Background: an optimization exercise with open tools, aiming at small area. Do not read the settings as production practice.
Where RTL was checked, it was by simulation tests only, not by an equivalence proof against the original.
Not every run is shown, and edits may drop behaviour that the tests do not exercise.
The RTL of runs 1, 3 and 4 was laid out without a check of its function.
Power is estimated from default activity; no workload was simulated.

===== design/flow/config.mk =====
export PLATFORM = sky130hd
export DESIGN_NAME = slide_puzzle
export DESIGN_NICKNAME = slide_puzzle
export VERILOG_FILES = /design/flow/design.v
export SDC_FILE = /design/flow/constraint.sdc
export NUM_CORES = 8
export LEC_CHECK = 0
export ABC_AREA = 1
export CAP_MARGIN = 20
export CORE_MARGIN = 2
export CORE_UTILIZATION = 40
export SLEW_MARGIN = 20

===== design/flow/constraint.sdc =====
create_clock -name core_clock -period 20.0 [get_ports {clk}]
set_input_delay 4.0000 -clock core_clock [delete_from_list [all_inputs] [get_ports {clk}]]
set_output_delay 4.0000 -clock core_clock [all_outputs]
set_load 0.01 [all_outputs]

===== design/flow/design.v =====
module slide_puzzle(
	input clk,
	input resetn,
	input [3: 0] KEY,
	output [7: 0] x,
	output [6: 0] y,
	output [2: 0] colour,
	output [6: 0] HEX0,
	output [6: 0] HEX1,
	output [6: 0] HEX2,
	output [6: 0] HEX3,
	output [6: 0] HEX4,
	output [6: 0] HEX5
);
	wire ifInGame, ifGameOver, ifWin;
	wire [3: 0] minute, sec1, sec0, cnt1, cnt0;
	wire [5: 0] cnt2;
	reg [2: 0] go;
	always @(posedge clk)
	begin
		if (KEY[3] == 1'b0)
			go <= 3'b001;
		else if (KEY[2] == 1'b0)
			go <= 3'b010;
		else if (KEY[1] == 1'b0)
			go <= 3'b011;
		else if (KEY[0] == 1'b0)
			go <= 3'b100;
		else
			go <= 3'b000;
	end
	game g0(
		.clk(clk),
		.resetn(resetn),
		.go(go),
		.xOut(x),
		.yOut(y),
		.colourOut(colour),
		.minuteOut(minute),
		.sec1(sec1),
		.sec0(sec0),
		.cnt2(cnt2),
		.cnt1(cnt1),
		.cnt0(cnt0),
		.ifInGame(ifInGame),
		.ifGameOver(ifGameOver),
		.ifWin(ifWin)
	);
	bcd_decoder h0(.hex_digit(sec0), .segments(HEX0), .ifInGame(ifInGame), .ifGameOver(ifGameOver), .ifWin(ifWin), .hexID(3'b000));
	sec_decoder h1(.hex_digit(sec1), .segments(HEX1), .ifInGame(ifInGame), .ifGameOver(ifGameOver), .ifWin(ifWin), .hexID(3'b001));
	bcd_decoder h2(.hex_digit(minute), .segments(HEX2), .ifInGame(ifInGame), .ifGameOver(ifGameOver), .ifWin(ifWin), .hexID(3'b010));
	bcd_decoder h3(.hex_digit(cnt0), .segments(HEX3), .ifInGame(ifInGame), .ifGameOver(ifGameOver), .ifWin(ifWin), .hexID(3'b011));
	bcd_decoder h4(.hex_digit(cnt1), .segments(HEX4), .ifInGame(ifInGame), .ifGameOver(ifGameOver), .ifWin(ifWin), .hexID(3'b100));
	hex_decoder h5(.hex_digit(cnt2[3:0]), .segments(HEX5), .ifInGame(ifInGame), .ifGameOver(ifGameOver), .ifWin(ifWin), .hexID(3'b101));
endmodule
module game(
	input clk,
	input resetn,
	input [2: 0] go,
	output [7: 0] xOut,
	output [6: 0] yOut,
	output [2: 0] colourOut,
	output [3: 0] minuteOut,
	output [3: 0] sec1,
	output [3: 0] sec0,
	output [5: 0] cnt2,
	output [3: 0] cnt1,
	output [3: 0] cnt0,
	output ifInGame,
	output ifGameOver,
	output ifWin
);
	wire gameOver, drawGrid, drawEZ, drawHARD, drawNORMAL, drawNum, clear, inGame;
	assign ifInGame = inGame;
	assign ifGameOver = gameOver;
	wire [63: 0] blockState;
	wire [1: 0] lvl;
	wire gameBoardReset = resetn & inGame;
	wire ifLose = (sec1 == 4'd0) && (sec0 == 4'd0) && (minuteOut == 4'd0);
	movementCounter m0(
		.clk(clk),
		.resetn(gameBoardReset),
		.go(go),
		.c2(cnt2),
		.c1(cnt1),
		.c0(cnt0)
	);
	countDown c0(
		.clk(clk),
		.resetn(gameBoardReset),
		.lvl(lvl),
		.minuteOut(minuteOut),
		.s1(sec1),
		.s0(sec0)
	);
	gameStateFSM g0(
		.clk(clk),
		.resetn(resetn),
		.go(go),
		.win(ifWin),
		.lose(ifLose),
		.drawGrid(drawGrid),
		.drawEZ(drawEZ),
		.drawNORMAL(drawNORMAL),
		.drawHARD(drawHARD),
		.inGame(inGame),
		.drawNum(drawNum),
		.gameOver(gameOver),
		.clear(clear)
	);
	gameStateDatapath d0(
		.clk(clk),
		.resetn(resetn),
		.drawGrid(drawGrid),
		.drawEZ(drawEZ),
		.drawNORMAL(drawNORMAL),
		.drawHARD(drawHARD),
		.drawNum(drawNum),
		.clear(clear),
		.numbers(blockState),
		.colorOut(colourOut),
		.xOut(xOut),
		.yOut(yOut),
		.lvl(lvl)
	);
	wire [63: 0] initialGameBoard =
		(lvl == 2'd1) ? 64'b0000_1011_1110_1101_1111_1100_1010_1001_1000_0111_0110_0101_0100_0011_0010_0001 :
		(lvl == 2'd2) ? 64'b0000_1011_1110_1101_1111_0111_1010_1001_1100_0110_0101_0001_1000_0100_0011_0010 :
		(lvl == 2'd3) ? 64'b0000_0101_1010_1110_1111_0010_0011_1101_0100_1100_1000_0110_1001_0111_1011_0001 :
		64'd0;
	gameBoardPart2 g1(
		.clk(clk),
		.resetn(gameBoardReset),
		.initialGameBoard(initialGameBoard),
		.go(go),
		.initialState({1'b0, (lvl != 2'd0), 4'b0000}),
		.ifWin(ifWin),
		.blockState(blockState)
	);
endmodule
module hex_decoder(hex_digit, segments, ifInGame, ifGameOver, ifWin, hexID);
	input [3:0] hex_digit;
	input ifGameOver, ifInGame, ifWin;
	input [2:0] hexID;
	output reg [6:0] segments;
	always @(*)
		if (ifInGame == 1'b1)
		begin
			case (hex_digit)
				4'h0: segments = 7'b100_0000;
				4'h1: segments = 7'b111_1001;
				4'h2: segments = 7'b010_0100;
				4'h3: segments = 7'b011_0000;
				4'h4: segments = 7'b001_1001;
				4'h5: segments = 7'b001_0010;
				4'h6: segments = 7'b000_0010;
				4'h7: segments = 7'b111_1000;
				4'h8: segments = 7'b000_0000;
				4'h9: segments = 7'b001_1000;
				4'hA: segments = 7'b000_1000;
				4'hB: segments = 7'b000_0011;
				4'hC: segments = 7'b100_0110;
				4'hD: segments = 7'b010_0001;
				4'hE: segments = 7'b000_0110;
				4'hF: segments = 7'b000_1110;
				default: segments = 7'h7f;
			endcase
		end
		else if (ifGameOver == 1'b1)
		begin
			if (ifWin == 1'b1)
			begin
				case(hexID)
					3'b000: segments = 7'b010_0001;
					3'b001: segments = 7'b010_0011;
					3'b010: segments = 7'b010_0011;
					3'b011: segments = 7'b001_1000;
					default: segments = 7'h7f;
				endcase
			end
			else
			begin
				case(hexID)
					3'b000: segments = 7'b000_0110;
					3'b001: segments = 7'b001_0010;
					3'b010: segments = 7'b100_0000;
					3'b011: segments = 7'b100_0111;
					default: segments = 7'h7f;
				endcase
			end
		end
		else
			segments = 7'h7f;
endmodule
module bcd_decoder(hex_digit, segments, ifInGame, ifGameOver, ifWin, hexID);
	input [3:0] hex_digit;
	input ifGameOver, ifInGame, ifWin;
	input [2:0] hexID;
	output reg [6:0] segments;
	wire A = hex_digit[3], B = hex_digit[2], C = hex_digit[1], D = hex_digit[0];
	wire [6:0] on;  
	assign on[0] = A | (~B & ~D) | (B & D) | C;
	assign on[1] = ~B | (~C & ~D) | (C & D);
	assign on[2] = B | ~C | D;
	assign on[3] = (~B & C) | (~B & ~D) | (B & ~C & D) | (C & ~D);
	assign on[4] = (~B & ~D) | (C & ~D);
	assign on[5] = A | (B & ~C) | (B & ~D) | (~C & ~D);
	assign on[6] = A | (~B & C) | (B & ~C) | (B & ~D);
	always @(*)
		if (ifInGame == 1'b1)
			segments = ~on;
		else if (ifGameOver == 1'b1)
		begin
			if (ifWin == 1'b1)
			begin
				case(hexID)
					3'b000: segments = 7'b010_0001;
					3'b001: segments = 7'b010_0011;
					3'b010: segments = 7'b010_0011;
					3'b011: segments = 7'b001_1000;
					default: segments = 7'h7f;
				endcase
			end
			else
			begin
				case(hexID)
					3'b000: segments = 7'b000_0110;
					3'b001: segments = 7'b001_0010;
					3'b010: segments = 7'b100_0000;
					3'b011: segments = 7'b100_0111;
					default: segments = 7'h7f;
				endcase
			end
		end
		else
			segments = 7'h7f;
endmodule
module sec_decoder(hex_digit, segments, ifInGame, ifGameOver, ifWin, hexID);
	input [3:0] hex_digit;
	input ifGameOver, ifInGame, ifWin;
	input [2:0] hexID;
	output reg [6:0] segments;
	wire A = hex_digit[3], B = hex_digit[2], C = hex_digit[1], D = hex_digit[0];
	wire [6:0] on;  
	assign on[0] = (~B & ~D) | (B & D) | C;
	assign on[1] = ~B | ~D;
	assign on[2] = ~C | D;
	assign on[3] = (~B & ~D) | (B & D) | C;
	assign on[4] = (~B & ~D);
	assign on[5] = B | (~C & ~D);
	assign on[6] = B | C;
	always @(*)
		if (ifInGame == 1'b1)
			segments = ~on;
		else if (ifGameOver == 1'b1)
		begin
			if (ifWin == 1'b1)
			begin
				case(hexID)
					3'b000: segments = 7'b010_0001;
					3'b001: segments = 7'b010_0011;
					3'b010: segments = 7'b010_0011;
					3'b011: segments = 7'b001_1000;
					default: segments = 7'h7f;
				endcase
			end
			else
			begin
				case(hexID)
					3'b000: segments = 7'b000_0110;
					3'b001: segments = 7'b001_0010;
					3'b010: segments = 7'b100_0000;
					3'b011: segments = 7'b100_0111;
					default: segments = 7'h7f;
				endcase
			end
		end
		else
			segments = 7'h7f;
endmodule
module clear(clk, enable, resetn, colorOut, xOut, yOut);
	input clk, enable, resetn;
	output [2: 0] colorOut;
	output [7: 0] xOut;
	output [6: 0] yOut;
	reg [7:0]x;
	reg [6:0]y;
	always @(posedge clk)
	begin
		if (resetn == 0)
			begin
				x <= 0;
				y <= 0;
			end
		else if (enable == 1'b1)
			begin
				if (y == 7'd116 && x != 8'd116)
					begin
						y <= 0;
						x <= x + 1;
					end
				else if (y == 7'd116 && x == 8'd116)
					begin
						x <= 0;
						y <= 0;
					end
				else
					y <= y + 1;
			end
	end
	assign xOut = x;
	assign yOut = y;
	assign colorOut = 3'b000;
endmodule
module countDown(clk, resetn, lvl, minuteOut, s1, s0);
	input clk, resetn;
	input [1: 0] lvl;
	output reg [3: 0] minuteOut;
	output reg [3: 0] s1;  
	output reg [3: 0] s0;  
	reg [9: 0] cnt;  
	always @(posedge clk)
	begin
		if (resetn == 1'b0)
			begin
				cnt <= 10'd999;
				minuteOut <= (lvl == 2'd1) ? 4'd9 : (lvl == 2'd2) ? 4'd5 : (lvl == 2'd3) ? 4'd2 : 4'd0;
				s1 <= (lvl != 2'd0) ? 4'd5 : 4'd0;
				s0 <= (lvl != 2'd0) ? 4'd9 : 4'd0;
			end
		else
			begin
				cnt <= (cnt == 10'd0) ? 10'd999 : cnt - 1'b1;
				if (cnt == 10'd0)
					begin
						if (s1 != 4'd0 || s0 != 4'd0)
							begin
								if (s0 == 4'd0)
									begin
										s0 <= 4'd9;
										s1 <= s1 - 1'b1;
									end
								else
									s0 <= s0 - 1'b1;
							end
						else if (minuteOut != 4'd0)
							begin
								s1 <= 4'd5;
								s0 <= 4'd9;
								minuteOut <= minuteOut - 1'b1;
							end
					end
			end
	end
endmodule
module gameBoardDatapath(
	input clk,
	input resetn,
	input [4: 0] moveTo,
	input [4: 0] moveFrom,
	input [63: 0] initialGameBoard,
	output ifWin,
	output reg [63: 0] blockState  
);
	wire [15: 0] fromSel, toSel;
	genvar i;
	generate
		for (i = 0; i < 16; i = i + 1)
		begin : sel
			assign fromSel[i] = (moveFrom == i + 1);
			assign toSel[i] = (moveTo == i + 1);
		end
	endgenerate
	reg [3: 0] tile;
	integer j;
	always @(*)
	begin
		tile = 4'd0;
		for (j = 0; j < 16; j = j + 1)
			tile = tile | (blockState[j*4 +: 4] & {4{fromSel[j]}});
	end
	wire move = (tile != 4'd0);
	integer k;
	always @(posedge clk)
	begin
		if (resetn == 1'b0)
			blockState <= initialGameBoard;
		else if (move)
			for (k = 0; k < 16; k = k + 1)
				begin
					if (fromSel[k])
						blockState[k*4 +: 4] <= 4'd0;
					else if (toSel[k])
						blockState[k*4 +: 4] <= tile;
				end
	end
	assign ifWin = (blockState[59:0] == 60'hfedcba987654321);
endmodule
module gameBoardFSM(
	input clk,
	input resetn,
	input [2: 0] go,   
	input [5: 0] initialState,  
	output reg [4: 0] moveTo,
	output reg [4: 0] moveFrom
	);
	reg [5: 0] current_state, next_state, last_state, last_last_state;
	wire isPos = (current_state >= 6'd1) && (current_state <= 6'd16);
	wire isWait = (current_state >= 6'd17) && (current_state <= 6'd32);
	wire [3: 0] p = current_state[3:0] - 1'b1;  
	reg [3: 0] q;
	always @(*)
	begin
		case (go)
			3'b001: q = (p[3:2] != 2'd3) ? p + 4'd4 : p;  
			3'b010: q = (p[3:2] != 2'd0) ? p - 4'd4 : p;  
			3'b011: q = (p[1:0] != 2'd3) ? p + 4'd1 : p;  
			default: q = (p[1:0] != 2'd0) ? p - 4'd1 : p;  
		endcase
	end
	always @(posedge clk)
	begin
		if (isPos)
			begin
				if (go >= 3'b001 && go <= 3'b100)
					next_state <= 6'd17 + q;
			end
		else if (isWait)
			next_state <= (go != 3'b000) ? current_state : current_state - 6'd16;
		else
			next_state <= initialState;
	end
	always @(posedge clk)
	begin
		moveFrom <= current_state[4: 0];
		moveTo <= last_last_state[4: 0];
	end
	always @(posedge clk)
	begin
		if (!resetn)
			begin
				current_state <= initialState;
				last_state <= initialState;
				last_last_state <= initialState;
			end
		else
			begin
				if (current_state != next_state)
					begin
						last_state <= current_state;
						last_last_state <= last_state;
					end
				current_state <= next_state;
			end
	end
endmodule
module gameBoardPart2(
	input clk,
    input resetn,
	input [63: 0] initialGameBoard,
	input [2: 0] go,   
	input [5: 0] initialState,  
	output ifWin,
	output [63: 0] blockState
);
	wire [4: 0] moveTo, moveFrom;
	gameBoardFSM f0(
		.clk(clk),
		.resetn(resetn),
		.go(go),
		.initialState(initialState),
		.moveTo(moveTo),
		.moveFrom(moveFrom)
	);
	gameBoardDatapath d0(
		.clk(clk),
		.resetn(resetn),
		.moveTo(moveTo),
		.moveFrom(moveFrom),
		.initialGameBoard(initialGameBoard),
		.ifWin(ifWin),
		.blockState(blockState)
	);
endmodule
module gameStateFSM(
    input clk,
    input resetn,
    input [2: 0] go,
	input win, lose,
	output reg drawGrid, drawEZ, drawNORMAL, drawHARD, inGame, drawNum, gameOver, clear
);
	reg [3: 0] current_state, next_state;
	reg [7:0] counter;
	reg [3:0] slc;  
	reg [2:0] stc;  
	reg chg;  
	reg nGrid, nEZ, nNORMAL, nHARD, nInGame, nNum, nOver, nClear;
    localparam DRAW_GRID_WAIT = 4'd0,
					DRAW_GRID = 4'd1,
					SELECT = 4'd2,
					DRAW_EZ_WAIT = 4'd3,
					DRAW_EZ = 4'd4,
					DRAW_NORMAL_WAIT = 4'd5,
					DRAW_NORMAL = 4'd6,
					DRAW_HARD_WAIT = 4'd7,
					DRAW_HARD = 4'd8,
					GAME_START = 4'd9,
					IN_GAME = 4'd10,
					DRAW_NUM_WAIT = 4'd11,
					DRAW_NUM = 4'd12,
					GAME_OVER = 4'd13,
					CLEAR_WAIT = 4'd14,
					CLEAR = 4'd15;
	always @(posedge clk)
	begin
		if (resetn == 0 || chg)
			begin
				counter <= 0;
				slc <= 0;
				stc <= 0;
			end
		else
			begin
				if (counter == 8'd200 && slc != 4'd15)
					begin
						counter <= 0;
						slc <= slc + 1;
					end
				else if (counter == 8'd200 && slc == 4'd15)
					begin
						counter <= 0;
						slc <= 0;
						stc <= stc + 1;
					end
				else
					begin
						counter <= counter + 1;
					end
			end
	end
	always@(posedge clk)
   begin
		case (current_state)
			DRAW_GRID_WAIT: next_state <= DRAW_GRID;
			DRAW_GRID:
				begin
					if (stc == 3'd1 && inGame == 0)
						next_state <= SELECT;
					else if (stc == 3'd1 && inGame == 1)
						next_state <= DRAW_NUM_WAIT;
					else
						next_state <= DRAW_GRID;
				end
			SELECT:
				begin
					if (go == 3'b001)
						begin
							next_state <= DRAW_EZ_WAIT;
						end
					else if (go == 3'b010)
						begin
							next_state <= DRAW_NORMAL_WAIT;
						end
					else if (go == 3'b100)
						begin
							next_state <= DRAW_HARD_WAIT;
						end
					else
						next_state <= SELECT;						
				end
			DRAW_EZ_WAIT: next_state <= DRAW_EZ;
			DRAW_EZ:
				begin
					if (stc == 3'd1)
						next_state <= GAME_START;
					else
						next_state <= DRAW_EZ;
				end
			DRAW_NORMAL_WAIT: next_state <= DRAW_NORMAL;
			DRAW_NORMAL:
				begin
					if (stc == 3'd1)
						next_state <= GAME_START;
					else
						next_state <= DRAW_NORMAL;
				end
			DRAW_HARD_WAIT: next_state <= DRAW_HARD;
			DRAW_HARD:
				begin
					if (stc == 3'd1)
						next_state <= GAME_START;
					else
						next_state <= DRAW_HARD;
				end
			GAME_START:
				begin
					if (go == 3'b000)
						next_state <= IN_GAME;
					else
						next_state <= GAME_START;
				end
			IN_GAME: 
				begin
					if (win == 1 || lose == 1)
						next_state <= GAME_OVER;
					else if (go != 3'b000)
						next_state <= CLEAR_WAIT;
					else
						next_state <= IN_GAME;
				end
			DRAW_NUM_WAIT: next_state <= DRAW_NUM;
			DRAW_NUM:
				begin
					if (stc == 3'd1 && go == 3'b000)
						next_state <= IN_GAME;
					else
						next_state <= DRAW_NUM;
				end
			GAME_OVER:
				begin
					if (go != 3'b000)
						begin
							next_state <= CLEAR_WAIT;
						end
					else
						next_state <= GAME_OVER;
				end
			CLEAR_WAIT: next_state <= (go != 3'b000) ? CLEAR_WAIT : CLEAR; 
			CLEAR:
				begin
					if (stc == 3'd5)
						begin
							next_state <= DRAW_GRID_WAIT;
						end
					else
						next_state <= CLEAR;
				end
		endcase
	end
	always@(posedge clk)
		begin
			if(!resetn)
				current_state <= CLEAR;
			else
				current_state <= next_state;
		end
	always @(*)
		begin
			{nGrid, nEZ, nNORMAL, nHARD, nInGame, nNum, nOver, nClear} =
				{drawGrid, drawEZ, drawNORMAL, drawHARD, inGame, drawNum, gameOver, clear};
			if (resetn == 0)
				begin
					nGrid = 1'b0;
					nEZ = 1'b0;
					nNORMAL = 1'b0;
					nHARD = 1'b0;
					nInGame = 1'b0;
					nNum = 1'b0;
					nOver = 1'b0;
					nClear = 1'b0;
				end
			else
				begin
					case (current_state)
						DRAW_GRID_WAIT:
							begin
								nClear = 1'b0;
								nGrid = 1'b1;
							end
						SELECT:
							begin
								nGrid = 1'b0;
							end
						DRAW_EZ_WAIT:
							begin
								nEZ = 1'b1;
							end
						DRAW_NORMAL_WAIT:
							begin
								nNORMAL = 1'b1;
							end
						DRAW_HARD_WAIT:
							begin
								nHARD = 1'b1;
							end
						GAME_START:
							begin
								nEZ = 1'b0;
								nNORMAL = 1'b0;
								nHARD = 1'b0;
							end
						IN_GAME:
							begin
								nInGame = 1'b1;
								nNum = 1'b0;
							end
						DRAW_NUM_WAIT:
							begin
								nGrid = 1'b0;
								nNum = 1'b1;
							end
						GAME_OVER:
							begin
								nInGame = 1'b0;
								nOver = 1'b1;
							end
						CLEAR:
							begin
								nNum = 1'b0;
								nOver = 1'b0;
								nClear = 1'b1;
							end
				endcase
			end
		end
	always @(posedge clk)
		begin
			{drawGrid, drawEZ, drawNORMAL, drawHARD, inGame, drawNum, gameOver, clear} <=
				{nGrid, nEZ, nNORMAL, nHARD, nInGame, nNum, nOver, nClear};
			chg <= {nGrid, nEZ, nNORMAL, nHARD, nInGame, nNum, nClear} !=
				{drawGrid, drawEZ, drawNORMAL, drawHARD, inGame, drawNum, clear};
		end
endmodule
module gameStateDatapath(
	input clk, resetn,
	input drawGrid, drawEZ, drawNORMAL, drawHARD, drawNum, clear,
	input [63:0] numbers,
	output reg [2:0] colorOut,
	output reg [7:0] xOut,
	output reg [6:0] yOut,
	output reg [1:0] lvl  
	);
	wire [7: 0] gridXOut, clearXOut, numXOut;
	wire [6: 0] gridYOut, clearYOut, numYOut;
	wire [2: 0] gridColor, clearColor;
	gridDrawer g0(
		.clk(clk),
		.enable(drawGrid),
		.resetn(resetn),
		.colorOut(gridColor),
		.xOut(gridXOut),
		.yOut(gridYOut)
	);
	clear c0(
		.clk(clk),
		.enable(clear),
		.resetn(resetn),
		.colorOut(clearColor),
		.xOut(clearXOut),
		.yOut(clearYOut)
	);
	wire [64: 0] sEZ, sNORMAL, sHARD, sNum;
	drawerCnt d0(.clk(clk), .resetn(resetn), .enable(drawEZ), .state(sEZ));
	drawerCnt d1(.clk(clk), .resetn(resetn), .enable(drawNORMAL), .state(sNORMAL));
	drawerCnt d2(.clk(clk), .resetn(resetn), .enable(drawHARD), .state(sHARD));
	drawerCnt d3(.clk(clk), .resetn(resetn), .enable(drawNum), .state(sNum));
	reg fEZ, fNORMAL, fHARD;
	reg [3: 0] numNum;
	wire [3: 0] bNext = sNum[11:8] + 1'b1;
	always @(posedge clk)
	begin
		if (resetn == 1'b0)
			begin
				fEZ <= 1'b0;
				fNORMAL <= 1'b0;
				fHARD <= 1'b0;
				numNum <= 4'd0;
			end
		else
			begin
				if (drawEZ && sEZ[7:0] == 8'd199)
					fEZ <= 1'b1;
				if (drawNORMAL && sNORMAL[7:0] == 8'd199)
					fNORMAL <= 1'b1;
				if (drawHARD && sHARD[7:0] == 8'd199)
					fHARD <= 1'b1;
				if (drawNum && sNum[7:0] == 8'd199)
					numNum <= numbers[bNext*4 +: 4];
			end
	end
	localparam [63: 0] EZ = 64'b0000_1011_1110_1101_1111_1100_1010_1001_1000_0111_0110_0101_0100_0011_0010_0001;
	localparam [63: 0] NORMAL = 64'b0000_1011_1110_1101_1111_0111_1010_1001_1100_0110_0101_0001_1000_0100_0011_0010;
	localparam [63: 0] HARD = 64'b0000_0101_1010_1110_1111_0010_0011_1101_0100_1100_1000_0110_1001_0111_1011_0001;
	wire pEZ = drawEZ;
	wire pNORMAL = ~drawEZ & drawNORMAL;
	wire pHARD = ~drawEZ & ~drawNORMAL & drawHARD;
	wire pNum = ~drawEZ & ~drawNORMAL & ~drawHARD;
	wire [64: 0] sSel = ({65{pEZ}} & sEZ) | ({65{pNORMAL}} & sNORMAL) | ({65{pHARD}} & sHARD) | ({65{pNum}} & sNum);
	wire [3: 0] bSel = sSel[11:8];
	wire [3: 0] numSel = ({4{pEZ & fEZ}} & EZ[bSel*4 +: 4]) | ({4{pNORMAL & fNORMAL}} & NORMAL[bSel*4 +: 4]) |
		({4{pHARD & fHARD}} & HARD[bSel*4 +: 4]) | ({4{pNum}} & numNum);
	glyph u0(.s(sSel), .number(numSel), .xOut(numXOut), .yOut(numYOut));
	always@(*)
	begin
		if (resetn == 0)
			begin
				xOut = 8'd0;
				yOut = 7'd0;
				colorOut = 3'd0;
			end
		else if (drawGrid == 1'b1)
			begin
				xOut = gridXOut;
				yOut = gridYOut;
				colorOut = gridColor;
			end
		else if (drawEZ | drawNORMAL | drawHARD | drawNum)
			begin
				xOut = numXOut;
				yOut = numYOut;
				colorOut = 3'b111;
			end
		else if (clear == 1'b1)
			begin
				xOut = clearXOut;
				yOut = clearYOut;
				colorOut = clearColor;
			end
		else
			begin
				xOut = 8'd0;
				yOut = 7'd0;
				colorOut = 3'b111;
			end
	end
	always@(posedge clk)
	begin
		if (resetn == 0)
			lvl <= 2'd0;
		else if (drawGrid == 1'b1)
			begin
			end
		else if (drawEZ == 1'b1)
			lvl <= 2'd1;
		else if (drawNORMAL == 1'b1)
			lvl <= 2'd2;
		else if (drawHARD == 1'b1)
			lvl <= 2'd3;
	end
endmodule
module gridDrawer(clk, enable, resetn, colorOut, xOut, yOut);
	input clk, enable, resetn;
	output [2: 0] colorOut;
	output [7: 0] xOut;
	output [6: 0] yOut;
	reg [2: 0] line;   
	reg [6: 0] pix;    
	reg [6: 0] slow;   
	reg slowerClk;
	always @(posedge clk)
	begin
		if (resetn == 1'b0)
			line <= 3'd0;
		else if (enable == 1'b1)
			line <= (line == 3'd4) ? 3'd0 : line + 1'b1;
		if (resetn == 1'b0 || pix >= 7'd116)
			pix <= 7'd0;
		else if (enable == 1'b1)
			pix <= pix + 1'b1;
		if (resetn == 1'b0 || slow >= 7'd127)
			slow <= 7'd0;
		else if (enable == 1'b1)
			slow <= slow + 1'b1;
		if (resetn == 1'b0)
			slowerClk <= 1'b0;
		else if (slow == 7'd0)
			slowerClk <= ~slowerClk;
	end
	wire [6: 0] pos = {line, 4'b0000} + {line, 3'b000} + {line, 2'b00} + line;  
	assign xOut = (slowerClk == 1'b0) ? {1'b0, pix} : {1'b0, pos};
	assign yOut = (slowerClk == 1'b0) ? pos : pix;
	assign colorOut = 3'b111;
endmodule
module movementCounter(clk, resetn, go, c2, c1, c0);
	input clk, resetn;
	input [2: 0] go;
	output reg [5: 0] c2;
	output reg [3: 0] c1;
	output reg [3: 0] c0;
	reg pressed;  
	always @(posedge clk)
	begin
		pressed <= (go != 3'b000);
		if (go != 3'b000 && !pressed)
		begin
			if (resetn == 1'b0 || (c2 == 6'd40 && c1 == 4'd9 && c0 == 4'd5))
				begin
					c2 <= 6'd0;
					c1 <= 4'd0;
					c0 <= 4'd0;
				end
			else if (c0 == 4'd9)
				begin
					c0 <= 4'd0;
					if (c1 == 4'd9)
						begin
							c1 <= 4'd0;
							c2 <= c2 + 1'b1;
						end
					else
						c1 <= c1 + 1'b1;
				end
			else
				c0 <= c0 + 1'b1;
		end
	end
endmodule
module drawerCnt(clk, resetn, enable, state);
	input clk, resetn, enable;
	output [64: 0] state;
	reg [7: 0] c;
	reg [3: 0] b;
	reg [2: 0] k7;
	reg [5: 0] k51;
	reg [6: 0] k111;
	reg [7: 0] k141;
	reg [6: 0] k81;
	reg [6: 0] k101;
	reg [6: 0] k121;
	reg [7: 0] k131;
	wire endc = enable & (c == 8'd199);
	always @(posedge clk)
	begin
		c <= (resetn == 1'b0 || endc) ? 8'd0 : c + enable;
		b <= (resetn == 1'b0) ? 4'd0 : b + endc;
		k7 <= (resetn == 1'b0 || (enable && k7 == 3'd6)) ? 3'd0 : k7 + enable;
		k51 <= (resetn == 1'b0 || (enable && k51 == 6'd50)) ? 6'd0 : k51 + enable;
		k111 <= (resetn == 1'b0 || (enable && k111 == 7'd110)) ? 7'd0 : k111 + enable;
		k141 <= (resetn == 1'b0 || (enable && k141 == 8'd140)) ? 8'd0 : k141 + enable;
		k81 <= (resetn == 1'b0 || (enable && k81 == 7'd80)) ? 7'd0 : k81 + enable;
		k101 <= (resetn == 1'b0 || (enable && k101 == 7'd100)) ? 7'd0 : k101 + enable;
		k121 <= (resetn == 1'b0 || (enable && k121 == 7'd120)) ? 7'd0 : k121 + enable;
		k131 <= (resetn == 1'b0 || (enable && k131 == 8'd130)) ? 8'd0 : k131 + enable;
	end
	assign state = {k131, k121, k101, k81, k141, k111, k51, k7, b, c};
endmodule
module glyph(s, number, xOut, yOut);
	input [64: 0] s;
	input [3: 0] number;
	output [7: 0] xOut;
	output [6: 0] yOut;
	wire [7: 0] c = s[7:0];
	wire [3: 0] b = s[11:8];
	wire [2: 0] k7 = s[14:12];
	wire [5: 0] k51 = s[20:15];
	wire [6: 0] k111 = s[27:21];
	wire [7: 0] k141 = s[35:28];
	wire [6: 0] k81 = s[42:36];
	wire [6: 0] k101 = s[49:43];
	wire [6: 0] k121 = s[56:50];
	wire [7: 0] k131 = s[64:57];
	reg [1: 0] r3;
	always @(*)
	begin
		case (k51)
			6'd0: r3 = 2'd0;
			6'd1: r3 = 2'd1;
			6'd2: r3 = 2'd2;
			6'd3: r3 = 2'd0;
			6'd4: r3 = 2'd1;
			6'd5: r3 = 2'd2;
			6'd6: r3 = 2'd0;
			6'd7: r3 = 2'd1;
			6'd8: r3 = 2'd2;
			6'd9: r3 = 2'd0;
			6'd10: r3 = 2'd1;
			6'd11: r3 = 2'd2;
			6'd12: r3 = 2'd0;
			6'd13: r3 = 2'd1;
			6'd14: r3 = 2'd2;
			6'd15: r3 = 2'd0;
			6'd16: r3 = 2'd1;
			6'd17: r3 = 2'd2;
			6'd18: r3 = 2'd0;
			6'd19: r3 = 2'd1;
			6'd20: r3 = 2'd2;
			6'd21: r3 = 2'd0;
			6'd22: r3 = 2'd1;
			6'd23: r3 = 2'd2;
			6'd24: r3 = 2'd0;
			6'd25: r3 = 2'd1;
			6'd26: r3 = 2'd2;
			6'd27: r3 = 2'd0;
			6'd28: r3 = 2'd1;
			6'd29: r3 = 2'd2;
			6'd30: r3 = 2'd0;
			6'd31: r3 = 2'd1;
			6'd32: r3 = 2'd2;
			6'd33: r3 = 2'd0;
			6'd34: r3 = 2'd1;
			6'd35: r3 = 2'd2;
			6'd36: r3 = 2'd0;
			6'd37: r3 = 2'd1;
			6'd38: r3 = 2'd2;
			6'd39: r3 = 2'd0;
			6'd40: r3 = 2'd1;
			6'd41: r3 = 2'd2;
			6'd42: r3 = 2'd0;
			6'd43: r3 = 2'd1;
			6'd44: r3 = 2'd2;
			6'd45: r3 = 2'd0;
			6'd46: r3 = 2'd1;
			6'd47: r3 = 2'd2;
			6'd48: r3 = 2'd0;
			6'd49: r3 = 2'd1;
			6'd50: r3 = 2'd2;
			default: r3 = 2'd0;
		endcase
	end
	reg [2: 0] ld_51_20;
	always @(*)
	begin
		case (k51)
			6'd0: ld_51_20 = 3'd0;
			6'd1: ld_51_20 = 3'd0;
			6'd2: ld_51_20 = 3'd0;
			6'd3: ld_51_20 = 3'd0;
			6'd4: ld_51_20 = 3'd0;
			6'd5: ld_51_20 = 3'd0;
			6'd6: ld_51_20 = 3'd0;
			6'd7: ld_51_20 = 3'd0;
			6'd8: ld_51_20 = 3'd0;
			6'd9: ld_51_20 = 3'd0;
			6'd10: ld_51_20 = 3'd0;
			6'd11: ld_51_20 = 3'd0;
			6'd12: ld_51_20 = 3'd0;
			6'd13: ld_51_20 = 3'd0;
			6'd14: ld_51_20 = 3'd0;
			6'd15: ld_51_20 = 3'd0;
			6'd16: ld_51_20 = 3'd0;
			6'd17: ld_51_20 = 3'd0;
			6'd18: ld_51_20 = 3'd0;
			6'd19: ld_51_20 = 3'd0;
			6'd20: ld_51_20 = 3'd0;
			6'd21: ld_51_20 = 3'd1;
			6'd22: ld_51_20 = 3'd1;
			6'd23: ld_51_20 = 3'd1;
			6'd24: ld_51_20 = 3'd1;
			6'd25: ld_51_20 = 3'd1;
			6'd26: ld_51_20 = 3'd1;
			6'd27: ld_51_20 = 3'd1;
			6'd28: ld_51_20 = 3'd1;
			6'd29: ld_51_20 = 3'd1;
			6'd30: ld_51_20 = 3'd1;
			6'd31: ld_51_20 = 3'd1;
			6'd32: ld_51_20 = 3'd1;
			6'd33: ld_51_20 = 3'd1;
			6'd34: ld_51_20 = 3'd1;
			6'd35: ld_51_20 = 3'd1;
			6'd36: ld_51_20 = 3'd1;
			6'd37: ld_51_20 = 3'd1;
			6'd38: ld_51_20 = 3'd1;
			6'd39: ld_51_20 = 3'd1;
			6'd40: ld_51_20 = 3'd1;
			6'd41: ld_51_20 = 3'd1;
			6'd42: ld_51_20 = 3'd1;
			6'd43: ld_51_20 = 3'd1;
			6'd44: ld_51_20 = 3'd1;
			6'd45: ld_51_20 = 3'd1;
			6'd46: ld_51_20 = 3'd1;
			6'd47: ld_51_20 = 3'd1;
			6'd48: ld_51_20 = 3'd1;
			6'd49: ld_51_20 = 3'd1;
			6'd50: ld_51_20 = 3'd1;
			default: ld_51_20 = 3'd0;
		endcase
	end
	reg [2: 0] ld_81_20_40;
	always @(*)
	begin
		case (k81)
			7'd0: ld_81_20_40 = 3'd0;
			7'd1: ld_81_20_40 = 3'd0;
			7'd2: ld_81_20_40 = 3'd0;
			7'd3: ld_81_20_40 = 3'd0;
			7'd4: ld_81_20_40 = 3'd0;
			7'd5: ld_81_20_40 = 3'd0;
			7'd6: ld_81_20_40 = 3'd0;
			7'd7: ld_81_20_40 = 3'd0;
			7'd8: ld_81_20_40 = 3'd0;
			7'd9: ld_81_20_40 = 3'd0;
			7'd10: ld_81_20_40 = 3'd0;
			7'd11: ld_81_20_40 = 3'd0;
			7'd12: ld_81_20_40 = 3'd0;
			7'd13: ld_81_20_40 = 3'd0;
			7'd14: ld_81_20_40 = 3'd0;
			7'd15: ld_81_20_40 = 3'd0;
			7'd16: ld_81_20_40 = 3'd0;
			7'd17: ld_81_20_40 = 3'd0;
			7'd18: ld_81_20_40 = 3'd0;
			7'd19: ld_81_20_40 = 3'd0;
			7'd20: ld_81_20_40 = 3'd0;
			7'd21: ld_81_20_40 = 3'd1;
			7'd22: ld_81_20_40 = 3'd1;
			7'd23: ld_81_20_40 = 3'd1;
			7'd24: ld_81_20_40 = 3'd1;
			7'd25: ld_81_20_40 = 3'd1;
			7'd26: ld_81_20_40 = 3'd1;
			7'd27: ld_81_20_40 = 3'd1;
			7'd28: ld_81_20_40 = 3'd1;
			7'd29: ld_81_20_40 = 3'd1;
			7'd30: ld_81_20_40 = 3'd1;
			7'd31: ld_81_20_40 = 3'd1;
			7'd32: ld_81_20_40 = 3'd1;
			7'd33: ld_81_20_40 = 3'd1;
			7'd34: ld_81_20_40 = 3'd1;
			7'd35: ld_81_20_40 = 3'd1;
			7'd36: ld_81_20_40 = 3'd1;
			7'd37: ld_81_20_40 = 3'd1;
			7'd38: ld_81_20_40 = 3'd1;
			7'd39: ld_81_20_40 = 3'd1;
			7'd40: ld_81_20_40 = 3'd1;
			7'd41: ld_81_20_40 = 3'd2;
			7'd42: ld_81_20_40 = 3'd2;
			7'd43: ld_81_20_40 = 3'd2;
			7'd44: ld_81_20_40 = 3'd2;
			7'd45: ld_81_20_40 = 3'd2;
			7'd46: ld_81_20_40 = 3'd2;
			7'd47: ld_81_20_40 = 3'd2;
			7'd48: ld_81_20_40 = 3'd2;
			7'd49: ld_81_20_40 = 3'd2;
			7'd50: ld_81_20_40 = 3'd2;
			7'd51: ld_81_20_40 = 3'd2;
			7'd52: ld_81_20_40 = 3'd2;
			7'd53: ld_81_20_40 = 3'd2;
			7'd54: ld_81_20_40 = 3'd2;
			7'd55: ld_81_20_40 = 3'd2;
			7'd56: ld_81_20_40 = 3'd2;
			7'd57: ld_81_20_40 = 3'd2;
			7'd58: ld_81_20_40 = 3'd2;
			7'd59: ld_81_20_40 = 3'd2;
			7'd60: ld_81_20_40 = 3'd2;
			7'd61: ld_81_20_40 = 3'd2;
			7'd62: ld_81_20_40 = 3'd2;
			7'd63: ld_81_20_40 = 3'd2;
			7'd64: ld_81_20_40 = 3'd2;
			7'd65: ld_81_20_40 = 3'd2;
			7'd66: ld_81_20_40 = 3'd2;
			7'd67: ld_81_20_40 = 3'd2;
			7'd68: ld_81_20_40 = 3'd2;
			7'd69: ld_81_20_40 = 3'd2;
			7'd70: ld_81_20_40 = 3'd2;
			7'd71: ld_81_20_40 = 3'd2;
			7'd72: ld_81_20_40 = 3'd2;
			7'd73: ld_81_20_40 = 3'd2;
			7'd74: ld_81_20_40 = 3'd2;
			7'd75: ld_81_20_40 = 3'd2;
			7'd76: ld_81_20_40 = 3'd2;
			7'd77: ld_81_20_40 = 3'd2;
			7'd78: ld_81_20_40 = 3'd2;
			7'd79: ld_81_20_40 = 3'd2;
			7'd80: ld_81_20_40 = 3'd2;
			default: ld_81_20_40 = 3'd0;
		endcase
	end
	reg [2: 0] ld_81_40;
	always @(*)
	begin
		case (k81)
			7'd0: ld_81_40 = 3'd0;
			7'd1: ld_81_40 = 3'd0;
			7'd2: ld_81_40 = 3'd0;
			7'd3: ld_81_40 = 3'd0;
			7'd4: ld_81_40 = 3'd0;
			7'd5: ld_81_40 = 3'd0;
			7'd6: ld_81_40 = 3'd0;
			7'd7: ld_81_40 = 3'd0;
			7'd8: ld_81_40 = 3'd0;
			7'd9: ld_81_40 = 3'd0;
			7'd10: ld_81_40 = 3'd0;
			7'd11: ld_81_40 = 3'd0;
			7'd12: ld_81_40 = 3'd0;
			7'd13: ld_81_40 = 3'd0;
			7'd14: ld_81_40 = 3'd0;
			7'd15: ld_81_40 = 3'd0;
			7'd16: ld_81_40 = 3'd0;
			7'd17: ld_81_40 = 3'd0;
			7'd18: ld_81_40 = 3'd0;
			7'd19: ld_81_40 = 3'd0;
			7'd20: ld_81_40 = 3'd0;
			7'd21: ld_81_40 = 3'd0;
			7'd22: ld_81_40 = 3'd0;
			7'd23: ld_81_40 = 3'd0;
			7'd24: ld_81_40 = 3'd0;
			7'd25: ld_81_40 = 3'd0;
			7'd26: ld_81_40 = 3'd0;
			7'd27: ld_81_40 = 3'd0;
			7'd28: ld_81_40 = 3'd0;
			7'd29: ld_81_40 = 3'd0;
			7'd30: ld_81_40 = 3'd0;
			7'd31: ld_81_40 = 3'd0;
			7'd32: ld_81_40 = 3'd0;
			7'd33: ld_81_40 = 3'd0;
			7'd34: ld_81_40 = 3'd0;
			7'd35: ld_81_40 = 3'd0;
			7'd36: ld_81_40 = 3'd0;
			7'd37: ld_81_40 = 3'd0;
			7'd38: ld_81_40 = 3'd0;
			7'd39: ld_81_40 = 3'd0;
			7'd40: ld_81_40 = 3'd0;
			7'd41: ld_81_40 = 3'd1;
			7'd42: ld_81_40 = 3'd1;
			7'd43: ld_81_40 = 3'd1;
			7'd44: ld_81_40 = 3'd1;
			7'd45: ld_81_40 = 3'd1;
			7'd46: ld_81_40 = 3'd1;
			7'd47: ld_81_40 = 3'd1;
			7'd48: ld_81_40 = 3'd1;
			7'd49: ld_81_40 = 3'd1;
			7'd50: ld_81_40 = 3'd1;
			7'd51: ld_81_40 = 3'd1;
			7'd52: ld_81_40 = 3'd1;
			7'd53: ld_81_40 = 3'd1;
			7'd54: ld_81_40 = 3'd1;
			7'd55: ld_81_40 = 3'd1;
			7'd56: ld_81_40 = 3'd1;
			7'd57: ld_81_40 = 3'd1;
			7'd58: ld_81_40 = 3'd1;
			7'd59: ld_81_40 = 3'd1;
			7'd60: ld_81_40 = 3'd1;
			7'd61: ld_81_40 = 3'd1;
			7'd62: ld_81_40 = 3'd1;
			7'd63: ld_81_40 = 3'd1;
			7'd64: ld_81_40 = 3'd1;
			7'd65: ld_81_40 = 3'd1;
			7'd66: ld_81_40 = 3'd1;
			7'd67: ld_81_40 = 3'd1;
			7'd68: ld_81_40 = 3'd1;
			7'd69: ld_81_40 = 3'd1;
			7'd70: ld_81_40 = 3'd1;
			7'd71: ld_81_40 = 3'd1;
			7'd72: ld_81_40 = 3'd1;
			7'd73: ld_81_40 = 3'd1;
			7'd74: ld_81_40 = 3'd1;
			7'd75: ld_81_40 = 3'd1;
			7'd76: ld_81_40 = 3'd1;
			7'd77: ld_81_40 = 3'd1;
			7'd78: ld_81_40 = 3'd1;
			7'd79: ld_81_40 = 3'd1;
			7'd80: ld_81_40 = 3'd1;
			default: ld_81_40 = 3'd0;
		endcase
	end
	reg [2: 0] ld_101_20_40_60;
	always @(*)
	begin
		case (k101)
			7'd0: ld_101_20_40_60 = 3'd0;
			7'd1: ld_101_20_40_60 = 3'd0;
			7'd2: ld_101_20_40_60 = 3'd0;
			7'd3: ld_101_20_40_60 = 3'd0;
			7'd4: ld_101_20_40_60 = 3'd0;
			7'd5: ld_101_20_40_60 = 3'd0;
			7'd6: ld_101_20_40_60 = 3'd0;
			7'd7: ld_101_20_40_60 = 3'd0;
			7'd8: ld_101_20_40_60 = 3'd0;
			7'd9: ld_101_20_40_60 = 3'd0;
			7'd10: ld_101_20_40_60 = 3'd0;
			7'd11: ld_101_20_40_60 = 3'd0;
			7'd12: ld_101_20_40_60 = 3'd0;
			7'd13: ld_101_20_40_60 = 3'd0;
			7'd14: ld_101_20_40_60 = 3'd0;
			7'd15: ld_101_20_40_60 = 3'd0;
			7'd16: ld_101_20_40_60 = 3'd0;
			7'd17: ld_101_20_40_60 = 3'd0;
			7'd18: ld_101_20_40_60 = 3'd0;
			7'd19: ld_101_20_40_60 = 3'd0;
			7'd20: ld_101_20_40_60 = 3'd0;
			7'd21: ld_101_20_40_60 = 3'd1;
			7'd22: ld_101_20_40_60 = 3'd1;
			7'd23: ld_101_20_40_60 = 3'd1;
			7'd24: ld_101_20_40_60 = 3'd1;
			7'd25: ld_101_20_40_60 = 3'd1;
			7'd26: ld_101_20_40_60 = 3'd1;
			7'd27: ld_101_20_40_60 = 3'd1;
			7'd28: ld_101_20_40_60 = 3'd1;
			7'd29: ld_101_20_40_60 = 3'd1;
			7'd30: ld_101_20_40_60 = 3'd1;
			7'd31: ld_101_20_40_60 = 3'd1;
			7'd32: ld_101_20_40_60 = 3'd1;
			7'd33: ld_101_20_40_60 = 3'd1;
			7'd34: ld_101_20_40_60 = 3'd1;
			7'd35: ld_101_20_40_60 = 3'd1;
			7'd36: ld_101_20_40_60 = 3'd1;
			7'd37: ld_101_20_40_60 = 3'd1;
			7'd38: ld_101_20_40_60 = 3'd1;
			7'd39: ld_101_20_40_60 = 3'd1;
			7'd40: ld_101_20_40_60 = 3'd1;
			7'd41: ld_101_20_40_60 = 3'd2;
			7'd42: ld_101_20_40_60 = 3'd2;
			7'd43: ld_101_20_40_60 = 3'd2;
			7'd44: ld_101_20_40_60 = 3'd2;
			7'd45: ld_101_20_40_60 = 3'd2;
			7'd46: ld_101_20_40_60 = 3'd2;
			7'd47: ld_101_20_40_60 = 3'd2;
			7'd48: ld_101_20_40_60 = 3'd2;
			7'd49: ld_101_20_40_60 = 3'd2;
			7'd50: ld_101_20_40_60 = 3'd2;
			7'd51: ld_101_20_40_60 = 3'd2;
			7'd52: ld_101_20_40_60 = 3'd2;
			7'd53: ld_101_20_40_60 = 3'd2;
			7'd54: ld_101_20_40_60 = 3'd2;
			7'd55: ld_101_20_40_60 = 3'd2;
			7'd56: ld_101_20_40_60 = 3'd2;
			7'd57: ld_101_20_40_60 = 3'd2;
			7'd58: ld_101_20_40_60 = 3'd2;
			7'd59: ld_101_20_40_60 = 3'd2;
			7'd60: ld_101_20_40_60 = 3'd2;
			7'd61: ld_101_20_40_60 = 3'd3;
			7'd62: ld_101_20_40_60 = 3'd3;
			7'd63: ld_101_20_40_60 = 3'd3;
			7'd64: ld_101_20_40_60 = 3'd3;
			7'd65: ld_101_20_40_60 = 3'd3;
			7'd66: ld_101_20_40_60 = 3'd3;
			7'd67: ld_101_20_40_60 = 3'd3;
			7'd68: ld_101_20_40_60 = 3'd3;
			7'd69: ld_101_20_40_60 = 3'd3;
			7'd70: ld_101_20_40_60 = 3'd3;
			7'd71: ld_101_20_40_60 = 3'd3;
			7'd72: ld_101_20_40_60 = 3'd3;
			7'd73: ld_101_20_40_60 = 3'd3;
			7'd74: ld_101_20_40_60 = 3'd3;
			7'd75: ld_101_20_40_60 = 3'd3;
			7'd76: ld_101_20_40_60 = 3'd3;
			7'd77: ld_101_20_40_60 = 3'd3;
			7'd78: ld_101_20_40_60 = 3'd3;
			7'd79: ld_101_20_40_60 = 3'd3;
			7'd80: ld_101_20_40_60 = 3'd3;
			7'd81: ld_101_20_40_60 = 3'd3;
			7'd82: ld_101_20_40_60 = 3'd3;
			7'd83: ld_101_20_40_60 = 3'd3;
			7'd84: ld_101_20_40_60 = 3'd3;
			7'd85: ld_101_20_40_60 = 3'd3;
			7'd86: ld_101_20_40_60 = 3'd3;
			7'd87: ld_101_20_40_60 = 3'd3;
			7'd88: ld_101_20_40_60 = 3'd3;
			7'd89: ld_101_20_40_60 = 3'd3;
			7'd90: ld_101_20_40_60 = 3'd3;
			7'd91: ld_101_20_40_60 = 3'd3;
			7'd92: ld_101_20_40_60 = 3'd3;
			7'd93: ld_101_20_40_60 = 3'd3;
			7'd94: ld_101_20_40_60 = 3'd3;
			7'd95: ld_101_20_40_60 = 3'd3;
			7'd96: ld_101_20_40_60 = 3'd3;
			7'd97: ld_101_20_40_60 = 3'd3;
			7'd98: ld_101_20_40_60 = 3'd3;
			7'd99: ld_101_20_40_60 = 3'd3;
			7'd100: ld_101_20_40_60 = 3'd3;
			default: ld_101_20_40_60 = 3'd0;
		endcase
	end
	reg [2: 0] ld_101_20_40_60_80;
	always @(*)
	begin
		case (k101)
			7'd0: ld_101_20_40_60_80 = 3'd0;
			7'd1: ld_101_20_40_60_80 = 3'd0;
			7'd2: ld_101_20_40_60_80 = 3'd0;
			7'd3: ld_101_20_40_60_80 = 3'd0;
			7'd4: ld_101_20_40_60_80 = 3'd0;
			7'd5: ld_101_20_40_60_80 = 3'd0;
			7'd6: ld_101_20_40_60_80 = 3'd0;
			7'd7: ld_101_20_40_60_80 = 3'd0;
			7'd8: ld_101_20_40_60_80 = 3'd0;
			7'd9: ld_101_20_40_60_80 = 3'd0;
			7'd10: ld_101_20_40_60_80 = 3'd0;
			7'd11: ld_101_20_40_60_80 = 3'd0;
			7'd12: ld_101_20_40_60_80 = 3'd0;
			7'd13: ld_101_20_40_60_80 = 3'd0;
			7'd14: ld_101_20_40_60_80 = 3'd0;
			7'd15: ld_101_20_40_60_80 = 3'd0;
			7'd16: ld_101_20_40_60_80 = 3'd0;
			7'd17: ld_101_20_40_60_80 = 3'd0;
			7'd18: ld_101_20_40_60_80 = 3'd0;
			7'd19: ld_101_20_40_60_80 = 3'd0;
			7'd20: ld_101_20_40_60_80 = 3'd0;
			7'd21: ld_101_20_40_60_80 = 3'd1;
			7'd22: ld_101_20_40_60_80 = 3'd1;
			7'd23: ld_101_20_40_60_80 = 3'd1;
			7'd24: ld_101_20_40_60_80 = 3'd1;
			7'd25: ld_101_20_40_60_80 = 3'd1;
			7'd26: ld_101_20_40_60_80 = 3'd1;
			7'd27: ld_101_20_40_60_80 = 3'd1;
			7'd28: ld_101_20_40_60_80 = 3'd1;
			7'd29: ld_101_20_40_60_80 = 3'd1;
			7'd30: ld_101_20_40_60_80 = 3'd1;
			7'd31: ld_101_20_40_60_80 = 3'd1;
			7'd32: ld_101_20_40_60_80 = 3'd1;
			7'd33: ld_101_20_40_60_80 = 3'd1;
			7'd34: ld_101_20_40_60_80 = 3'd1;
			7'd35: ld_101_20_40_60_80 = 3'd1;
			7'd36: ld_101_20_40_60_80 = 3'd1;
			7'd37: ld_101_20_40_60_80 = 3'd1;
			7'd38: ld_101_20_40_60_80 = 3'd1;
			7'd39: ld_101_20_40_60_80 = 3'd1;
			7'd40: ld_101_20_40_60_80 = 3'd1;
			7'd41: ld_101_20_40_60_80 = 3'd2;
			7'd42: ld_101_20_40_60_80 = 3'd2;
			7'd43: ld_101_20_40_60_80 = 3'd2;
			7'd44: ld_101_20_40_60_80 = 3'd2;
			7'd45: ld_101_20_40_60_80 = 3'd2;
			7'd46: ld_101_20_40_60_80 = 3'd2;
			7'd47: ld_101_20_40_60_80 = 3'd2;
			7'd48: ld_101_20_40_60_80 = 3'd2;
			7'd49: ld_101_20_40_60_80 = 3'd2;
			7'd50: ld_101_20_40_60_80 = 3'd2;
			7'd51: ld_101_20_40_60_80 = 3'd2;
			7'd52: ld_101_20_40_60_80 = 3'd2;
			7'd53: ld_101_20_40_60_80 = 3'd2;
			7'd54: ld_101_20_40_60_80 = 3'd2;
			7'd55: ld_101_20_40_60_80 = 3'd2;
			7'd56: ld_101_20_40_60_80 = 3'd2;
			7'd57: ld_101_20_40_60_80 = 3'd2;
			7'd58: ld_101_20_40_60_80 = 3'd2;
			7'd59: ld_101_20_40_60_80 = 3'd2;
			7'd60: ld_101_20_40_60_80 = 3'd2;
			7'd61: ld_101_20_40_60_80 = 3'd3;
			7'd62: ld_101_20_40_60_80 = 3'd3;
			7'd63: ld_101_20_40_60_80 = 3'd3;
			7'd64: ld_101_20_40_60_80 = 3'd3;
			7'd65: ld_101_20_40_60_80 = 3'd3;
			7'd66: ld_101_20_40_60_80 = 3'd3;
			7'd67: ld_101_20_40_60_80 = 3'd3;
			7'd68: ld_101_20_40_60_80 = 3'd3;
			7'd69: ld_101_20_40_60_80 = 3'd3;
			7'd70: ld_101_20_40_60_80 = 3'd3;
			7'd71: ld_101_20_40_60_80 = 3'd3;
			7'd72: ld_101_20_40_60_80 = 3'd3;
			7'd73: ld_101_20_40_60_80 = 3'd3;
			7'd74: ld_101_20_40_60_80 = 3'd3;
			7'd75: ld_101_20_40_60_80 = 3'd3;
			7'd76: ld_101_20_40_60_80 = 3'd3;
			7'd77: ld_101_20_40_60_80 = 3'd3;
			7'd78: ld_101_20_40_60_80 = 3'd3;
			7'd79: ld_101_20_40_60_80 = 3'd3;
			7'd80: ld_101_20_40_60_80 = 3'd3;
			7'd81: ld_101_20_40_60_80 = 3'd4;
			7'd82: ld_101_20_40_60_80 = 3'd4;
			7'd83: ld_101_20_40_60_80 = 3'd4;
			7'd84: ld_101_20_40_60_80 = 3'd4;
			7'd85: ld_101_20_40_60_80 = 3'd4;
			7'd86: ld_101_20_40_60_80 = 3'd4;
			7'd87: ld_101_20_40_60_80 = 3'd4;
			7'd88: ld_101_20_40_60_80 = 3'd4;
			7'd89: ld_101_20_40_60_80 = 3'd4;
			7'd90: ld_101_20_40_60_80 = 3'd4;
			7'd91: ld_101_20_40_60_80 = 3'd4;
			7'd92: ld_101_20_40_60_80 = 3'd4;
			7'd93: ld_101_20_40_60_80 = 3'd4;
			7'd94: ld_101_20_40_60_80 = 3'd4;
			7'd95: ld_101_20_40_60_80 = 3'd4;
			7'd96: ld_101_20_40_60_80 = 3'd4;
			7'd97: ld_101_20_40_60_80 = 3'd4;
			7'd98: ld_101_20_40_60_80 = 3'd4;
			7'd99: ld_101_20_40_60_80 = 3'd4;
			7'd100: ld_101_20_40_60_80 = 3'd4;
			default: ld_101_20_40_60_80 = 3'd0;
		endcase
	end
	reg [2: 0] ld_111_20_40_60_80;
	always @(*)
	begin
		case (k111)
			7'd0: ld_111_20_40_60_80 = 3'd0;
			7'd1: ld_111_20_40_60_80 = 3'd0;
			7'd2: ld_111_20_40_60_80 = 3'd0;
			7'd3: ld_111_20_40_60_80 = 3'd0;
			7'd4: ld_111_20_40_60_80 = 3'd0;
			7'd5: ld_111_20_40_60_80 = 3'd0;
			7'd6: ld_111_20_40_60_80 = 3'd0;
			7'd7: ld_111_20_40_60_80 = 3'd0;
			7'd8: ld_111_20_40_60_80 = 3'd0;
			7'd9: ld_111_20_40_60_80 = 3'd0;
			7'd10: ld_111_20_40_60_80 = 3'd0;
			7'd11: ld_111_20_40_60_80 = 3'd0;
			7'd12: ld_111_20_40_60_80 = 3'd0;
			7'd13: ld_111_20_40_60_80 = 3'd0;
			7'd14: ld_111_20_40_60_80 = 3'd0;
			7'd15: ld_111_20_40_60_80 = 3'd0;
			7'd16: ld_111_20_40_60_80 = 3'd0;
			7'd17: ld_111_20_40_60_80 = 3'd0;
			7'd18: ld_111_20_40_60_80 = 3'd0;
			7'd19: ld_111_20_40_60_80 = 3'd0;
			7'd20: ld_111_20_40_60_80 = 3'd0;
			7'd21: ld_111_20_40_60_80 = 3'd1;
			7'd22: ld_111_20_40_60_80 = 3'd1;
			7'd23: ld_111_20_40_60_80 = 3'd1;
			7'd24: ld_111_20_40_60_80 = 3'd1;
			7'd25: ld_111_20_40_60_80 = 3'd1;
			7'd26: ld_111_20_40_60_80 = 3'd1;
			7'd27: ld_111_20_40_60_80 = 3'd1;
			7'd28: ld_111_20_40_60_80 = 3'd1;
			7'd29: ld_111_20_40_60_80 = 3'd1;
			7'd30: ld_111_20_40_60_80 = 3'd1;
			7'd31: ld_111_20_40_60_80 = 3'd1;
			7'd32: ld_111_20_40_60_80 = 3'd1;
			7'd33: ld_111_20_40_60_80 = 3'd1;
			7'd34: ld_111_20_40_60_80 = 3'd1;
			7'd35: ld_111_20_40_60_80 = 3'd1;
			7'd36: ld_111_20_40_60_80 = 3'd1;
			7'd37: ld_111_20_40_60_80 = 3'd1;
			7'd38: ld_111_20_40_60_80 = 3'd1;
			7'd39: ld_111_20_40_60_80 = 3'd1;
			7'd40: ld_111_20_40_60_80 = 3'd1;
			7'd41: ld_111_20_40_60_80 = 3'd2;
			7'd42: ld_111_20_40_60_80 = 3'd2;
			7'd43: ld_111_20_40_60_80 = 3'd2;
			7'd44: ld_111_20_40_60_80 = 3'd2;
			7'd45: ld_111_20_40_60_80 = 3'd2;
			7'd46: ld_111_20_40_60_80 = 3'd2;
			7'd47: ld_111_20_40_60_80 = 3'd2;
			7'd48: ld_111_20_40_60_80 = 3'd2;
			7'd49: ld_111_20_40_60_80 = 3'd2;
			7'd50: ld_111_20_40_60_80 = 3'd2;
			7'd51: ld_111_20_40_60_80 = 3'd2;
			7'd52: ld_111_20_40_60_80 = 3'd2;
			7'd53: ld_111_20_40_60_80 = 3'd2;
			7'd54: ld_111_20_40_60_80 = 3'd2;
			7'd55: ld_111_20_40_60_80 = 3'd2;
			7'd56: ld_111_20_40_60_80 = 3'd2;
			7'd57: ld_111_20_40_60_80 = 3'd2;
			7'd58: ld_111_20_40_60_80 = 3'd2;
			7'd59: ld_111_20_40_60_80 = 3'd2;
			7'd60: ld_111_20_40_60_80 = 3'd2;
			7'd61: ld_111_20_40_60_80 = 3'd3;
			7'd62: ld_111_20_40_60_80 = 3'd3;
			7'd63: ld_111_20_40_60_80 = 3'd3;
			7'd64: ld_111_20_40_60_80 = 3'd3;
			7'd65: ld_111_20_40_60_80 = 3'd3;
			7'd66: ld_111_20_40_60_80 = 3'd3;
			7'd67: ld_111_20_40_60_80 = 3'd3;
			7'd68: ld_111_20_40_60_80 = 3'd3;
			7'd69: ld_111_20_40_60_80 = 3'd3;
			7'd70: ld_111_20_40_60_80 = 3'd3;
			7'd71: ld_111_20_40_60_80 = 3'd3;
			7'd72: ld_111_20_40_60_80 = 3'd3;
			7'd73: ld_111_20_40_60_80 = 3'd3;
			7'd74: ld_111_20_40_60_80 = 3'd3;
			7'd75: ld_111_20_40_60_80 = 3'd3;
			7'd76: ld_111_20_40_60_80 = 3'd3;
			7'd77: ld_111_20_40_60_80 = 3'd3;
			7'd78: ld_111_20_40_60_80 = 3'd3;
			7'd79: ld_111_20_40_60_80 = 3'd3;
			7'd80: ld_111_20_40_60_80 = 3'd3;
			7'd81: ld_111_20_40_60_80 = 3'd4;
			7'd82: ld_111_20_40_60_80 = 3'd4;
			7'd83: ld_111_20_40_60_80 = 3'd4;
			7'd84: ld_111_20_40_60_80 = 3'd4;
			7'd85: ld_111_20_40_60_80 = 3'd4;
			7'd86: ld_111_20_40_60_80 = 3'd4;
			7'd87: ld_111_20_40_60_80 = 3'd4;
			7'd88: ld_111_20_40_60_80 = 3'd4;
			7'd89: ld_111_20_40_60_80 = 3'd4;
			7'd90: ld_111_20_40_60_80 = 3'd4;
			7'd91: ld_111_20_40_60_80 = 3'd4;
			7'd92: ld_111_20_40_60_80 = 3'd4;
			7'd93: ld_111_20_40_60_80 = 3'd4;
			7'd94: ld_111_20_40_60_80 = 3'd4;
			7'd95: ld_111_20_40_60_80 = 3'd4;
			7'd96: ld_111_20_40_60_80 = 3'd4;
			7'd97: ld_111_20_40_60_80 = 3'd4;
			7'd98: ld_111_20_40_60_80 = 3'd4;
			7'd99: ld_111_20_40_60_80 = 3'd4;
			7'd100: ld_111_20_40_60_80 = 3'd4;
			7'd101: ld_111_20_40_60_80 = 3'd4;
			7'd102: ld_111_20_40_60_80 = 3'd4;
			7'd103: ld_111_20_40_60_80 = 3'd4;
			7'd104: ld_111_20_40_60_80 = 3'd4;
			7'd105: ld_111_20_40_60_80 = 3'd4;
			7'd106: ld_111_20_40_60_80 = 3'd4;
			7'd107: ld_111_20_40_60_80 = 3'd4;
			7'd108: ld_111_20_40_60_80 = 3'd4;
			7'd109: ld_111_20_40_60_80 = 3'd4;
			7'd110: ld_111_20_40_60_80 = 3'd4;
			default: ld_111_20_40_60_80 = 3'd0;
		endcase
	end
	reg [2: 0] ld_111_20_40_60_90;
	always @(*)
	begin
		case (k111)
			7'd0: ld_111_20_40_60_90 = 3'd0;
			7'd1: ld_111_20_40_60_90 = 3'd0;
			7'd2: ld_111_20_40_60_90 = 3'd0;
			7'd3: ld_111_20_40_60_90 = 3'd0;
			7'd4: ld_111_20_40_60_90 = 3'd0;
			7'd5: ld_111_20_40_60_90 = 3'd0;
			7'd6: ld_111_20_40_60_90 = 3'd0;
			7'd7: ld_111_20_40_60_90 = 3'd0;
			7'd8: ld_111_20_40_60_90 = 3'd0;
			7'd9: ld_111_20_40_60_90 = 3'd0;
			7'd10: ld_111_20_40_60_90 = 3'd0;
			7'd11: ld_111_20_40_60_90 = 3'd0;
			7'd12: ld_111_20_40_60_90 = 3'd0;
			7'd13: ld_111_20_40_60_90 = 3'd0;
			7'd14: ld_111_20_40_60_90 = 3'd0;
			7'd15: ld_111_20_40_60_90 = 3'd0;
			7'd16: ld_111_20_40_60_90 = 3'd0;
			7'd17: ld_111_20_40_60_90 = 3'd0;
			7'd18: ld_111_20_40_60_90 = 3'd0;
			7'd19: ld_111_20_40_60_90 = 3'd0;
			7'd20: ld_111_20_40_60_90 = 3'd0;
			7'd21: ld_111_20_40_60_90 = 3'd1;
			7'd22: ld_111_20_40_60_90 = 3'd1;
			7'd23: ld_111_20_40_60_90 = 3'd1;
			7'd24: ld_111_20_40_60_90 = 3'd1;
			7'd25: ld_111_20_40_60_90 = 3'd1;
			7'd26: ld_111_20_40_60_90 = 3'd1;
			7'd27: ld_111_20_40_60_90 = 3'd1;
			7'd28: ld_111_20_40_60_90 = 3'd1;
			7'd29: ld_111_20_40_60_90 = 3'd1;
			7'd30: ld_111_20_40_60_90 = 3'd1;
			7'd31: ld_111_20_40_60_90 = 3'd1;
			7'd32: ld_111_20_40_60_90 = 3'd1;
			7'd33: ld_111_20_40_60_90 = 3'd1;
			7'd34: ld_111_20_40_60_90 = 3'd1;
			7'd35: ld_111_20_40_60_90 = 3'd1;
			7'd36: ld_111_20_40_60_90 = 3'd1;
			7'd37: ld_111_20_40_60_90 = 3'd1;
			7'd38: ld_111_20_40_60_90 = 3'd1;
			7'd39: ld_111_20_40_60_90 = 3'd1;
			7'd40: ld_111_20_40_60_90 = 3'd1;
			7'd41: ld_111_20_40_60_90 = 3'd2;
			7'd42: ld_111_20_40_60_90 = 3'd2;
			7'd43: ld_111_20_40_60_90 = 3'd2;
			7'd44: ld_111_20_40_60_90 = 3'd2;
			7'd45: ld_111_20_40_60_90 = 3'd2;
			7'd46: ld_111_20_40_60_90 = 3'd2;
			7'd47: ld_111_20_40_60_90 = 3'd2;
			7'd48: ld_111_20_40_60_90 = 3'd2;
			7'd49: ld_111_20_40_60_90 = 3'd2;
			7'd50: ld_111_20_40_60_90 = 3'd2;
			7'd51: ld_111_20_40_60_90 = 3'd2;
			7'd52: ld_111_20_40_60_90 = 3'd2;
			7'd53: ld_111_20_40_60_90 = 3'd2;
			7'd54: ld_111_20_40_60_90 = 3'd2;
			7'd55: ld_111_20_40_60_90 = 3'd2;
			7'd56: ld_111_20_40_60_90 = 3'd2;
			7'd57: ld_111_20_40_60_90 = 3'd2;
			7'd58: ld_111_20_40_60_90 = 3'd2;
			7'd59: ld_111_20_40_60_90 = 3'd2;
			7'd60: ld_111_20_40_60_90 = 3'd2;
			7'd61: ld_111_20_40_60_90 = 3'd3;
			7'd62: ld_111_20_40_60_90 = 3'd3;
			7'd63: ld_111_20_40_60_90 = 3'd3;
			7'd64: ld_111_20_40_60_90 = 3'd3;
			7'd65: ld_111_20_40_60_90 = 3'd3;
			7'd66: ld_111_20_40_60_90 = 3'd3;
			7'd67: ld_111_20_40_60_90 = 3'd3;
			7'd68: ld_111_20_40_60_90 = 3'd3;
			7'd69: ld_111_20_40_60_90 = 3'd3;
			7'd70: ld_111_20_40_60_90 = 3'd3;
			7'd71: ld_111_20_40_60_90 = 3'd3;
			7'd72: ld_111_20_40_60_90 = 3'd3;
			7'd73: ld_111_20_40_60_90 = 3'd3;
			7'd74: ld_111_20_40_60_90 = 3'd3;
			7'd75: ld_111_20_40_60_90 = 3'd3;
			7'd76: ld_111_20_40_60_90 = 3'd3;
			7'd77: ld_111_20_40_60_90 = 3'd3;
			7'd78: ld_111_20_40_60_90 = 3'd3;
			7'd79: ld_111_20_40_60_90 = 3'd3;
			7'd80: ld_111_20_40_60_90 = 3'd3;
			7'd81: ld_111_20_40_60_90 = 3'd3;
			7'd82: ld_111_20_40_60_90 = 3'd3;
			7'd83: ld_111_20_40_60_90 = 3'd3;
			7'd84: ld_111_20_40_60_90 = 3'd3;
			7'd85: ld_111_20_40_60_90 = 3'd3;
			7'd86: ld_111_20_40_60_90 = 3'd3;
			7'd87: ld_111_20_40_60_90 = 3'd3;
			7'd88: ld_111_20_40_60_90 = 3'd3;
			7'd89: ld_111_20_40_60_90 = 3'd3;
			7'd90: ld_111_20_40_60_90 = 3'd3;
			7'd91: ld_111_20_40_60_90 = 3'd4;
			7'd92: ld_111_20_40_60_90 = 3'd4;
			7'd93: ld_111_20_40_60_90 = 3'd4;
			7'd94: ld_111_20_40_60_90 = 3'd4;
			7'd95: ld_111_20_40_60_90 = 3'd4;
			7'd96: ld_111_20_40_60_90 = 3'd4;
			7'd97: ld_111_20_40_60_90 = 3'd4;
			7'd98: ld_111_20_40_60_90 = 3'd4;
			7'd99: ld_111_20_40_60_90 = 3'd4;
			7'd100: ld_111_20_40_60_90 = 3'd4;
			7'd101: ld_111_20_40_60_90 = 3'd4;
			7'd102: ld_111_20_40_60_90 = 3'd4;
			7'd103: ld_111_20_40_60_90 = 3'd4;
			7'd104: ld_111_20_40_60_90 = 3'd4;
			7'd105: ld_111_20_40_60_90 = 3'd4;
			7'd106: ld_111_20_40_60_90 = 3'd4;
			7'd107: ld_111_20_40_60_90 = 3'd4;
			7'd108: ld_111_20_40_60_90 = 3'd4;
			7'd109: ld_111_20_40_60_90 = 3'd4;
			7'd110: ld_111_20_40_60_90 = 3'd4;
			default: ld_111_20_40_60_90 = 3'd0;
		endcase
	end
	reg [2: 0] ld_121_20_40_60_90;
	always @(*)
	begin
		case (k121)
			7'd0: ld_121_20_40_60_90 = 3'd0;
			7'd1: ld_121_20_40_60_90 = 3'd0;
			7'd2: ld_121_20_40_60_90 = 3'd0;
			7'd3: ld_121_20_40_60_90 = 3'd0;
			7'd4: ld_121_20_40_60_90 = 3'd0;
			7'd5: ld_121_20_40_60_90 = 3'd0;
			7'd6: ld_121_20_40_60_90 = 3'd0;
			7'd7: ld_121_20_40_60_90 = 3'd0;
			7'd8: ld_121_20_40_60_90 = 3'd0;
			7'd9: ld_121_20_40_60_90 = 3'd0;
			7'd10: ld_121_20_40_60_90 = 3'd0;
			7'd11: ld_121_20_40_60_90 = 3'd0;
			7'd12: ld_121_20_40_60_90 = 3'd0;
			7'd13: ld_121_20_40_60_90 = 3'd0;
			7'd14: ld_121_20_40_60_90 = 3'd0;
			7'd15: ld_121_20_40_60_90 = 3'd0;
			7'd16: ld_121_20_40_60_90 = 3'd0;
			7'd17: ld_121_20_40_60_90 = 3'd0;
			7'd18: ld_121_20_40_60_90 = 3'd0;
			7'd19: ld_121_20_40_60_90 = 3'd0;
			7'd20: ld_121_20_40_60_90 = 3'd0;
			7'd21: ld_121_20_40_60_90 = 3'd1;
			7'd22: ld_121_20_40_60_90 = 3'd1;
			7'd23: ld_121_20_40_60_90 = 3'd1;
			7'd24: ld_121_20_40_60_90 = 3'd1;
			7'd25: ld_121_20_40_60_90 = 3'd1;
			7'd26: ld_121_20_40_60_90 = 3'd1;
			7'd27: ld_121_20_40_60_90 = 3'd1;
			7'd28: ld_121_20_40_60_90 = 3'd1;
			7'd29: ld_121_20_40_60_90 = 3'd1;
			7'd30: ld_121_20_40_60_90 = 3'd1;
			7'd31: ld_121_20_40_60_90 = 3'd1;
			7'd32: ld_121_20_40_60_90 = 3'd1;
			7'd33: ld_121_20_40_60_90 = 3'd1;
			7'd34: ld_121_20_40_60_90 = 3'd1;
			7'd35: ld_121_20_40_60_90 = 3'd1;
			7'd36: ld_121_20_40_60_90 = 3'd1;
			7'd37: ld_121_20_40_60_90 = 3'd1;
			7'd38: ld_121_20_40_60_90 = 3'd1;
			7'd39: ld_121_20_40_60_90 = 3'd1;
			7'd40: ld_121_20_40_60_90 = 3'd1;
			7'd41: ld_121_20_40_60_90 = 3'd2;
			7'd42: ld_121_20_40_60_90 = 3'd2;
			7'd43: ld_121_20_40_60_90 = 3'd2;
			7'd44: ld_121_20_40_60_90 = 3'd2;
			7'd45: ld_121_20_40_60_90 = 3'd2;
			7'd46: ld_121_20_40_60_90 = 3'd2;
			7'd47: ld_121_20_40_60_90 = 3'd2;
			7'd48: ld_121_20_40_60_90 = 3'd2;
			7'd49: ld_121_20_40_60_90 = 3'd2;
			7'd50: ld_121_20_40_60_90 = 3'd2;
			7'd51: ld_121_20_40_60_90 = 3'd2;
			7'd52: ld_121_20_40_60_90 = 3'd2;
			7'd53: ld_121_20_40_60_90 = 3'd2;
			7'd54: ld_121_20_40_60_90 = 3'd2;
			7'd55: ld_121_20_40_60_90 = 3'd2;
			7'd56: ld_121_20_40_60_90 = 3'd2;
			7'd57: ld_121_20_40_60_90 = 3'd2;
			7'd58: ld_121_20_40_60_90 = 3'd2;
			7'd59: ld_121_20_40_60_90 = 3'd2;
			7'd60: ld_121_20_40_60_90 = 3'd2;
			7'd61: ld_121_20_40_60_90 = 3'd3;
			7'd62: ld_121_20_40_60_90 = 3'd3;
			7'd63: ld_121_20_40_60_90 = 3'd3;
			7'd64: ld_121_20_40_60_90 = 3'd3;
			7'd65: ld_121_20_40_60_90 = 3'd3;
			7'd66: ld_121_20_40_60_90 = 3'd3;
			7'd67: ld_121_20_40_60_90 = 3'd3;
			7'd68: ld_121_20_40_60_90 = 3'd3;
			7'd69: ld_121_20_40_60_90 = 3'd3;
			7'd70: ld_121_20_40_60_90 = 3'd3;
			7'd71: ld_121_20_40_60_90 = 3'd3;
			7'd72: ld_121_20_40_60_90 = 3'd3;
			7'd73: ld_121_20_40_60_90 = 3'd3;
			7'd74: ld_121_20_40_60_90 = 3'd3;
			7'd75: ld_121_20_40_60_90 = 3'd3;
			7'd76: ld_121_20_40_60_90 = 3'd3;
			7'd77: ld_121_20_40_60_90 = 3'd3;
			7'd78: ld_121_20_40_60_90 = 3'd3;
			7'd79: ld_121_20_40_60_90 = 3'd3;
			7'd80: ld_121_20_40_60_90 = 3'd3;
			7'd81: ld_121_20_40_60_90 = 3'd3;
			7'd82: ld_121_20_40_60_90 = 3'd3;
			7'd83: ld_121_20_40_60_90 = 3'd3;
			7'd84: ld_121_20_40_60_90 = 3'd3;
			7'd85: ld_121_20_40_60_90 = 3'd3;
			7'd86: ld_121_20_40_60_90 = 3'd3;
			7'd87: ld_121_20_40_60_90 = 3'd3;
			7'd88: ld_121_20_40_60_90 = 3'd3;
			7'd89: ld_121_20_40_60_90 = 3'd3;
			7'd90: ld_121_20_40_60_90 = 3'd3;
			7'd91: ld_121_20_40_60_90 = 3'd4;
			7'd92: ld_121_20_40_60_90 = 3'd4;
			7'd93: ld_121_20_40_60_90 = 3'd4;
			7'd94: ld_121_20_40_60_90 = 3'd4;
			7'd95: ld_121_20_40_60_90 = 3'd4;
			7'd96: ld_121_20_40_60_90 = 3'd4;
			7'd97: ld_121_20_40_60_90 = 3'd4;
			7'd98: ld_121_20_40_60_90 = 3'd4;
			7'd99: ld_121_20_40_60_90 = 3'd4;
			7'd100: ld_121_20_40_60_90 = 3'd4;
			7'd101: ld_121_20_40_60_90 = 3'd4;
			7'd102: ld_121_20_40_60_90 = 3'd4;
			7'd103: ld_121_20_40_60_90 = 3'd4;
			7'd104: ld_121_20_40_60_90 = 3'd4;
			7'd105: ld_121_20_40_60_90 = 3'd4;
			7'd106: ld_121_20_40_60_90 = 3'd4;
			7'd107: ld_121_20_40_60_90 = 3'd4;
			7'd108: ld_121_20_40_60_90 = 3'd4;
			7'd109: ld_121_20_40_60_90 = 3'd4;
			7'd110: ld_121_20_40_60_90 = 3'd4;
			7'd111: ld_121_20_40_60_90 = 3'd4;
			7'd112: ld_121_20_40_60_90 = 3'd4;
			7'd113: ld_121_20_40_60_90 = 3'd4;
			7'd114: ld_121_20_40_60_90 = 3'd4;
			7'd115: ld_121_20_40_60_90 = 3'd4;
			7'd116: ld_121_20_40_60_90 = 3'd4;
			7'd117: ld_121_20_40_60_90 = 3'd4;
			7'd118: ld_121_20_40_60_90 = 3'd4;
			7'd119: ld_121_20_40_60_90 = 3'd4;
			7'd120: ld_121_20_40_60_90 = 3'd4;
			default: ld_121_20_40_60_90 = 3'd0;
		endcase
	end
	reg [2: 0] ld_121_20_60_80;
	always @(*)
	begin
		case (k121)
			7'd0: ld_121_20_60_80 = 3'd0;
			7'd1: ld_121_20_60_80 = 3'd0;
			7'd2: ld_121_20_60_80 = 3'd0;
			7'd3: ld_121_20_60_80 = 3'd0;
			7'd4: ld_121_20_60_80 = 3'd0;
			7'd5: ld_121_20_60_80 = 3'd0;
			7'd6: ld_121_20_60_80 = 3'd0;
			7'd7: ld_121_20_60_80 = 3'd0;
			7'd8: ld_121_20_60_80 = 3'd0;
			7'd9: ld_121_20_60_80 = 3'd0;
			7'd10: ld_121_20_60_80 = 3'd0;
			7'd11: ld_121_20_60_80 = 3'd0;
			7'd12: ld_121_20_60_80 = 3'd0;
			7'd13: ld_121_20_60_80 = 3'd0;
			7'd14: ld_121_20_60_80 = 3'd0;
			7'd15: ld_121_20_60_80 = 3'd0;
			7'd16: ld_121_20_60_80 = 3'd0;
			7'd17: ld_121_20_60_80 = 3'd0;
			7'd18: ld_121_20_60_80 = 3'd0;
			7'd19: ld_121_20_60_80 = 3'd0;
			7'd20: ld_121_20_60_80 = 3'd0;
			7'd21: ld_121_20_60_80 = 3'd1;
			7'd22: ld_121_20_60_80 = 3'd1;
			7'd23: ld_121_20_60_80 = 3'd1;
			7'd24: ld_121_20_60_80 = 3'd1;
			7'd25: ld_121_20_60_80 = 3'd1;
			7'd26: ld_121_20_60_80 = 3'd1;
			7'd27: ld_121_20_60_80 = 3'd1;
			7'd28: ld_121_20_60_80 = 3'd1;
			7'd29: ld_121_20_60_80 = 3'd1;
			7'd30: ld_121_20_60_80 = 3'd1;
			7'd31: ld_121_20_60_80 = 3'd1;
			7'd32: ld_121_20_60_80 = 3'd1;
			7'd33: ld_121_20_60_80 = 3'd1;
			7'd34: ld_121_20_60_80 = 3'd1;
			7'd35: ld_121_20_60_80 = 3'd1;
			7'd36: ld_121_20_60_80 = 3'd1;
			7'd37: ld_121_20_60_80 = 3'd1;
			7'd38: ld_121_20_60_80 = 3'd1;
			7'd39: ld_121_20_60_80 = 3'd1;
			7'd40: ld_121_20_60_80 = 3'd1;
			7'd41: ld_121_20_60_80 = 3'd1;
			7'd42: ld_121_20_60_80 = 3'd1;
			7'd43: ld_121_20_60_80 = 3'd1;
			7'd44: ld_121_20_60_80 = 3'd1;
			7'd45: ld_121_20_60_80 = 3'd1;
			7'd46: ld_121_20_60_80 = 3'd1;
			7'd47: ld_121_20_60_80 = 3'd1;
			7'd48: ld_121_20_60_80 = 3'd1;
			7'd49: ld_121_20_60_80 = 3'd1;
			7'd50: ld_121_20_60_80 = 3'd1;
			7'd51: ld_121_20_60_80 = 3'd1;
			7'd52: ld_121_20_60_80 = 3'd1;
			7'd53: ld_121_20_60_80 = 3'd1;
			7'd54: ld_121_20_60_80 = 3'd1;
			7'd55: ld_121_20_60_80 = 3'd1;
			7'd56: ld_121_20_60_80 = 3'd1;
			7'd57: ld_121_20_60_80 = 3'd1;
			7'd58: ld_121_20_60_80 = 3'd1;
			7'd59: ld_121_20_60_80 = 3'd1;
			7'd60: ld_121_20_60_80 = 3'd1;
			7'd61: ld_121_20_60_80 = 3'd2;
			7'd62: ld_121_20_60_80 = 3'd2;
			7'd63: ld_121_20_60_80 = 3'd2;
			7'd64: ld_121_20_60_80 = 3'd2;
			7'd65: ld_121_20_60_80 = 3'd2;
			7'd66: ld_121_20_60_80 = 3'd2;
			7'd67: ld_121_20_60_80 = 3'd2;
			7'd68: ld_121_20_60_80 = 3'd2;
			7'd69: ld_121_20_60_80 = 3'd2;
			7'd70: ld_121_20_60_80 = 3'd2;
			7'd71: ld_121_20_60_80 = 3'd2;
			7'd72: ld_121_20_60_80 = 3'd2;
			7'd73: ld_121_20_60_80 = 3'd2;
			7'd74: ld_121_20_60_80 = 3'd2;
			7'd75: ld_121_20_60_80 = 3'd2;
			7'd76: ld_121_20_60_80 = 3'd2;
			7'd77: ld_121_20_60_80 = 3'd2;
			7'd78: ld_121_20_60_80 = 3'd2;
			7'd79: ld_121_20_60_80 = 3'd2;
			7'd80: ld_121_20_60_80 = 3'd2;
			7'd81: ld_121_20_60_80 = 3'd3;
			7'd82: ld_121_20_60_80 = 3'd3;
			7'd83: ld_121_20_60_80 = 3'd3;
			7'd84: ld_121_20_60_80 = 3'd3;
			7'd85: ld_121_20_60_80 = 3'd3;
			7'd86: ld_121_20_60_80 = 3'd3;
			7'd87: ld_121_20_60_80 = 3'd3;
			7'd88: ld_121_20_60_80 = 3'd3;
			7'd89: ld_121_20_60_80 = 3'd3;
			7'd90: ld_121_20_60_80 = 3'd3;
			7'd91: ld_121_20_60_80 = 3'd3;
			7'd92: ld_121_20_60_80 = 3'd3;
			7'd93: ld_121_20_60_80 = 3'd3;
			7'd94: ld_121_20_60_80 = 3'd3;
			7'd95: ld_121_20_60_80 = 3'd3;
			7'd96: ld_121_20_60_80 = 3'd3;
			7'd97: ld_121_20_60_80 = 3'd3;
			7'd98: ld_121_20_60_80 = 3'd3;
			7'd99: ld_121_20_60_80 = 3'd3;
			7'd100: ld_121_20_60_80 = 3'd3;
			7'd101: ld_121_20_60_80 = 3'd3;
			7'd102: ld_121_20_60_80 = 3'd3;
			7'd103: ld_121_20_60_80 = 3'd3;
			7'd104: ld_121_20_60_80 = 3'd3;
			7'd105: ld_121_20_60_80 = 3'd3;
			7'd106: ld_121_20_60_80 = 3'd3;
			7'd107: ld_121_20_60_80 = 3'd3;
			7'd108: ld_121_20_60_80 = 3'd3;
			7'd109: ld_121_20_60_80 = 3'd3;
			7'd110: ld_121_20_60_80 = 3'd3;
			7'd111: ld_121_20_60_80 = 3'd3;
			7'd112: ld_121_20_60_80 = 3'd3;
			7'd113: ld_121_20_60_80 = 3'd3;
			7'd114: ld_121_20_60_80 = 3'd3;
			7'd115: ld_121_20_60_80 = 3'd3;
			7'd116: ld_121_20_60_80 = 3'd3;
			7'd117: ld_121_20_60_80 = 3'd3;
			7'd118: ld_121_20_60_80 = 3'd3;
			7'd119: ld_121_20_60_80 = 3'd3;
			7'd120: ld_121_20_60_80 = 3'd3;
			default: ld_121_20_60_80 = 3'd0;
		endcase
	end
	reg [2: 0] ld_131_20_40_60_100;
	always @(*)
	begin
		case (k131)
			8'd0: ld_131_20_40_60_100 = 3'd0;
			8'd1: ld_131_20_40_60_100 = 3'd0;
			8'd2: ld_131_20_40_60_100 = 3'd0;
			8'd3: ld_131_20_40_60_100 = 3'd0;
			8'd4: ld_131_20_40_60_100 = 3'd0;
			8'd5: ld_131_20_40_60_100 = 3'd0;
			8'd6: ld_131_20_40_60_100 = 3'd0;
			8'd7: ld_131_20_40_60_100 = 3'd0;
			8'd8: ld_131_20_40_60_100 = 3'd0;
			8'd9: ld_131_20_40_60_100 = 3'd0;
			8'd10: ld_131_20_40_60_100 = 3'd0;
			8'd11: ld_131_20_40_60_100 = 3'd0;
			8'd12: ld_131_20_40_60_100 = 3'd0;
			8'd13: ld_131_20_40_60_100 = 3'd0;
			8'd14: ld_131_20_40_60_100 = 3'd0;
			8'd15: ld_131_20_40_60_100 = 3'd0;
			8'd16: ld_131_20_40_60_100 = 3'd0;
			8'd17: ld_131_20_40_60_100 = 3'd0;
			8'd18: ld_131_20_40_60_100 = 3'd0;
			8'd19: ld_131_20_40_60_100 = 3'd0;
			8'd20: ld_131_20_40_60_100 = 3'd0;
			8'd21: ld_131_20_40_60_100 = 3'd1;
			8'd22: ld_131_20_40_60_100 = 3'd1;
			8'd23: ld_131_20_40_60_100 = 3'd1;
			8'd24: ld_131_20_40_60_100 = 3'd1;
			8'd25: ld_131_20_40_60_100 = 3'd1;
			8'd26: ld_131_20_40_60_100 = 3'd1;
			8'd27: ld_131_20_40_60_100 = 3'd1;
			8'd28: ld_131_20_40_60_100 = 3'd1;
			8'd29: ld_131_20_40_60_100 = 3'd1;
			8'd30: ld_131_20_40_60_100 = 3'd1;
			8'd31: ld_131_20_40_60_100 = 3'd1;
			8'd32: ld_131_20_40_60_100 = 3'd1;
			8'd33: ld_131_20_40_60_100 = 3'd1;
			8'd34: ld_131_20_40_60_100 = 3'd1;
			8'd35: ld_131_20_40_60_100 = 3'd1;
			8'd36: ld_131_20_40_60_100 = 3'd1;
			8'd37: ld_131_20_40_60_100 = 3'd1;
			8'd38: ld_131_20_40_60_100 = 3'd1;
			8'd39: ld_131_20_40_60_100 = 3'd1;
			8'd40: ld_131_20_40_60_100 = 3'd1;
			8'd41: ld_131_20_40_60_100 = 3'd2;
			8'd42: ld_131_20_40_60_100 = 3'd2;
			8'd43: ld_131_20_40_60_100 = 3'd2;
			8'd44: ld_131_20_40_60_100 = 3'd2;
			8'd45: ld_131_20_40_60_100 = 3'd2;
			8'd46: ld_131_20_40_60_100 = 3'd2;
			8'd47: ld_131_20_40_60_100 = 3'd2;
			8'd48: ld_131_20_40_60_100 = 3'd2;
			8'd49: ld_131_20_40_60_100 = 3'd2;
			8'd50: ld_131_20_40_60_100 = 3'd2;
			8'd51: ld_131_20_40_60_100 = 3'd2;
			8'd52: ld_131_20_40_60_100 = 3'd2;
			8'd53: ld_131_20_40_60_100 = 3'd2;
			8'd54: ld_131_20_40_60_100 = 3'd2;
			8'd55: ld_131_20_40_60_100 = 3'd2;
			8'd56: ld_131_20_40_60_100 = 3'd2;
			8'd57: ld_131_20_40_60_100 = 3'd2;
			8'd58: ld_131_20_40_60_100 = 3'd2;
			8'd59: ld_131_20_40_60_100 = 3'd2;
			8'd60: ld_131_20_40_60_100 = 3'd2;
			8'd61: ld_131_20_40_60_100 = 3'd3;
			8'd62: ld_131_20_40_60_100 = 3'd3;
			8'd63: ld_131_20_40_60_100 = 3'd3;
			8'd64: ld_131_20_40_60_100 = 3'd3;
			8'd65: ld_131_20_40_60_100 = 3'd3;
			8'd66: ld_131_20_40_60_100 = 3'd3;
			8'd67: ld_131_20_40_60_100 = 3'd3;
			8'd68: ld_131_20_40_60_100 = 3'd3;
			8'd69: ld_131_20_40_60_100 = 3'd3;
			8'd70: ld_131_20_40_60_100 = 3'd3;
			8'd71: ld_131_20_40_60_100 = 3'd3;
			8'd72: ld_131_20_40_60_100 = 3'd3;
			8'd73: ld_131_20_40_60_100 = 3'd3;
			8'd74: ld_131_20_40_60_100 = 3'd3;
			8'd75: ld_131_20_40_60_100 = 3'd3;
			8'd76: ld_131_20_40_60_100 = 3'd3;
			8'd77: ld_131_20_40_60_100 = 3'd3;
			8'd78: ld_131_20_40_60_100 = 3'd3;
			8'd79: ld_131_20_40_60_100 = 3'd3;
			8'd80: ld_131_20_40_60_100 = 3'd3;
			8'd81: ld_131_20_40_60_100 = 3'd3;
			8'd82: ld_131_20_40_60_100 = 3'd3;
			8'd83: ld_131_20_40_60_100 = 3'd3;
			8'd84: ld_131_20_40_60_100 = 3'd3;
			8'd85: ld_131_20_40_60_100 = 3'd3;
			8'd86: ld_131_20_40_60_100 = 3'd3;
			8'd87: ld_131_20_40_60_100 = 3'd3;
			8'd88: ld_131_20_40_60_100 = 3'd3;
			8'd89: ld_131_20_40_60_100 = 3'd3;
			8'd90: ld_131_20_40_60_100 = 3'd3;
			8'd91: ld_131_20_40_60_100 = 3'd3;
			8'd92: ld_131_20_40_60_100 = 3'd3;
			8'd93: ld_131_20_40_60_100 = 3'd3;
			8'd94: ld_131_20_40_60_100 = 3'd3;
			8'd95: ld_131_20_40_60_100 = 3'd3;
			8'd96: ld_131_20_40_60_100 = 3'd3;
			8'd97: ld_131_20_40_60_100 = 3'd3;
			8'd98: ld_131_20_40_60_100 = 3'd3;
			8'd99: ld_131_20_40_60_100 = 3'd3;
			8'd100: ld_131_20_40_60_100 = 3'd3;
			8'd101: ld_131_20_40_60_100 = 3'd4;
			8'd102: ld_131_20_40_60_100 = 3'd4;
			8'd103: ld_131_20_40_60_100 = 3'd4;
			8'd104: ld_131_20_40_60_100 = 3'd4;
			8'd105: ld_131_20_40_60_100 = 3'd4;
			8'd106: ld_131_20_40_60_100 = 3'd4;
			8'd107: ld_131_20_40_60_100 = 3'd4;
			8'd108: ld_131_20_40_60_100 = 3'd4;
			8'd109: ld_131_20_40_60_100 = 3'd4;
			8'd110: ld_131_20_40_60_100 = 3'd4;
			8'd111: ld_131_20_40_60_100 = 3'd4;
			8'd112: ld_131_20_40_60_100 = 3'd4;
			8'd113: ld_131_20_40_60_100 = 3'd4;
			8'd114: ld_131_20_40_60_100 = 3'd4;
			8'd115: ld_131_20_40_60_100 = 3'd4;
			8'd116: ld_131_20_40_60_100 = 3'd4;
			8'd117: ld_131_20_40_60_100 = 3'd4;
			8'd118: ld_131_20_40_60_100 = 3'd4;
			8'd119: ld_131_20_40_60_100 = 3'd4;
			8'd120: ld_131_20_40_60_100 = 3'd4;
			8'd121: ld_131_20_40_60_100 = 3'd4;
			8'd122: ld_131_20_40_60_100 = 3'd4;
			8'd123: ld_131_20_40_60_100 = 3'd4;
			8'd124: ld_131_20_40_60_100 = 3'd4;
			8'd125: ld_131_20_40_60_100 = 3'd4;
			8'd126: ld_131_20_40_60_100 = 3'd4;
			8'd127: ld_131_20_40_60_100 = 3'd4;
			8'd128: ld_131_20_40_60_100 = 3'd4;
			8'd129: ld_131_20_40_60_100 = 3'd4;
			8'd130: ld_131_20_40_60_100 = 3'd4;
			default: ld_131_20_40_60_100 = 3'd0;
		endcase
	end
	reg [2: 0] ld_141_20_40_60_100_120;
	always @(*)
	begin
		case (k141)
			8'd0: ld_141_20_40_60_100_120 = 3'd0;
			8'd1: ld_141_20_40_60_100_120 = 3'd0;
			8'd2: ld_141_20_40_60_100_120 = 3'd0;
			8'd3: ld_141_20_40_60_100_120 = 3'd0;
			8'd4: ld_141_20_40_60_100_120 = 3'd0;
			8'd5: ld_141_20_40_60_100_120 = 3'd0;
			8'd6: ld_141_20_40_60_100_120 = 3'd0;
			8'd7: ld_141_20_40_60_100_120 = 3'd0;
			8'd8: ld_141_20_40_60_100_120 = 3'd0;
			8'd9: ld_141_20_40_60_100_120 = 3'd0;
			8'd10: ld_141_20_40_60_100_120 = 3'd0;
			8'd11: ld_141_20_40_60_100_120 = 3'd0;
			8'd12: ld_141_20_40_60_100_120 = 3'd0;
			8'd13: ld_141_20_40_60_100_120 = 3'd0;
			8'd14: ld_141_20_40_60_100_120 = 3'd0;
			8'd15: ld_141_20_40_60_100_120 = 3'd0;
			8'd16: ld_141_20_40_60_100_120 = 3'd0;
			8'd17: ld_141_20_40_60_100_120 = 3'd0;
			8'd18: ld_141_20_40_60_100_120 = 3'd0;
			8'd19: ld_141_20_40_60_100_120 = 3'd0;
			8'd20: ld_141_20_40_60_100_120 = 3'd0;
			8'd21: ld_141_20_40_60_100_120 = 3'd1;
			8'd22: ld_141_20_40_60_100_120 = 3'd1;
			8'd23: ld_141_20_40_60_100_120 = 3'd1;
			8'd24: ld_141_20_40_60_100_120 = 3'd1;
			8'd25: ld_141_20_40_60_100_120 = 3'd1;
			8'd26: ld_141_20_40_60_100_120 = 3'd1;
			8'd27: ld_141_20_40_60_100_120 = 3'd1;
			8'd28: ld_141_20_40_60_100_120 = 3'd1;
			8'd29: ld_141_20_40_60_100_120 = 3'd1;
			8'd30: ld_141_20_40_60_100_120 = 3'd1;
			8'd31: ld_141_20_40_60_100_120 = 3'd1;
			8'd32: ld_141_20_40_60_100_120 = 3'd1;
			8'd33: ld_141_20_40_60_100_120 = 3'd1;
			8'd34: ld_141_20_40_60_100_120 = 3'd1;
			8'd35: ld_141_20_40_60_100_120 = 3'd1;
			8'd36: ld_141_20_40_60_100_120 = 3'd1;
			8'd37: ld_141_20_40_60_100_120 = 3'd1;
			8'd38: ld_141_20_40_60_100_120 = 3'd1;
			8'd39: ld_141_20_40_60_100_120 = 3'd1;
			8'd40: ld_141_20_40_60_100_120 = 3'd1;
			8'd41: ld_141_20_40_60_100_120 = 3'd2;
			8'd42: ld_141_20_40_60_100_120 = 3'd2;
			8'd43: ld_141_20_40_60_100_120 = 3'd2;
			8'd44: ld_141_20_40_60_100_120 = 3'd2;
			8'd45: ld_141_20_40_60_100_120 = 3'd2;
			8'd46: ld_141_20_40_60_100_120 = 3'd2;
			8'd47: ld_141_20_40_60_100_120 = 3'd2;
			8'd48: ld_141_20_40_60_100_120 = 3'd2;
			8'd49: ld_141_20_40_60_100_120 = 3'd2;
			8'd50: ld_141_20_40_60_100_120 = 3'd2;
			8'd51: ld_141_20_40_60_100_120 = 3'd2;
			8'd52: ld_141_20_40_60_100_120 = 3'd2;
			8'd53: ld_141_20_40_60_100_120 = 3'd2;
			8'd54: ld_141_20_40_60_100_120 = 3'd2;
			8'd55: ld_141_20_40_60_100_120 = 3'd2;
			8'd56: ld_141_20_40_60_100_120 = 3'd2;
			8'd57: ld_141_20_40_60_100_120 = 3'd2;
			8'd58: ld_141_20_40_60_100_120 = 3'd2;
			8'd59: ld_141_20_40_60_100_120 = 3'd2;
			8'd60: ld_141_20_40_60_100_120 = 3'd2;
			8'd61: ld_141_20_40_60_100_120 = 3'd3;
			8'd62: ld_141_20_40_60_100_120 = 3'd3;
			8'd63: ld_141_20_40_60_100_120 = 3'd3;
			8'd64: ld_141_20_40_60_100_120 = 3'd3;
			8'd65: ld_141_20_40_60_100_120 = 3'd3;
			8'd66: ld_141_20_40_60_100_120 = 3'd3;
			8'd67: ld_141_20_40_60_100_120 = 3'd3;
			8'd68: ld_141_20_40_60_100_120 = 3'd3;
			8'd69: ld_141_20_40_60_100_120 = 3'd3;
			8'd70: ld_141_20_40_60_100_120 = 3'd3;
			8'd71: ld_141_20_40_60_100_120 = 3'd3;
			8'd72: ld_141_20_40_60_100_120 = 3'd3;
			8'd73: ld_141_20_40_60_100_120 = 3'd3;
			8'd74: ld_141_20_40_60_100_120 = 3'd3;
			8'd75: ld_141_20_40_60_100_120 = 3'd3;
			8'd76: ld_141_20_40_60_100_120 = 3'd3;
			8'd77: ld_141_20_40_60_100_120 = 3'd3;
			8'd78: ld_141_20_40_60_100_120 = 3'd3;
			8'd79: ld_141_20_40_60_100_120 = 3'd3;
			8'd80: ld_141_20_40_60_100_120 = 3'd3;
			8'd81: ld_141_20_40_60_100_120 = 3'd3;
			8'd82: ld_141_20_40_60_100_120 = 3'd3;
			8'd83: ld_141_20_40_60_100_120 = 3'd3;
			8'd84: ld_141_20_40_60_100_120 = 3'd3;
			8'd85: ld_141_20_40_60_100_120 = 3'd3;
			8'd86: ld_141_20_40_60_100_120 = 3'd3;
			8'd87: ld_141_20_40_60_100_120 = 3'd3;
			8'd88: ld_141_20_40_60_100_120 = 3'd3;
			8'd89: ld_141_20_40_60_100_120 = 3'd3;
			8'd90: ld_141_20_40_60_100_120 = 3'd3;
			8'd91: ld_141_20_40_60_100_120 = 3'd3;
			8'd92: ld_141_20_40_60_100_120 = 3'd3;
			8'd93: ld_141_20_40_60_100_120 = 3'd3;
			8'd94: ld_141_20_40_60_100_120 = 3'd3;
			8'd95: ld_141_20_40_60_100_120 = 3'd3;
			8'd96: ld_141_20_40_60_100_120 = 3'd3;
			8'd97: ld_141_20_40_60_100_120 = 3'd3;
			8'd98: ld_141_20_40_60_100_120 = 3'd3;
			8'd99: ld_141_20_40_60_100_120 = 3'd3;
			8'd100: ld_141_20_40_60_100_120 = 3'd3;
			8'd101: ld_141_20_40_60_100_120 = 3'd4;
			8'd102: ld_141_20_40_60_100_120 = 3'd4;
			8'd103: ld_141_20_40_60_100_120 = 3'd4;
			8'd104: ld_141_20_40_60_100_120 = 3'd4;
			8'd105: ld_141_20_40_60_100_120 = 3'd4;
			8'd106: ld_141_20_40_60_100_120 = 3'd4;
			8'd107: ld_141_20_40_60_100_120 = 3'd4;
			8'd108: ld_141_20_40_60_100_120 = 3'd4;
			8'd109: ld_141_20_40_60_100_120 = 3'd4;
			8'd110: ld_141_20_40_60_100_120 = 3'd4;
			8'd111: ld_141_20_40_60_100_120 = 3'd4;
			8'd112: ld_141_20_40_60_100_120 = 3'd4;
			8'd113: ld_141_20_40_60_100_120 = 3'd4;
			8'd114: ld_141_20_40_60_100_120 = 3'd4;
			8'd115: ld_141_20_40_60_100_120 = 3'd4;
			8'd116: ld_141_20_40_60_100_120 = 3'd4;
			8'd117: ld_141_20_40_60_100_120 = 3'd4;
			8'd118: ld_141_20_40_60_100_120 = 3'd4;
			8'd119: ld_141_20_40_60_100_120 = 3'd4;
			8'd120: ld_141_20_40_60_100_120 = 3'd4;
			8'd121: ld_141_20_40_60_100_120 = 3'd5;
			8'd122: ld_141_20_40_60_100_120 = 3'd5;
			8'd123: ld_141_20_40_60_100_120 = 3'd5;
			8'd124: ld_141_20_40_60_100_120 = 3'd5;
			8'd125: ld_141_20_40_60_100_120 = 3'd5;
			8'd126: ld_141_20_40_60_100_120 = 3'd5;
			8'd127: ld_141_20_40_60_100_120 = 3'd5;
			8'd128: ld_141_20_40_60_100_120 = 3'd5;
			8'd129: ld_141_20_40_60_100_120 = 3'd5;
			8'd130: ld_141_20_40_60_100_120 = 3'd5;
			8'd131: ld_141_20_40_60_100_120 = 3'd5;
			8'd132: ld_141_20_40_60_100_120 = 3'd5;
			8'd133: ld_141_20_40_60_100_120 = 3'd5;
			8'd134: ld_141_20_40_60_100_120 = 3'd5;
			8'd135: ld_141_20_40_60_100_120 = 3'd5;
			8'd136: ld_141_20_40_60_100_120 = 3'd5;
			8'd137: ld_141_20_40_60_100_120 = 3'd5;
			8'd138: ld_141_20_40_60_100_120 = 3'd5;
			8'd139: ld_141_20_40_60_100_120 = 3'd5;
			8'd140: ld_141_20_40_60_100_120 = 3'd5;
			default: ld_141_20_40_60_100_120 = 3'd0;
		endcase
	end
	reg [2: 0] ld_141_20_40_80_110;
	always @(*)
	begin
		case (k141)
			8'd0: ld_141_20_40_80_110 = 3'd0;
			8'd1: ld_141_20_40_80_110 = 3'd0;
			8'd2: ld_141_20_40_80_110 = 3'd0;
			8'd3: ld_141_20_40_80_110 = 3'd0;
			8'd4: ld_141_20_40_80_110 = 3'd0;
			8'd5: ld_141_20_40_80_110 = 3'd0;
			8'd6: ld_141_20_40_80_110 = 3'd0;
			8'd7: ld_141_20_40_80_110 = 3'd0;
			8'd8: ld_141_20_40_80_110 = 3'd0;
			8'd9: ld_141_20_40_80_110 = 3'd0;
			8'd10: ld_141_20_40_80_110 = 3'd0;
			8'd11: ld_141_20_40_80_110 = 3'd0;
			8'd12: ld_141_20_40_80_110 = 3'd0;
			8'd13: ld_141_20_40_80_110 = 3'd0;
			8'd14: ld_141_20_40_80_110 = 3'd0;
			8'd15: ld_141_20_40_80_110 = 3'd0;
			8'd16: ld_141_20_40_80_110 = 3'd0;
			8'd17: ld_141_20_40_80_110 = 3'd0;
			8'd18: ld_141_20_40_80_110 = 3'd0;
			8'd19: ld_141_20_40_80_110 = 3'd0;
			8'd20: ld_141_20_40_80_110 = 3'd0;
			8'd21: ld_141_20_40_80_110 = 3'd1;
			8'd22: ld_141_20_40_80_110 = 3'd1;
			8'd23: ld_141_20_40_80_110 = 3'd1;
			8'd24: ld_141_20_40_80_110 = 3'd1;
			8'd25: ld_141_20_40_80_110 = 3'd1;
			8'd26: ld_141_20_40_80_110 = 3'd1;
			8'd27: ld_141_20_40_80_110 = 3'd1;
			8'd28: ld_141_20_40_80_110 = 3'd1;
			8'd29: ld_141_20_40_80_110 = 3'd1;
			8'd30: ld_141_20_40_80_110 = 3'd1;
			8'd31: ld_141_20_40_80_110 = 3'd1;
			8'd32: ld_141_20_40_80_110 = 3'd1;
			8'd33: ld_141_20_40_80_110 = 3'd1;
			8'd34: ld_141_20_40_80_110 = 3'd1;
			8'd35: ld_141_20_40_80_110 = 3'd1;
			8'd36: ld_141_20_40_80_110 = 3'd1;
			8'd37: ld_141_20_40_80_110 = 3'd1;
			8'd38: ld_141_20_40_80_110 = 3'd1;
			8'd39: ld_141_20_40_80_110 = 3'd1;
			8'd40: ld_141_20_40_80_110 = 3'd1;
			8'd41: ld_141_20_40_80_110 = 3'd2;
			8'd42: ld_141_20_40_80_110 = 3'd2;
			8'd43: ld_141_20_40_80_110 = 3'd2;
			8'd44: ld_141_20_40_80_110 = 3'd2;
			8'd45: ld_141_20_40_80_110 = 3'd2;
			8'd46: ld_141_20_40_80_110 = 3'd2;
			8'd47: ld_141_20_40_80_110 = 3'd2;
			8'd48: ld_141_20_40_80_110 = 3'd2;
			8'd49: ld_141_20_40_80_110 = 3'd2;
			8'd50: ld_141_20_40_80_110 = 3'd2;
			8'd51: ld_141_20_40_80_110 = 3'd2;
			8'd52: ld_141_20_40_80_110 = 3'd2;
			8'd53: ld_141_20_40_80_110 = 3'd2;
			8'd54: ld_141_20_40_80_110 = 3'd2;
			8'd55: ld_141_20_40_80_110 = 3'd2;
			8'd56: ld_141_20_40_80_110 = 3'd2;
			8'd57: ld_141_20_40_80_110 = 3'd2;
			8'd58: ld_141_20_40_80_110 = 3'd2;
			8'd59: ld_141_20_40_80_110 = 3'd2;
			8'd60: ld_141_20_40_80_110 = 3'd2;
			8'd61: ld_141_20_40_80_110 = 3'd2;
			8'd62: ld_141_20_40_80_110 = 3'd2;
			8'd63: ld_141_20_40_80_110 = 3'd2;
			8'd64: ld_141_20_40_80_110 = 3'd2;
			8'd65: ld_141_20_40_80_110 = 3'd2;
			8'd66: ld_141_20_40_80_110 = 3'd2;
			8'd67: ld_141_20_40_80_110 = 3'd2;
			8'd68: ld_141_20_40_80_110 = 3'd2;
			8'd69: ld_141_20_40_80_110 = 3'd2;
			8'd70: ld_141_20_40_80_110 = 3'd2;
			8'd71: ld_141_20_40_80_110 = 3'd2;
			8'd72: ld_141_20_40_80_110 = 3'd2;
			8'd73: ld_141_20_40_80_110 = 3'd2;
			8'd74: ld_141_20_40_80_110 = 3'd2;
			8'd75: ld_141_20_40_80_110 = 3'd2;
			8'd76: ld_141_20_40_80_110 = 3'd2;
			8'd77: ld_141_20_40_80_110 = 3'd2;
			8'd78: ld_141_20_40_80_110 = 3'd2;
			8'd79: ld_141_20_40_80_110 = 3'd2;
			8'd80: ld_141_20_40_80_110 = 3'd2;
			8'd81: ld_141_20_40_80_110 = 3'd3;
			8'd82: ld_141_20_40_80_110 = 3'd3;
			8'd83: ld_141_20_40_80_110 = 3'd3;
			8'd84: ld_141_20_40_80_110 = 3'd3;
			8'd85: ld_141_20_40_80_110 = 3'd3;
			8'd86: ld_141_20_40_80_110 = 3'd3;
			8'd87: ld_141_20_40_80_110 = 3'd3;
			8'd88: ld_141_20_40_80_110 = 3'd3;
			8'd89: ld_141_20_40_80_110 = 3'd3;
			8'd90: ld_141_20_40_80_110 = 3'd3;
			8'd91: ld_141_20_40_80_110 = 3'd3;
			8'd92: ld_141_20_40_80_110 = 3'd3;
			8'd93: ld_141_20_40_80_110 = 3'd3;
			8'd94: ld_141_20_40_80_110 = 3'd3;
			8'd95: ld_141_20_40_80_110 = 3'd3;
			8'd96: ld_141_20_40_80_110 = 3'd3;
			8'd97: ld_141_20_40_80_110 = 3'd3;
			8'd98: ld_141_20_40_80_110 = 3'd3;
			8'd99: ld_141_20_40_80_110 = 3'd3;
			8'd100: ld_141_20_40_80_110 = 3'd3;
			8'd101: ld_141_20_40_80_110 = 3'd3;
			8'd102: ld_141_20_40_80_110 = 3'd3;
			8'd103: ld_141_20_40_80_110 = 3'd3;
			8'd104: ld_141_20_40_80_110 = 3'd3;
			8'd105: ld_141_20_40_80_110 = 3'd3;
			8'd106: ld_141_20_40_80_110 = 3'd3;
			8'd107: ld_141_20_40_80_110 = 3'd3;
			8'd108: ld_141_20_40_80_110 = 3'd3;
			8'd109: ld_141_20_40_80_110 = 3'd3;
			8'd110: ld_141_20_40_80_110 = 3'd3;
			8'd111: ld_141_20_40_80_110 = 3'd4;
			8'd112: ld_141_20_40_80_110 = 3'd4;
			8'd113: ld_141_20_40_80_110 = 3'd4;
			8'd114: ld_141_20_40_80_110 = 3'd4;
			8'd115: ld_141_20_40_80_110 = 3'd4;
			8'd116: ld_141_20_40_80_110 = 3'd4;
			8'd117: ld_141_20_40_80_110 = 3'd4;
			8'd118: ld_141_20_40_80_110 = 3'd4;
			8'd119: ld_141_20_40_80_110 = 3'd4;
			8'd120: ld_141_20_40_80_110 = 3'd4;
			8'd121: ld_141_20_40_80_110 = 3'd4;
			8'd122: ld_141_20_40_80_110 = 3'd4;
			8'd123: ld_141_20_40_80_110 = 3'd4;
			8'd124: ld_141_20_40_80_110 = 3'd4;
			8'd125: ld_141_20_40_80_110 = 3'd4;
			8'd126: ld_141_20_40_80_110 = 3'd4;
			8'd127: ld_141_20_40_80_110 = 3'd4;
			8'd128: ld_141_20_40_80_110 = 3'd4;
			8'd129: ld_141_20_40_80_110 = 3'd4;
			8'd130: ld_141_20_40_80_110 = 3'd4;
			8'd131: ld_141_20_40_80_110 = 3'd4;
			8'd132: ld_141_20_40_80_110 = 3'd4;
			8'd133: ld_141_20_40_80_110 = 3'd4;
			8'd134: ld_141_20_40_80_110 = 3'd4;
			8'd135: ld_141_20_40_80_110 = 3'd4;
			8'd136: ld_141_20_40_80_110 = 3'd4;
			8'd137: ld_141_20_40_80_110 = 3'd4;
			8'd138: ld_141_20_40_80_110 = 3'd4;
			8'd139: ld_141_20_40_80_110 = 3'd4;
			8'd140: ld_141_20_40_80_110 = 3'd4;
			default: ld_141_20_40_80_110 = 3'd0;
		endcase
	end
	reg [2: 0] ld;
	always @(*)
	begin
		case (number)
			4'd2: ld = ld_101_20_40_60_80;
			4'd3: ld = ld_101_20_40_60;
			4'd4: ld = ld_81_20_40;
			4'd5: ld = ld_101_20_40_60_80;
			4'd6: ld = ld_111_20_40_60_90;
			4'd7: ld = ld_51_20;
			4'd8: ld = ld_121_20_40_60_90;
			4'd9: ld = ld_111_20_40_60_80;
			4'd10: ld = ld_141_20_40_80_110;
			4'd11: ld = ld_81_40;
			4'd12: ld = ld_141_20_40_60_100_120;
			4'd13: ld = ld_131_20_40_60_100;
			4'd14: ld = ld_121_20_60_80;
			4'd15: ld = ld_141_20_40_60_100_120;
			default: ld = 3'd0;
		endcase
	end
	reg h;
	reg [4: 0] x0, y0;
	reg [2: 0] d;
	always @(*)
	begin
		case ({number, ld})
			{4'd1, 3'd0}: begin h = 1'b0; x0 = 5'd14; y0 = 5'd7; d = 3'd6; end
			{4'd2, 3'd0}: begin h = 1'b1; x0 = 5'd11; y0 = 5'd7; d = 3'd3; end
			{4'd2, 3'd1}: begin h = 1'b1; x0 = 5'd11; y0 = 5'd14; d = 3'd3; end
			{4'd2, 3'd2}: begin h = 1'b1; x0 = 5'd11; y0 = 5'd21; d = 3'd3; end
			{4'd2, 3'd3}: begin h = 1'b0; x0 = 5'd17; y0 = 5'd9; d = 3'd0; end
			{4'd2, 3'd4}: begin h = 1'b0; x0 = 5'd11; y0 = 5'd16; d = 3'd0; end
			{4'd3, 3'd0}: begin h = 1'b1; x0 = 5'd11; y0 = 5'd7; d = 3'd1; end
			{4'd3, 3'd1}: begin h = 1'b1; x0 = 5'd11; y0 = 5'd14; d = 3'd1; end
			{4'd3, 3'd2}: begin h = 1'b1; x0 = 5'd11; y0 = 5'd21; d = 3'd1; end
			{4'd3, 3'd3}: begin h = 1'b0; x0 = 5'd17; y0 = 5'd7; d = 3'd6; end
			{4'd4, 3'd0}: begin h = 1'b1; x0 = 5'd11; y0 = 5'd14; d = 3'd1; end
			{4'd4, 3'd1}: begin h = 1'b0; x0 = 5'd11; y0 = 5'd7; d = 3'd2; end
			{4'd4, 3'd2}: begin h = 1'b0; x0 = 5'd17; y0 = 5'd7; d = 3'd6; end
			{4'd5, 3'd0}: begin h = 1'b1; x0 = 5'd11; y0 = 5'd7; d = 3'd3; end
			{4'd5, 3'd1}: begin h = 1'b1; x0 = 5'd11; y0 = 5'd14; d = 3'd3; end
			{4'd5, 3'd2}: begin h = 1'b1; x0 = 5'd11; y0 = 5'd21; d = 3'd3; end
			{4'd5, 3'd3}: begin h = 1'b0; x0 = 5'd11; y0 = 5'd9; d = 3'd0; end
			{4'd5, 3'd4}: begin h = 1'b0; x0 = 5'd17; y0 = 5'd16; d = 3'd0; end
			{4'd6, 3'd0}: begin h = 1'b1; x0 = 5'd11; y0 = 5'd7; d = 3'd3; end
			{4'd6, 3'd1}: begin h = 1'b1; x0 = 5'd11; y0 = 5'd14; d = 3'd3; end
			{4'd6, 3'd2}: begin h = 1'b1; x0 = 5'd11; y0 = 5'd21; d = 3'd3; end
			{4'd6, 3'd3}: begin h = 1'b0; x0 = 5'd11; y0 = 5'd9; d = 3'd4; end
			{4'd6, 3'd4}: begin h = 1'b0; x0 = 5'd17; y0 = 5'd16; d = 3'd0; end
			{4'd7, 3'd0}: begin h = 1'b1; x0 = 5'd11; y0 = 5'd7; d = 3'd3; end
			{4'd7, 3'd1}: begin h = 1'b0; x0 = 5'd17; y0 = 5'd9; d = 3'd5; end
			{4'd8, 3'd0}: begin h = 1'b1; x0 = 5'd11; y0 = 5'd7; d = 3'd3; end
			{4'd8, 3'd1}: begin h = 1'b1; x0 = 5'd11; y0 = 5'd14; d = 3'd3; end
			{4'd8, 3'd2}: begin h = 1'b1; x0 = 5'd11; y0 = 5'd21; d = 3'd3; end
			{4'd8, 3'd3}: begin h = 1'b0; x0 = 5'd11; y0 = 5'd9; d = 3'd4; end
			{4'd8, 3'd4}: begin h = 1'b0; x0 = 5'd17; y0 = 5'd9; d = 3'd4; end
			{4'd9, 3'd0}: begin h = 1'b1; x0 = 5'd11; y0 = 5'd7; d = 3'd3; end
			{4'd9, 3'd1}: begin h = 1'b1; x0 = 5'd11; y0 = 5'd14; d = 3'd3; end
			{4'd9, 3'd2}: begin h = 1'b1; x0 = 5'd11; y0 = 5'd21; d = 3'd3; end
			{4'd9, 3'd3}: begin h = 1'b0; x0 = 5'd11; y0 = 5'd9; d = 3'd0; end
			{4'd9, 3'd4}: begin h = 1'b0; x0 = 5'd17; y0 = 5'd9; d = 3'd4; end
			{4'd10, 3'd0}: begin h = 1'b1; x0 = 5'd17; y0 = 5'd7; d = 3'd3; end
			{4'd10, 3'd1}: begin h = 1'b1; x0 = 5'd17; y0 = 5'd21; d = 3'd3; end
			{4'd10, 3'd2}: begin h = 1'b0; x0 = 5'd8; y0 = 5'd7; d = 3'd6; end
			{4'd10, 3'd3}: begin h = 1'b0; x0 = 5'd17; y0 = 5'd9; d = 3'd4; end
			{4'd10, 3'd4}: begin h = 1'b0; x0 = 5'd23; y0 = 5'd9; d = 3'd4; end
			{4'd11, 3'd0}: begin h = 1'b0; x0 = 5'd8; y0 = 5'd7; d = 3'd6; end
			{4'd11, 3'd1}: begin h = 1'b0; x0 = 5'd20; y0 = 5'd7; d = 3'd6; end
			{4'd12, 3'd0}: begin h = 1'b1; x0 = 5'd17; y0 = 5'd7; d = 3'd3; end
			{4'd12, 3'd1}: begin h = 1'b1; x0 = 5'd17; y0 = 5'd14; d = 3'd3; end
			{4'd12, 3'd2}: begin h = 1'b1; x0 = 5'd17; y0 = 5'd21; d = 3'd3; end
			{4'd12, 3'd3}: begin h = 1'b0; x0 = 5'd8; y0 = 5'd7; d = 3'd6; end
			{4'd12, 3'd4}: begin h = 1'b0; x0 = 5'd23; y0 = 5'd9; d = 3'd0; end
			{4'd12, 3'd5}: begin h = 1'b0; x0 = 5'd17; y0 = 5'd16; d = 3'd0; end
			{4'd13, 3'd0}: begin h = 1'b1; x0 = 5'd17; y0 = 5'd7; d = 3'd3; end
			{4'd13, 3'd1}: begin h = 1'b1; x0 = 5'd17; y0 = 5'd14; d = 3'd3; end
			{4'd13, 3'd2}: begin h = 1'b1; x0 = 5'd17; y0 = 5'd21; d = 3'd3; end
			{4'd13, 3'd3}: begin h = 1'b0; x0 = 5'd8; y0 = 5'd7; d = 3'd6; end
			{4'd13, 3'd4}: begin h = 1'b0; x0 = 5'd23; y0 = 5'd9; d = 3'd4; end
			{4'd14, 3'd0}: begin h = 1'b1; x0 = 5'd17; y0 = 5'd14; d = 3'd1; end
			{4'd14, 3'd1}: begin h = 1'b0; x0 = 5'd8; y0 = 5'd7; d = 3'd6; end
			{4'd14, 3'd2}: begin h = 1'b0; x0 = 5'd17; y0 = 5'd7; d = 3'd2; end
			{4'd14, 3'd3}: begin h = 1'b0; x0 = 5'd23; y0 = 5'd7; d = 3'd6; end
			{4'd15, 3'd0}: begin h = 1'b1; x0 = 5'd17; y0 = 5'd7; d = 3'd3; end
			{4'd15, 3'd1}: begin h = 1'b1; x0 = 5'd17; y0 = 5'd14; d = 3'd3; end
			{4'd15, 3'd2}: begin h = 1'b1; x0 = 5'd17; y0 = 5'd21; d = 3'd3; end
			{4'd15, 3'd3}: begin h = 1'b0; x0 = 5'd8; y0 = 5'd7; d = 3'd6; end
			{4'd15, 3'd4}: begin h = 1'b0; x0 = 5'd17; y0 = 5'd9; d = 3'd0; end
			{4'd15, 3'd5}: begin h = 1'b0; x0 = 5'd23; y0 = 5'd16; d = 3'd0; end
			default: begin h = 1'b0; x0 = 5'd0; y0 = 5'd0; d = 3'd0; end
		endcase
	end
	reg [3: 0] ph4;
	always @(*)
	begin
		case (c)
			8'd0: ph4 = 4'd0;
			8'd1: ph4 = 4'd1;
			8'd2: ph4 = 4'd2;
			8'd3: ph4 = 4'd3;
			8'd4: ph4 = 4'd4;
			8'd5: ph4 = 4'd8;
			8'd6: ph4 = 4'd9;
			8'd7: ph4 = 4'd10;
			8'd8: ph4 = 4'd11;
			8'd9: ph4 = 4'd12;
			8'd10: ph4 = 4'd0;
			8'd11: ph4 = 4'd1;
			8'd12: ph4 = 4'd2;
			8'd13: ph4 = 4'd3;
			8'd14: ph4 = 4'd4;
			8'd15: ph4 = 4'd8;
			8'd16: ph4 = 4'd9;
			8'd17: ph4 = 4'd10;
			8'd18: ph4 = 4'd11;
			8'd19: ph4 = 4'd12;
			8'd20: ph4 = 4'd0;
			8'd21: ph4 = 4'd1;
			8'd22: ph4 = 4'd2;
			8'd23: ph4 = 4'd3;
			8'd24: ph4 = 4'd4;
			8'd25: ph4 = 4'd8;
			8'd26: ph4 = 4'd9;
			8'd27: ph4 = 4'd10;
			8'd28: ph4 = 4'd11;
			8'd29: ph4 = 4'd12;
			8'd30: ph4 = 4'd0;
			8'd31: ph4 = 4'd1;
			8'd32: ph4 = 4'd2;
			8'd33: ph4 = 4'd3;
			8'd34: ph4 = 4'd4;
			8'd35: ph4 = 4'd8;
			8'd36: ph4 = 4'd9;
			8'd37: ph4 = 4'd10;
			8'd38: ph4 = 4'd11;
			8'd39: ph4 = 4'd12;
			8'd40: ph4 = 4'd0;
			8'd41: ph4 = 4'd1;
			8'd42: ph4 = 4'd2;
			8'd43: ph4 = 4'd3;
			8'd44: ph4 = 4'd4;
			8'd45: ph4 = 4'd8;
			8'd46: ph4 = 4'd9;
			8'd47: ph4 = 4'd10;
			8'd48: ph4 = 4'd11;
			8'd49: ph4 = 4'd12;
			8'd50: ph4 = 4'd0;
			8'd51: ph4 = 4'd1;
			8'd52: ph4 = 4'd2;
			8'd53: ph4 = 4'd3;
			8'd54: ph4 = 4'd4;
			8'd55: ph4 = 4'd8;
			8'd56: ph4 = 4'd9;
			8'd57: ph4 = 4'd10;
			8'd58: ph4 = 4'd11;
			8'd59: ph4 = 4'd12;
			8'd60: ph4 = 4'd0;
			8'd61: ph4 = 4'd1;
			8'd62: ph4 = 4'd2;
			8'd63: ph4 = 4'd3;
			8'd64: ph4 = 4'd4;
			8'd65: ph4 = 4'd8;
			8'd66: ph4 = 4'd9;
			8'd67: ph4 = 4'd10;
			8'd68: ph4 = 4'd11;
			8'd69: ph4 = 4'd12;
			8'd70: ph4 = 4'd0;
			8'd71: ph4 = 4'd1;
			8'd72: ph4 = 4'd2;
			8'd73: ph4 = 4'd3;
			8'd74: ph4 = 4'd4;
			8'd75: ph4 = 4'd8;
			8'd76: ph4 = 4'd9;
			8'd77: ph4 = 4'd10;
			8'd78: ph4 = 4'd11;
			8'd79: ph4 = 4'd12;
			8'd80: ph4 = 4'd0;
			8'd81: ph4 = 4'd1;
			8'd82: ph4 = 4'd2;
			8'd83: ph4 = 4'd3;
			8'd84: ph4 = 4'd4;
			8'd85: ph4 = 4'd8;
			8'd86: ph4 = 4'd9;
			8'd87: ph4 = 4'd10;
			8'd88: ph4 = 4'd11;
			8'd89: ph4 = 4'd12;
			8'd90: ph4 = 4'd0;
			8'd91: ph4 = 4'd1;
			8'd92: ph4 = 4'd2;
			8'd93: ph4 = 4'd3;
			8'd94: ph4 = 4'd4;
			8'd95: ph4 = 4'd8;
			8'd96: ph4 = 4'd9;
			8'd97: ph4 = 4'd10;
			8'd98: ph4 = 4'd11;
			8'd99: ph4 = 4'd12;
			8'd100: ph4 = 4'd0;
			8'd101: ph4 = 4'd1;
			8'd102: ph4 = 4'd2;
			8'd103: ph4 = 4'd3;
			8'd104: ph4 = 4'd4;
			8'd105: ph4 = 4'd8;
			8'd106: ph4 = 4'd9;
			8'd107: ph4 = 4'd10;
			8'd108: ph4 = 4'd11;
			8'd109: ph4 = 4'd12;
			8'd110: ph4 = 4'd0;
			8'd111: ph4 = 4'd1;
			8'd112: ph4 = 4'd2;
			8'd113: ph4 = 4'd3;
			8'd114: ph4 = 4'd4;
			8'd115: ph4 = 4'd8;
			8'd116: ph4 = 4'd9;
			8'd117: ph4 = 4'd10;
			8'd118: ph4 = 4'd11;
			8'd119: ph4 = 4'd12;
			8'd120: ph4 = 4'd0;
			8'd121: ph4 = 4'd1;
			8'd122: ph4 = 4'd2;
			8'd123: ph4 = 4'd3;
			8'd124: ph4 = 4'd4;
			8'd125: ph4 = 4'd8;
			8'd126: ph4 = 4'd9;
			8'd127: ph4 = 4'd10;
			8'd128: ph4 = 4'd11;
			8'd129: ph4 = 4'd12;
			8'd130: ph4 = 4'd0;
			8'd131: ph4 = 4'd1;
			8'd132: ph4 = 4'd2;
			8'd133: ph4 = 4'd3;
			8'd134: ph4 = 4'd4;
			8'd135: ph4 = 4'd8;
			8'd136: ph4 = 4'd9;
			8'd137: ph4 = 4'd10;
			8'd138: ph4 = 4'd11;
			8'd139: ph4 = 4'd12;
			8'd140: ph4 = 4'd0;
			8'd141: ph4 = 4'd1;
			8'd142: ph4 = 4'd2;
			8'd143: ph4 = 4'd3;
			8'd144: ph4 = 4'd4;
			8'd145: ph4 = 4'd8;
			8'd146: ph4 = 4'd9;
			8'd147: ph4 = 4'd10;
			8'd148: ph4 = 4'd11;
			8'd149: ph4 = 4'd12;
			8'd150: ph4 = 4'd0;
			8'd151: ph4 = 4'd1;
			8'd152: ph4 = 4'd2;
			8'd153: ph4 = 4'd3;
			8'd154: ph4 = 4'd4;
			8'd155: ph4 = 4'd8;
			8'd156: ph4 = 4'd9;
			8'd157: ph4 = 4'd10;
			8'd158: ph4 = 4'd11;
			8'd159: ph4 = 4'd12;
			8'd160: ph4 = 4'd0;
			8'd161: ph4 = 4'd1;
			8'd162: ph4 = 4'd2;
			8'd163: ph4 = 4'd3;
			8'd164: ph4 = 4'd4;
			8'd165: ph4 = 4'd8;
			8'd166: ph4 = 4'd9;
			8'd167: ph4 = 4'd10;
			8'd168: ph4 = 4'd11;
			8'd169: ph4 = 4'd12;
			8'd170: ph4 = 4'd0;
			8'd171: ph4 = 4'd1;
			8'd172: ph4 = 4'd2;
			8'd173: ph4 = 4'd3;
			8'd174: ph4 = 4'd4;
			8'd175: ph4 = 4'd8;
			8'd176: ph4 = 4'd9;
			8'd177: ph4 = 4'd10;
			8'd178: ph4 = 4'd11;
			8'd179: ph4 = 4'd12;
			8'd180: ph4 = 4'd0;
			8'd181: ph4 = 4'd1;
			8'd182: ph4 = 4'd2;
			8'd183: ph4 = 4'd3;
			8'd184: ph4 = 4'd4;
			8'd185: ph4 = 4'd8;
			8'd186: ph4 = 4'd9;
			8'd187: ph4 = 4'd10;
			8'd188: ph4 = 4'd11;
			8'd189: ph4 = 4'd12;
			8'd190: ph4 = 4'd0;
			8'd191: ph4 = 4'd1;
			8'd192: ph4 = 4'd2;
			8'd193: ph4 = 4'd3;
			8'd194: ph4 = 4'd4;
			8'd195: ph4 = 4'd8;
			8'd196: ph4 = 4'd9;
			8'd197: ph4 = 4'd10;
			8'd198: ph4 = 4'd11;
			8'd199: ph4 = 4'd12;
			default: ph4 = 4'd0;
		endcase
	end
	reg [3: 0] ph5;
	always @(*)
	begin
		case ({r3, c[1:0]})
			4'd0: ph5 = 4'd0;
			4'd1: ph5 = 4'd11;
			4'd2: ph5 = 4'd8;
			4'd3: ph5 = 4'd3;
			4'd4: ph5 = 4'd4;
			4'd5: ph5 = 4'd1;
			4'd6: ph5 = 4'd12;
			4'd7: ph5 = 4'd9;
			4'd8: ph5 = 4'd10;
			4'd9: ph5 = 4'd5;
			4'd10: ph5 = 4'd2;
			4'd11: ph5 = 4'd13;
			default: ph5 = 4'd0;
		endcase
	end
	reg [4: 0] ph11;
	always @(*)
	begin
		case ({r3, c[2:0]})
			5'd0: ph11 = 5'd0;
			5'd1: ph11 = 5'd9;
			5'd2: ph11 = 5'd22;
			5'd3: ph11 = 5'd3;
			5'd4: ph11 = 5'd16;
			5'd5: ph11 = 5'd25;
			5'd6: ph11 = 5'd6;
			5'd7: ph11 = 5'd19;
			5'd8: ph11 = 5'd20;
			5'd9: ph11 = 5'd1;
			5'd10: ph11 = 5'd10;
			5'd11: ph11 = 5'd23;
			5'd12: ph11 = 5'd4;
			5'd13: ph11 = 5'd17;
			5'd14: ph11 = 5'd26;
			5'd15: ph11 = 5'd7;
			5'd16: ph11 = 5'd8;
			5'd17: ph11 = 5'd21;
			5'd18: ph11 = 5'd2;
			5'd19: ph11 = 5'd11;
			5'd20: ph11 = 5'd24;
			5'd21: ph11 = 5'd5;
			5'd22: ph11 = 5'd18;
			5'd23: ph11 = 5'd27;
			default: ph11 = 5'd0;
		endcase
	end
	reg [3: 0] ph6;
	always @(*)
	begin
		case ({k7, c[0]})
			4'd0: ph6 = 4'd0;
			4'd1: ph6 = 4'd8;
			4'd2: ph6 = 4'd9;
			4'd3: ph6 = 4'd1;
			4'd4: ph6 = 4'd2;
			4'd5: ph6 = 4'd10;
			4'd6: ph6 = 4'd11;
			4'd7: ph6 = 4'd3;
			4'd8: ph6 = 4'd4;
			4'd9: ph6 = 4'd12;
			4'd10: ph6 = 4'd13;
			4'd11: ph6 = 4'd5;
			4'd12: ph6 = 4'd6;
			4'd13: ph6 = 4'd14;
			default: ph6 = 4'd0;
		endcase
	end
	reg [4: 0] ph13;
	always @(*)
	begin
		case ({k7, c[1:0]})
			5'd0: ph13 = 5'd0;
			5'd1: ph13 = 5'd23;
			5'd2: ph13 = 5'd16;
			5'd3: ph13 = 5'd7;
			5'd4: ph13 = 5'd8;
			5'd5: ph13 = 5'd1;
			5'd6: ph13 = 5'd24;
			5'd7: ph13 = 5'd17;
			5'd8: ph13 = 5'd18;
			5'd9: ph13 = 5'd9;
			5'd10: ph13 = 5'd2;
			5'd11: ph13 = 5'd25;
			5'd12: ph13 = 5'd26;
			5'd13: ph13 = 5'd19;
			5'd14: ph13 = 5'd10;
			5'd15: ph13 = 5'd3;
			5'd16: ph13 = 5'd4;
			5'd17: ph13 = 5'd27;
			5'd18: ph13 = 5'd20;
			5'd19: ph13 = 5'd11;
			5'd20: ph13 = 5'd12;
			5'd21: ph13 = 5'd5;
			5'd22: ph13 = 5'd28;
			5'd23: ph13 = 5'd21;
			5'd24: ph13 = 5'd22;
			5'd25: ph13 = 5'd13;
			5'd26: ph13 = 5'd6;
			5'd27: ph13 = 5'd29;
			default: ph13 = 5'd0;
		endcase
	end
	wire [4: 0] t32 = c[4:0] + {b[1:0], 3'b000};
	reg [3: 0] m;
	reg t;
	always @(*)
	begin
		case (d)
			3'd0: begin m = {1'b0, ph4[2:0]}; t = ph4[3]; end
			3'd1: begin m = {1'b0, ph5[2:0]}; t = ph5[3]; end
			3'd2: begin m = {1'b0, ph6[2:0]}; t = ph6[3]; end
			3'd3: begin m = {1'b0, c[2:0]}; t = t32[3]; end
			3'd4: begin m = ph11[3:0]; t = ph11[4]; end
			3'd5: begin m = ph13[3:0]; t = ph13[4]; end
			default: begin m = t32[3:0]; t = t32[4]; end
		endcase
	end
	wire [4: 0] lx = x0 + (h ? {1'b0, m} : {4'd0, t});
	wire [4: 0] ly = y0 + (h ? {4'd0, t} : {1'b0, m});
	wire [6: 0] bx = {b[1:0], 4'b0000} + {b[1:0], 3'b000} + {b[1:0], 2'b00} + b[1:0];  
	wire [6: 0] by = {b[3:2], 4'b0000} + {b[3:2], 3'b000} + {b[3:2], 2'b00} + b[3:2];  
	assign xOut = (number == 4'd0) ? 8'd0 : {1'b0, bx} + lx;
	assign yOut = (number == 4'd0) ? 7'd0 : by + ly;
endmodule

===== design/flow/run.sh =====
#!/bin/bash
# synth_recipe.tcl (not shown) runs the flow's synth.tcl, then flattens the netlist and writes it again
# the make line also repeats each setting of config.mk as NAME=value (left out here)
make -C /OpenROAD-flow-scripts/flow DESIGN_CONFIG=/design/flow/config.mk WORK_HOME=/design/flow/orfs CLKGATE_MAP_FILE= SYNTH_SCRIPT=/design/flow/synth_recipe.tcl finish

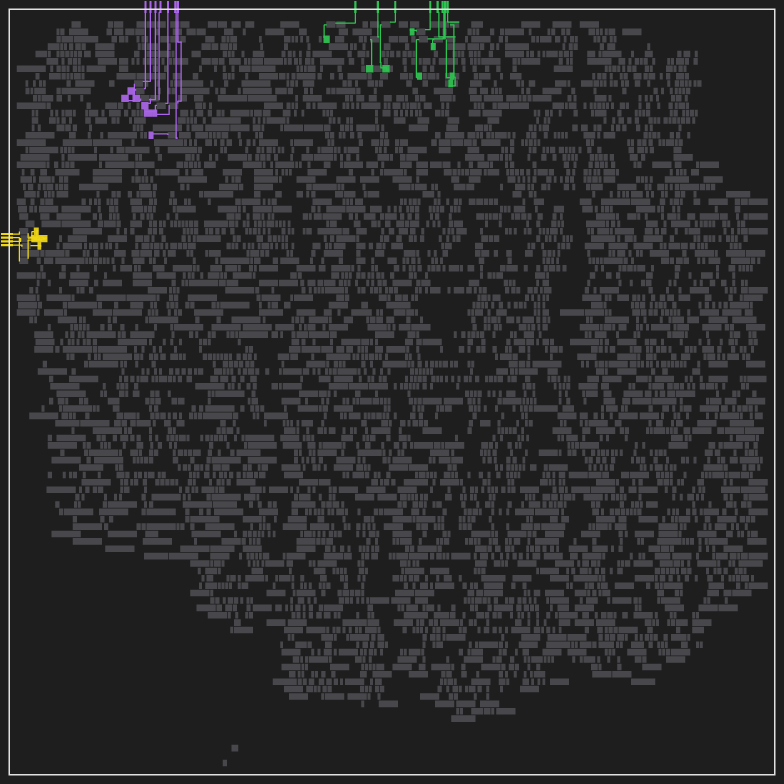
run_1/io_fan.png
color	port	bits	direction	end cells	wire
yellow	KEY	4	input	5	63.3 um
green	x	8	output	8	190 um
purple	HEX3	7	output	7	279 um
Port Buf Inserts: 65
I/O pin count: 66

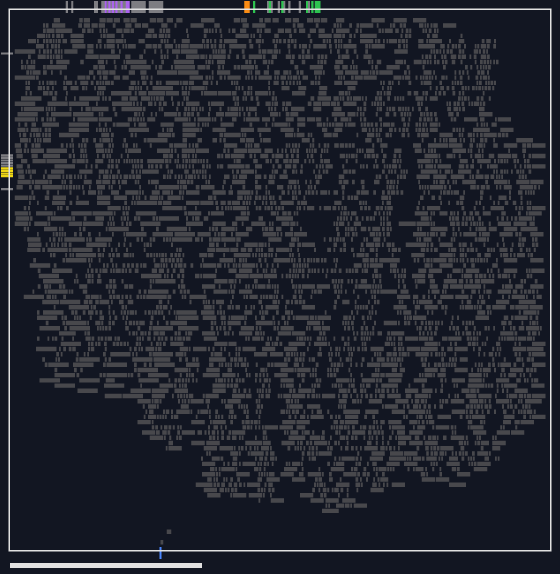
run_1/io_placement.png
Bar = 100 um. Pins as bars across the die edge, other pins in gray.
color	port	pins	direction	edge
blue	resetn	1	input	bottom
orange	colour	3	output	top
purple	HEX3	7	output	top
yellow	KEY	4	input	left
green	x	8	output	top

==> run summary, run 1 <==
For this run, global-route usage on met1 was measured as approximately 29%. The number of hold buffers added after cts is 0. Compared with the post-synthesis result, the final layout area differs by 11.4%. The largest registers in the layout are g0.g1.d0.blockState (64), g0.c0.cnt (10). The critical path contains buffers and inverters numbering 7 combined. The worst hold slack is ~340 ps.

The buffers inserted during post-CTS setup optimization came out at 0. The DRC violation count after routing is 0. The path length in cells of the critical path came out at 52. The routed metal-1 wire length came out at 40200 um.

The initial antenna violation count came out at 0. STA puts the critical path data required time at ~16000 ps. The effective utilization at floorplan is slightly above 40%. The worst hold path terminates at g0.g1.f0.moveTo[4]. The time the final worst path needs with I/O delays and setup came out at 14340 ps. The total met2 wirelength after detailed routing came out at ~40000 um. The worst flop-to-flop path startpoint is g0.g0.inGame. The classification of the worst setup path is flip-flop to primary output. The register area is between 10000 and 15000 um^2. By area, the combinational part of the netlist is dominated by simple AND/OR/NAND/NOR gates. The remaining antenna violation count came out at 0. The final weighted congestion in routability-driven placement came out at approximately 0.97. Setup violations remaining at the end of the flow were counted as 0.

The height of the die is 281 um. In this run the worst setup path begins at g0.g0.drawNORMAL. The combined area of the multi-input logic cells is ~17000 um^2. The filler-free cell count of the finished design came out at between 5000 and 6000. The total count of max-transition violations in the final report is 0. Leaving out fill and tap cells, the most frequent cell in the layout is sky130_fd_sc_hd__nand2_1. The number of global-route vias before repair came out at approximately 27000. The total of warnings raised by yosys came out at 14. The count of inverters not on the clock network in the layout came out at between 600 and 700. The instance count of the mapped netlist is 4400. Synthesis inferred about 480 register bits. The minimum setup slack in the final design is between 5000 and 6000 ps.

In this run the worst setup path terminates at y[5]. The relative contribution of sequential cells to total power is 44.2%. The number of vias in the routed layout is roughly 29000. In the post-synthesis netlist, the cell with the most instances is sky130_fd_sc_hd__nand2_1. The final setup skew is 42.6 ps. After detailed routing, no signal wire sits above met4. The sum of met3 wire segment lengths after detailed routing is about 4300 um.

The total clock buffers created by CTS is 54. The power in sequential cells came out at about 1200 uW. The number of flip-flops in the largest register is 64. The biggest area consumer among cell classes is multi-input combinational cells. The fraction of area in non-clock buffers is under 10%.

The number of multi-input logic gates came out at approximately 3200. The fraction of standard cell area that is sequential is ~31%. The number of synthesized flops with an enable pin came out at slightly below 100. The number of clock-tree buffers in the layout came out at between 70 and 80. The final antenna diode count came out at 0. The clock-pin slew reported for the worst setup and hold paths after clock tree synthesis came out at around 60 ps.

The cell seen most often among critical-path stages is sky130_fd_sc_hd__nand2_1. The first-iteration detailed-routing DRC count came out at about 2300. The main flop type after synthesis is sky130_fd_sc_hd__dfxtp_1. The post-synthesis mux area share is less than 1%. STA classifies the critical path endpoint as a primary output. The first global-routing pass estimated roughly 140000 um of wire. The clock reaches the later pin of the worst-skew pair after approximately 630 ps. The reg2reg setup slack came out at ~16000 ps. The share of the final layout cell area in multi-input gates is about half. The total combinational power came out at between 400 and 500 uW. By area the synthesized netlist is led by sky130_fd_sc_hd__dfxtp_1 (25%), sky130_fd_sc_hd__nand2_1 (10%), sky130_fd_sc_hd__edfxtp_1 (9.6%). Summing the sequential cell areas from Yosys gives between 30% and 40% of the chip area.

The clock tree from TritonCTS is yes. The flow ran to the end and the layout has no timing, DRC or antenna violations. The synthesized netlist occupies a cell area of between 30000 and 40000 um^2. The leftover overflow at the end of global routing came out at 0.
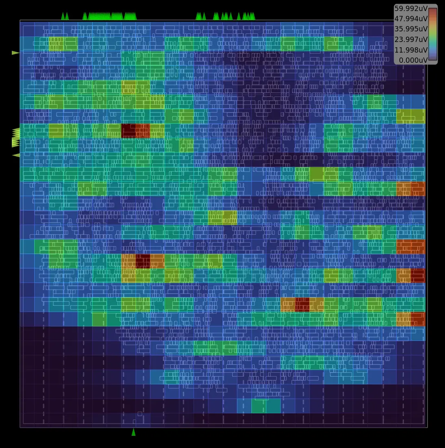
run_1/ir_drop.png
NetSw: 807 uW
total chip power: 2610 uW
pwr dens: 76.1 nW/um^2
Power Internal: 1800 uW

run_1/layer_met2.png
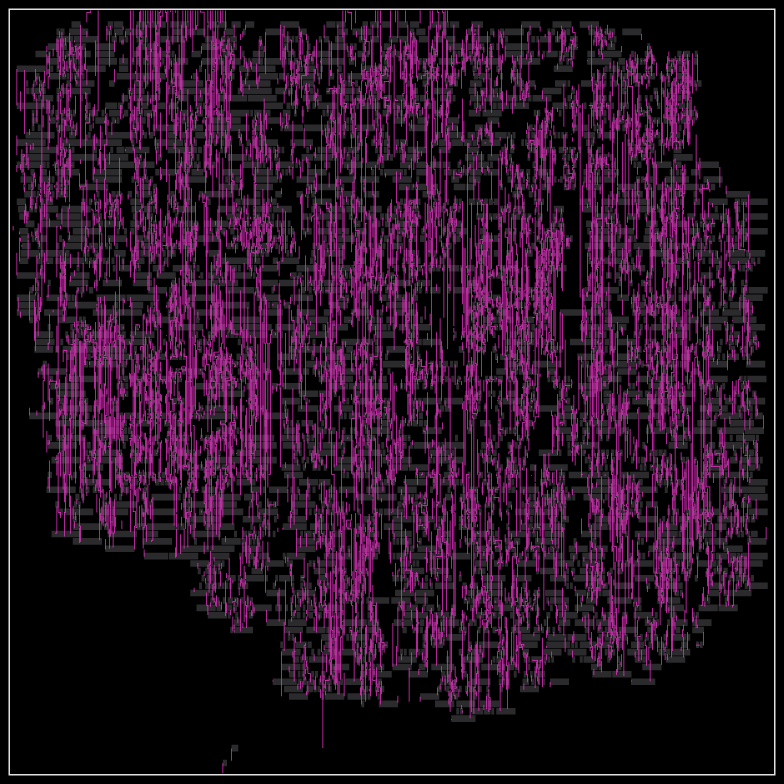

==> run 1 -> run 2 <==
--- a/design/flow/design.v
+++ b/design/flow/design.v
@@ -751,10 +751,11 @@
 	);
-	wire [64: 0] sEZ, sNORMAL, sHARD, sNum;
-	drawerCnt d0(.clk(clk), .resetn(resetn), .enable(drawEZ), .state(sEZ));
-	drawerCnt d1(.clk(clk), .resetn(resetn), .enable(drawNORMAL), .state(sNORMAL));
-	drawerCnt d2(.clk(clk), .resetn(resetn), .enable(drawHARD), .state(sHARD));
-	drawerCnt d3(.clk(clk), .resetn(resetn), .enable(drawNum), .state(sNum));
+	wire [66: 0] sEZ, sNORMAL, sHARD, sNum;
+	wire lEZ, lNORMAL, lHARD, lNum;  
+	drawerCnt d0(.clk(clk), .resetn(resetn), .enable(drawEZ), .last(lEZ), .state(sEZ));
+	drawerCnt d1(.clk(clk), .resetn(resetn), .enable(drawNORMAL), .last(lNORMAL), .state(sNORMAL));
+	drawerCnt d2(.clk(clk), .resetn(resetn), .enable(drawHARD), .last(lHARD), .state(sHARD));
+	drawerCnt d3(.clk(clk), .resetn(resetn), .enable(drawNum), .last(lNum), .state(sNum));
 	reg fEZ, fNORMAL, fHARD;
 	reg [3: 0] numNum;
-	wire [3: 0] bNext = sNum[11:8] + 1'b1;
+	wire [3: 0] bNext = sNum[13:10] + 1'b1;
 	always @(posedge clk)
@@ -770,9 +771,9 @@
 			begin
-				if (drawEZ && sEZ[7:0] == 8'd199)
+				if (drawEZ && lEZ)
 					fEZ <= 1'b1;
-				if (drawNORMAL && sNORMAL[7:0] == 8'd199)
+				if (drawNORMAL && lNORMAL)
 					fNORMAL <= 1'b1;
-				if (drawHARD && sHARD[7:0] == 8'd199)
+				if (drawHARD && lHARD)
 					fHARD <= 1'b1;
-				if (drawNum && sNum[7:0] == 8'd199)
+				if (drawNum && lNum)
 					numNum <= numbers[bNext*4 +: 4];
@@ -787,4 +788,4 @@
 	wire pNum = ~drawEZ & ~drawNORMAL & ~drawHARD;
-	wire [64: 0] sSel = ({65{pEZ}} & sEZ) | ({65{pNORMAL}} & sNORMAL) | ({65{pHARD}} & sHARD) | ({65{pNum}} & sNum);
-	wire [3: 0] bSel = sSel[11:8];
+	wire [66: 0] sSel = ({67{pEZ}} & sEZ) | ({67{pNORMAL}} & sNORMAL) | ({67{pHARD}} & sHARD) | ({67{pNum}} & sNum);
+	wire [3: 0] bSel = sSel[13:10];
 	wire [3: 0] numSel = ({4{pEZ & fEZ}} & EZ[bSel*4 +: 4]) | ({4{pNORMAL & fNORMAL}} & NORMAL[bSel*4 +: 4]) |
@@ -907,6 +908,8 @@
 endmodule
-module drawerCnt(clk, resetn, enable, state);
+module drawerCnt(clk, resetn, enable, last, state);
 	input clk, resetn, enable;
-	output [64: 0] state;
-	reg [7: 0] c;
+	output last;  
+	output [66: 0] state;
+	reg [4: 0] t32;
+	reg [4: 0] t25;
 	reg [3: 0] b;
@@ -920,6 +923,8 @@
 	reg [7: 0] k131;
-	wire endc = enable & (c == 8'd199);
+	assign last = (t32[2:0] == 3'd7) && (t25 == 5'd24);
+	wire endc = enable & last;
 	always @(posedge clk)
 	begin
-		c <= (resetn == 1'b0 || endc) ? 8'd0 : c + enable;
+		t32 <= (resetn == 1'b0) ? 5'd0 : t32 + enable;
+		t25 <= (resetn == 1'b0 || (enable && t25 == 5'd24)) ? 5'd0 : t25 + enable;
 		b <= (resetn == 1'b0) ? 4'd0 : b + endc;
@@ -934,6 +939,6 @@
 	end
-	assign state = {k131, k121, k101, k81, k141, k111, k51, k7, b, c};
+	assign state = {k131, k121, k101, k81, k141, k111, k51, k7, b, t25, t32};
 endmodule
 module glyph(s, number, xOut, yOut);
-	input [64: 0] s;
+	input [66: 0] s;
 	input [3: 0] number;
@@ -941,12 +946,13 @@
 	output [6: 0] yOut;
-	wire [7: 0] c = s[7:0];
-	wire [3: 0] b = s[11:8];
-	wire [2: 0] k7 = s[14:12];
-	wire [5: 0] k51 = s[20:15];
-	wire [6: 0] k111 = s[27:21];
-	wire [7: 0] k141 = s[35:28];
-	wire [6: 0] k81 = s[42:36];
-	wire [6: 0] k101 = s[49:43];
-	wire [6: 0] k121 = s[56:50];
-	wire [7: 0] k131 = s[64:57];
+	wire [4: 0] t32 = s[4:0];
+	wire [4: 0] t25 = s[9:5];
+	wire [3: 0] b = s[13:10];
+	wire [2: 0] k7 = s[16:14];
+	wire [5: 0] k51 = s[22:17];
+	wire [6: 0] k111 = s[29:23];
+	wire [7: 0] k141 = s[37:30];
+	wire [6: 0] k81 = s[44:38];
+	wire [6: 0] k101 = s[51:45];
+	wire [6: 0] k121 = s[58:52];
+	wire [7: 0] k131 = s[66:59];
 	reg [1: 0] r3;
@@ -2478,209 +2484,35 @@
 	end
-	reg [3: 0] ph4;
+	reg [2: 0] t5;
 	always @(*)
 	begin
-		case (c)
-			8'd0: ph4 = 4'd0;
-			8'd1: ph4 = 4'd1;
-			8'd2: ph4 = 4'd2;
-			8'd3: ph4 = 4'd3;
-			8'd4: ph4 = 4'd4;
-			8'd5: ph4 = 4'd8;
-			8'd6: ph4 = 4'd9;
-			8'd7: ph4 = 4'd10;
-			8'd8: ph4 = 4'd11;
-			8'd9: ph4 = 4'd12;
-			8'd10: ph4 = 4'd0;
-			8'd11: ph4 = 4'd1;
-			8'd12: ph4 = 4'd2;
-			8'd13: ph4 = 4'd3;
-			8'd14: ph4 = 4'd4;
-			8'd15: ph4 = 4'd8;
-			8'd16: ph4 = 4'd9;
-			8'd17: ph4 = 4'd10;
-			8'd18: ph4 = 4'd11;
-			8'd19: ph4 = 4'd12;
-			8'd20: ph4 = 4'd0;
-			8'd21: ph4 = 4'd1;
-			8'd22: ph4 = 4'd2;
-			8'd23: ph4 = 4'd3;
-			8'd24: ph4 = 4'd4;
-			8'd25: ph4 = 4'd8;
-			8'd26: ph4 = 4'd9;
-			8'd27: ph4 = 4'd10;
-			8'd28: ph4 = 4'd11;
-			8'd29: ph4 = 4'd12;
-			8'd30: ph4 = 4'd0;
-			8'd31: ph4 = 4'd1;
-			8'd32: ph4 = 4'd2;
-			8'd33: ph4 = 4'd3;
-			8'd34: ph4 = 4'd4;
-			8'd35: ph4 = 4'd8;
-			8'd36: ph4 = 4'd9;
-			8'd37: ph4 = 4'd10;
-			8'd38: ph4 = 4'd11;
-			8'd39: ph4 = 4'd12;
-			8'd40: ph4 = 4'd0;
-			8'd41: ph4 = 4'd1;
-			8'd42: ph4 = 4'd2;
-			8'd43: ph4 = 4'd3;
-			8'd44: ph4 = 4'd4;
-			8'd45: ph4 = 4'd8;
-			8'd46: ph4 = 4'd9;
-			8'd47: ph4 = 4'd10;
-			8'd48: ph4 = 4'd11;
-			8'd49: ph4 = 4'd12;
-			8'd50: ph4 = 4'd0;
-			8'd51: ph4 = 4'd1;
-			8'd52: ph4 = 4'd2;
-			8'd53: ph4 = 4'd3;
-			8'd54: ph4 = 4'd4;
-			8'd55: ph4 = 4'd8;
-			8'd56: ph4 = 4'd9;
-			8'd57: ph4 = 4'd10;
-			8'd58: ph4 = 4'd11;
-			8'd59: ph4 = 4'd12;
-			8'd60: ph4 = 4'd0;
-			8'd61: ph4 = 4'd1;
-			8'd62: ph4 = 4'd2;
-			8'd63: ph4 = 4'd3;
-			8'd64: ph4 = 4'd4;
-			8'd65: ph4 = 4'd8;
-			8'd66: ph4 = 4'd9;
-			8'd67: ph4 = 4'd10;
-			8'd68: ph4 = 4'd11;
-			8'd69: ph4 = 4'd12;
-			8'd70: ph4 = 4'd0;
-			8'd71: ph4 = 4'd1;
-			8'd72: ph4 = 4'd2;
-			8'd73: ph4 = 4'd3;
-			8'd74: ph4 = 4'd4;
-			8'd75: ph4 = 4'd8;
-			8'd76: ph4 = 4'd9;
-			8'd77: ph4 = 4'd10;
-			8'd78: ph4 = 4'd11;
-			8'd79: ph4 = 4'd12;
-			8'd80: ph4 = 4'd0;
-			8'd81: ph4 = 4'd1;
-			8'd82: ph4 = 4'd2;
-			8'd83: ph4 = 4'd3;
-			8'd84: ph4 = 4'd4;
-			8'd85: ph4 = 4'd8;
-			8'd86: ph4 = 4'd9;
-			8'd87: ph4 = 4'd10;
-			8'd88: ph4 = 4'd11;
-			8'd89: ph4 = 4'd12;
-			8'd90: ph4 = 4'd0;
-			8'd91: ph4 = 4'd1;
-			8'd92: ph4 = 4'd2;
-			8'd93: ph4 = 4'd3;
-			8'd94: ph4 = 4'd4;
-			8'd95: ph4 = 4'd8;
-			8'd96: ph4 = 4'd9;
-			8'd97: ph4 = 4'd10;
-			8'd98: ph4 = 4'd11;
-			8'd99: ph4 = 4'd12;
-			8'd100: ph4 = 4'd0;
-			8'd101: ph4 = 4'd1;
-			8'd102: ph4 = 4'd2;
-			8'd103: ph4 = 4'd3;
-			8'd104: ph4 = 4'd4;
-			8'd105: ph4 = 4'd8;
-			8'd106: ph4 = 4'd9;
-			8'd107: ph4 = 4'd10;
-			8'd108: ph4 = 4'd11;
-			8'd109: ph4 = 4'd12;
-			8'd110: ph4 = 4'd0;
-			8'd111: ph4 = 4'd1;
-			8'd112: ph4 = 4'd2;
-			8'd113: ph4 = 4'd3;
-			8'd114: ph4 = 4'd4;
-			8'd115: ph4 = 4'd8;
-			8'd116: ph4 = 4'd9;
-			8'd117: ph4 = 4'd10;
-			8'd118: ph4 = 4'd11;
-			8'd119: ph4 = 4'd12;
-			8'd120: ph4 = 4'd0;
-			8'd121: ph4 = 4'd1;
-			8'd122: ph4 = 4'd2;
-			8'd123: ph4 = 4'd3;
-			8'd124: ph4 = 4'd4;
-			8'd125: ph4 = 4'd8;
-			8'd126: ph4 = 4'd9;
-			8'd127: ph4 = 4'd10;
-			8'd128: ph4 = 4'd11;
-			8'd129: ph4 = 4'd12;
-			8'd130: ph4 = 4'd0;
-			8'd131: ph4 = 4'd1;
-			8'd132: ph4 = 4'd2;
-			8'd133: ph4 = 4'd3;
-			8'd134: ph4 = 4'd4;
-			8'd135: ph4 = 4'd8;
-			8'd136: ph4 = 4'd9;
-			8'd137: ph4 = 4'd10;
-			8'd138: ph4 = 4'd11;
-			8'd139: ph4 = 4'd12;
-			8'd140: ph4 = 4'd0;
-			8'd141: ph4 = 4'd1;
-			8'd142: ph4 = 4'd2;
-			8'd143: ph4 = 4'd3;
-			8'd144: ph4 = 4'd4;
-			8'd145: ph4 = 4'd8;
-			8'd146: ph4 = 4'd9;
-			8'd147: ph4 = 4'd10;
-			8'd148: ph4 = 4'd11;
-			8'd149: ph4 = 4'd12;
-			8'd150: ph4 = 4'd0;
-			8'd151: ph4 = 4'd1;
-			8'd152: ph4 = 4'd2;
-			8'd153: ph4 = 4'd3;
-			8'd154: ph4 = 4'd4;
-			8'd155: ph4 = 4'd8;
-			8'd156: ph4 = 4'd9;
-			8'd157: ph4 = 4'd10;
-			8'd158: ph4 = 4'd11;
-			8'd159: ph4 = 4'd12;
-			8'd160: ph4 = 4'd0;
-			8'd161: ph4 = 4'd1;
-			8'd162: ph4 = 4'd2;
-			8'd163: ph4 = 4'd3;
-			8'd164: ph4 = 4'd4;
-			8'd165: ph4 = 4'd8;
-			8'd166: ph4 = 4'd9;
-			8'd167: ph4 = 4'd10;
-			8'd168: ph4 = 4'd11;
-			8'd169: ph4 = 4'd12;
-			8'd170: ph4 = 4'd0;
-			8'd171: ph4 = 4'd1;
-			8'd172: ph4 = 4'd2;
-			8'd173: ph4 = 4'd3;
-			8'd174: ph4 = 4'd4;
-			8'd175: ph4 = 4'd8;
-			8'd176: ph4 = 4'd9;
-			8'd177: ph4 = 4'd10;
-			8'd178: ph4 = 4'd11;
-			8'd179: ph4 = 4'd12;
-			8'd180: ph4 = 4'd0;
-			8'd181: ph4 = 4'd1;
-			8'd182: ph4 = 4'd2;
-			8'd183: ph4 = 4'd3;
-			8'd184: ph4 = 4'd4;
-			8'd185: ph4 = 4'd8;
-			8'd186: ph4 = 4'd9;
-			8'd187: ph4 = 4'd10;
-			8'd188: ph4 = 4'd11;
-			8'd189: ph4 = 4'd12;
-			8'd190: ph4 = 4'd0;
-			8'd191: ph4 = 4'd1;
-			8'd192: ph4 = 4'd2;
-			8'd193: ph4 = 4'd3;
-			8'd194: ph4 = 4'd4;
-			8'd195: ph4 = 4'd8;
-			8'd196: ph4 = 4'd9;
-			8'd197: ph4 = 4'd10;
-			8'd198: ph4 = 4'd11;
-			8'd199: ph4 = 4'd12;
-			default: ph4 = 4'd0;
+		case (t25)
+			5'd0: t5 = 3'd0;
+			5'd1: t5 = 3'd1;
+			5'd2: t5 = 3'd2;
+			5'd3: t5 = 3'd3;
+			5'd4: t5 = 3'd4;
+			5'd5: t5 = 3'd0;
+			5'd6: t5 = 3'd1;
+			5'd7: t5 = 3'd2;
+			5'd8: t5 = 3'd3;
+			5'd9: t5 = 3'd4;
+			5'd10: t5 = 3'd0;
+			5'd11: t5 = 3'd1;
+			5'd12: t5 = 3'd2;
+			5'd13: t5 = 3'd3;
+			5'd14: t5 = 3'd4;
+			5'd15: t5 = 3'd0;
+			5'd16: t5 = 3'd1;
+			5'd17: t5 = 3'd2;
+			5'd18: t5 = 3'd3;
+			5'd19: t5 = 3'd4;
+			5'd20: t5 = 3'd0;
+			5'd21: t5 = 3'd1;
+			5'd22: t5 = 3'd2;
+			5'd23: t5 = 3'd3;
+			5'd24: t5 = 3'd4;
+			default: t5 = 3'd0;
 		endcase
 	end
+	wire [3: 0] ph4 = {t5[0] ^ t32[0], t5};
 	reg [3: 0] ph5;
@@ -2688,3 +2520,3 @@
 	begin
-		case ({r3, c[1:0]})
+		case ({r3, t32[1:0]})
 			4'd0: ph5 = 4'd0;
@@ -2707,3 +2539,3 @@
 	begin
-		case ({r3, c[2:0]})
+		case ({r3, t32[2:0]})
 			5'd0: ph11 = 5'd0;
@@ -2738,3 +2570,3 @@
 	begin
-		case ({k7, c[0]})
+		case ({k7, t32[0]})
 			4'd0: ph6 = 4'd0;
@@ -2759,3 +2591,3 @@
 	begin
-		case ({k7, c[1:0]})
+		case ({k7, t32[1:0]})
 			5'd0: ph13 = 5'd0;
@@ -2791,3 +2623,2 @@
 	end
-	wire [4: 0] t32 = c[4:0] + {b[1:0], 3'b000};
 	reg [3: 0] m;
@@ -2800,3 +2631,3 @@
 			3'd2: begin m = {1'b0, ph6[2:0]}; t = ph6[3]; end
-			3'd3: begin m = {1'b0, c[2:0]}; t = t32[3]; end
+			3'd3: begin m = {1'b0, t32[2:0]}; t = t32[3]; end
 			3'd4: begin m = ph11[3:0]; t = ph11[4]; end
==> design/flow/flow/run.sh (new file) <==
#!/bin/bash
# Layout flow: the standard ORFS flow, except that synthesis maps the logic
# with an area-oriented ABC script (abc_area.abc) instead of ORFS's. Every step
# before ABC (and so every register, its name and its cell) is the standard
# synthesis's; the layout steps are standard.sh's.
set -euo pipefail
WORK=$(pwd)
FLOWDIR=$WORK/flow

# 1. synthesis: synth_recipe.tcl with the ABC script replaced
sed -e "s#@ABC_SCRIPT@#$FLOWDIR/abc_area.abc#" -e "s#@DONE@#$WORK/own_abc.done#" $FLOWDIR/synth_area.tcl > $WORK/synth_area.tcl
cat $WORK/synth_recipe.tcl >> $WORK/synth_area.tcl
# the same make command standard.sh runs, with our synthesis script
CMD=$(grep '^make ' $WORK/standard.sh | sed -e "s#SYNTH_SCRIPT=[^ ]*#SYNTH_SCRIPT=$WORK/synth_area.tcl#" -e 's#"${@:-finish}"#synth#')
eval "$CMD" > $WORK/synth.log 2>&1
test -f $WORK/own_abc.done

# 2. layout: standard.sh from floorplan to finish (synthesis is up to date)
bash $WORK/standard.sh > $WORK/layout.log 2>&1
==> design/flow/flow/abc_area.abc (new file) <==
strash
&get -n
&deepsyn -T 60
&put
dch -f
amap
==> design/flow/flow/synth_area.tcl (new file) <==
# Replaces the script of every abc call by @ABC_SCRIPT@; all other arguments
# (liberty, don't-use cells, constraints) are ORFS's.
proc abc {args} {
  set i [lsearch -exact $args -script]
  if {$i >= 0} { set args [lreplace $args $i [expr {$i + 1}] -script @ABC_SCRIPT@] }
  yosys abc {*}$args
  close [open @DONE@ w]
}
==> design/flow/standard.sh (new file) <==
#!/bin/bash
# synth_recipe.tcl (not shown) runs the flow's synth.tcl, then flattens the netlist and writes it again
# the make line also repeats each setting of config.mk as NAME=value (left out here)
make -C /OpenROAD-flow-scripts/flow DESIGN_CONFIG=/design/flow/config.mk WORK_HOME=/design/flow/orfs CLKGATE_MAP_FILE= SYNTH_SCRIPT=/design/flow/synth_recipe.tcl "${@:-finish}"
removed: design/flow/run.sh
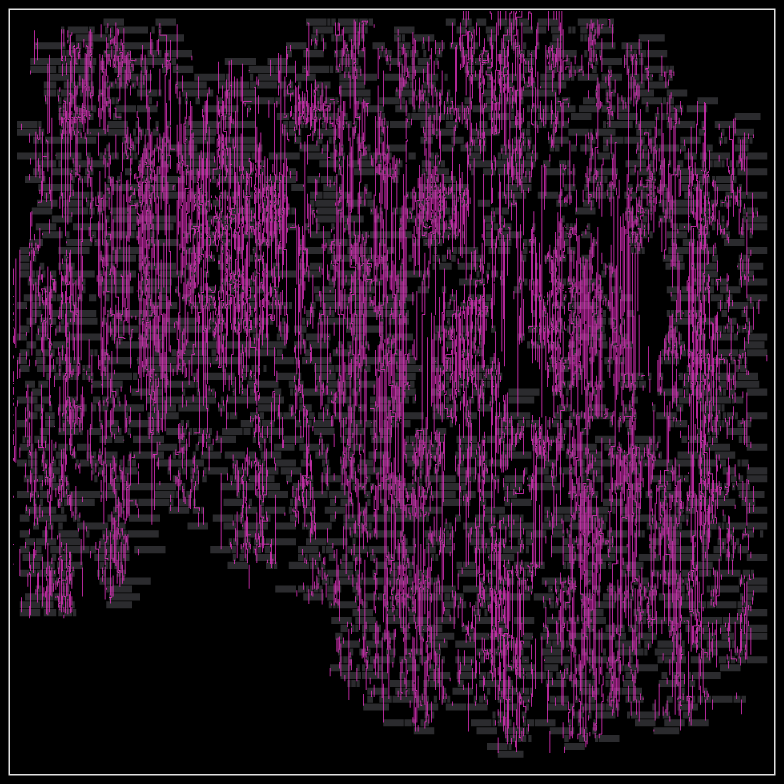
run_2/layer_met2.png
nets with wire on the layer	2969
wire length on this layer	36.7 mm
main direction	vertical

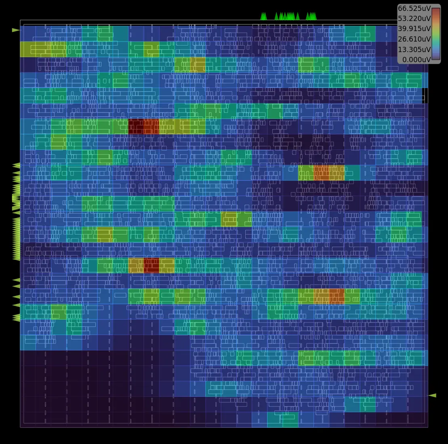
run_2/ir_drop.png
NetSw: 590 uW
Power Internal: 1730 uW
total chip power: 2320 uW
pwr dens: 74.7 nW/um^2

==> run 2 against run 1 <==
  * Largest cell class unchanged
  * Clock power increased by 7%
  * Largest power group unchanged
  * Clock skew decreased by 13 ps
  * Flip-flop and latch count increased by 8
  * Worst hold slack improved by 2.7 ps
  * Count of clock-buffer cells in the layout decreased by 1
  * Sequential power decreased by 7%
  * First-iteration DRC count decreased by 7.6%
  * Highest routed layer unchanged
  * Final area decreased by 9.5%
  * Fmax decreased by 16%
==> run summary, run 2 <==
The leftover overflow at the end of global routing is 0 (unchanged). The path length in cells of the critical path is 48 (-7.7%). The power in sequential cells came out at 1070 uW (-7%). The reg2reg setup slack is 15090 ps (-860 ps).

The routed metal-1 wire length is 35900 um (-11%). The effective utilization at floorplan came out at 40.3% (-0.15 points). The share of synthesized registers carrying an async set or reset came out at 0%. By area the synthesized netlist is led by sky130_fd_sc_hd__dfxtp_1 (29%), sky130_fd_sc_hd__edfxtp_1 (11%), sky130_fd_sc_hd__ha_1 (9.4%).

The share of the final layout cell area in multi-input gates was 48.1% (-2.6 points). The number of global-route vias before repair is 23700 (-11%). The DRC violation count after routing is 0 (unchanged). The endpoint kind of the worst setup timing path is a primary output.

The post-synthesis sequential element count came to 485 (+1.7%). Once layout is done, the placed cells without fillers occupy ~31000 um^2. The relative contribution of sequential cells to total power came out at 46.3% (+2.1 points). The clock-pin slew reported for the worst setup and hold paths after clock tree synthesis came to 60 ps (about the same). The count of inverters not on the clock network in the layout came out at 395 (-39%). The fraction of the mapped netlist area in compound gates came out at approximately a quarter.

In the final layout, the registers with the most flip-flops are g0.g1.d0.blockState (64), g0.c0.cnt (10). During tapcell insertion the tool placed roughly 870 well taps. The combined area of the multi-input logic cells is 14900 um^2 (-14%). The required time of the critical path is 16000 ps (about the same). The area of the die is roughly 70000 um^2. The number of failing hold endpoints at the final stage came out at 0. The global routing met1 resource utilization is 30.2% (+1.5 points). The detailed-route vias per instance is 5.71. The buffer depth of the longest clock path came out at 3. The number of cell rows is 95.

The tightest min-delay check is of the flip-flop to flip-flop type. The initial antenna violation count came out at 2 (+2). The worst setup path is launched from a flip-flop.

The summed instance area of the synthesized netlist is 27000 um^2 (-12%). The largest single stage delay on the critical path is roughly 700 ps. The fraction of power spent switching nets came out at between 20% and 30%. The most critical setup path has its startpoint at g0.g0.drawEZ. The remaining antenna violation count came out at 0 (unchanged). The instance count of the mapped netlist came out at 3307 (-25%). The detailed router used layers up to and including met4. The post-synthesis mux area share came out at 0% (-0.037 points).

After synthesis, the largest family of logic cells by area is compound AO/OA/AOI/OAI gates. The cell seen most often among critical-path stages is sky130_fd_sc_hd__clkinv_1. Broken down by cell family, the worst path's largest delay share belongs to compound AO/OA/AOI/OAI gates. The count of buffers from port buffering came out at 65 (unchanged).

Once placement finished, the instance area stood at 29100 um^2. The filler-free cell count of the finished design was 4385 (-21%). Leaving out fill and tap cells, the most frequent cell in the layout is sky130_fd_sc_hd__nor2_1. For hold timing, the worst endpoint is g0.g1.f0.moveTo[4]. The total of warnings raised by yosys came out at 14 (unchanged). The worst setup path is of the flip-flop to primary output kind.

The sum of met3 wire segment lengths after detailed routing is 4730 um (+9.9%). The insertion delay to the later sink of the worst-skew pair was 640 ps (about the same). Summing the areas of all and, or, nand and nor instances in the mapped netlist gives 21.0% of the synthesized area.

The fraction of standard cell area that is sequential came out at 34.4% (+3.7 points). The worst flop-to-flop path startpoint is g0.g0.inGame. The register area is 10700 um^2 (+1.5%). The number of multi-input logic gates is 2425 (-24%). The chip width is 264 um. The number of buffer and inverter stages on the critical path was 13 (+6). The worst hold slack came out at 340 ps (+2.66 ps).

The number of ports placed on the die boundary came to 66 (unchanged). The post-synthesis to final-layout area growth is 14.9%. The minimum setup slack in the final design is 2960 ps (-2700 ps). The total count of max-transition violations in the final report came to 0 (unchanged). The top power group is registers. The fraction of area in non-clock buffers came out at 3.06% (+0.52 points). The number of synthesized flops with an enable pin came out at 98 (unchanged). The number of levels in the clock H-tree came out at 2. The time the final worst path needs with I/O delays and setup is 17040 ps (+2700 ps). The buffers inserted during post-CTS setup optimization was 0 (unchanged). The run finished with no timing, DRC or antenna violations.

The number of vias in the routed layout is 25000 (-13%). The count of final setup violators is 0 (unchanged). In the final design, more cell area goes to multi-input combinational cells than to any other class. The critical path's slowest cell is sky130_fd_sc_hd__a221oi_1.

The final antenna diode count came out at 0 (unchanged). The post-synthesis net count is ~3500. The number of hold buffers added after cts came out at 0 (unchanged).

The number of flip-flops in the largest register is 64 (unchanged). The first-pass GRT wire length was 130000 um (-6.6%). TritonCTS built the clock tree. The total clock buffers created by CTS is 54 (unchanged). The number of clock-tree buffers in the layout is 76 (-1.3%). The total combinational power was 175 uW (-62%).

Setup repair after global routing left no endpoint under its margin. The final setup skew came out at 29.7 ps (-12.9 ps). The final weighted congestion in routability-driven placement is 0.976 (+0.48%).

The share of synthesized area occupied by flip-flops and latches came to 39.6% (+5.3 points). The first-iteration detailed-routing DRC count is 2115 (-7.6%). The height of the die came to 264 um (-6.2%).

The most common cell in the synthesized netlist is sky130_fd_sc_hd__nor2_1. The most critical setup path has its endpoint at x[5]. The total met2 wirelength after detailed routing is 36700 um (-5.9%).

The most used flip-flop cell after synthesis is sky130_fd_sc_hd__dfxtp_1. The detailed placement HPWL came out at ~59000 um.
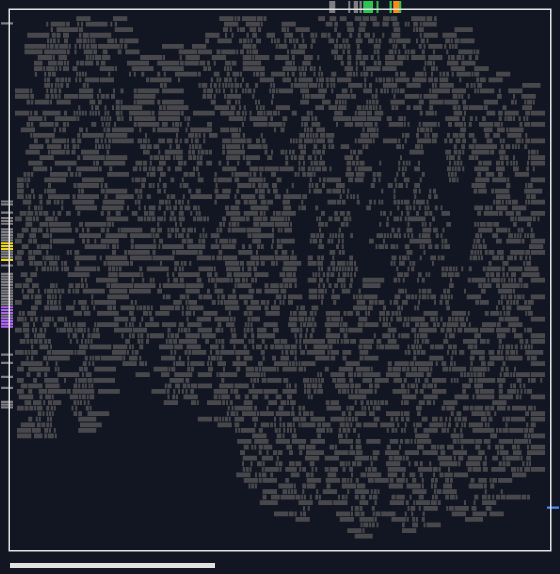
run_2/io_placement.png
Bar = 100 um. Pins as bars across the die edge, other pins in gray.
color	port	pins	direction	edge
orange	colour	3	output	top
green	x	8	output	top
blue	resetn	1	input	right
yellow	KEY	4	input	left
purple	HEX3	7	output	left

run_2/cell_density.png
26 x 26 tiles, from black (low) to pale yellow (high), 0 to 100% covered.
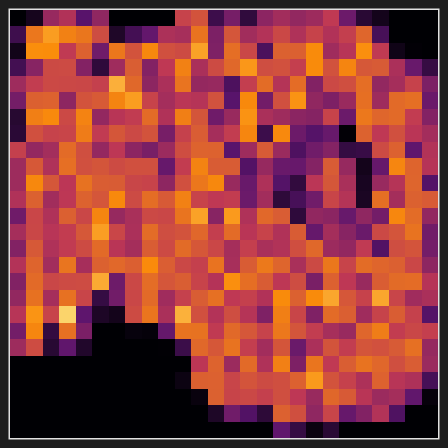

==> run 2 -> run 3 <==
--- a/design/flow/design.v
+++ b/design/flow/design.v
@@ -318,5 +318,8 @@
 	output reg [3: 0] minuteOut;
-	output reg [3: 0] s1;  
+	output [3: 0] s1;  
 	output reg [3: 0] s0;  
-	reg [9: 0] cnt;  
+	reg [9: 0] cnt;
+	reg [2: 0] s1r;
+	assign s1 = {1'b0, s1r};
+	wire tick = (cnt == 10'd690);
 	always @(posedge clk)
@@ -325,5 +328,5 @@
 			begin
-				cnt <= 10'd999;
+				cnt <= 10'd0;
 				minuteOut <= (lvl == 2'd1) ? 4'd9 : (lvl == 2'd2) ? 4'd5 : (lvl == 2'd3) ? 4'd2 : 4'd0;
-				s1 <= (lvl != 2'd0) ? 4'd5 : 4'd0;
+				s1r <= (lvl != 2'd0) ? 3'd5 : 3'd0;
 				s0 <= (lvl != 2'd0) ? 4'd9 : 4'd0;
@@ -332,6 +335,6 @@
 			begin
-				cnt <= (cnt == 10'd0) ? 10'd999 : cnt - 1'b1;
-				if (cnt == 10'd0)
+				cnt <= tick ? 10'd0 : {cnt[8:0], ~(cnt[9] ^ cnt[6])};
+				if (tick)
 					begin
-						if (s1 != 4'd0 || s0 != 4'd0)
+						if (s1r != 3'd0 || s0 != 4'd0)
 							begin
@@ -340,3 +343,3 @@
 										s0 <= 4'd9;
-										s1 <= s1 - 1'b1;
+										s1r <= s1r - 1'b1;
 									end
@@ -347,3 +350,3 @@
 							begin
-								s1 <= 4'd5;
+								s1r <= 3'd5;
 								s0 <= 4'd9;
--- a/design/flow/flow/run.sh
+++ b/design/flow/flow/run.sh
@@ -13,3 +13,3 @@
 # the same make command standard.sh runs, with our synthesis script
-CMD=$(grep '^make ' $WORK/standard.sh | sed -e "s#SYNTH_SCRIPT=[^ ]*#SYNTH_SCRIPT=$WORK/synth_area.tcl#" -e 's#"${@:-finish}"#synth#')
+CMD=$(grep '^make ' $WORK/standard.sh | sed -e "s#SYNTH_SCRIPT=[^ ]*#SYNTH_SCRIPT=$WORK/synth_area.tcl#" -e 's#"${@:-finish}"#ADDER_MAP_FILE= synth#')
 eval "$CMD" > $WORK/synth.log 2>&1
--- a/design/flow/config.mk
+++ b/design/flow/config.mk
@@ -11,2 +11,3 @@
 export CORE_UTILIZATION = 40
+export CTS_BUF_LIST = sky130_fd_sc_hd__clkbuf_4
 export SLEW_MARGIN = 20
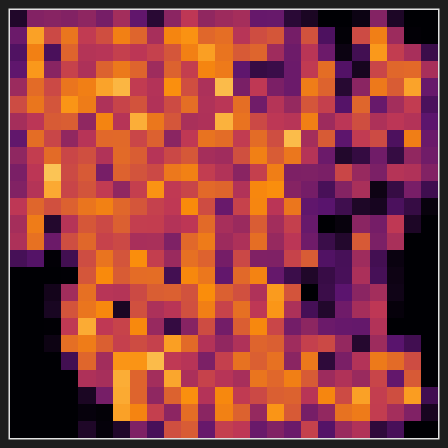
run_3/cell_density.png
25 x 25 tiles, from black (low) to pale yellow (high), 0 to 100% covered.
tiles over 75% full	5.6%
fullest tile	87%
nearly empty tiles	10%
mean over tiles	43%
CORE AREA: 59100 um^2
fraction of the core area covered by cells at the end of the flow: 46.8%
starting density of the core: 40.5%

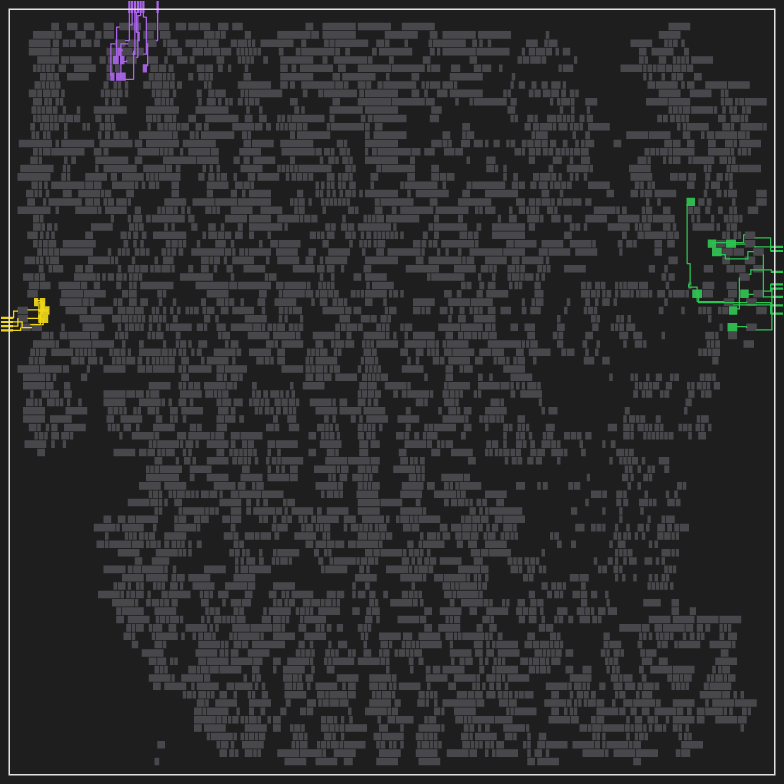
run_3/io_fan.png
color	port	bits	direction	end cells	wire
green	x	8	output	8	207 um
yellow	KEY	4	input	6	60.1 um
purple	HEX3	7	output	7	145 um

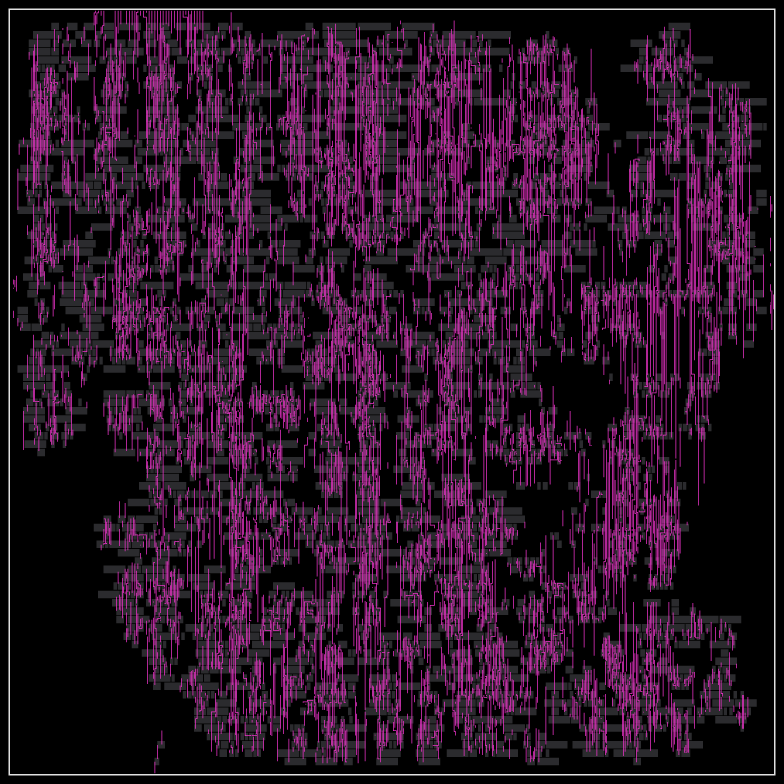
run_3/layer_met2.png
share of all routed wire	43%
nets with wire on the layer	2899
wire length on this layer	33.4 mm

==> run 3 against run 2 <==
  * Still clean on timing, DRC and antenna
  * Synthesized cell count is 6.2% lower
  * Clock power shrank 11%
  * Power up 1.8%
  * Flip-flop and latch count shrank 1
  * Combinational power up 57%
  * Worst setup slack improved by 190 ps
  * Synthesized area down 11%
  * Fmax is 1.1% higher
  * Final area shrank 11%
  * Worst hold slack improved by 9.8 ps
  * Largest cell class unchanged
==> run summary, run 3 <==
The count of buffers from port buffering is 65 (unchanged). The top metal layer carrying routed signals is met4. Setup repair after global routing left no endpoint under its margin. The power per unit of standard cell area is 85.4 nW/um^2 (+14%). The number of global-route vias before repair came to 22800 (-3.7%). The flow ran to the end and the layout has no timing, DRC or antenna violations. The final weighted congestion in routability-driven placement came out at 0.932 (-4.5%).

The post-synthesis sequential element count is 484 (-0.21%). The first-iteration detailed-routing DRC count came out at 2152 (+1.7%). The required time of the critical path came out at 16000 ps (about the same). The worst hold path belongs to the class flip-flop to flip-flop. The fraction of standard cell area that is sequential is 38.5% (+4.1 points). The number of multi-input logic gates came out at 2205 (-9.1%).

The post-synthesis mux area share came out at 0% (unchanged). In the post-synthesis netlist, the cell with the most instances is sky130_fd_sc_hd__nor2_1. The total met2 wirelength after detailed routing came out at 33400 um (-9.0%). By area the synthesized netlist is led by sky130_fd_sc_hd__dfxtp_1 (32%), sky130_fd_sc_hd__edfxtp_1 (12%), sky130_fd_sc_hd__nor2_1 (10%). The clock-pin slew reported for the worst setup and hold paths after clock tree synthesis is 70 ps (about the same). The total combinational power came to 274 uW (+57%).

The chip width came out at 249 um (-5.7%). The share of synthesized registers carrying an async set or reset is 0% (unchanged). TritonCTS built the clock tree.

The path length in cells of the critical path came out at 48 (unchanged). The final setup skew is 56.6 ps (+26.9 ps). The area of the die came out at 61900 um^2 (-11%).

The top power group is registers. The power in sequential cells came out at 1130 uW (+6%). The DRC violation count after routing came to 0 (unchanged). The detailed-route vias per instance came to 5.78 (+1.2%).

In the final design, more cell area goes to multi-input combinational cells than to any other class. The startpoint identified for the worst register-to-register timing path is g0.g0.inGame. The share of the final layout cell area in multi-input gates was 42.8% (-5.2 points). The insertion delay to the later sink of the worst-skew pair is 990 ps (+350 ps). The routed metal-1 wire length came out at 35100 um (-2.4%). The number of clock-tree buffers in the layout was 198 (+160%). The count of final setup violators is 0 (unchanged). The nature of the critical path startpoint is a flip-flop. The number of levels in the clock H-tree was 4 (+2). The fraction of the mapped netlist area in compound gates is 25.7% (+2.0 points).

The number of vias in the routed layout was 24200 (-3.2%). The share of synthesized area occupied by flip-flops and latches is 44.5% (+4.9 points). The number of synthesized flops with an enable pin is 97 (-1.0%). The total count of max-transition violations in the final report is 0 (unchanged).

The worst hold slack came out at 350 ps (+9.80 ps). The instance count of the mapped netlist came out at 3103 (-6.2%). The fraction of area in non-clock buffers came out at 2.99% (-0.073 points). The count of inverters not on the clock network in the layout is 412 (+4.3%). The main flop type after synthesis is sky130_fd_sc_hd__dfxtp_1. The switching power came out at 671 uW (+14%). The minimum setup slack in the final design came out at 3150 ps (+191 ps). The buffers inserted during post-CTS setup optimization was 0 (unchanged). The height of the die came out at 249 um (-5.7%). The basic-gate share of the synthesized area counting and, or, nand and nor cells is 23.4% (+2.3 points).
run_3/io_placement.png
Bar = 50 um. Pins as bars across the die edge, other pins in gray.
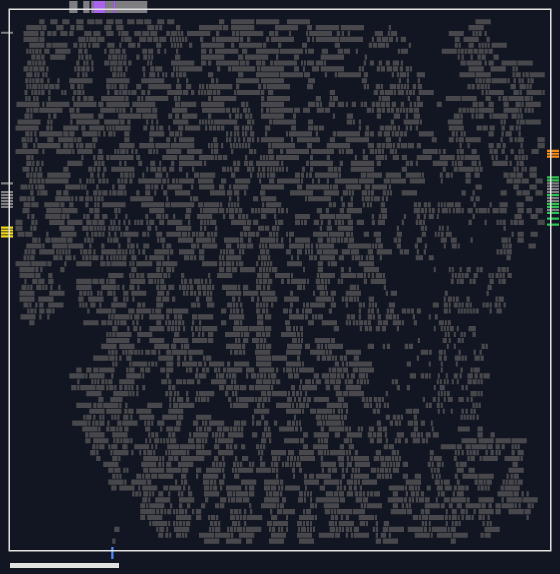

==> run 3 -> run 4 <==
--- a/design/flow/config.mk
+++ b/design/flow/config.mk
@@ -11,3 +11,3 @@
 export CORE_UTILIZATION = 40
-export CTS_BUF_LIST = sky130_fd_sc_hd__clkbuf_4
+export CTS_BUF_LIST = sky130_fd_sc_hd__clkbuf_2 sky130_fd_sc_hd__clkbuf_4 sky130_fd_sc_hd__clkbuf_8
 export SLEW_MARGIN = 20
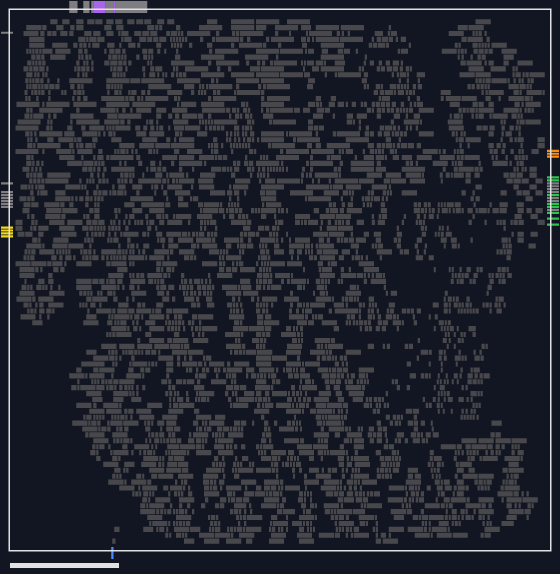
run_4/io_placement.png
Bar = 50 um. Pins as bars across the die edge, other pins in gray.
color	port	pins	direction	edge
green	x	8	output	right
purple	HEX3	7	output	top
blue	resetn	1	input	bottom
orange	colour	3	output	right
yellow	KEY	4	input	left

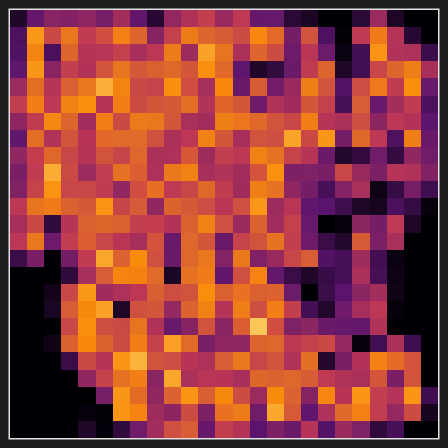
run_4/cell_density.png
25 x 25 tiles, from black (low) to pale yellow (high), 0 to 100% covered.
tiles over 75% full	5.1%
nearly empty tiles	10%
mean over tiles	43%
fullest tile	88%
emptiest ninth of the die	right middle
fraction of the core area covered by cells at the end of the flow: 46.9%

==> run 4 against run 3 <==
  * Clock skew is 4.2 ps lower
  * Power is 1.8% higher
  * Critical path depth is 1 higher
  * Critical path type unchanged
==> run summary, run 4 <==
The largest share of the power goes to registers. TritonCTS built the clock tree. The power in sequential cells is 1130 uW (about the same). The number of clock-tree buffers in the layout is 133 (-33%). The top metal layer carrying routed signals is met4. The number of global-route vias before repair came out at 22400 (-1.9%).

The required time of the critical path is 16000 ps (about the same). The total combinational power came out at 274 uW (about the same). Setup repair after global routing left no endpoint under its margin. The count of final setup violators came out at 0 (unchanged).

The final weighted congestion in routability-driven placement came to 0.932 (unchanged). The detailed-route vias per instance came out at 5.80 (+0.32%). The area of the core came out at 59100 um^2 (unchanged). The buffers inserted during post-CTS setup optimization is 0 (unchanged). The run finished with no timing, DRC or antenna violations. The worst hold path class is flip-flop to flip-flop.

The area of the die was 61900 um^2 (unchanged). By instance count, the leading cell after synthesis is sky130_fd_sc_hd__nor2_1. The first-iteration detailed-routing DRC count is 2171 (+0.88%). The minimum setup slack in the final design came out at 3490 ps (+336 ps). The final setup skew came out at 52.4 ps (-4.18 ps).

The post-synthesis mux area share came out at 0% (unchanged). The path length in cells of the critical path is 49 (+2.1%). The total count of max-transition violations in the final report was 0 (unchanged). The worst setup path is launched from a flip-flop. The main flop type after synthesis is sky130_fd_sc_hd__dfxtp_1.

The fraction of standard cell area that is sequential is 38.5% (-0.087 points). The instance count of the mapped netlist is 3103 (unchanged). The basic-gate share of the synthesized area counting and, or, nand and nor cells is 23.4% (unchanged). The number of levels in the clock H-tree came out at 3 (-1). The count of buffers from port buffering is 65 (unchanged).

The worst hold slack came out at 341 ps (-8.53 ps). The share of the final layout cell area in multi-input gates is 42.7% (-0.097 points). The share of synthesized area occupied by flip-flops and latches came to 44.5% (unchanged). The routed metal-1 wire length came out at 35200 um (+0.29%). The clock-pin slew reported for the worst setup and hold paths after clock tree synthesis is 60 ps (about the same). The number of vias in the routed layout came to 23900 (-1.5%). The count of inverters not on the clock network in the layout is 412 (unchanged). The effective utilization at floorplan was 40.5% (unchanged). The share of synthesized registers carrying an async set or reset came to 0% (unchanged). The DRC violation count after routing came out at 0 (unchanged). By area the synthesized netlist is led by sky130_fd_sc_hd__dfxtp_1 (32%), sky130_fd_sc_hd__edfxtp_1 (12%), sky130_fd_sc_hd__nor2_1 (10%). The total met2 wirelength after detailed routing came to 33000 um (-1.2%).

In this run the critical register-to-register path is launched from g0.g0.inGame. The insertion delay to the later sink of the worst-skew pair was 690 ps (-300 ps).
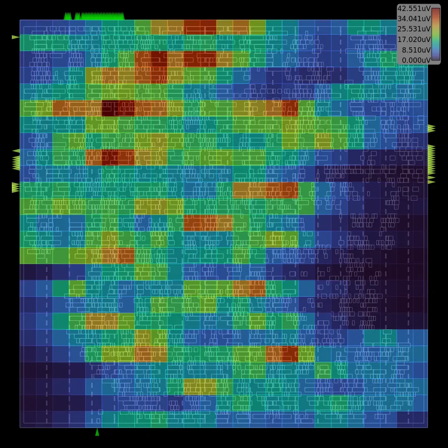
run_4/ir_drop.png
Power Internal: 1730 uW
NetSw: 675 uW

run_4/io_fan.png
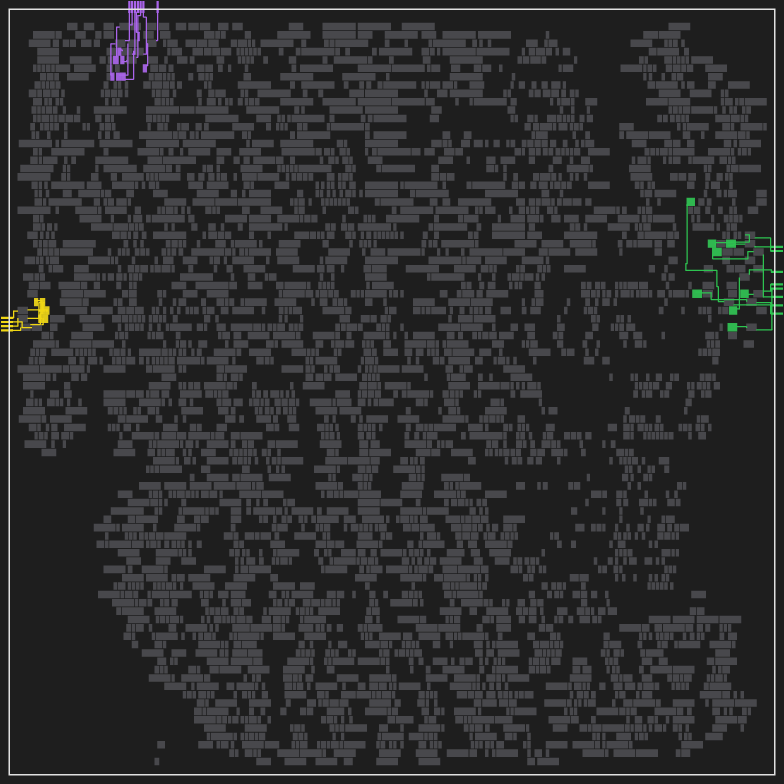

==> run 4 -> run 5 <==
--- a/design/flow/design.v
+++ b/design/flow/design.v
@@ -318,8 +318,5 @@
 	output reg [3: 0] minuteOut;
-	output [3: 0] s1;  
+	output reg [3: 0] s1;  
 	output reg [3: 0] s0;  
-	reg [9: 0] cnt;
-	reg [2: 0] s1r;
-	assign s1 = {1'b0, s1r};
-	wire tick = (cnt == 10'd690);
+	reg [9: 0] cnt;  
 	always @(posedge clk)
@@ -328,5 +325,5 @@
 			begin
-				cnt <= 10'd0;
+				cnt <= 10'd999;
 				minuteOut <= (lvl == 2'd1) ? 4'd9 : (lvl == 2'd2) ? 4'd5 : (lvl == 2'd3) ? 4'd2 : 4'd0;
-				s1r <= (lvl != 2'd0) ? 3'd5 : 3'd0;
+				s1 <= (lvl != 2'd0) ? 4'd5 : 4'd0;
 				s0 <= (lvl != 2'd0) ? 4'd9 : 4'd0;
@@ -335,6 +332,6 @@
 			begin
-				cnt <= tick ? 10'd0 : {cnt[8:0], ~(cnt[9] ^ cnt[6])};
-				if (tick)
+				cnt <= (cnt == 10'd0) ? 10'd999 : cnt - 1'b1;
+				if (cnt == 10'd0)
 					begin
-						if (s1r != 3'd0 || s0 != 4'd0)
+						if (s1 != 4'd0 || s0 != 4'd0)
 							begin
@@ -343,3 +340,3 @@
 										s0 <= 4'd9;
-										s1r <= s1r - 1'b1;
+										s1 <= s1 - 1'b1;
 									end
@@ -350,3 +347,3 @@
 							begin
-								s1r <= 3'd5;
+								s1 <= 4'd5;
 								s0 <= 4'd9;
==> design/flow/run.sh (new file) <==
#!/bin/bash
# synth_recipe.tcl (not shown) runs the flow's synth.tcl, then flattens the netlist and writes it again
# the make line also repeats each setting of config.mk as NAME=value (left out here)
make -C /OpenROAD-flow-scripts/flow DESIGN_CONFIG=/design/flow/config.mk WORK_HOME=/design/flow/orfs CLKGATE_MAP_FILE= SYNTH_SCRIPT=/design/flow/synth_recipe.tcl finish
--- a/design/flow/config.mk
+++ b/design/flow/config.mk
@@ -11,3 +11,2 @@
 export CORE_UTILIZATION = 40
-export CTS_BUF_LIST = sky130_fd_sc_hd__clkbuf_2 sky130_fd_sc_hd__clkbuf_4 sky130_fd_sc_hd__clkbuf_8
 export SLEW_MARGIN = 20
removed: design/flow/flow/run.sh
removed: design/flow/flow/abc_area.abc
removed: design/flow/flow/synth_area.tcl
removed: design/flow/standard.sh
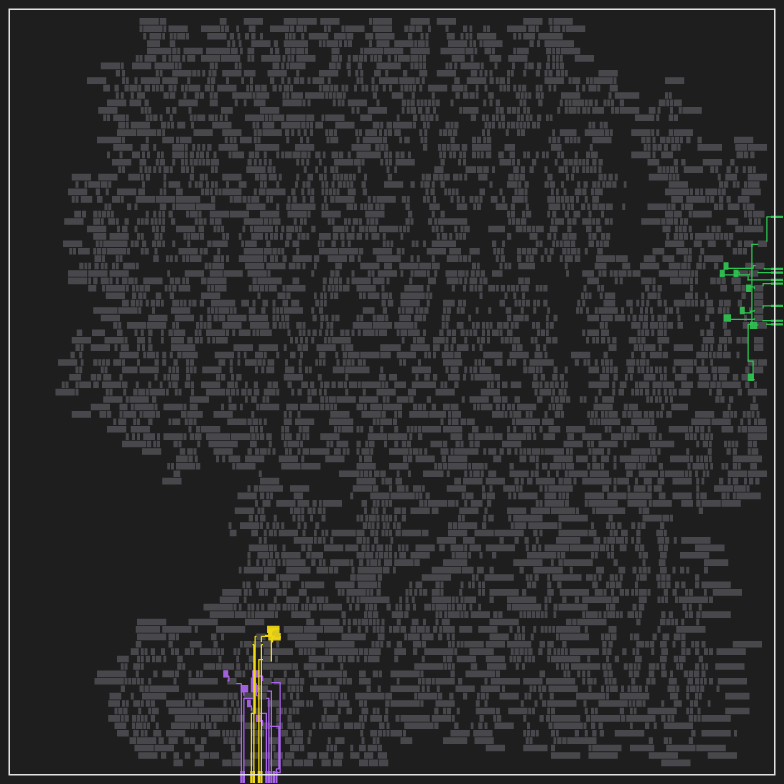
run_5/io_fan.png
color	port	bits	direction	end cells	wire
yellow	KEY	4	input	5	227 um
purple	HEX3	7	output	7	230 um
green	x	8	output	8	147 um

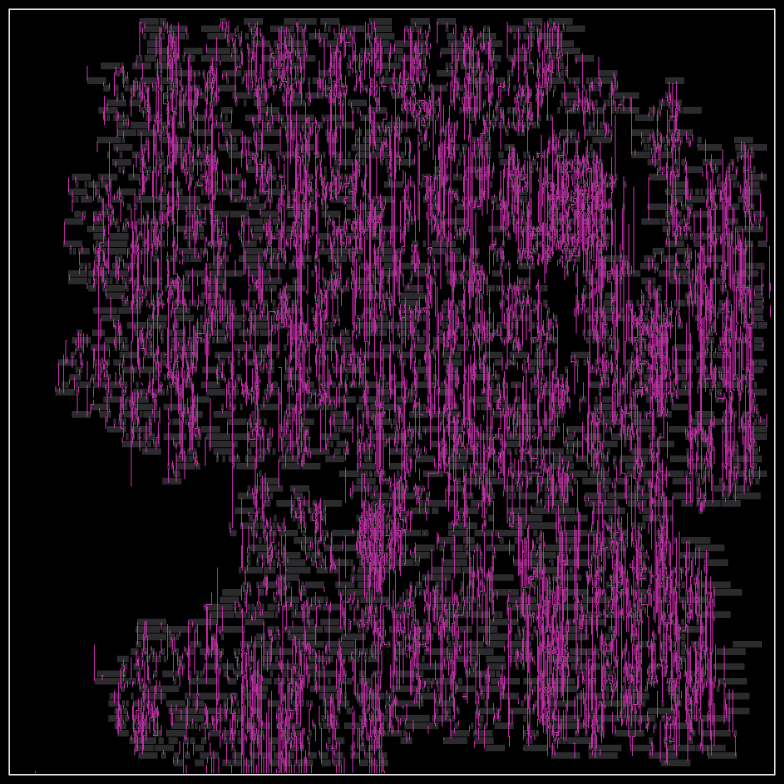
run_5/layer_met2.png
nets with wire on the layer	3563
share of all routed wire	45%

==> run 5 against run 4 <==
  * Still clean on timing, DRC and antenna
  * Final cell count up 30%
  * Global-route usage fell by 3.1 points
  * Sequential share of layout area shrank 7.1 points
  * Combinational power grew 71%
  * Clock power increased by 6%
  * Core utilization down 1.8 points
  * Die area up 27%
  * Register-to-register slack gained 360 ps
  * Final area is 23% higher
  * Via count grew 18%
  * First-iteration DRC count increased by 0.51%
  * Count of clock-buffer cells in the layout shrank 49
  * Critical path type unchanged
  * Critical endpoint is now y[5]
  * Largest power group unchanged
==> run summary, run 5 <==
The transition time of the tightest slew-check pin came out at about 1100 ps. The min-delay analysis places its worst path in the category flip-flop to flip-flop. The path with the worst hold slack has its endpoint at g0.g1.f0.moveTo[0]. The clock tree from TritonCTS is yes.

The startpoint identified for the worst register-to-register timing path is g0.g0.inGame. For this run, the leading register cell type out of synthesis is sky130_fd_sc_hd__dfxtp_1. The standby leakage power came out at approximately 0.014 uW. The DRC violation count after routing is 0 (unchanged).

The path length in cells of the critical path is 50 (+2.0%). The power in sequential cells is 1170 uW (+4%). The post-synthesis mux area share is 0% (unchanged). The final weighted congestion in routability-driven placement came out at 0.923 (-0.92%). The routed metal-1 wire length came out at 39600 um (+13%). The power in the clock group came out at around 1100 uW.

The chip width came out at about 280 um. The detailed router used layers up to and including met4. The global routing met1 resource utilization came out at between 20% and 30%. The number of ports placed on the die boundary came out at 66. The count of inverters not on the clock network in the layout came out at 655 (+59%). The share of synthesized registers carrying an async set or reset came to 0% (unchanged). The number of cell rows is around 100.

The insertion delay to the later sink of the worst-skew pair was 630 ps (-60 ps). The synthesized design spends more area on one cell type than any other, namely sky130_fd_sc_hd__dfxtp_1. Among all stages on the critical path, the largest delay is contributed by sky130_fd_sc_hd__clkdlybuf4s50_1. By count the netlist is led by sky130_fd_sc_hd__nand2_1 (756), sky130_fd_sc_hd__nor2_1 (634), sky130_fd_sc_hd__inv_1 (629).

The total clock buffers created by CTS came out at between 50 and 60. The count of buffers from port buffering came to 65 (unchanged). The number of vias in the routed layout is 28200 (+18%). The area of the core is 75700 um^2 (+28%). The leftover overflow at the end of global routing came out at 0. The internal power of the cells came to 1870 uW (+8.2%). The number of synthesized flops with an enable pin is ~100. The basic-gate share of the synthesized area counting and, or, nand and nor cells is 29.3% (+5.9 points).

The total global routing track utilization came out at between 20% and 30%. The maximum cell stage delay along the critical path is 590 ps. The first-iteration detailed-routing DRC count was 2182 (+0.51%). The sum of met3 wire segment lengths after detailed routing is 5050 um.

The cell sitting at the root of the clock tree is a sky130_fd_sc_hd__clkbuf_16. The fraction of standard cell area that is sequential came out at 31.3% (-7.1 points). The global routing stage identified its most utilized layer as met2. The switching power is 824 uW (+22%).

The fraction of the mapped netlist area in compound gates is 14.1%. The capturing element of the worst setup path is y[5]. The instance count of the mapped netlist is 4292 (+38%). In this run, distinct cell masters in the synthesized netlist total 65. The share of synthesized area occupied by flip-flops and latches came to 35.0% (-9.4 points).

The clock-pin slew reported for the worst setup and hold paths after clock tree synthesis is 60 ps (about the same). The number of clock-tree buffers in the layout came to 84 (-37%). The buffers inserted during post-CTS setup optimization is 0 (unchanged). The arithmetic-cell share of the synthesized area counting full adders, half adders and majority gates came out at under 10%. The minimum setup slack in the final design is 5870 ps (+2380 ps). Synthesis produced a netlist with a net count of about 4500. The die is about 280 um tall. The data arrival time of the critical path came out at around 10000 ps.

The detailed-route vias per instance came to 5.26 (-9.3%). The remaining antenna violation count came out at 0. In this run, the combinational gates consume around 17% of the power.

STA classifies the critical path startpoint as a flip-flop. The number of global-route vias before repair is 26100 (+16%). Setup repair after global routing left no endpoint under its margin. The initial antenna violation count is 0. The total combinational power is 469 uW (+71%). By area the synthesized netlist is led by sky130_fd_sc_hd__dfxtp_1 (25%), sky130_fd_sc_hd__edfxtp_1 (9.6%), sky130_fd_sc_hd__nand2_1 (9.3%). The total of warnings raised by yosys is 14. The required time of the critical path came out at 16000 ps (about the same). Ranked by total area, the top cell class in this layout is multi-input combinational cells. The biggest slice of the total power is consumed by registers. The flow ran to the end and the layout has no timing, DRC or antenna violations. The total count of max-transition violations in the final report was 0 (unchanged). The setup TNS is 0 ps. In the layout the commonest cells are sky130_fd_sc_hd__nand2_1 (756), sky130_fd_sc_hd__nor2_1 (634), sky130_fd_sc_hd__inv_1 (629). The count of final setup violators was 0 (unchanged). The area of the die is 78500 um^2 (+27%). The mean routed wirelength per cell is 15.8 um. The number of levels in the clock H-tree came out at 2 (-1). The final setup skew came out at 43.1 ps (-9.30 ps). For this run, the top clock speed supported by timing is a little over 70 MHz. In this run, synthesis produced a sequential element count of approximately 490. The worst hold slack came out at 330 ps (-11.4 ps). The largest net degree at the start of global routing came out at 47.

The share of the final layout cell area in multi-input gates is 49.7% (+7.0 points). The total met2 wirelength after detailed routing came out at 37900 um (+15%). The relative contribution of sequential cells to total power came out at between 40 and 50%.

Power spread over the standard cell area amounts to approximately 79 nW/um^2. No sink is reached through more buffers than the 3 on the longest clock path. Of the post-synthesis cell area, the dominant cell type holds between 20% and 30%. The count of instances resized after the clock tree is built came out at 0.

The dominant delay contributor by cell family on the critical path is simple AND/OR/NAND/NOR gates. The worst slew slack as a fraction of its limit came out at between 20% and 30%. The most common cell in the synthesized netlist is sky130_fd_sc_hd__nand2_1.
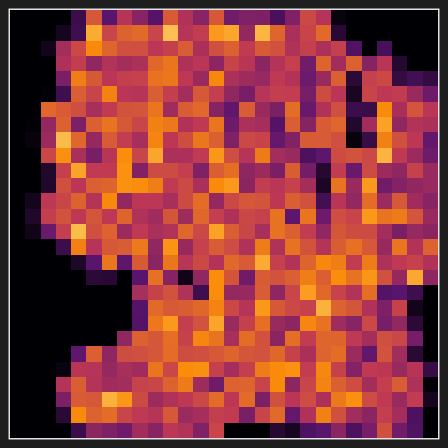
run_5/cell_density.png
28 x 28 tiles, from black (low) to pale yellow (high), 0 to 100% covered.
nearly empty tiles	16%
emptiest ninth of the die	bottom left
fullest tile	86%
tiles over 75% full	4.8%
fraction of the core area covered by cells at the end of the flow: 45.1%
starting density of the core: 40.3%

run_5/io_placement.png
Bar = 100 um. Pins as bars across the die edge, other pins in gray.
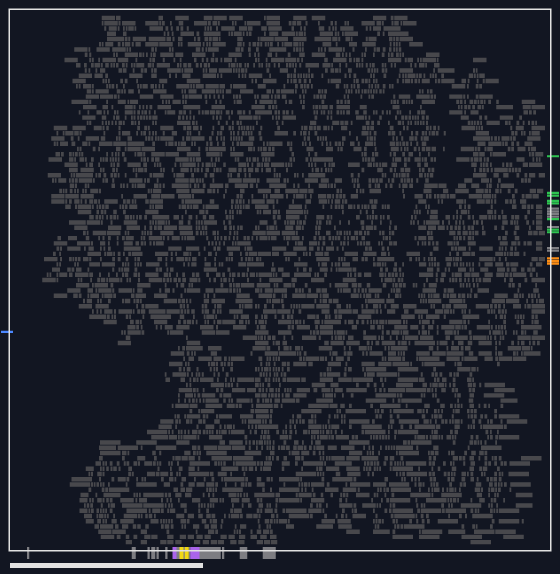

==> run 6: too many edits to list; what changed since run 5 <==
design/flow/design.v: 2644 -> 1362 lines; modules unchanged: 7
  hex_decoder: edited, 54 -> 43 lines
  clear: edited, 34 -> 18 lines
  countDown: edited, 41 -> 32 lines
  gameBoardDatapath: edited, 43 -> 37 lines
  gameBoardFSM: edited, 58 -> 49 lines
  gameStateDatapath: edited, 118 -> 118 lines
  movementCounter: edited, 34 -> 21 lines
  drawerCnt: edited, 33 -> 36 lines
  glyph: edited, 1703 -> 482 lines
==> module drawerCnt as of run 6 <==
module drawerCnt(clk, resetn, enable, last, state);
	input clk, resetn, enable;
	output last;  
	output [60: 0] state;
	reg [2: 0] t8;
	reg [4: 0] t25;
	reg [3: 0] b;
	reg [2: 0] k7;
	reg [1: 0] r3;
	reg [4: 0] q17;
	reg [4: 0] q27;
	reg [5: 0] q37;
	reg [5: 0] q47;
	reg [6: 0] k101;
	reg [6: 0] k121;
	reg [7: 0] k131;
	assign last = (t8 == 3'd7) && (t25 == 5'd24);
	wire endc = enable & last;
	wire e3 = enable & (r3 == 2'd2);  
	always @(posedge clk)
	begin
		t8 <= (resetn == 1'b0) ? 3'd0 : t8 + enable;
		b <= (resetn == 1'b0) ? 4'd0 : b + endc;
		t25 <= (resetn == 1'b0 || (enable && t25 == 5'd24)) ? 5'd0 : t25 + enable;
		k7 <= (resetn == 1'b0 || (enable && k7 == 3'd6)) ? 3'd0 : k7 + enable;
		r3 <= (resetn == 1'b0 || (enable && r3 == 2'd2)) ? 2'd0 : r3 + enable;
		k101 <= (resetn == 1'b0 || (enable && k101 == 7'd100)) ? 7'd0 : k101 + enable;
		k121 <= (resetn == 1'b0 || (enable && k121 == 7'd120)) ? 7'd0 : k121 + enable;
		k131 <= (resetn == 1'b0 || (enable && k131 == 8'd130)) ? 8'd0 : k131 + enable;
		q17 <= (resetn == 1'b0 || (e3 && q17 == 5'd16)) ? 5'd0 : q17 + e3;
		q27 <= (resetn == 1'b0 || (e3 && q27 == 5'd26)) ? 5'd0 : q27 + e3;
		q37 <= (resetn == 1'b0 || (e3 && q37 == 6'd36)) ? 6'd0 : q37 + e3;
		q47 <= (resetn == 1'b0 || (e3 && q47 == 6'd46)) ? 6'd0 : q47 + e3;
	end
	assign state = {k131, k121, k101, q47, q37, q27, q17, r3, k7, b, t25, t8};
endmodule
==> module countDown as of run 6 <==
module countDown(clk, resetn, lvl, minuteOut, s1, s0);
	input clk, resetn;
	input [1: 0] lvl;
	output reg [3: 0] minuteOut;
	output [3: 0] s1;  
	output reg [3: 0] s0;  
	reg [9: 0] cnt;
	reg [2: 0] s1r;
	assign s1 = {1'b0, s1r};
	wire tick = (cnt == 10'd690);
	wire secLeft = (s1r != 3'd0) || (s0 != 4'd0);
	wire dec0 = tick & secLeft;                           
	wire dec1 = dec0 & (s0 == 4'd0);                      
	wire decM = tick & ~secLeft & (minuteOut != 4'd0);    
	always @(posedge clk)
	begin
		if (resetn == 1'b0)
			begin
				cnt <= 10'd0;
				minuteOut <= (lvl == 2'd1) ? 4'd9 : (lvl == 2'd2) ? 4'd5 : (lvl == 2'd3) ? 4'd2 : 4'd0;
				s1r <= (lvl != 2'd0) ? 3'd5 : 3'd0;
				s0 <= (lvl != 2'd0) ? 4'd9 : 4'd0;
			end
		else
			begin
				cnt <= tick ? 10'd0 : {cnt[8:0], ~(cnt[9] ^ cnt[6])};
				s0 <= ({4{decM | dec1}} & 4'd9) | ({4{dec0 & ~dec1}} & (s0 - 1'b1)) | ({4{~decM & ~dec0}} & s0);
				s1r <= decM ? 3'd5 : s1r - dec1;
				minuteOut <= minuteOut - decM;
			end
	end
endmodule
==> module gameBoardDatapath as of run 6 <==
module gameBoardDatapath(
	input clk,
	input resetn,
	input [4: 0] moveTo,
	input [4: 0] moveFrom,
	input [63: 0] initialGameBoard,
	output ifWin,
	output reg [63: 0] blockState  
);
	wire [15: 0] fromSel, toSel;
	genvar i;
	generate
		for (i = 0; i < 16; i = i + 1)
		begin : sel
			assign fromSel[i] = (moveFrom == i + 1);
			assign toSel[i] = (moveTo == i + 1);
		end
	endgenerate
	reg [3: 0] tile;
	integer j;
	always @(*)
	begin
		tile = 4'd0;
		for (j = 0; j < 16; j = j + 1)
			tile = tile | (blockState[j*4 +: 4] & {4{fromSel[j]}});
	end
	wire move = (tile != 4'd0);
	reg [63: 0] nextState;
	integer k;
	always @(*)
		for (k = 0; k < 16; k = k + 1)
			nextState[k*4 +: 4] = ({4{~(move & (fromSel[k] | toSel[k]))}} & blockState[k*4 +: 4]) |
				({4{move & ~fromSel[k] & toSel[k]}} & tile);
	always @(posedge clk)
		blockState <= resetn ? nextState : initialGameBoard;
	assign ifWin = (blockState[59:0] == 60'hfedcba987654321);
endmodule
==> module gameStateDatapath as of run 6 <==
module gameStateDatapath(
	input clk, resetn,
	input drawGrid, drawEZ, drawNORMAL, drawHARD, drawNum, clear,
	input [63:0] numbers,
	output reg [2:0] colorOut,
	output reg [7:0] xOut,
	output reg [6:0] yOut,
	output reg [1:0] lvl  
	);
	wire [7: 0] gridXOut, clearXOut, numXOut;
	wire [6: 0] gridYOut, clearYOut, numYOut;
	wire [2: 0] gridColor, clearColor;
	gridDrawer g0(
		.clk(clk),
		.enable(drawGrid),
		.resetn(resetn),
		.colorOut(gridColor),
		.xOut(gridXOut),
		.yOut(gridYOut)
	);
	clear c0(
		.clk(clk),
		.enable(clear),
		.resetn(resetn),
		.colorOut(clearColor),
		.xOut(clearXOut),
		.yOut(clearYOut)
	);
	wire [60: 0] sEZ, sNORMAL, sHARD, sNum;
	wire lEZ, lNORMAL, lHARD, lNum;  
	drawerCnt d0(.clk(clk), .resetn(resetn), .enable(drawEZ), .last(lEZ), .state(sEZ));
	drawerCnt d1(.clk(clk), .resetn(resetn), .enable(drawNORMAL), .last(lNORMAL), .state(sNORMAL));
	drawerCnt d2(.clk(clk), .resetn(resetn), .enable(drawHARD), .last(lHARD), .state(sHARD));
	drawerCnt d3(.clk(clk), .resetn(resetn), .enable(drawNum), .last(lNum), .state(sNum));
	reg fEZ, fNORMAL, fHARD;
	reg [3: 0] numNum;
	wire [3: 0] bNext = sNum[11:8] + 1'b1;
	always @(posedge clk)
	begin
		if (resetn == 1'b0)
			begin
				fEZ <= 1'b0;
				fNORMAL <= 1'b0;
				fHARD <= 1'b0;
				numNum <= 4'd0;
			end
		else
			begin
				if (drawEZ && lEZ)
					fEZ <= 1'b1;
				if (drawNORMAL && lNORMAL)
					fNORMAL <= 1'b1;
				if (drawHARD && lHARD)
					fHARD <= 1'b1;
				if (drawNum && lNum)
					numNum <= numbers[bNext*4 +: 4];
			end
	end
	localparam [63: 0] EZ = 64'b0000_1011_1110_1101_1111_1100_1010_1001_1000_0111_0110_0101_0100_0011_0010_0001;
	localparam [63: 0] NORMAL = 64'b0000_1011_1110_1101_1111_0111_1010_1001_1100_0110_0101_0001_1000_0100_0011_0010;
	localparam [63: 0] HARD = 64'b0000_0101_1010_1110_1111_0010_0011_1101_0100_1100_1000_0110_1001_0111_1011_0001;
	wire pEZ = drawEZ;
	wire pNORMAL = ~drawEZ & drawNORMAL;
	wire pHARD = ~drawEZ & ~drawNORMAL & drawHARD;
	wire pNum = ~drawEZ & ~drawNORMAL & ~drawHARD;
	wire [60: 0] sSel = ({61{pEZ}} & sEZ) | ({61{pNORMAL}} & sNORMAL) | ({61{pHARD}} & sHARD) | ({61{pNum}} & sNum);
	wire [3: 0] bSel = sSel[11:8];
	wire [3: 0] numSel = ({4{pEZ & fEZ}} & EZ[bSel*4 +: 4]) | ({4{pNORMAL & fNORMAL}} & NORMAL[bSel*4 +: 4]) |
		({4{pHARD & fHARD}} & HARD[bSel*4 +: 4]) | ({4{pNum}} & numNum);
	glyph u0(.s(sSel), .number(numSel), .xOut(numXOut), .yOut(numYOut));
	always@(*)
	begin
		if (resetn == 0)
			begin
				xOut = 8'd0;
				yOut = 7'd0;
				colorOut = 3'd0;
			end
		else if (drawGrid == 1'b1)
			begin
				xOut = gridXOut;
				yOut = gridYOut;
				colorOut = gridColor;
			end
		else if (drawEZ | drawNORMAL | drawHARD | drawNum)
			begin
				xOut = numXOut;
				yOut = numYOut;
				colorOut = 3'b111;
			end
		else if (clear == 1'b1)
			begin
				xOut = clearXOut;
				yOut = clearYOut;
				colorOut = clearColor;
			end
		else
			begin
				xOut = 8'd0;
				yOut = 7'd0;
				colorOut = 3'b111;
			end
	end
	always@(posedge clk)
	begin
		if (resetn == 0)
			lvl <= 2'd0;
		else if (drawGrid == 1'b1)
			begin
			end
		else if (drawEZ == 1'b1)
			lvl <= 2'd1;
		else if (drawNORMAL == 1'b1)
			lvl <= 2'd2;
		else if (drawHARD == 1'b1)
			lvl <= 2'd3;
	end
endmodule
==> module gameBoardFSM as of run 6 <==
module gameBoardFSM(
	input clk,
	input resetn,
	input [2: 0] go,   
	input [5: 0] initialState,  
	output reg [4: 0] moveTo,
	output reg [4: 0] moveFrom
	);
	reg [5: 0] current_state, next_state, last_state, last_last_state;
	wire isPos = (current_state >= 6'd1) && (current_state <= 6'd16);
	wire isWait = (current_state >= 6'd17) && (current_state <= 6'd32);
	wire [3: 0] p = current_state[3:0] - 1'b1;  
	reg [3: 0] q;
	always @(*)
	begin
		case (go)
			3'b001: q = (p[3:2] != 2'd3) ? p + 4'd4 : p;  
			3'b010: q = (p[3:2] != 2'd0) ? p - 4'd4 : p;  
			3'b011: q = (p[1:0] != 2'd3) ? p + 4'd1 : p;  
			default: q = (p[1:0] != 2'd0) ? p - 4'd1 : p;  
		endcase
	end
	wire turn = isPos && (go >= 3'b001) && (go <= 3'b100);
	wire [5: 0] waitNext = (go != 3'b000) ? current_state : current_state - 6'd16;
	always @(posedge clk)
		next_state <= ({6{turn}} & (6'd17 + q)) | ({6{isPos & ~turn}} & next_state) |
			({6{isWait}} & waitNext) | ({6{~isPos & ~isWait}} & initialState);
	always @(posedge clk)
	begin
		moveFrom <= current_state[4: 0];
		moveTo <= last_last_state[4: 0];
	end
	wire moved = (current_state != next_state);
	always @(posedge clk)
	begin
		if (!resetn)
			begin
				current_state <= initialState;
				last_state <= initialState;
				last_last_state <= initialState;
			end
		else
			begin
				last_state <= ({6{moved}} & current_state) | ({6{~moved}} & last_state);
				last_last_state <= ({6{moved}} & last_state) | ({6{~moved}} & last_last_state);
				current_state <= next_state;
			end
	end
endmodule
==> module hex_decoder as of run 6 <==
module hex_decoder(hex_digit, segments, ifInGame, ifGameOver, ifWin, hexID);
	input [3:0] hex_digit;
	input ifGameOver, ifInGame, ifWin;
	input [2:0] hexID;
	output reg [6:0] segments;
	wire A = hex_digit[3], B = hex_digit[2], C = hex_digit[1], D = hex_digit[0];
	wire [6:0] on;  
	assign on[0] = (~A & B & D) | (~A & C) | (A & ~B & ~C) | (A & ~D) | (~B & ~D) | (B & C);
	assign on[1] = (~A & ~B) | (~A & ~C & ~D) | (~A & C & D) | (A & ~C & D) | (~B & ~D);
	assign on[2] = (~A & B) | (~A & ~C) | (~A & D) | (A & ~B) | (~C & D);
	assign on[3] = (~A & ~B & ~D) | (A & ~C & ~D) | (~B & C & D) | (B & ~C & D) | (B & C & ~D);
	assign on[4] = (A & B) | (A & C) | (~B & ~D) | (C & ~D);
	assign on[5] = (~A & B & ~C) | (A & ~B) | (A & C) | (B & ~D) | (~C & ~D);
	assign on[6] = (~A & B & ~C) | (A & ~B) | (A & D) | (~B & C) | (C & ~D);
	always @(*)
		if (ifInGame == 1'b1)
			segments = ~on;
		else if (ifGameOver == 1'b1)
		begin
			if (ifWin == 1'b1)
			begin
				case(hexID)
					3'b000: segments = 7'b010_0001;
					3'b001: segments = 7'b010_0011;
					3'b010: segments = 7'b010_0011;
					3'b011: segments = 7'b001_1000;
					default: segments = 7'h7f;
				endcase
			end
			else
			begin
				case(hexID)
					3'b000: segments = 7'b000_0110;
					3'b001: segments = 7'b001_0010;
					3'b010: segments = 7'b100_0000;
					3'b011: segments = 7'b100_0111;
					default: segments = 7'h7f;
				endcase
			end
		end
		else
			segments = 7'h7f;
endmodule
==> module movementCounter as of run 6 <==
module movementCounter(clk, resetn, go, c2, c1, c0);
	input clk, resetn;
	input [2: 0] go;
	output reg [5: 0] c2;
	output reg [3: 0] c1;
	output reg [3: 0] c0;
	reg pressed;  
	wire press = (go != 3'b000) && !pressed;
	wire zero = (resetn == 1'b0) || (c2 == 6'd40 && c1 == 4'd9 && c0 == 4'd5);
	wire up0 = press & ~zero;
	wire up1 = up0 & (c0 == 4'd9);
	wire up2 = up1 & (c1 == 4'd9);
	wire clr = press & zero;
	always @(posedge clk)
	begin
		pressed <= (go != 3'b000);
		c0 <= {4{~clr}} & (up0 ? ((c0 == 4'd9) ? 4'd0 : c0 + 1'b1) : c0);
		c1 <= {4{~clr}} & (up1 ? ((c1 == 4'd9) ? 4'd0 : c1 + 1'b1) : c1);
		c2 <= {6{~clr}} & (c2 + up2);
	end
endmodule
==> module clear as of run 6 <==
module clear(clk, enable, resetn, colorOut, xOut, yOut);
	input clk, enable, resetn;
	output [2: 0] colorOut;
	output [7: 0] xOut;
	output [6: 0] yOut;
	reg [6:0] x;  
	reg [6:0] y;
	wire endY = enable & (y == 7'd116);
	wire endX = endY & (x == 7'd116);
	always @(posedge clk)
	begin
		y <= (resetn == 1'b0 || endY) ? 7'd0 : y + enable;
		x <= (resetn == 1'b0 || endX) ? 7'd0 : x + endY;
	end
	assign xOut = {1'b0, x};
	assign yOut = y;
	assign colorOut = 3'b000;
endmodule
--- a/design/flow/config.mk
+++ b/design/flow/config.mk
@@ -10,3 +10,6 @@
 export CORE_MARGIN = 2
 export CORE_UTILIZATION = 40
+export CTS_BUF_LIST = sky130_fd_sc_hd__clkbuf_8
+export CTS_CLUSTER_DIAMETER = 110
+export CTS_CLUSTER_SIZE = 14
 export SLEW_MARGIN = 20
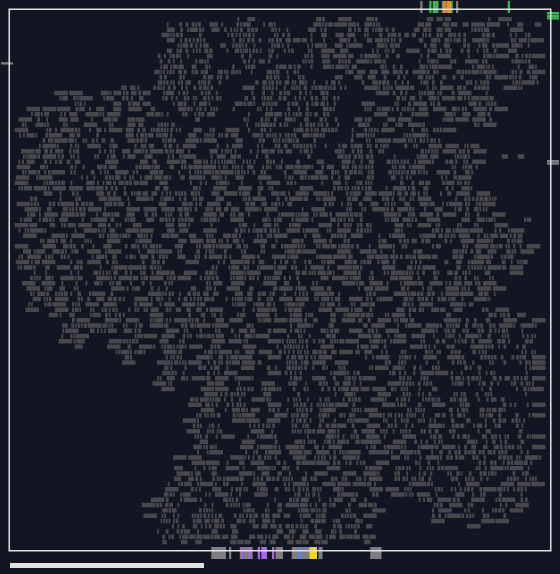
run_6/io_placement.png
Bar = 100 um. Pins as bars across the die edge, other pins in gray.
color	port	pins	direction	edge
purple	HEX3	7	output	bottom
orange	colour	3	output	top
blue	resetn	1	input	bottom
green	x	8	output	5 top, 3 right
yellow	KEY	4	input	bottom

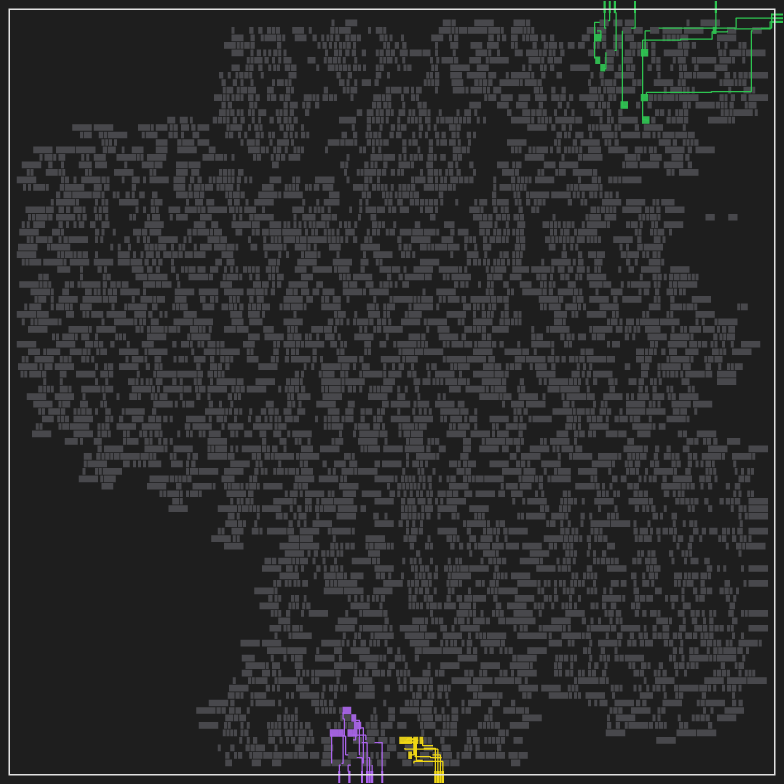
run_6/io_fan.png
color	port	bits	direction	end cells	wire
green	x	8	output	8	305 um
yellow	KEY	4	input	5	114 um
purple	HEX3	7	output	7	127 um
Port Buf Inserts: 64

==> run 6 against run 5 <==
  * Still clean
  * Final area fell by 5.1%
  * Register-to-register slack better by 80 ps
  * Core utilization down 1.6 points
  * Non-clock buffer count increased by 15
  * Via count rose by 0.66%
  * Power shrank 27%
  * Count of clock-buffer cells in the layout decreased by 45
  * Synthesized area is 1.6% lower
  * Clock skew increased by 22 ps
  * Wire length rose by 0.14%
  * Global-route usage grew 0.51 points
  * Critical path type unchanged
  * Critical endpoint unchanged
==> run summary, run 6 <==
The utilization after layout is 43.5% (-1.6 points). Measured on the final layout, buffering overhead outside the clock network stands at under 10%. The number of cell rows is 100 (-0.99%). The minimum setup slack in the final design was 3360 ps (-2510 ps). The global routing's busiest layer is met2.

The share of synthesized area occupied by flip-flops and latches came to 30.2% (-4.8 points). The effective utilization at floorplan is 40.4% (about the same). The buffers inserted during post-CTS setup optimization was 0 (unchanged).

The insertion delay to the later sink of the worst-skew pair was 670 ps (+40 ps). The combinational group share of total power is 22.3% (+4.9 points). The dominant power group in this design is registers. The max-capacitance violation count came out at 0. The startpoint identified for the worst register-to-register timing path is g0.g1.f0.moveFrom[0]. The count of final setup violators is 0 (unchanged).

The detailed-route vias per instance is 5.31 (+0.96%). The standby leakage power was 0.0141 uW (-2.5%). Of all cell types, the one taking the most synthesized area is sky130_fd_sc_hd__dfxtp_1.

Among all cell types in the netlist, the one instantiated most often is sky130_fd_sc_hd__nand2_1. The total clock buffers created by CTS came to 39 (-30%). The number of well taps is roughly 970. The fraction of standard cell area that is sequential was 28.0% (-3.3 points). The data arrival time of the critical path came out at 12640 ps (+2510 ps). The count of instances resized after the clock tree is built was 0 (unchanged). The number of levels in the clock H-tree came out at 2 (unchanged). The share of Yosys cell area claimed by the top area cell type is 30.0% (+4.6 points). The sum of met3 wire segment lengths after detailed routing is 4890 um (-3.1%). The share of synthesized registers carrying an async set or reset is 0% (unchanged). The chip width came out at 278 um (-0.78%).

Of the cells placed in the final design, the portion with a size suffix greater than 1 is 4.43%. The clock tree from TritonCTS is yes. The setup TNS is 0 ps (unchanged).

The required time of the critical path is 16000 ps (about the same). The main combinational cell family by area after synthesis is simple AND/OR/NAND/NOR gates. The remaining antenna violation count is 0 (unchanged). The path with the worst hold slack has its endpoint at g0.g1.f0.moveTo[3]. The transition time of the tightest slew-check pin came out at 1150 ps (+5.77 ps). The total count of max-transition violations in the final report came out at 0 (unchanged). The total global routing track utilization is 21.7% (+0.51 points).

The worst slew slack as a fraction of its limit came out at 22.8% (-0.67 points). Leaving out fill and tap cells, the most frequent cells in the layout are sky130_fd_sc_hd__nand2_1 (748), sky130_fd_sc_hd__inv_1 (678), sky130_fd_sc_hd__nor2_1 (551). The first-iteration detailed-routing DRC count is 2471 (+13%). Counting instances in the post-synthesis netlist gives the leading cell types as sky130_fd_sc_hd__nand2_1 (749), sky130_fd_sc_hd__inv_1 (677), sky130_fd_sc_hd__nor2_1 (553).

The post-synthesis sequential element count is 452 (-6.8%). The flow ran to the end and the layout has no timing, DRC or antenna violations. In this run the worst hold path is classified as flip-flop to flip-flop. The number of clock-tree buffers in the layout came to 39 (-54%). Setup repair after global routing left no endpoint under its margin. The number of synthesized flops with an enable pin is 2 (-98%). The post-synthesis net count was 4620 (+2.4%).

The biggest slice of the area belongs to multi-input combinational cells. For this design, the slowest cell found on the critical path is sky130_fd_sc_hd__clkdlybuf4s50_1. The DRC violation count after routing came out at 0 (unchanged). The switching power is 677 uW (-18%). In the final layout, clock buffers and inverters account for ~1.9% of the cell area.

The path length in cells of the critical path came out at 62 (+24%). The main flop type after synthesis is sky130_fd_sc_hd__dfxtp_1. The buffer depth of the longest clock path is 3 (unchanged).

After clock tree synthesis, the flow added hold-fix buffers numbering 0. The worst hold slack came out at 360 ps (+30.0 ps). The total met2 wirelength after detailed routing is 38100 um (+0.50%). The maximum cell stage delay along the critical path came out at 570 ps (-20 ps). The clock-pin slew reported for the worst setup and hold paths after clock tree synthesis came out at 90 ps (+30 ps). The instance count of the mapped netlist is 4339 (+1.1%). The height of the die came out at 278 um (-0.78%).

The power per unit of standard cell area is 60.7 nW/um^2 (-23%). The fraction of the mapped netlist area in compound gates is 15.7% (+1.7 points). The final weighted congestion in routability-driven placement came out at 0.987 (+6.9%). STA classifies the critical path startpoint as a flip-flop. The share of the final layout cell area in multi-input gates is 55.3% (+5.6 points). The area of the core is 74400 um^2 (-1.7%). The largest net degree at the start of global routing is 55 (+17%). The total combinational power is 439 uW (-6.4%). The internal power of the cells is 1290 uW (-31%). After synthesis, the cell types taking the most area are sky130_fd_sc_hd__dfxtp_1 (30%), sky130_fd_sc_hd__ha_1 (10%), sky130_fd_sc_hd__nand2_1 (9.4%).

In the final layout, flip-flops and latches occupy a little over 9000 um^2. The mean routed wirelength per cell is 15.9 um (+0.44%). The arithmetic-cell share of the synthesized area counting full adders, half adders and majority gates is 12.1% (+3.0 points). The power in the clock group came out at 509 uW (-52%). The power in sequential cells is 1020 uW (-13%). The post-synthesis mux area share came out at 0% (unchanged). The basic-gate share of the synthesized area counting and, or, nand and nor cells was 27.8% (-1.5 points). The largest registers in the layout are g0.g1.d0.blockState (64), g0.c0.cnt (10). The leftover overflow at the end of global routing is 0 (unchanged). The unique cell type count in the Yosys netlist is 71 (+9.2%).

The initial antenna violation count is 1 (+1). The routed metal-1 wire length is 39600 um (about the same). The final setup skew was 65.4 ps (+22.3 ps).

The total of warnings raised by yosys came out at 14 (unchanged). The most critical setup path has its endpoint at y[5]. The peak clock frequency supported by timing came to 60.1 MHz (-15%). Measured in cells, the most critical reg-to-reg path has a length of 18.
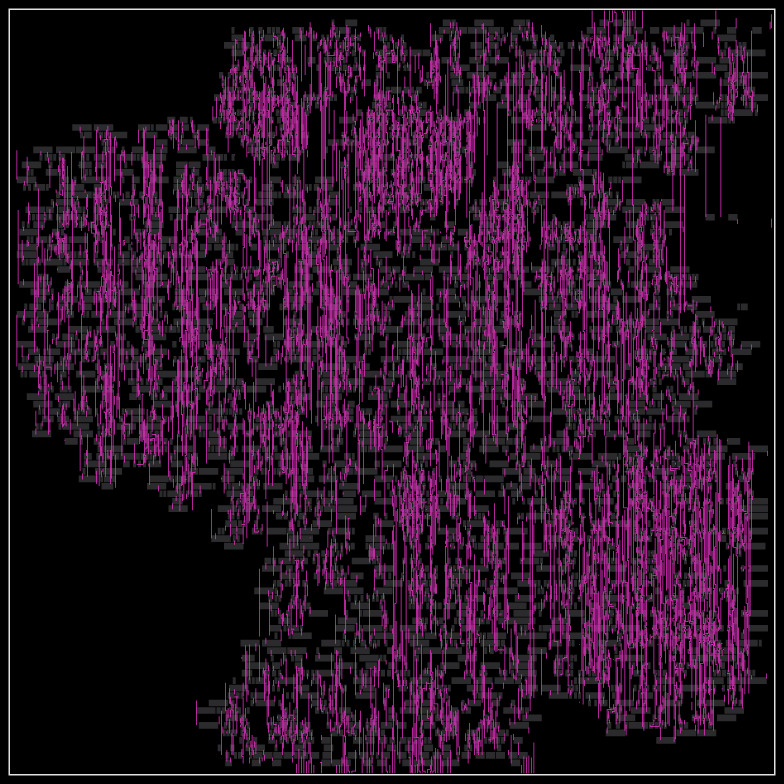
run_6/layer_met2.png
longest straight run	78.2 um
nets with wire on the layer	3601
wire length on this layer	38.1 mm
main direction	vertical
share of all routed wire	45%
wire length reported by the detailed router: 85000 um
Via Count: 28400
global-route met2 utilization: 35.7%

-- separate check: timing with driven ports --
The results above use ideal ports. As a check the final layouts listed here were re-extracted and re-timed, cells and wires unchanged.
Step 1 assumes that a clkbuf_16 drives the clock port and a buf_2 every other input.
Step 2 moves the port delays by t, midway between the first and last clock arrival at a register: inputs arrive t later, outputs are due t later. That takes back most of the time a late clock gives input paths.
a / b / c = ideal ports / drivers / drivers and shift; a / b = the first two.
run	t, ns	slack for setup (ns)	latest minus earliest clock arrival (ns)	slew at the worst register clock pin (ns)
run 1	0.680	5.660 / 5.594 / 6.274	0.051 / 0.051	0.07 / 0.07
run 2	0.687	2.961 / 2.897 / 3.584	0.034 / 0.034	0.07 / 0.07
run 3	1.015	3.152 / 3.093 / 4.108	0.066 / 0.066	0.07 / 0.07
run 4	0.728	3.488 / 3.425 / 4.152	0.058 / 0.057	0.07 / 0.07
run 5	0.673	5.873 / 5.811 / 6.485	0.044 / 0.045	0.07 / 0.07
run 6	0.691	3.362 / 3.307 / 3.998	0.071 / 0.072	0.11 / 0.11
After both steps setup and hold are still met in every run listed.
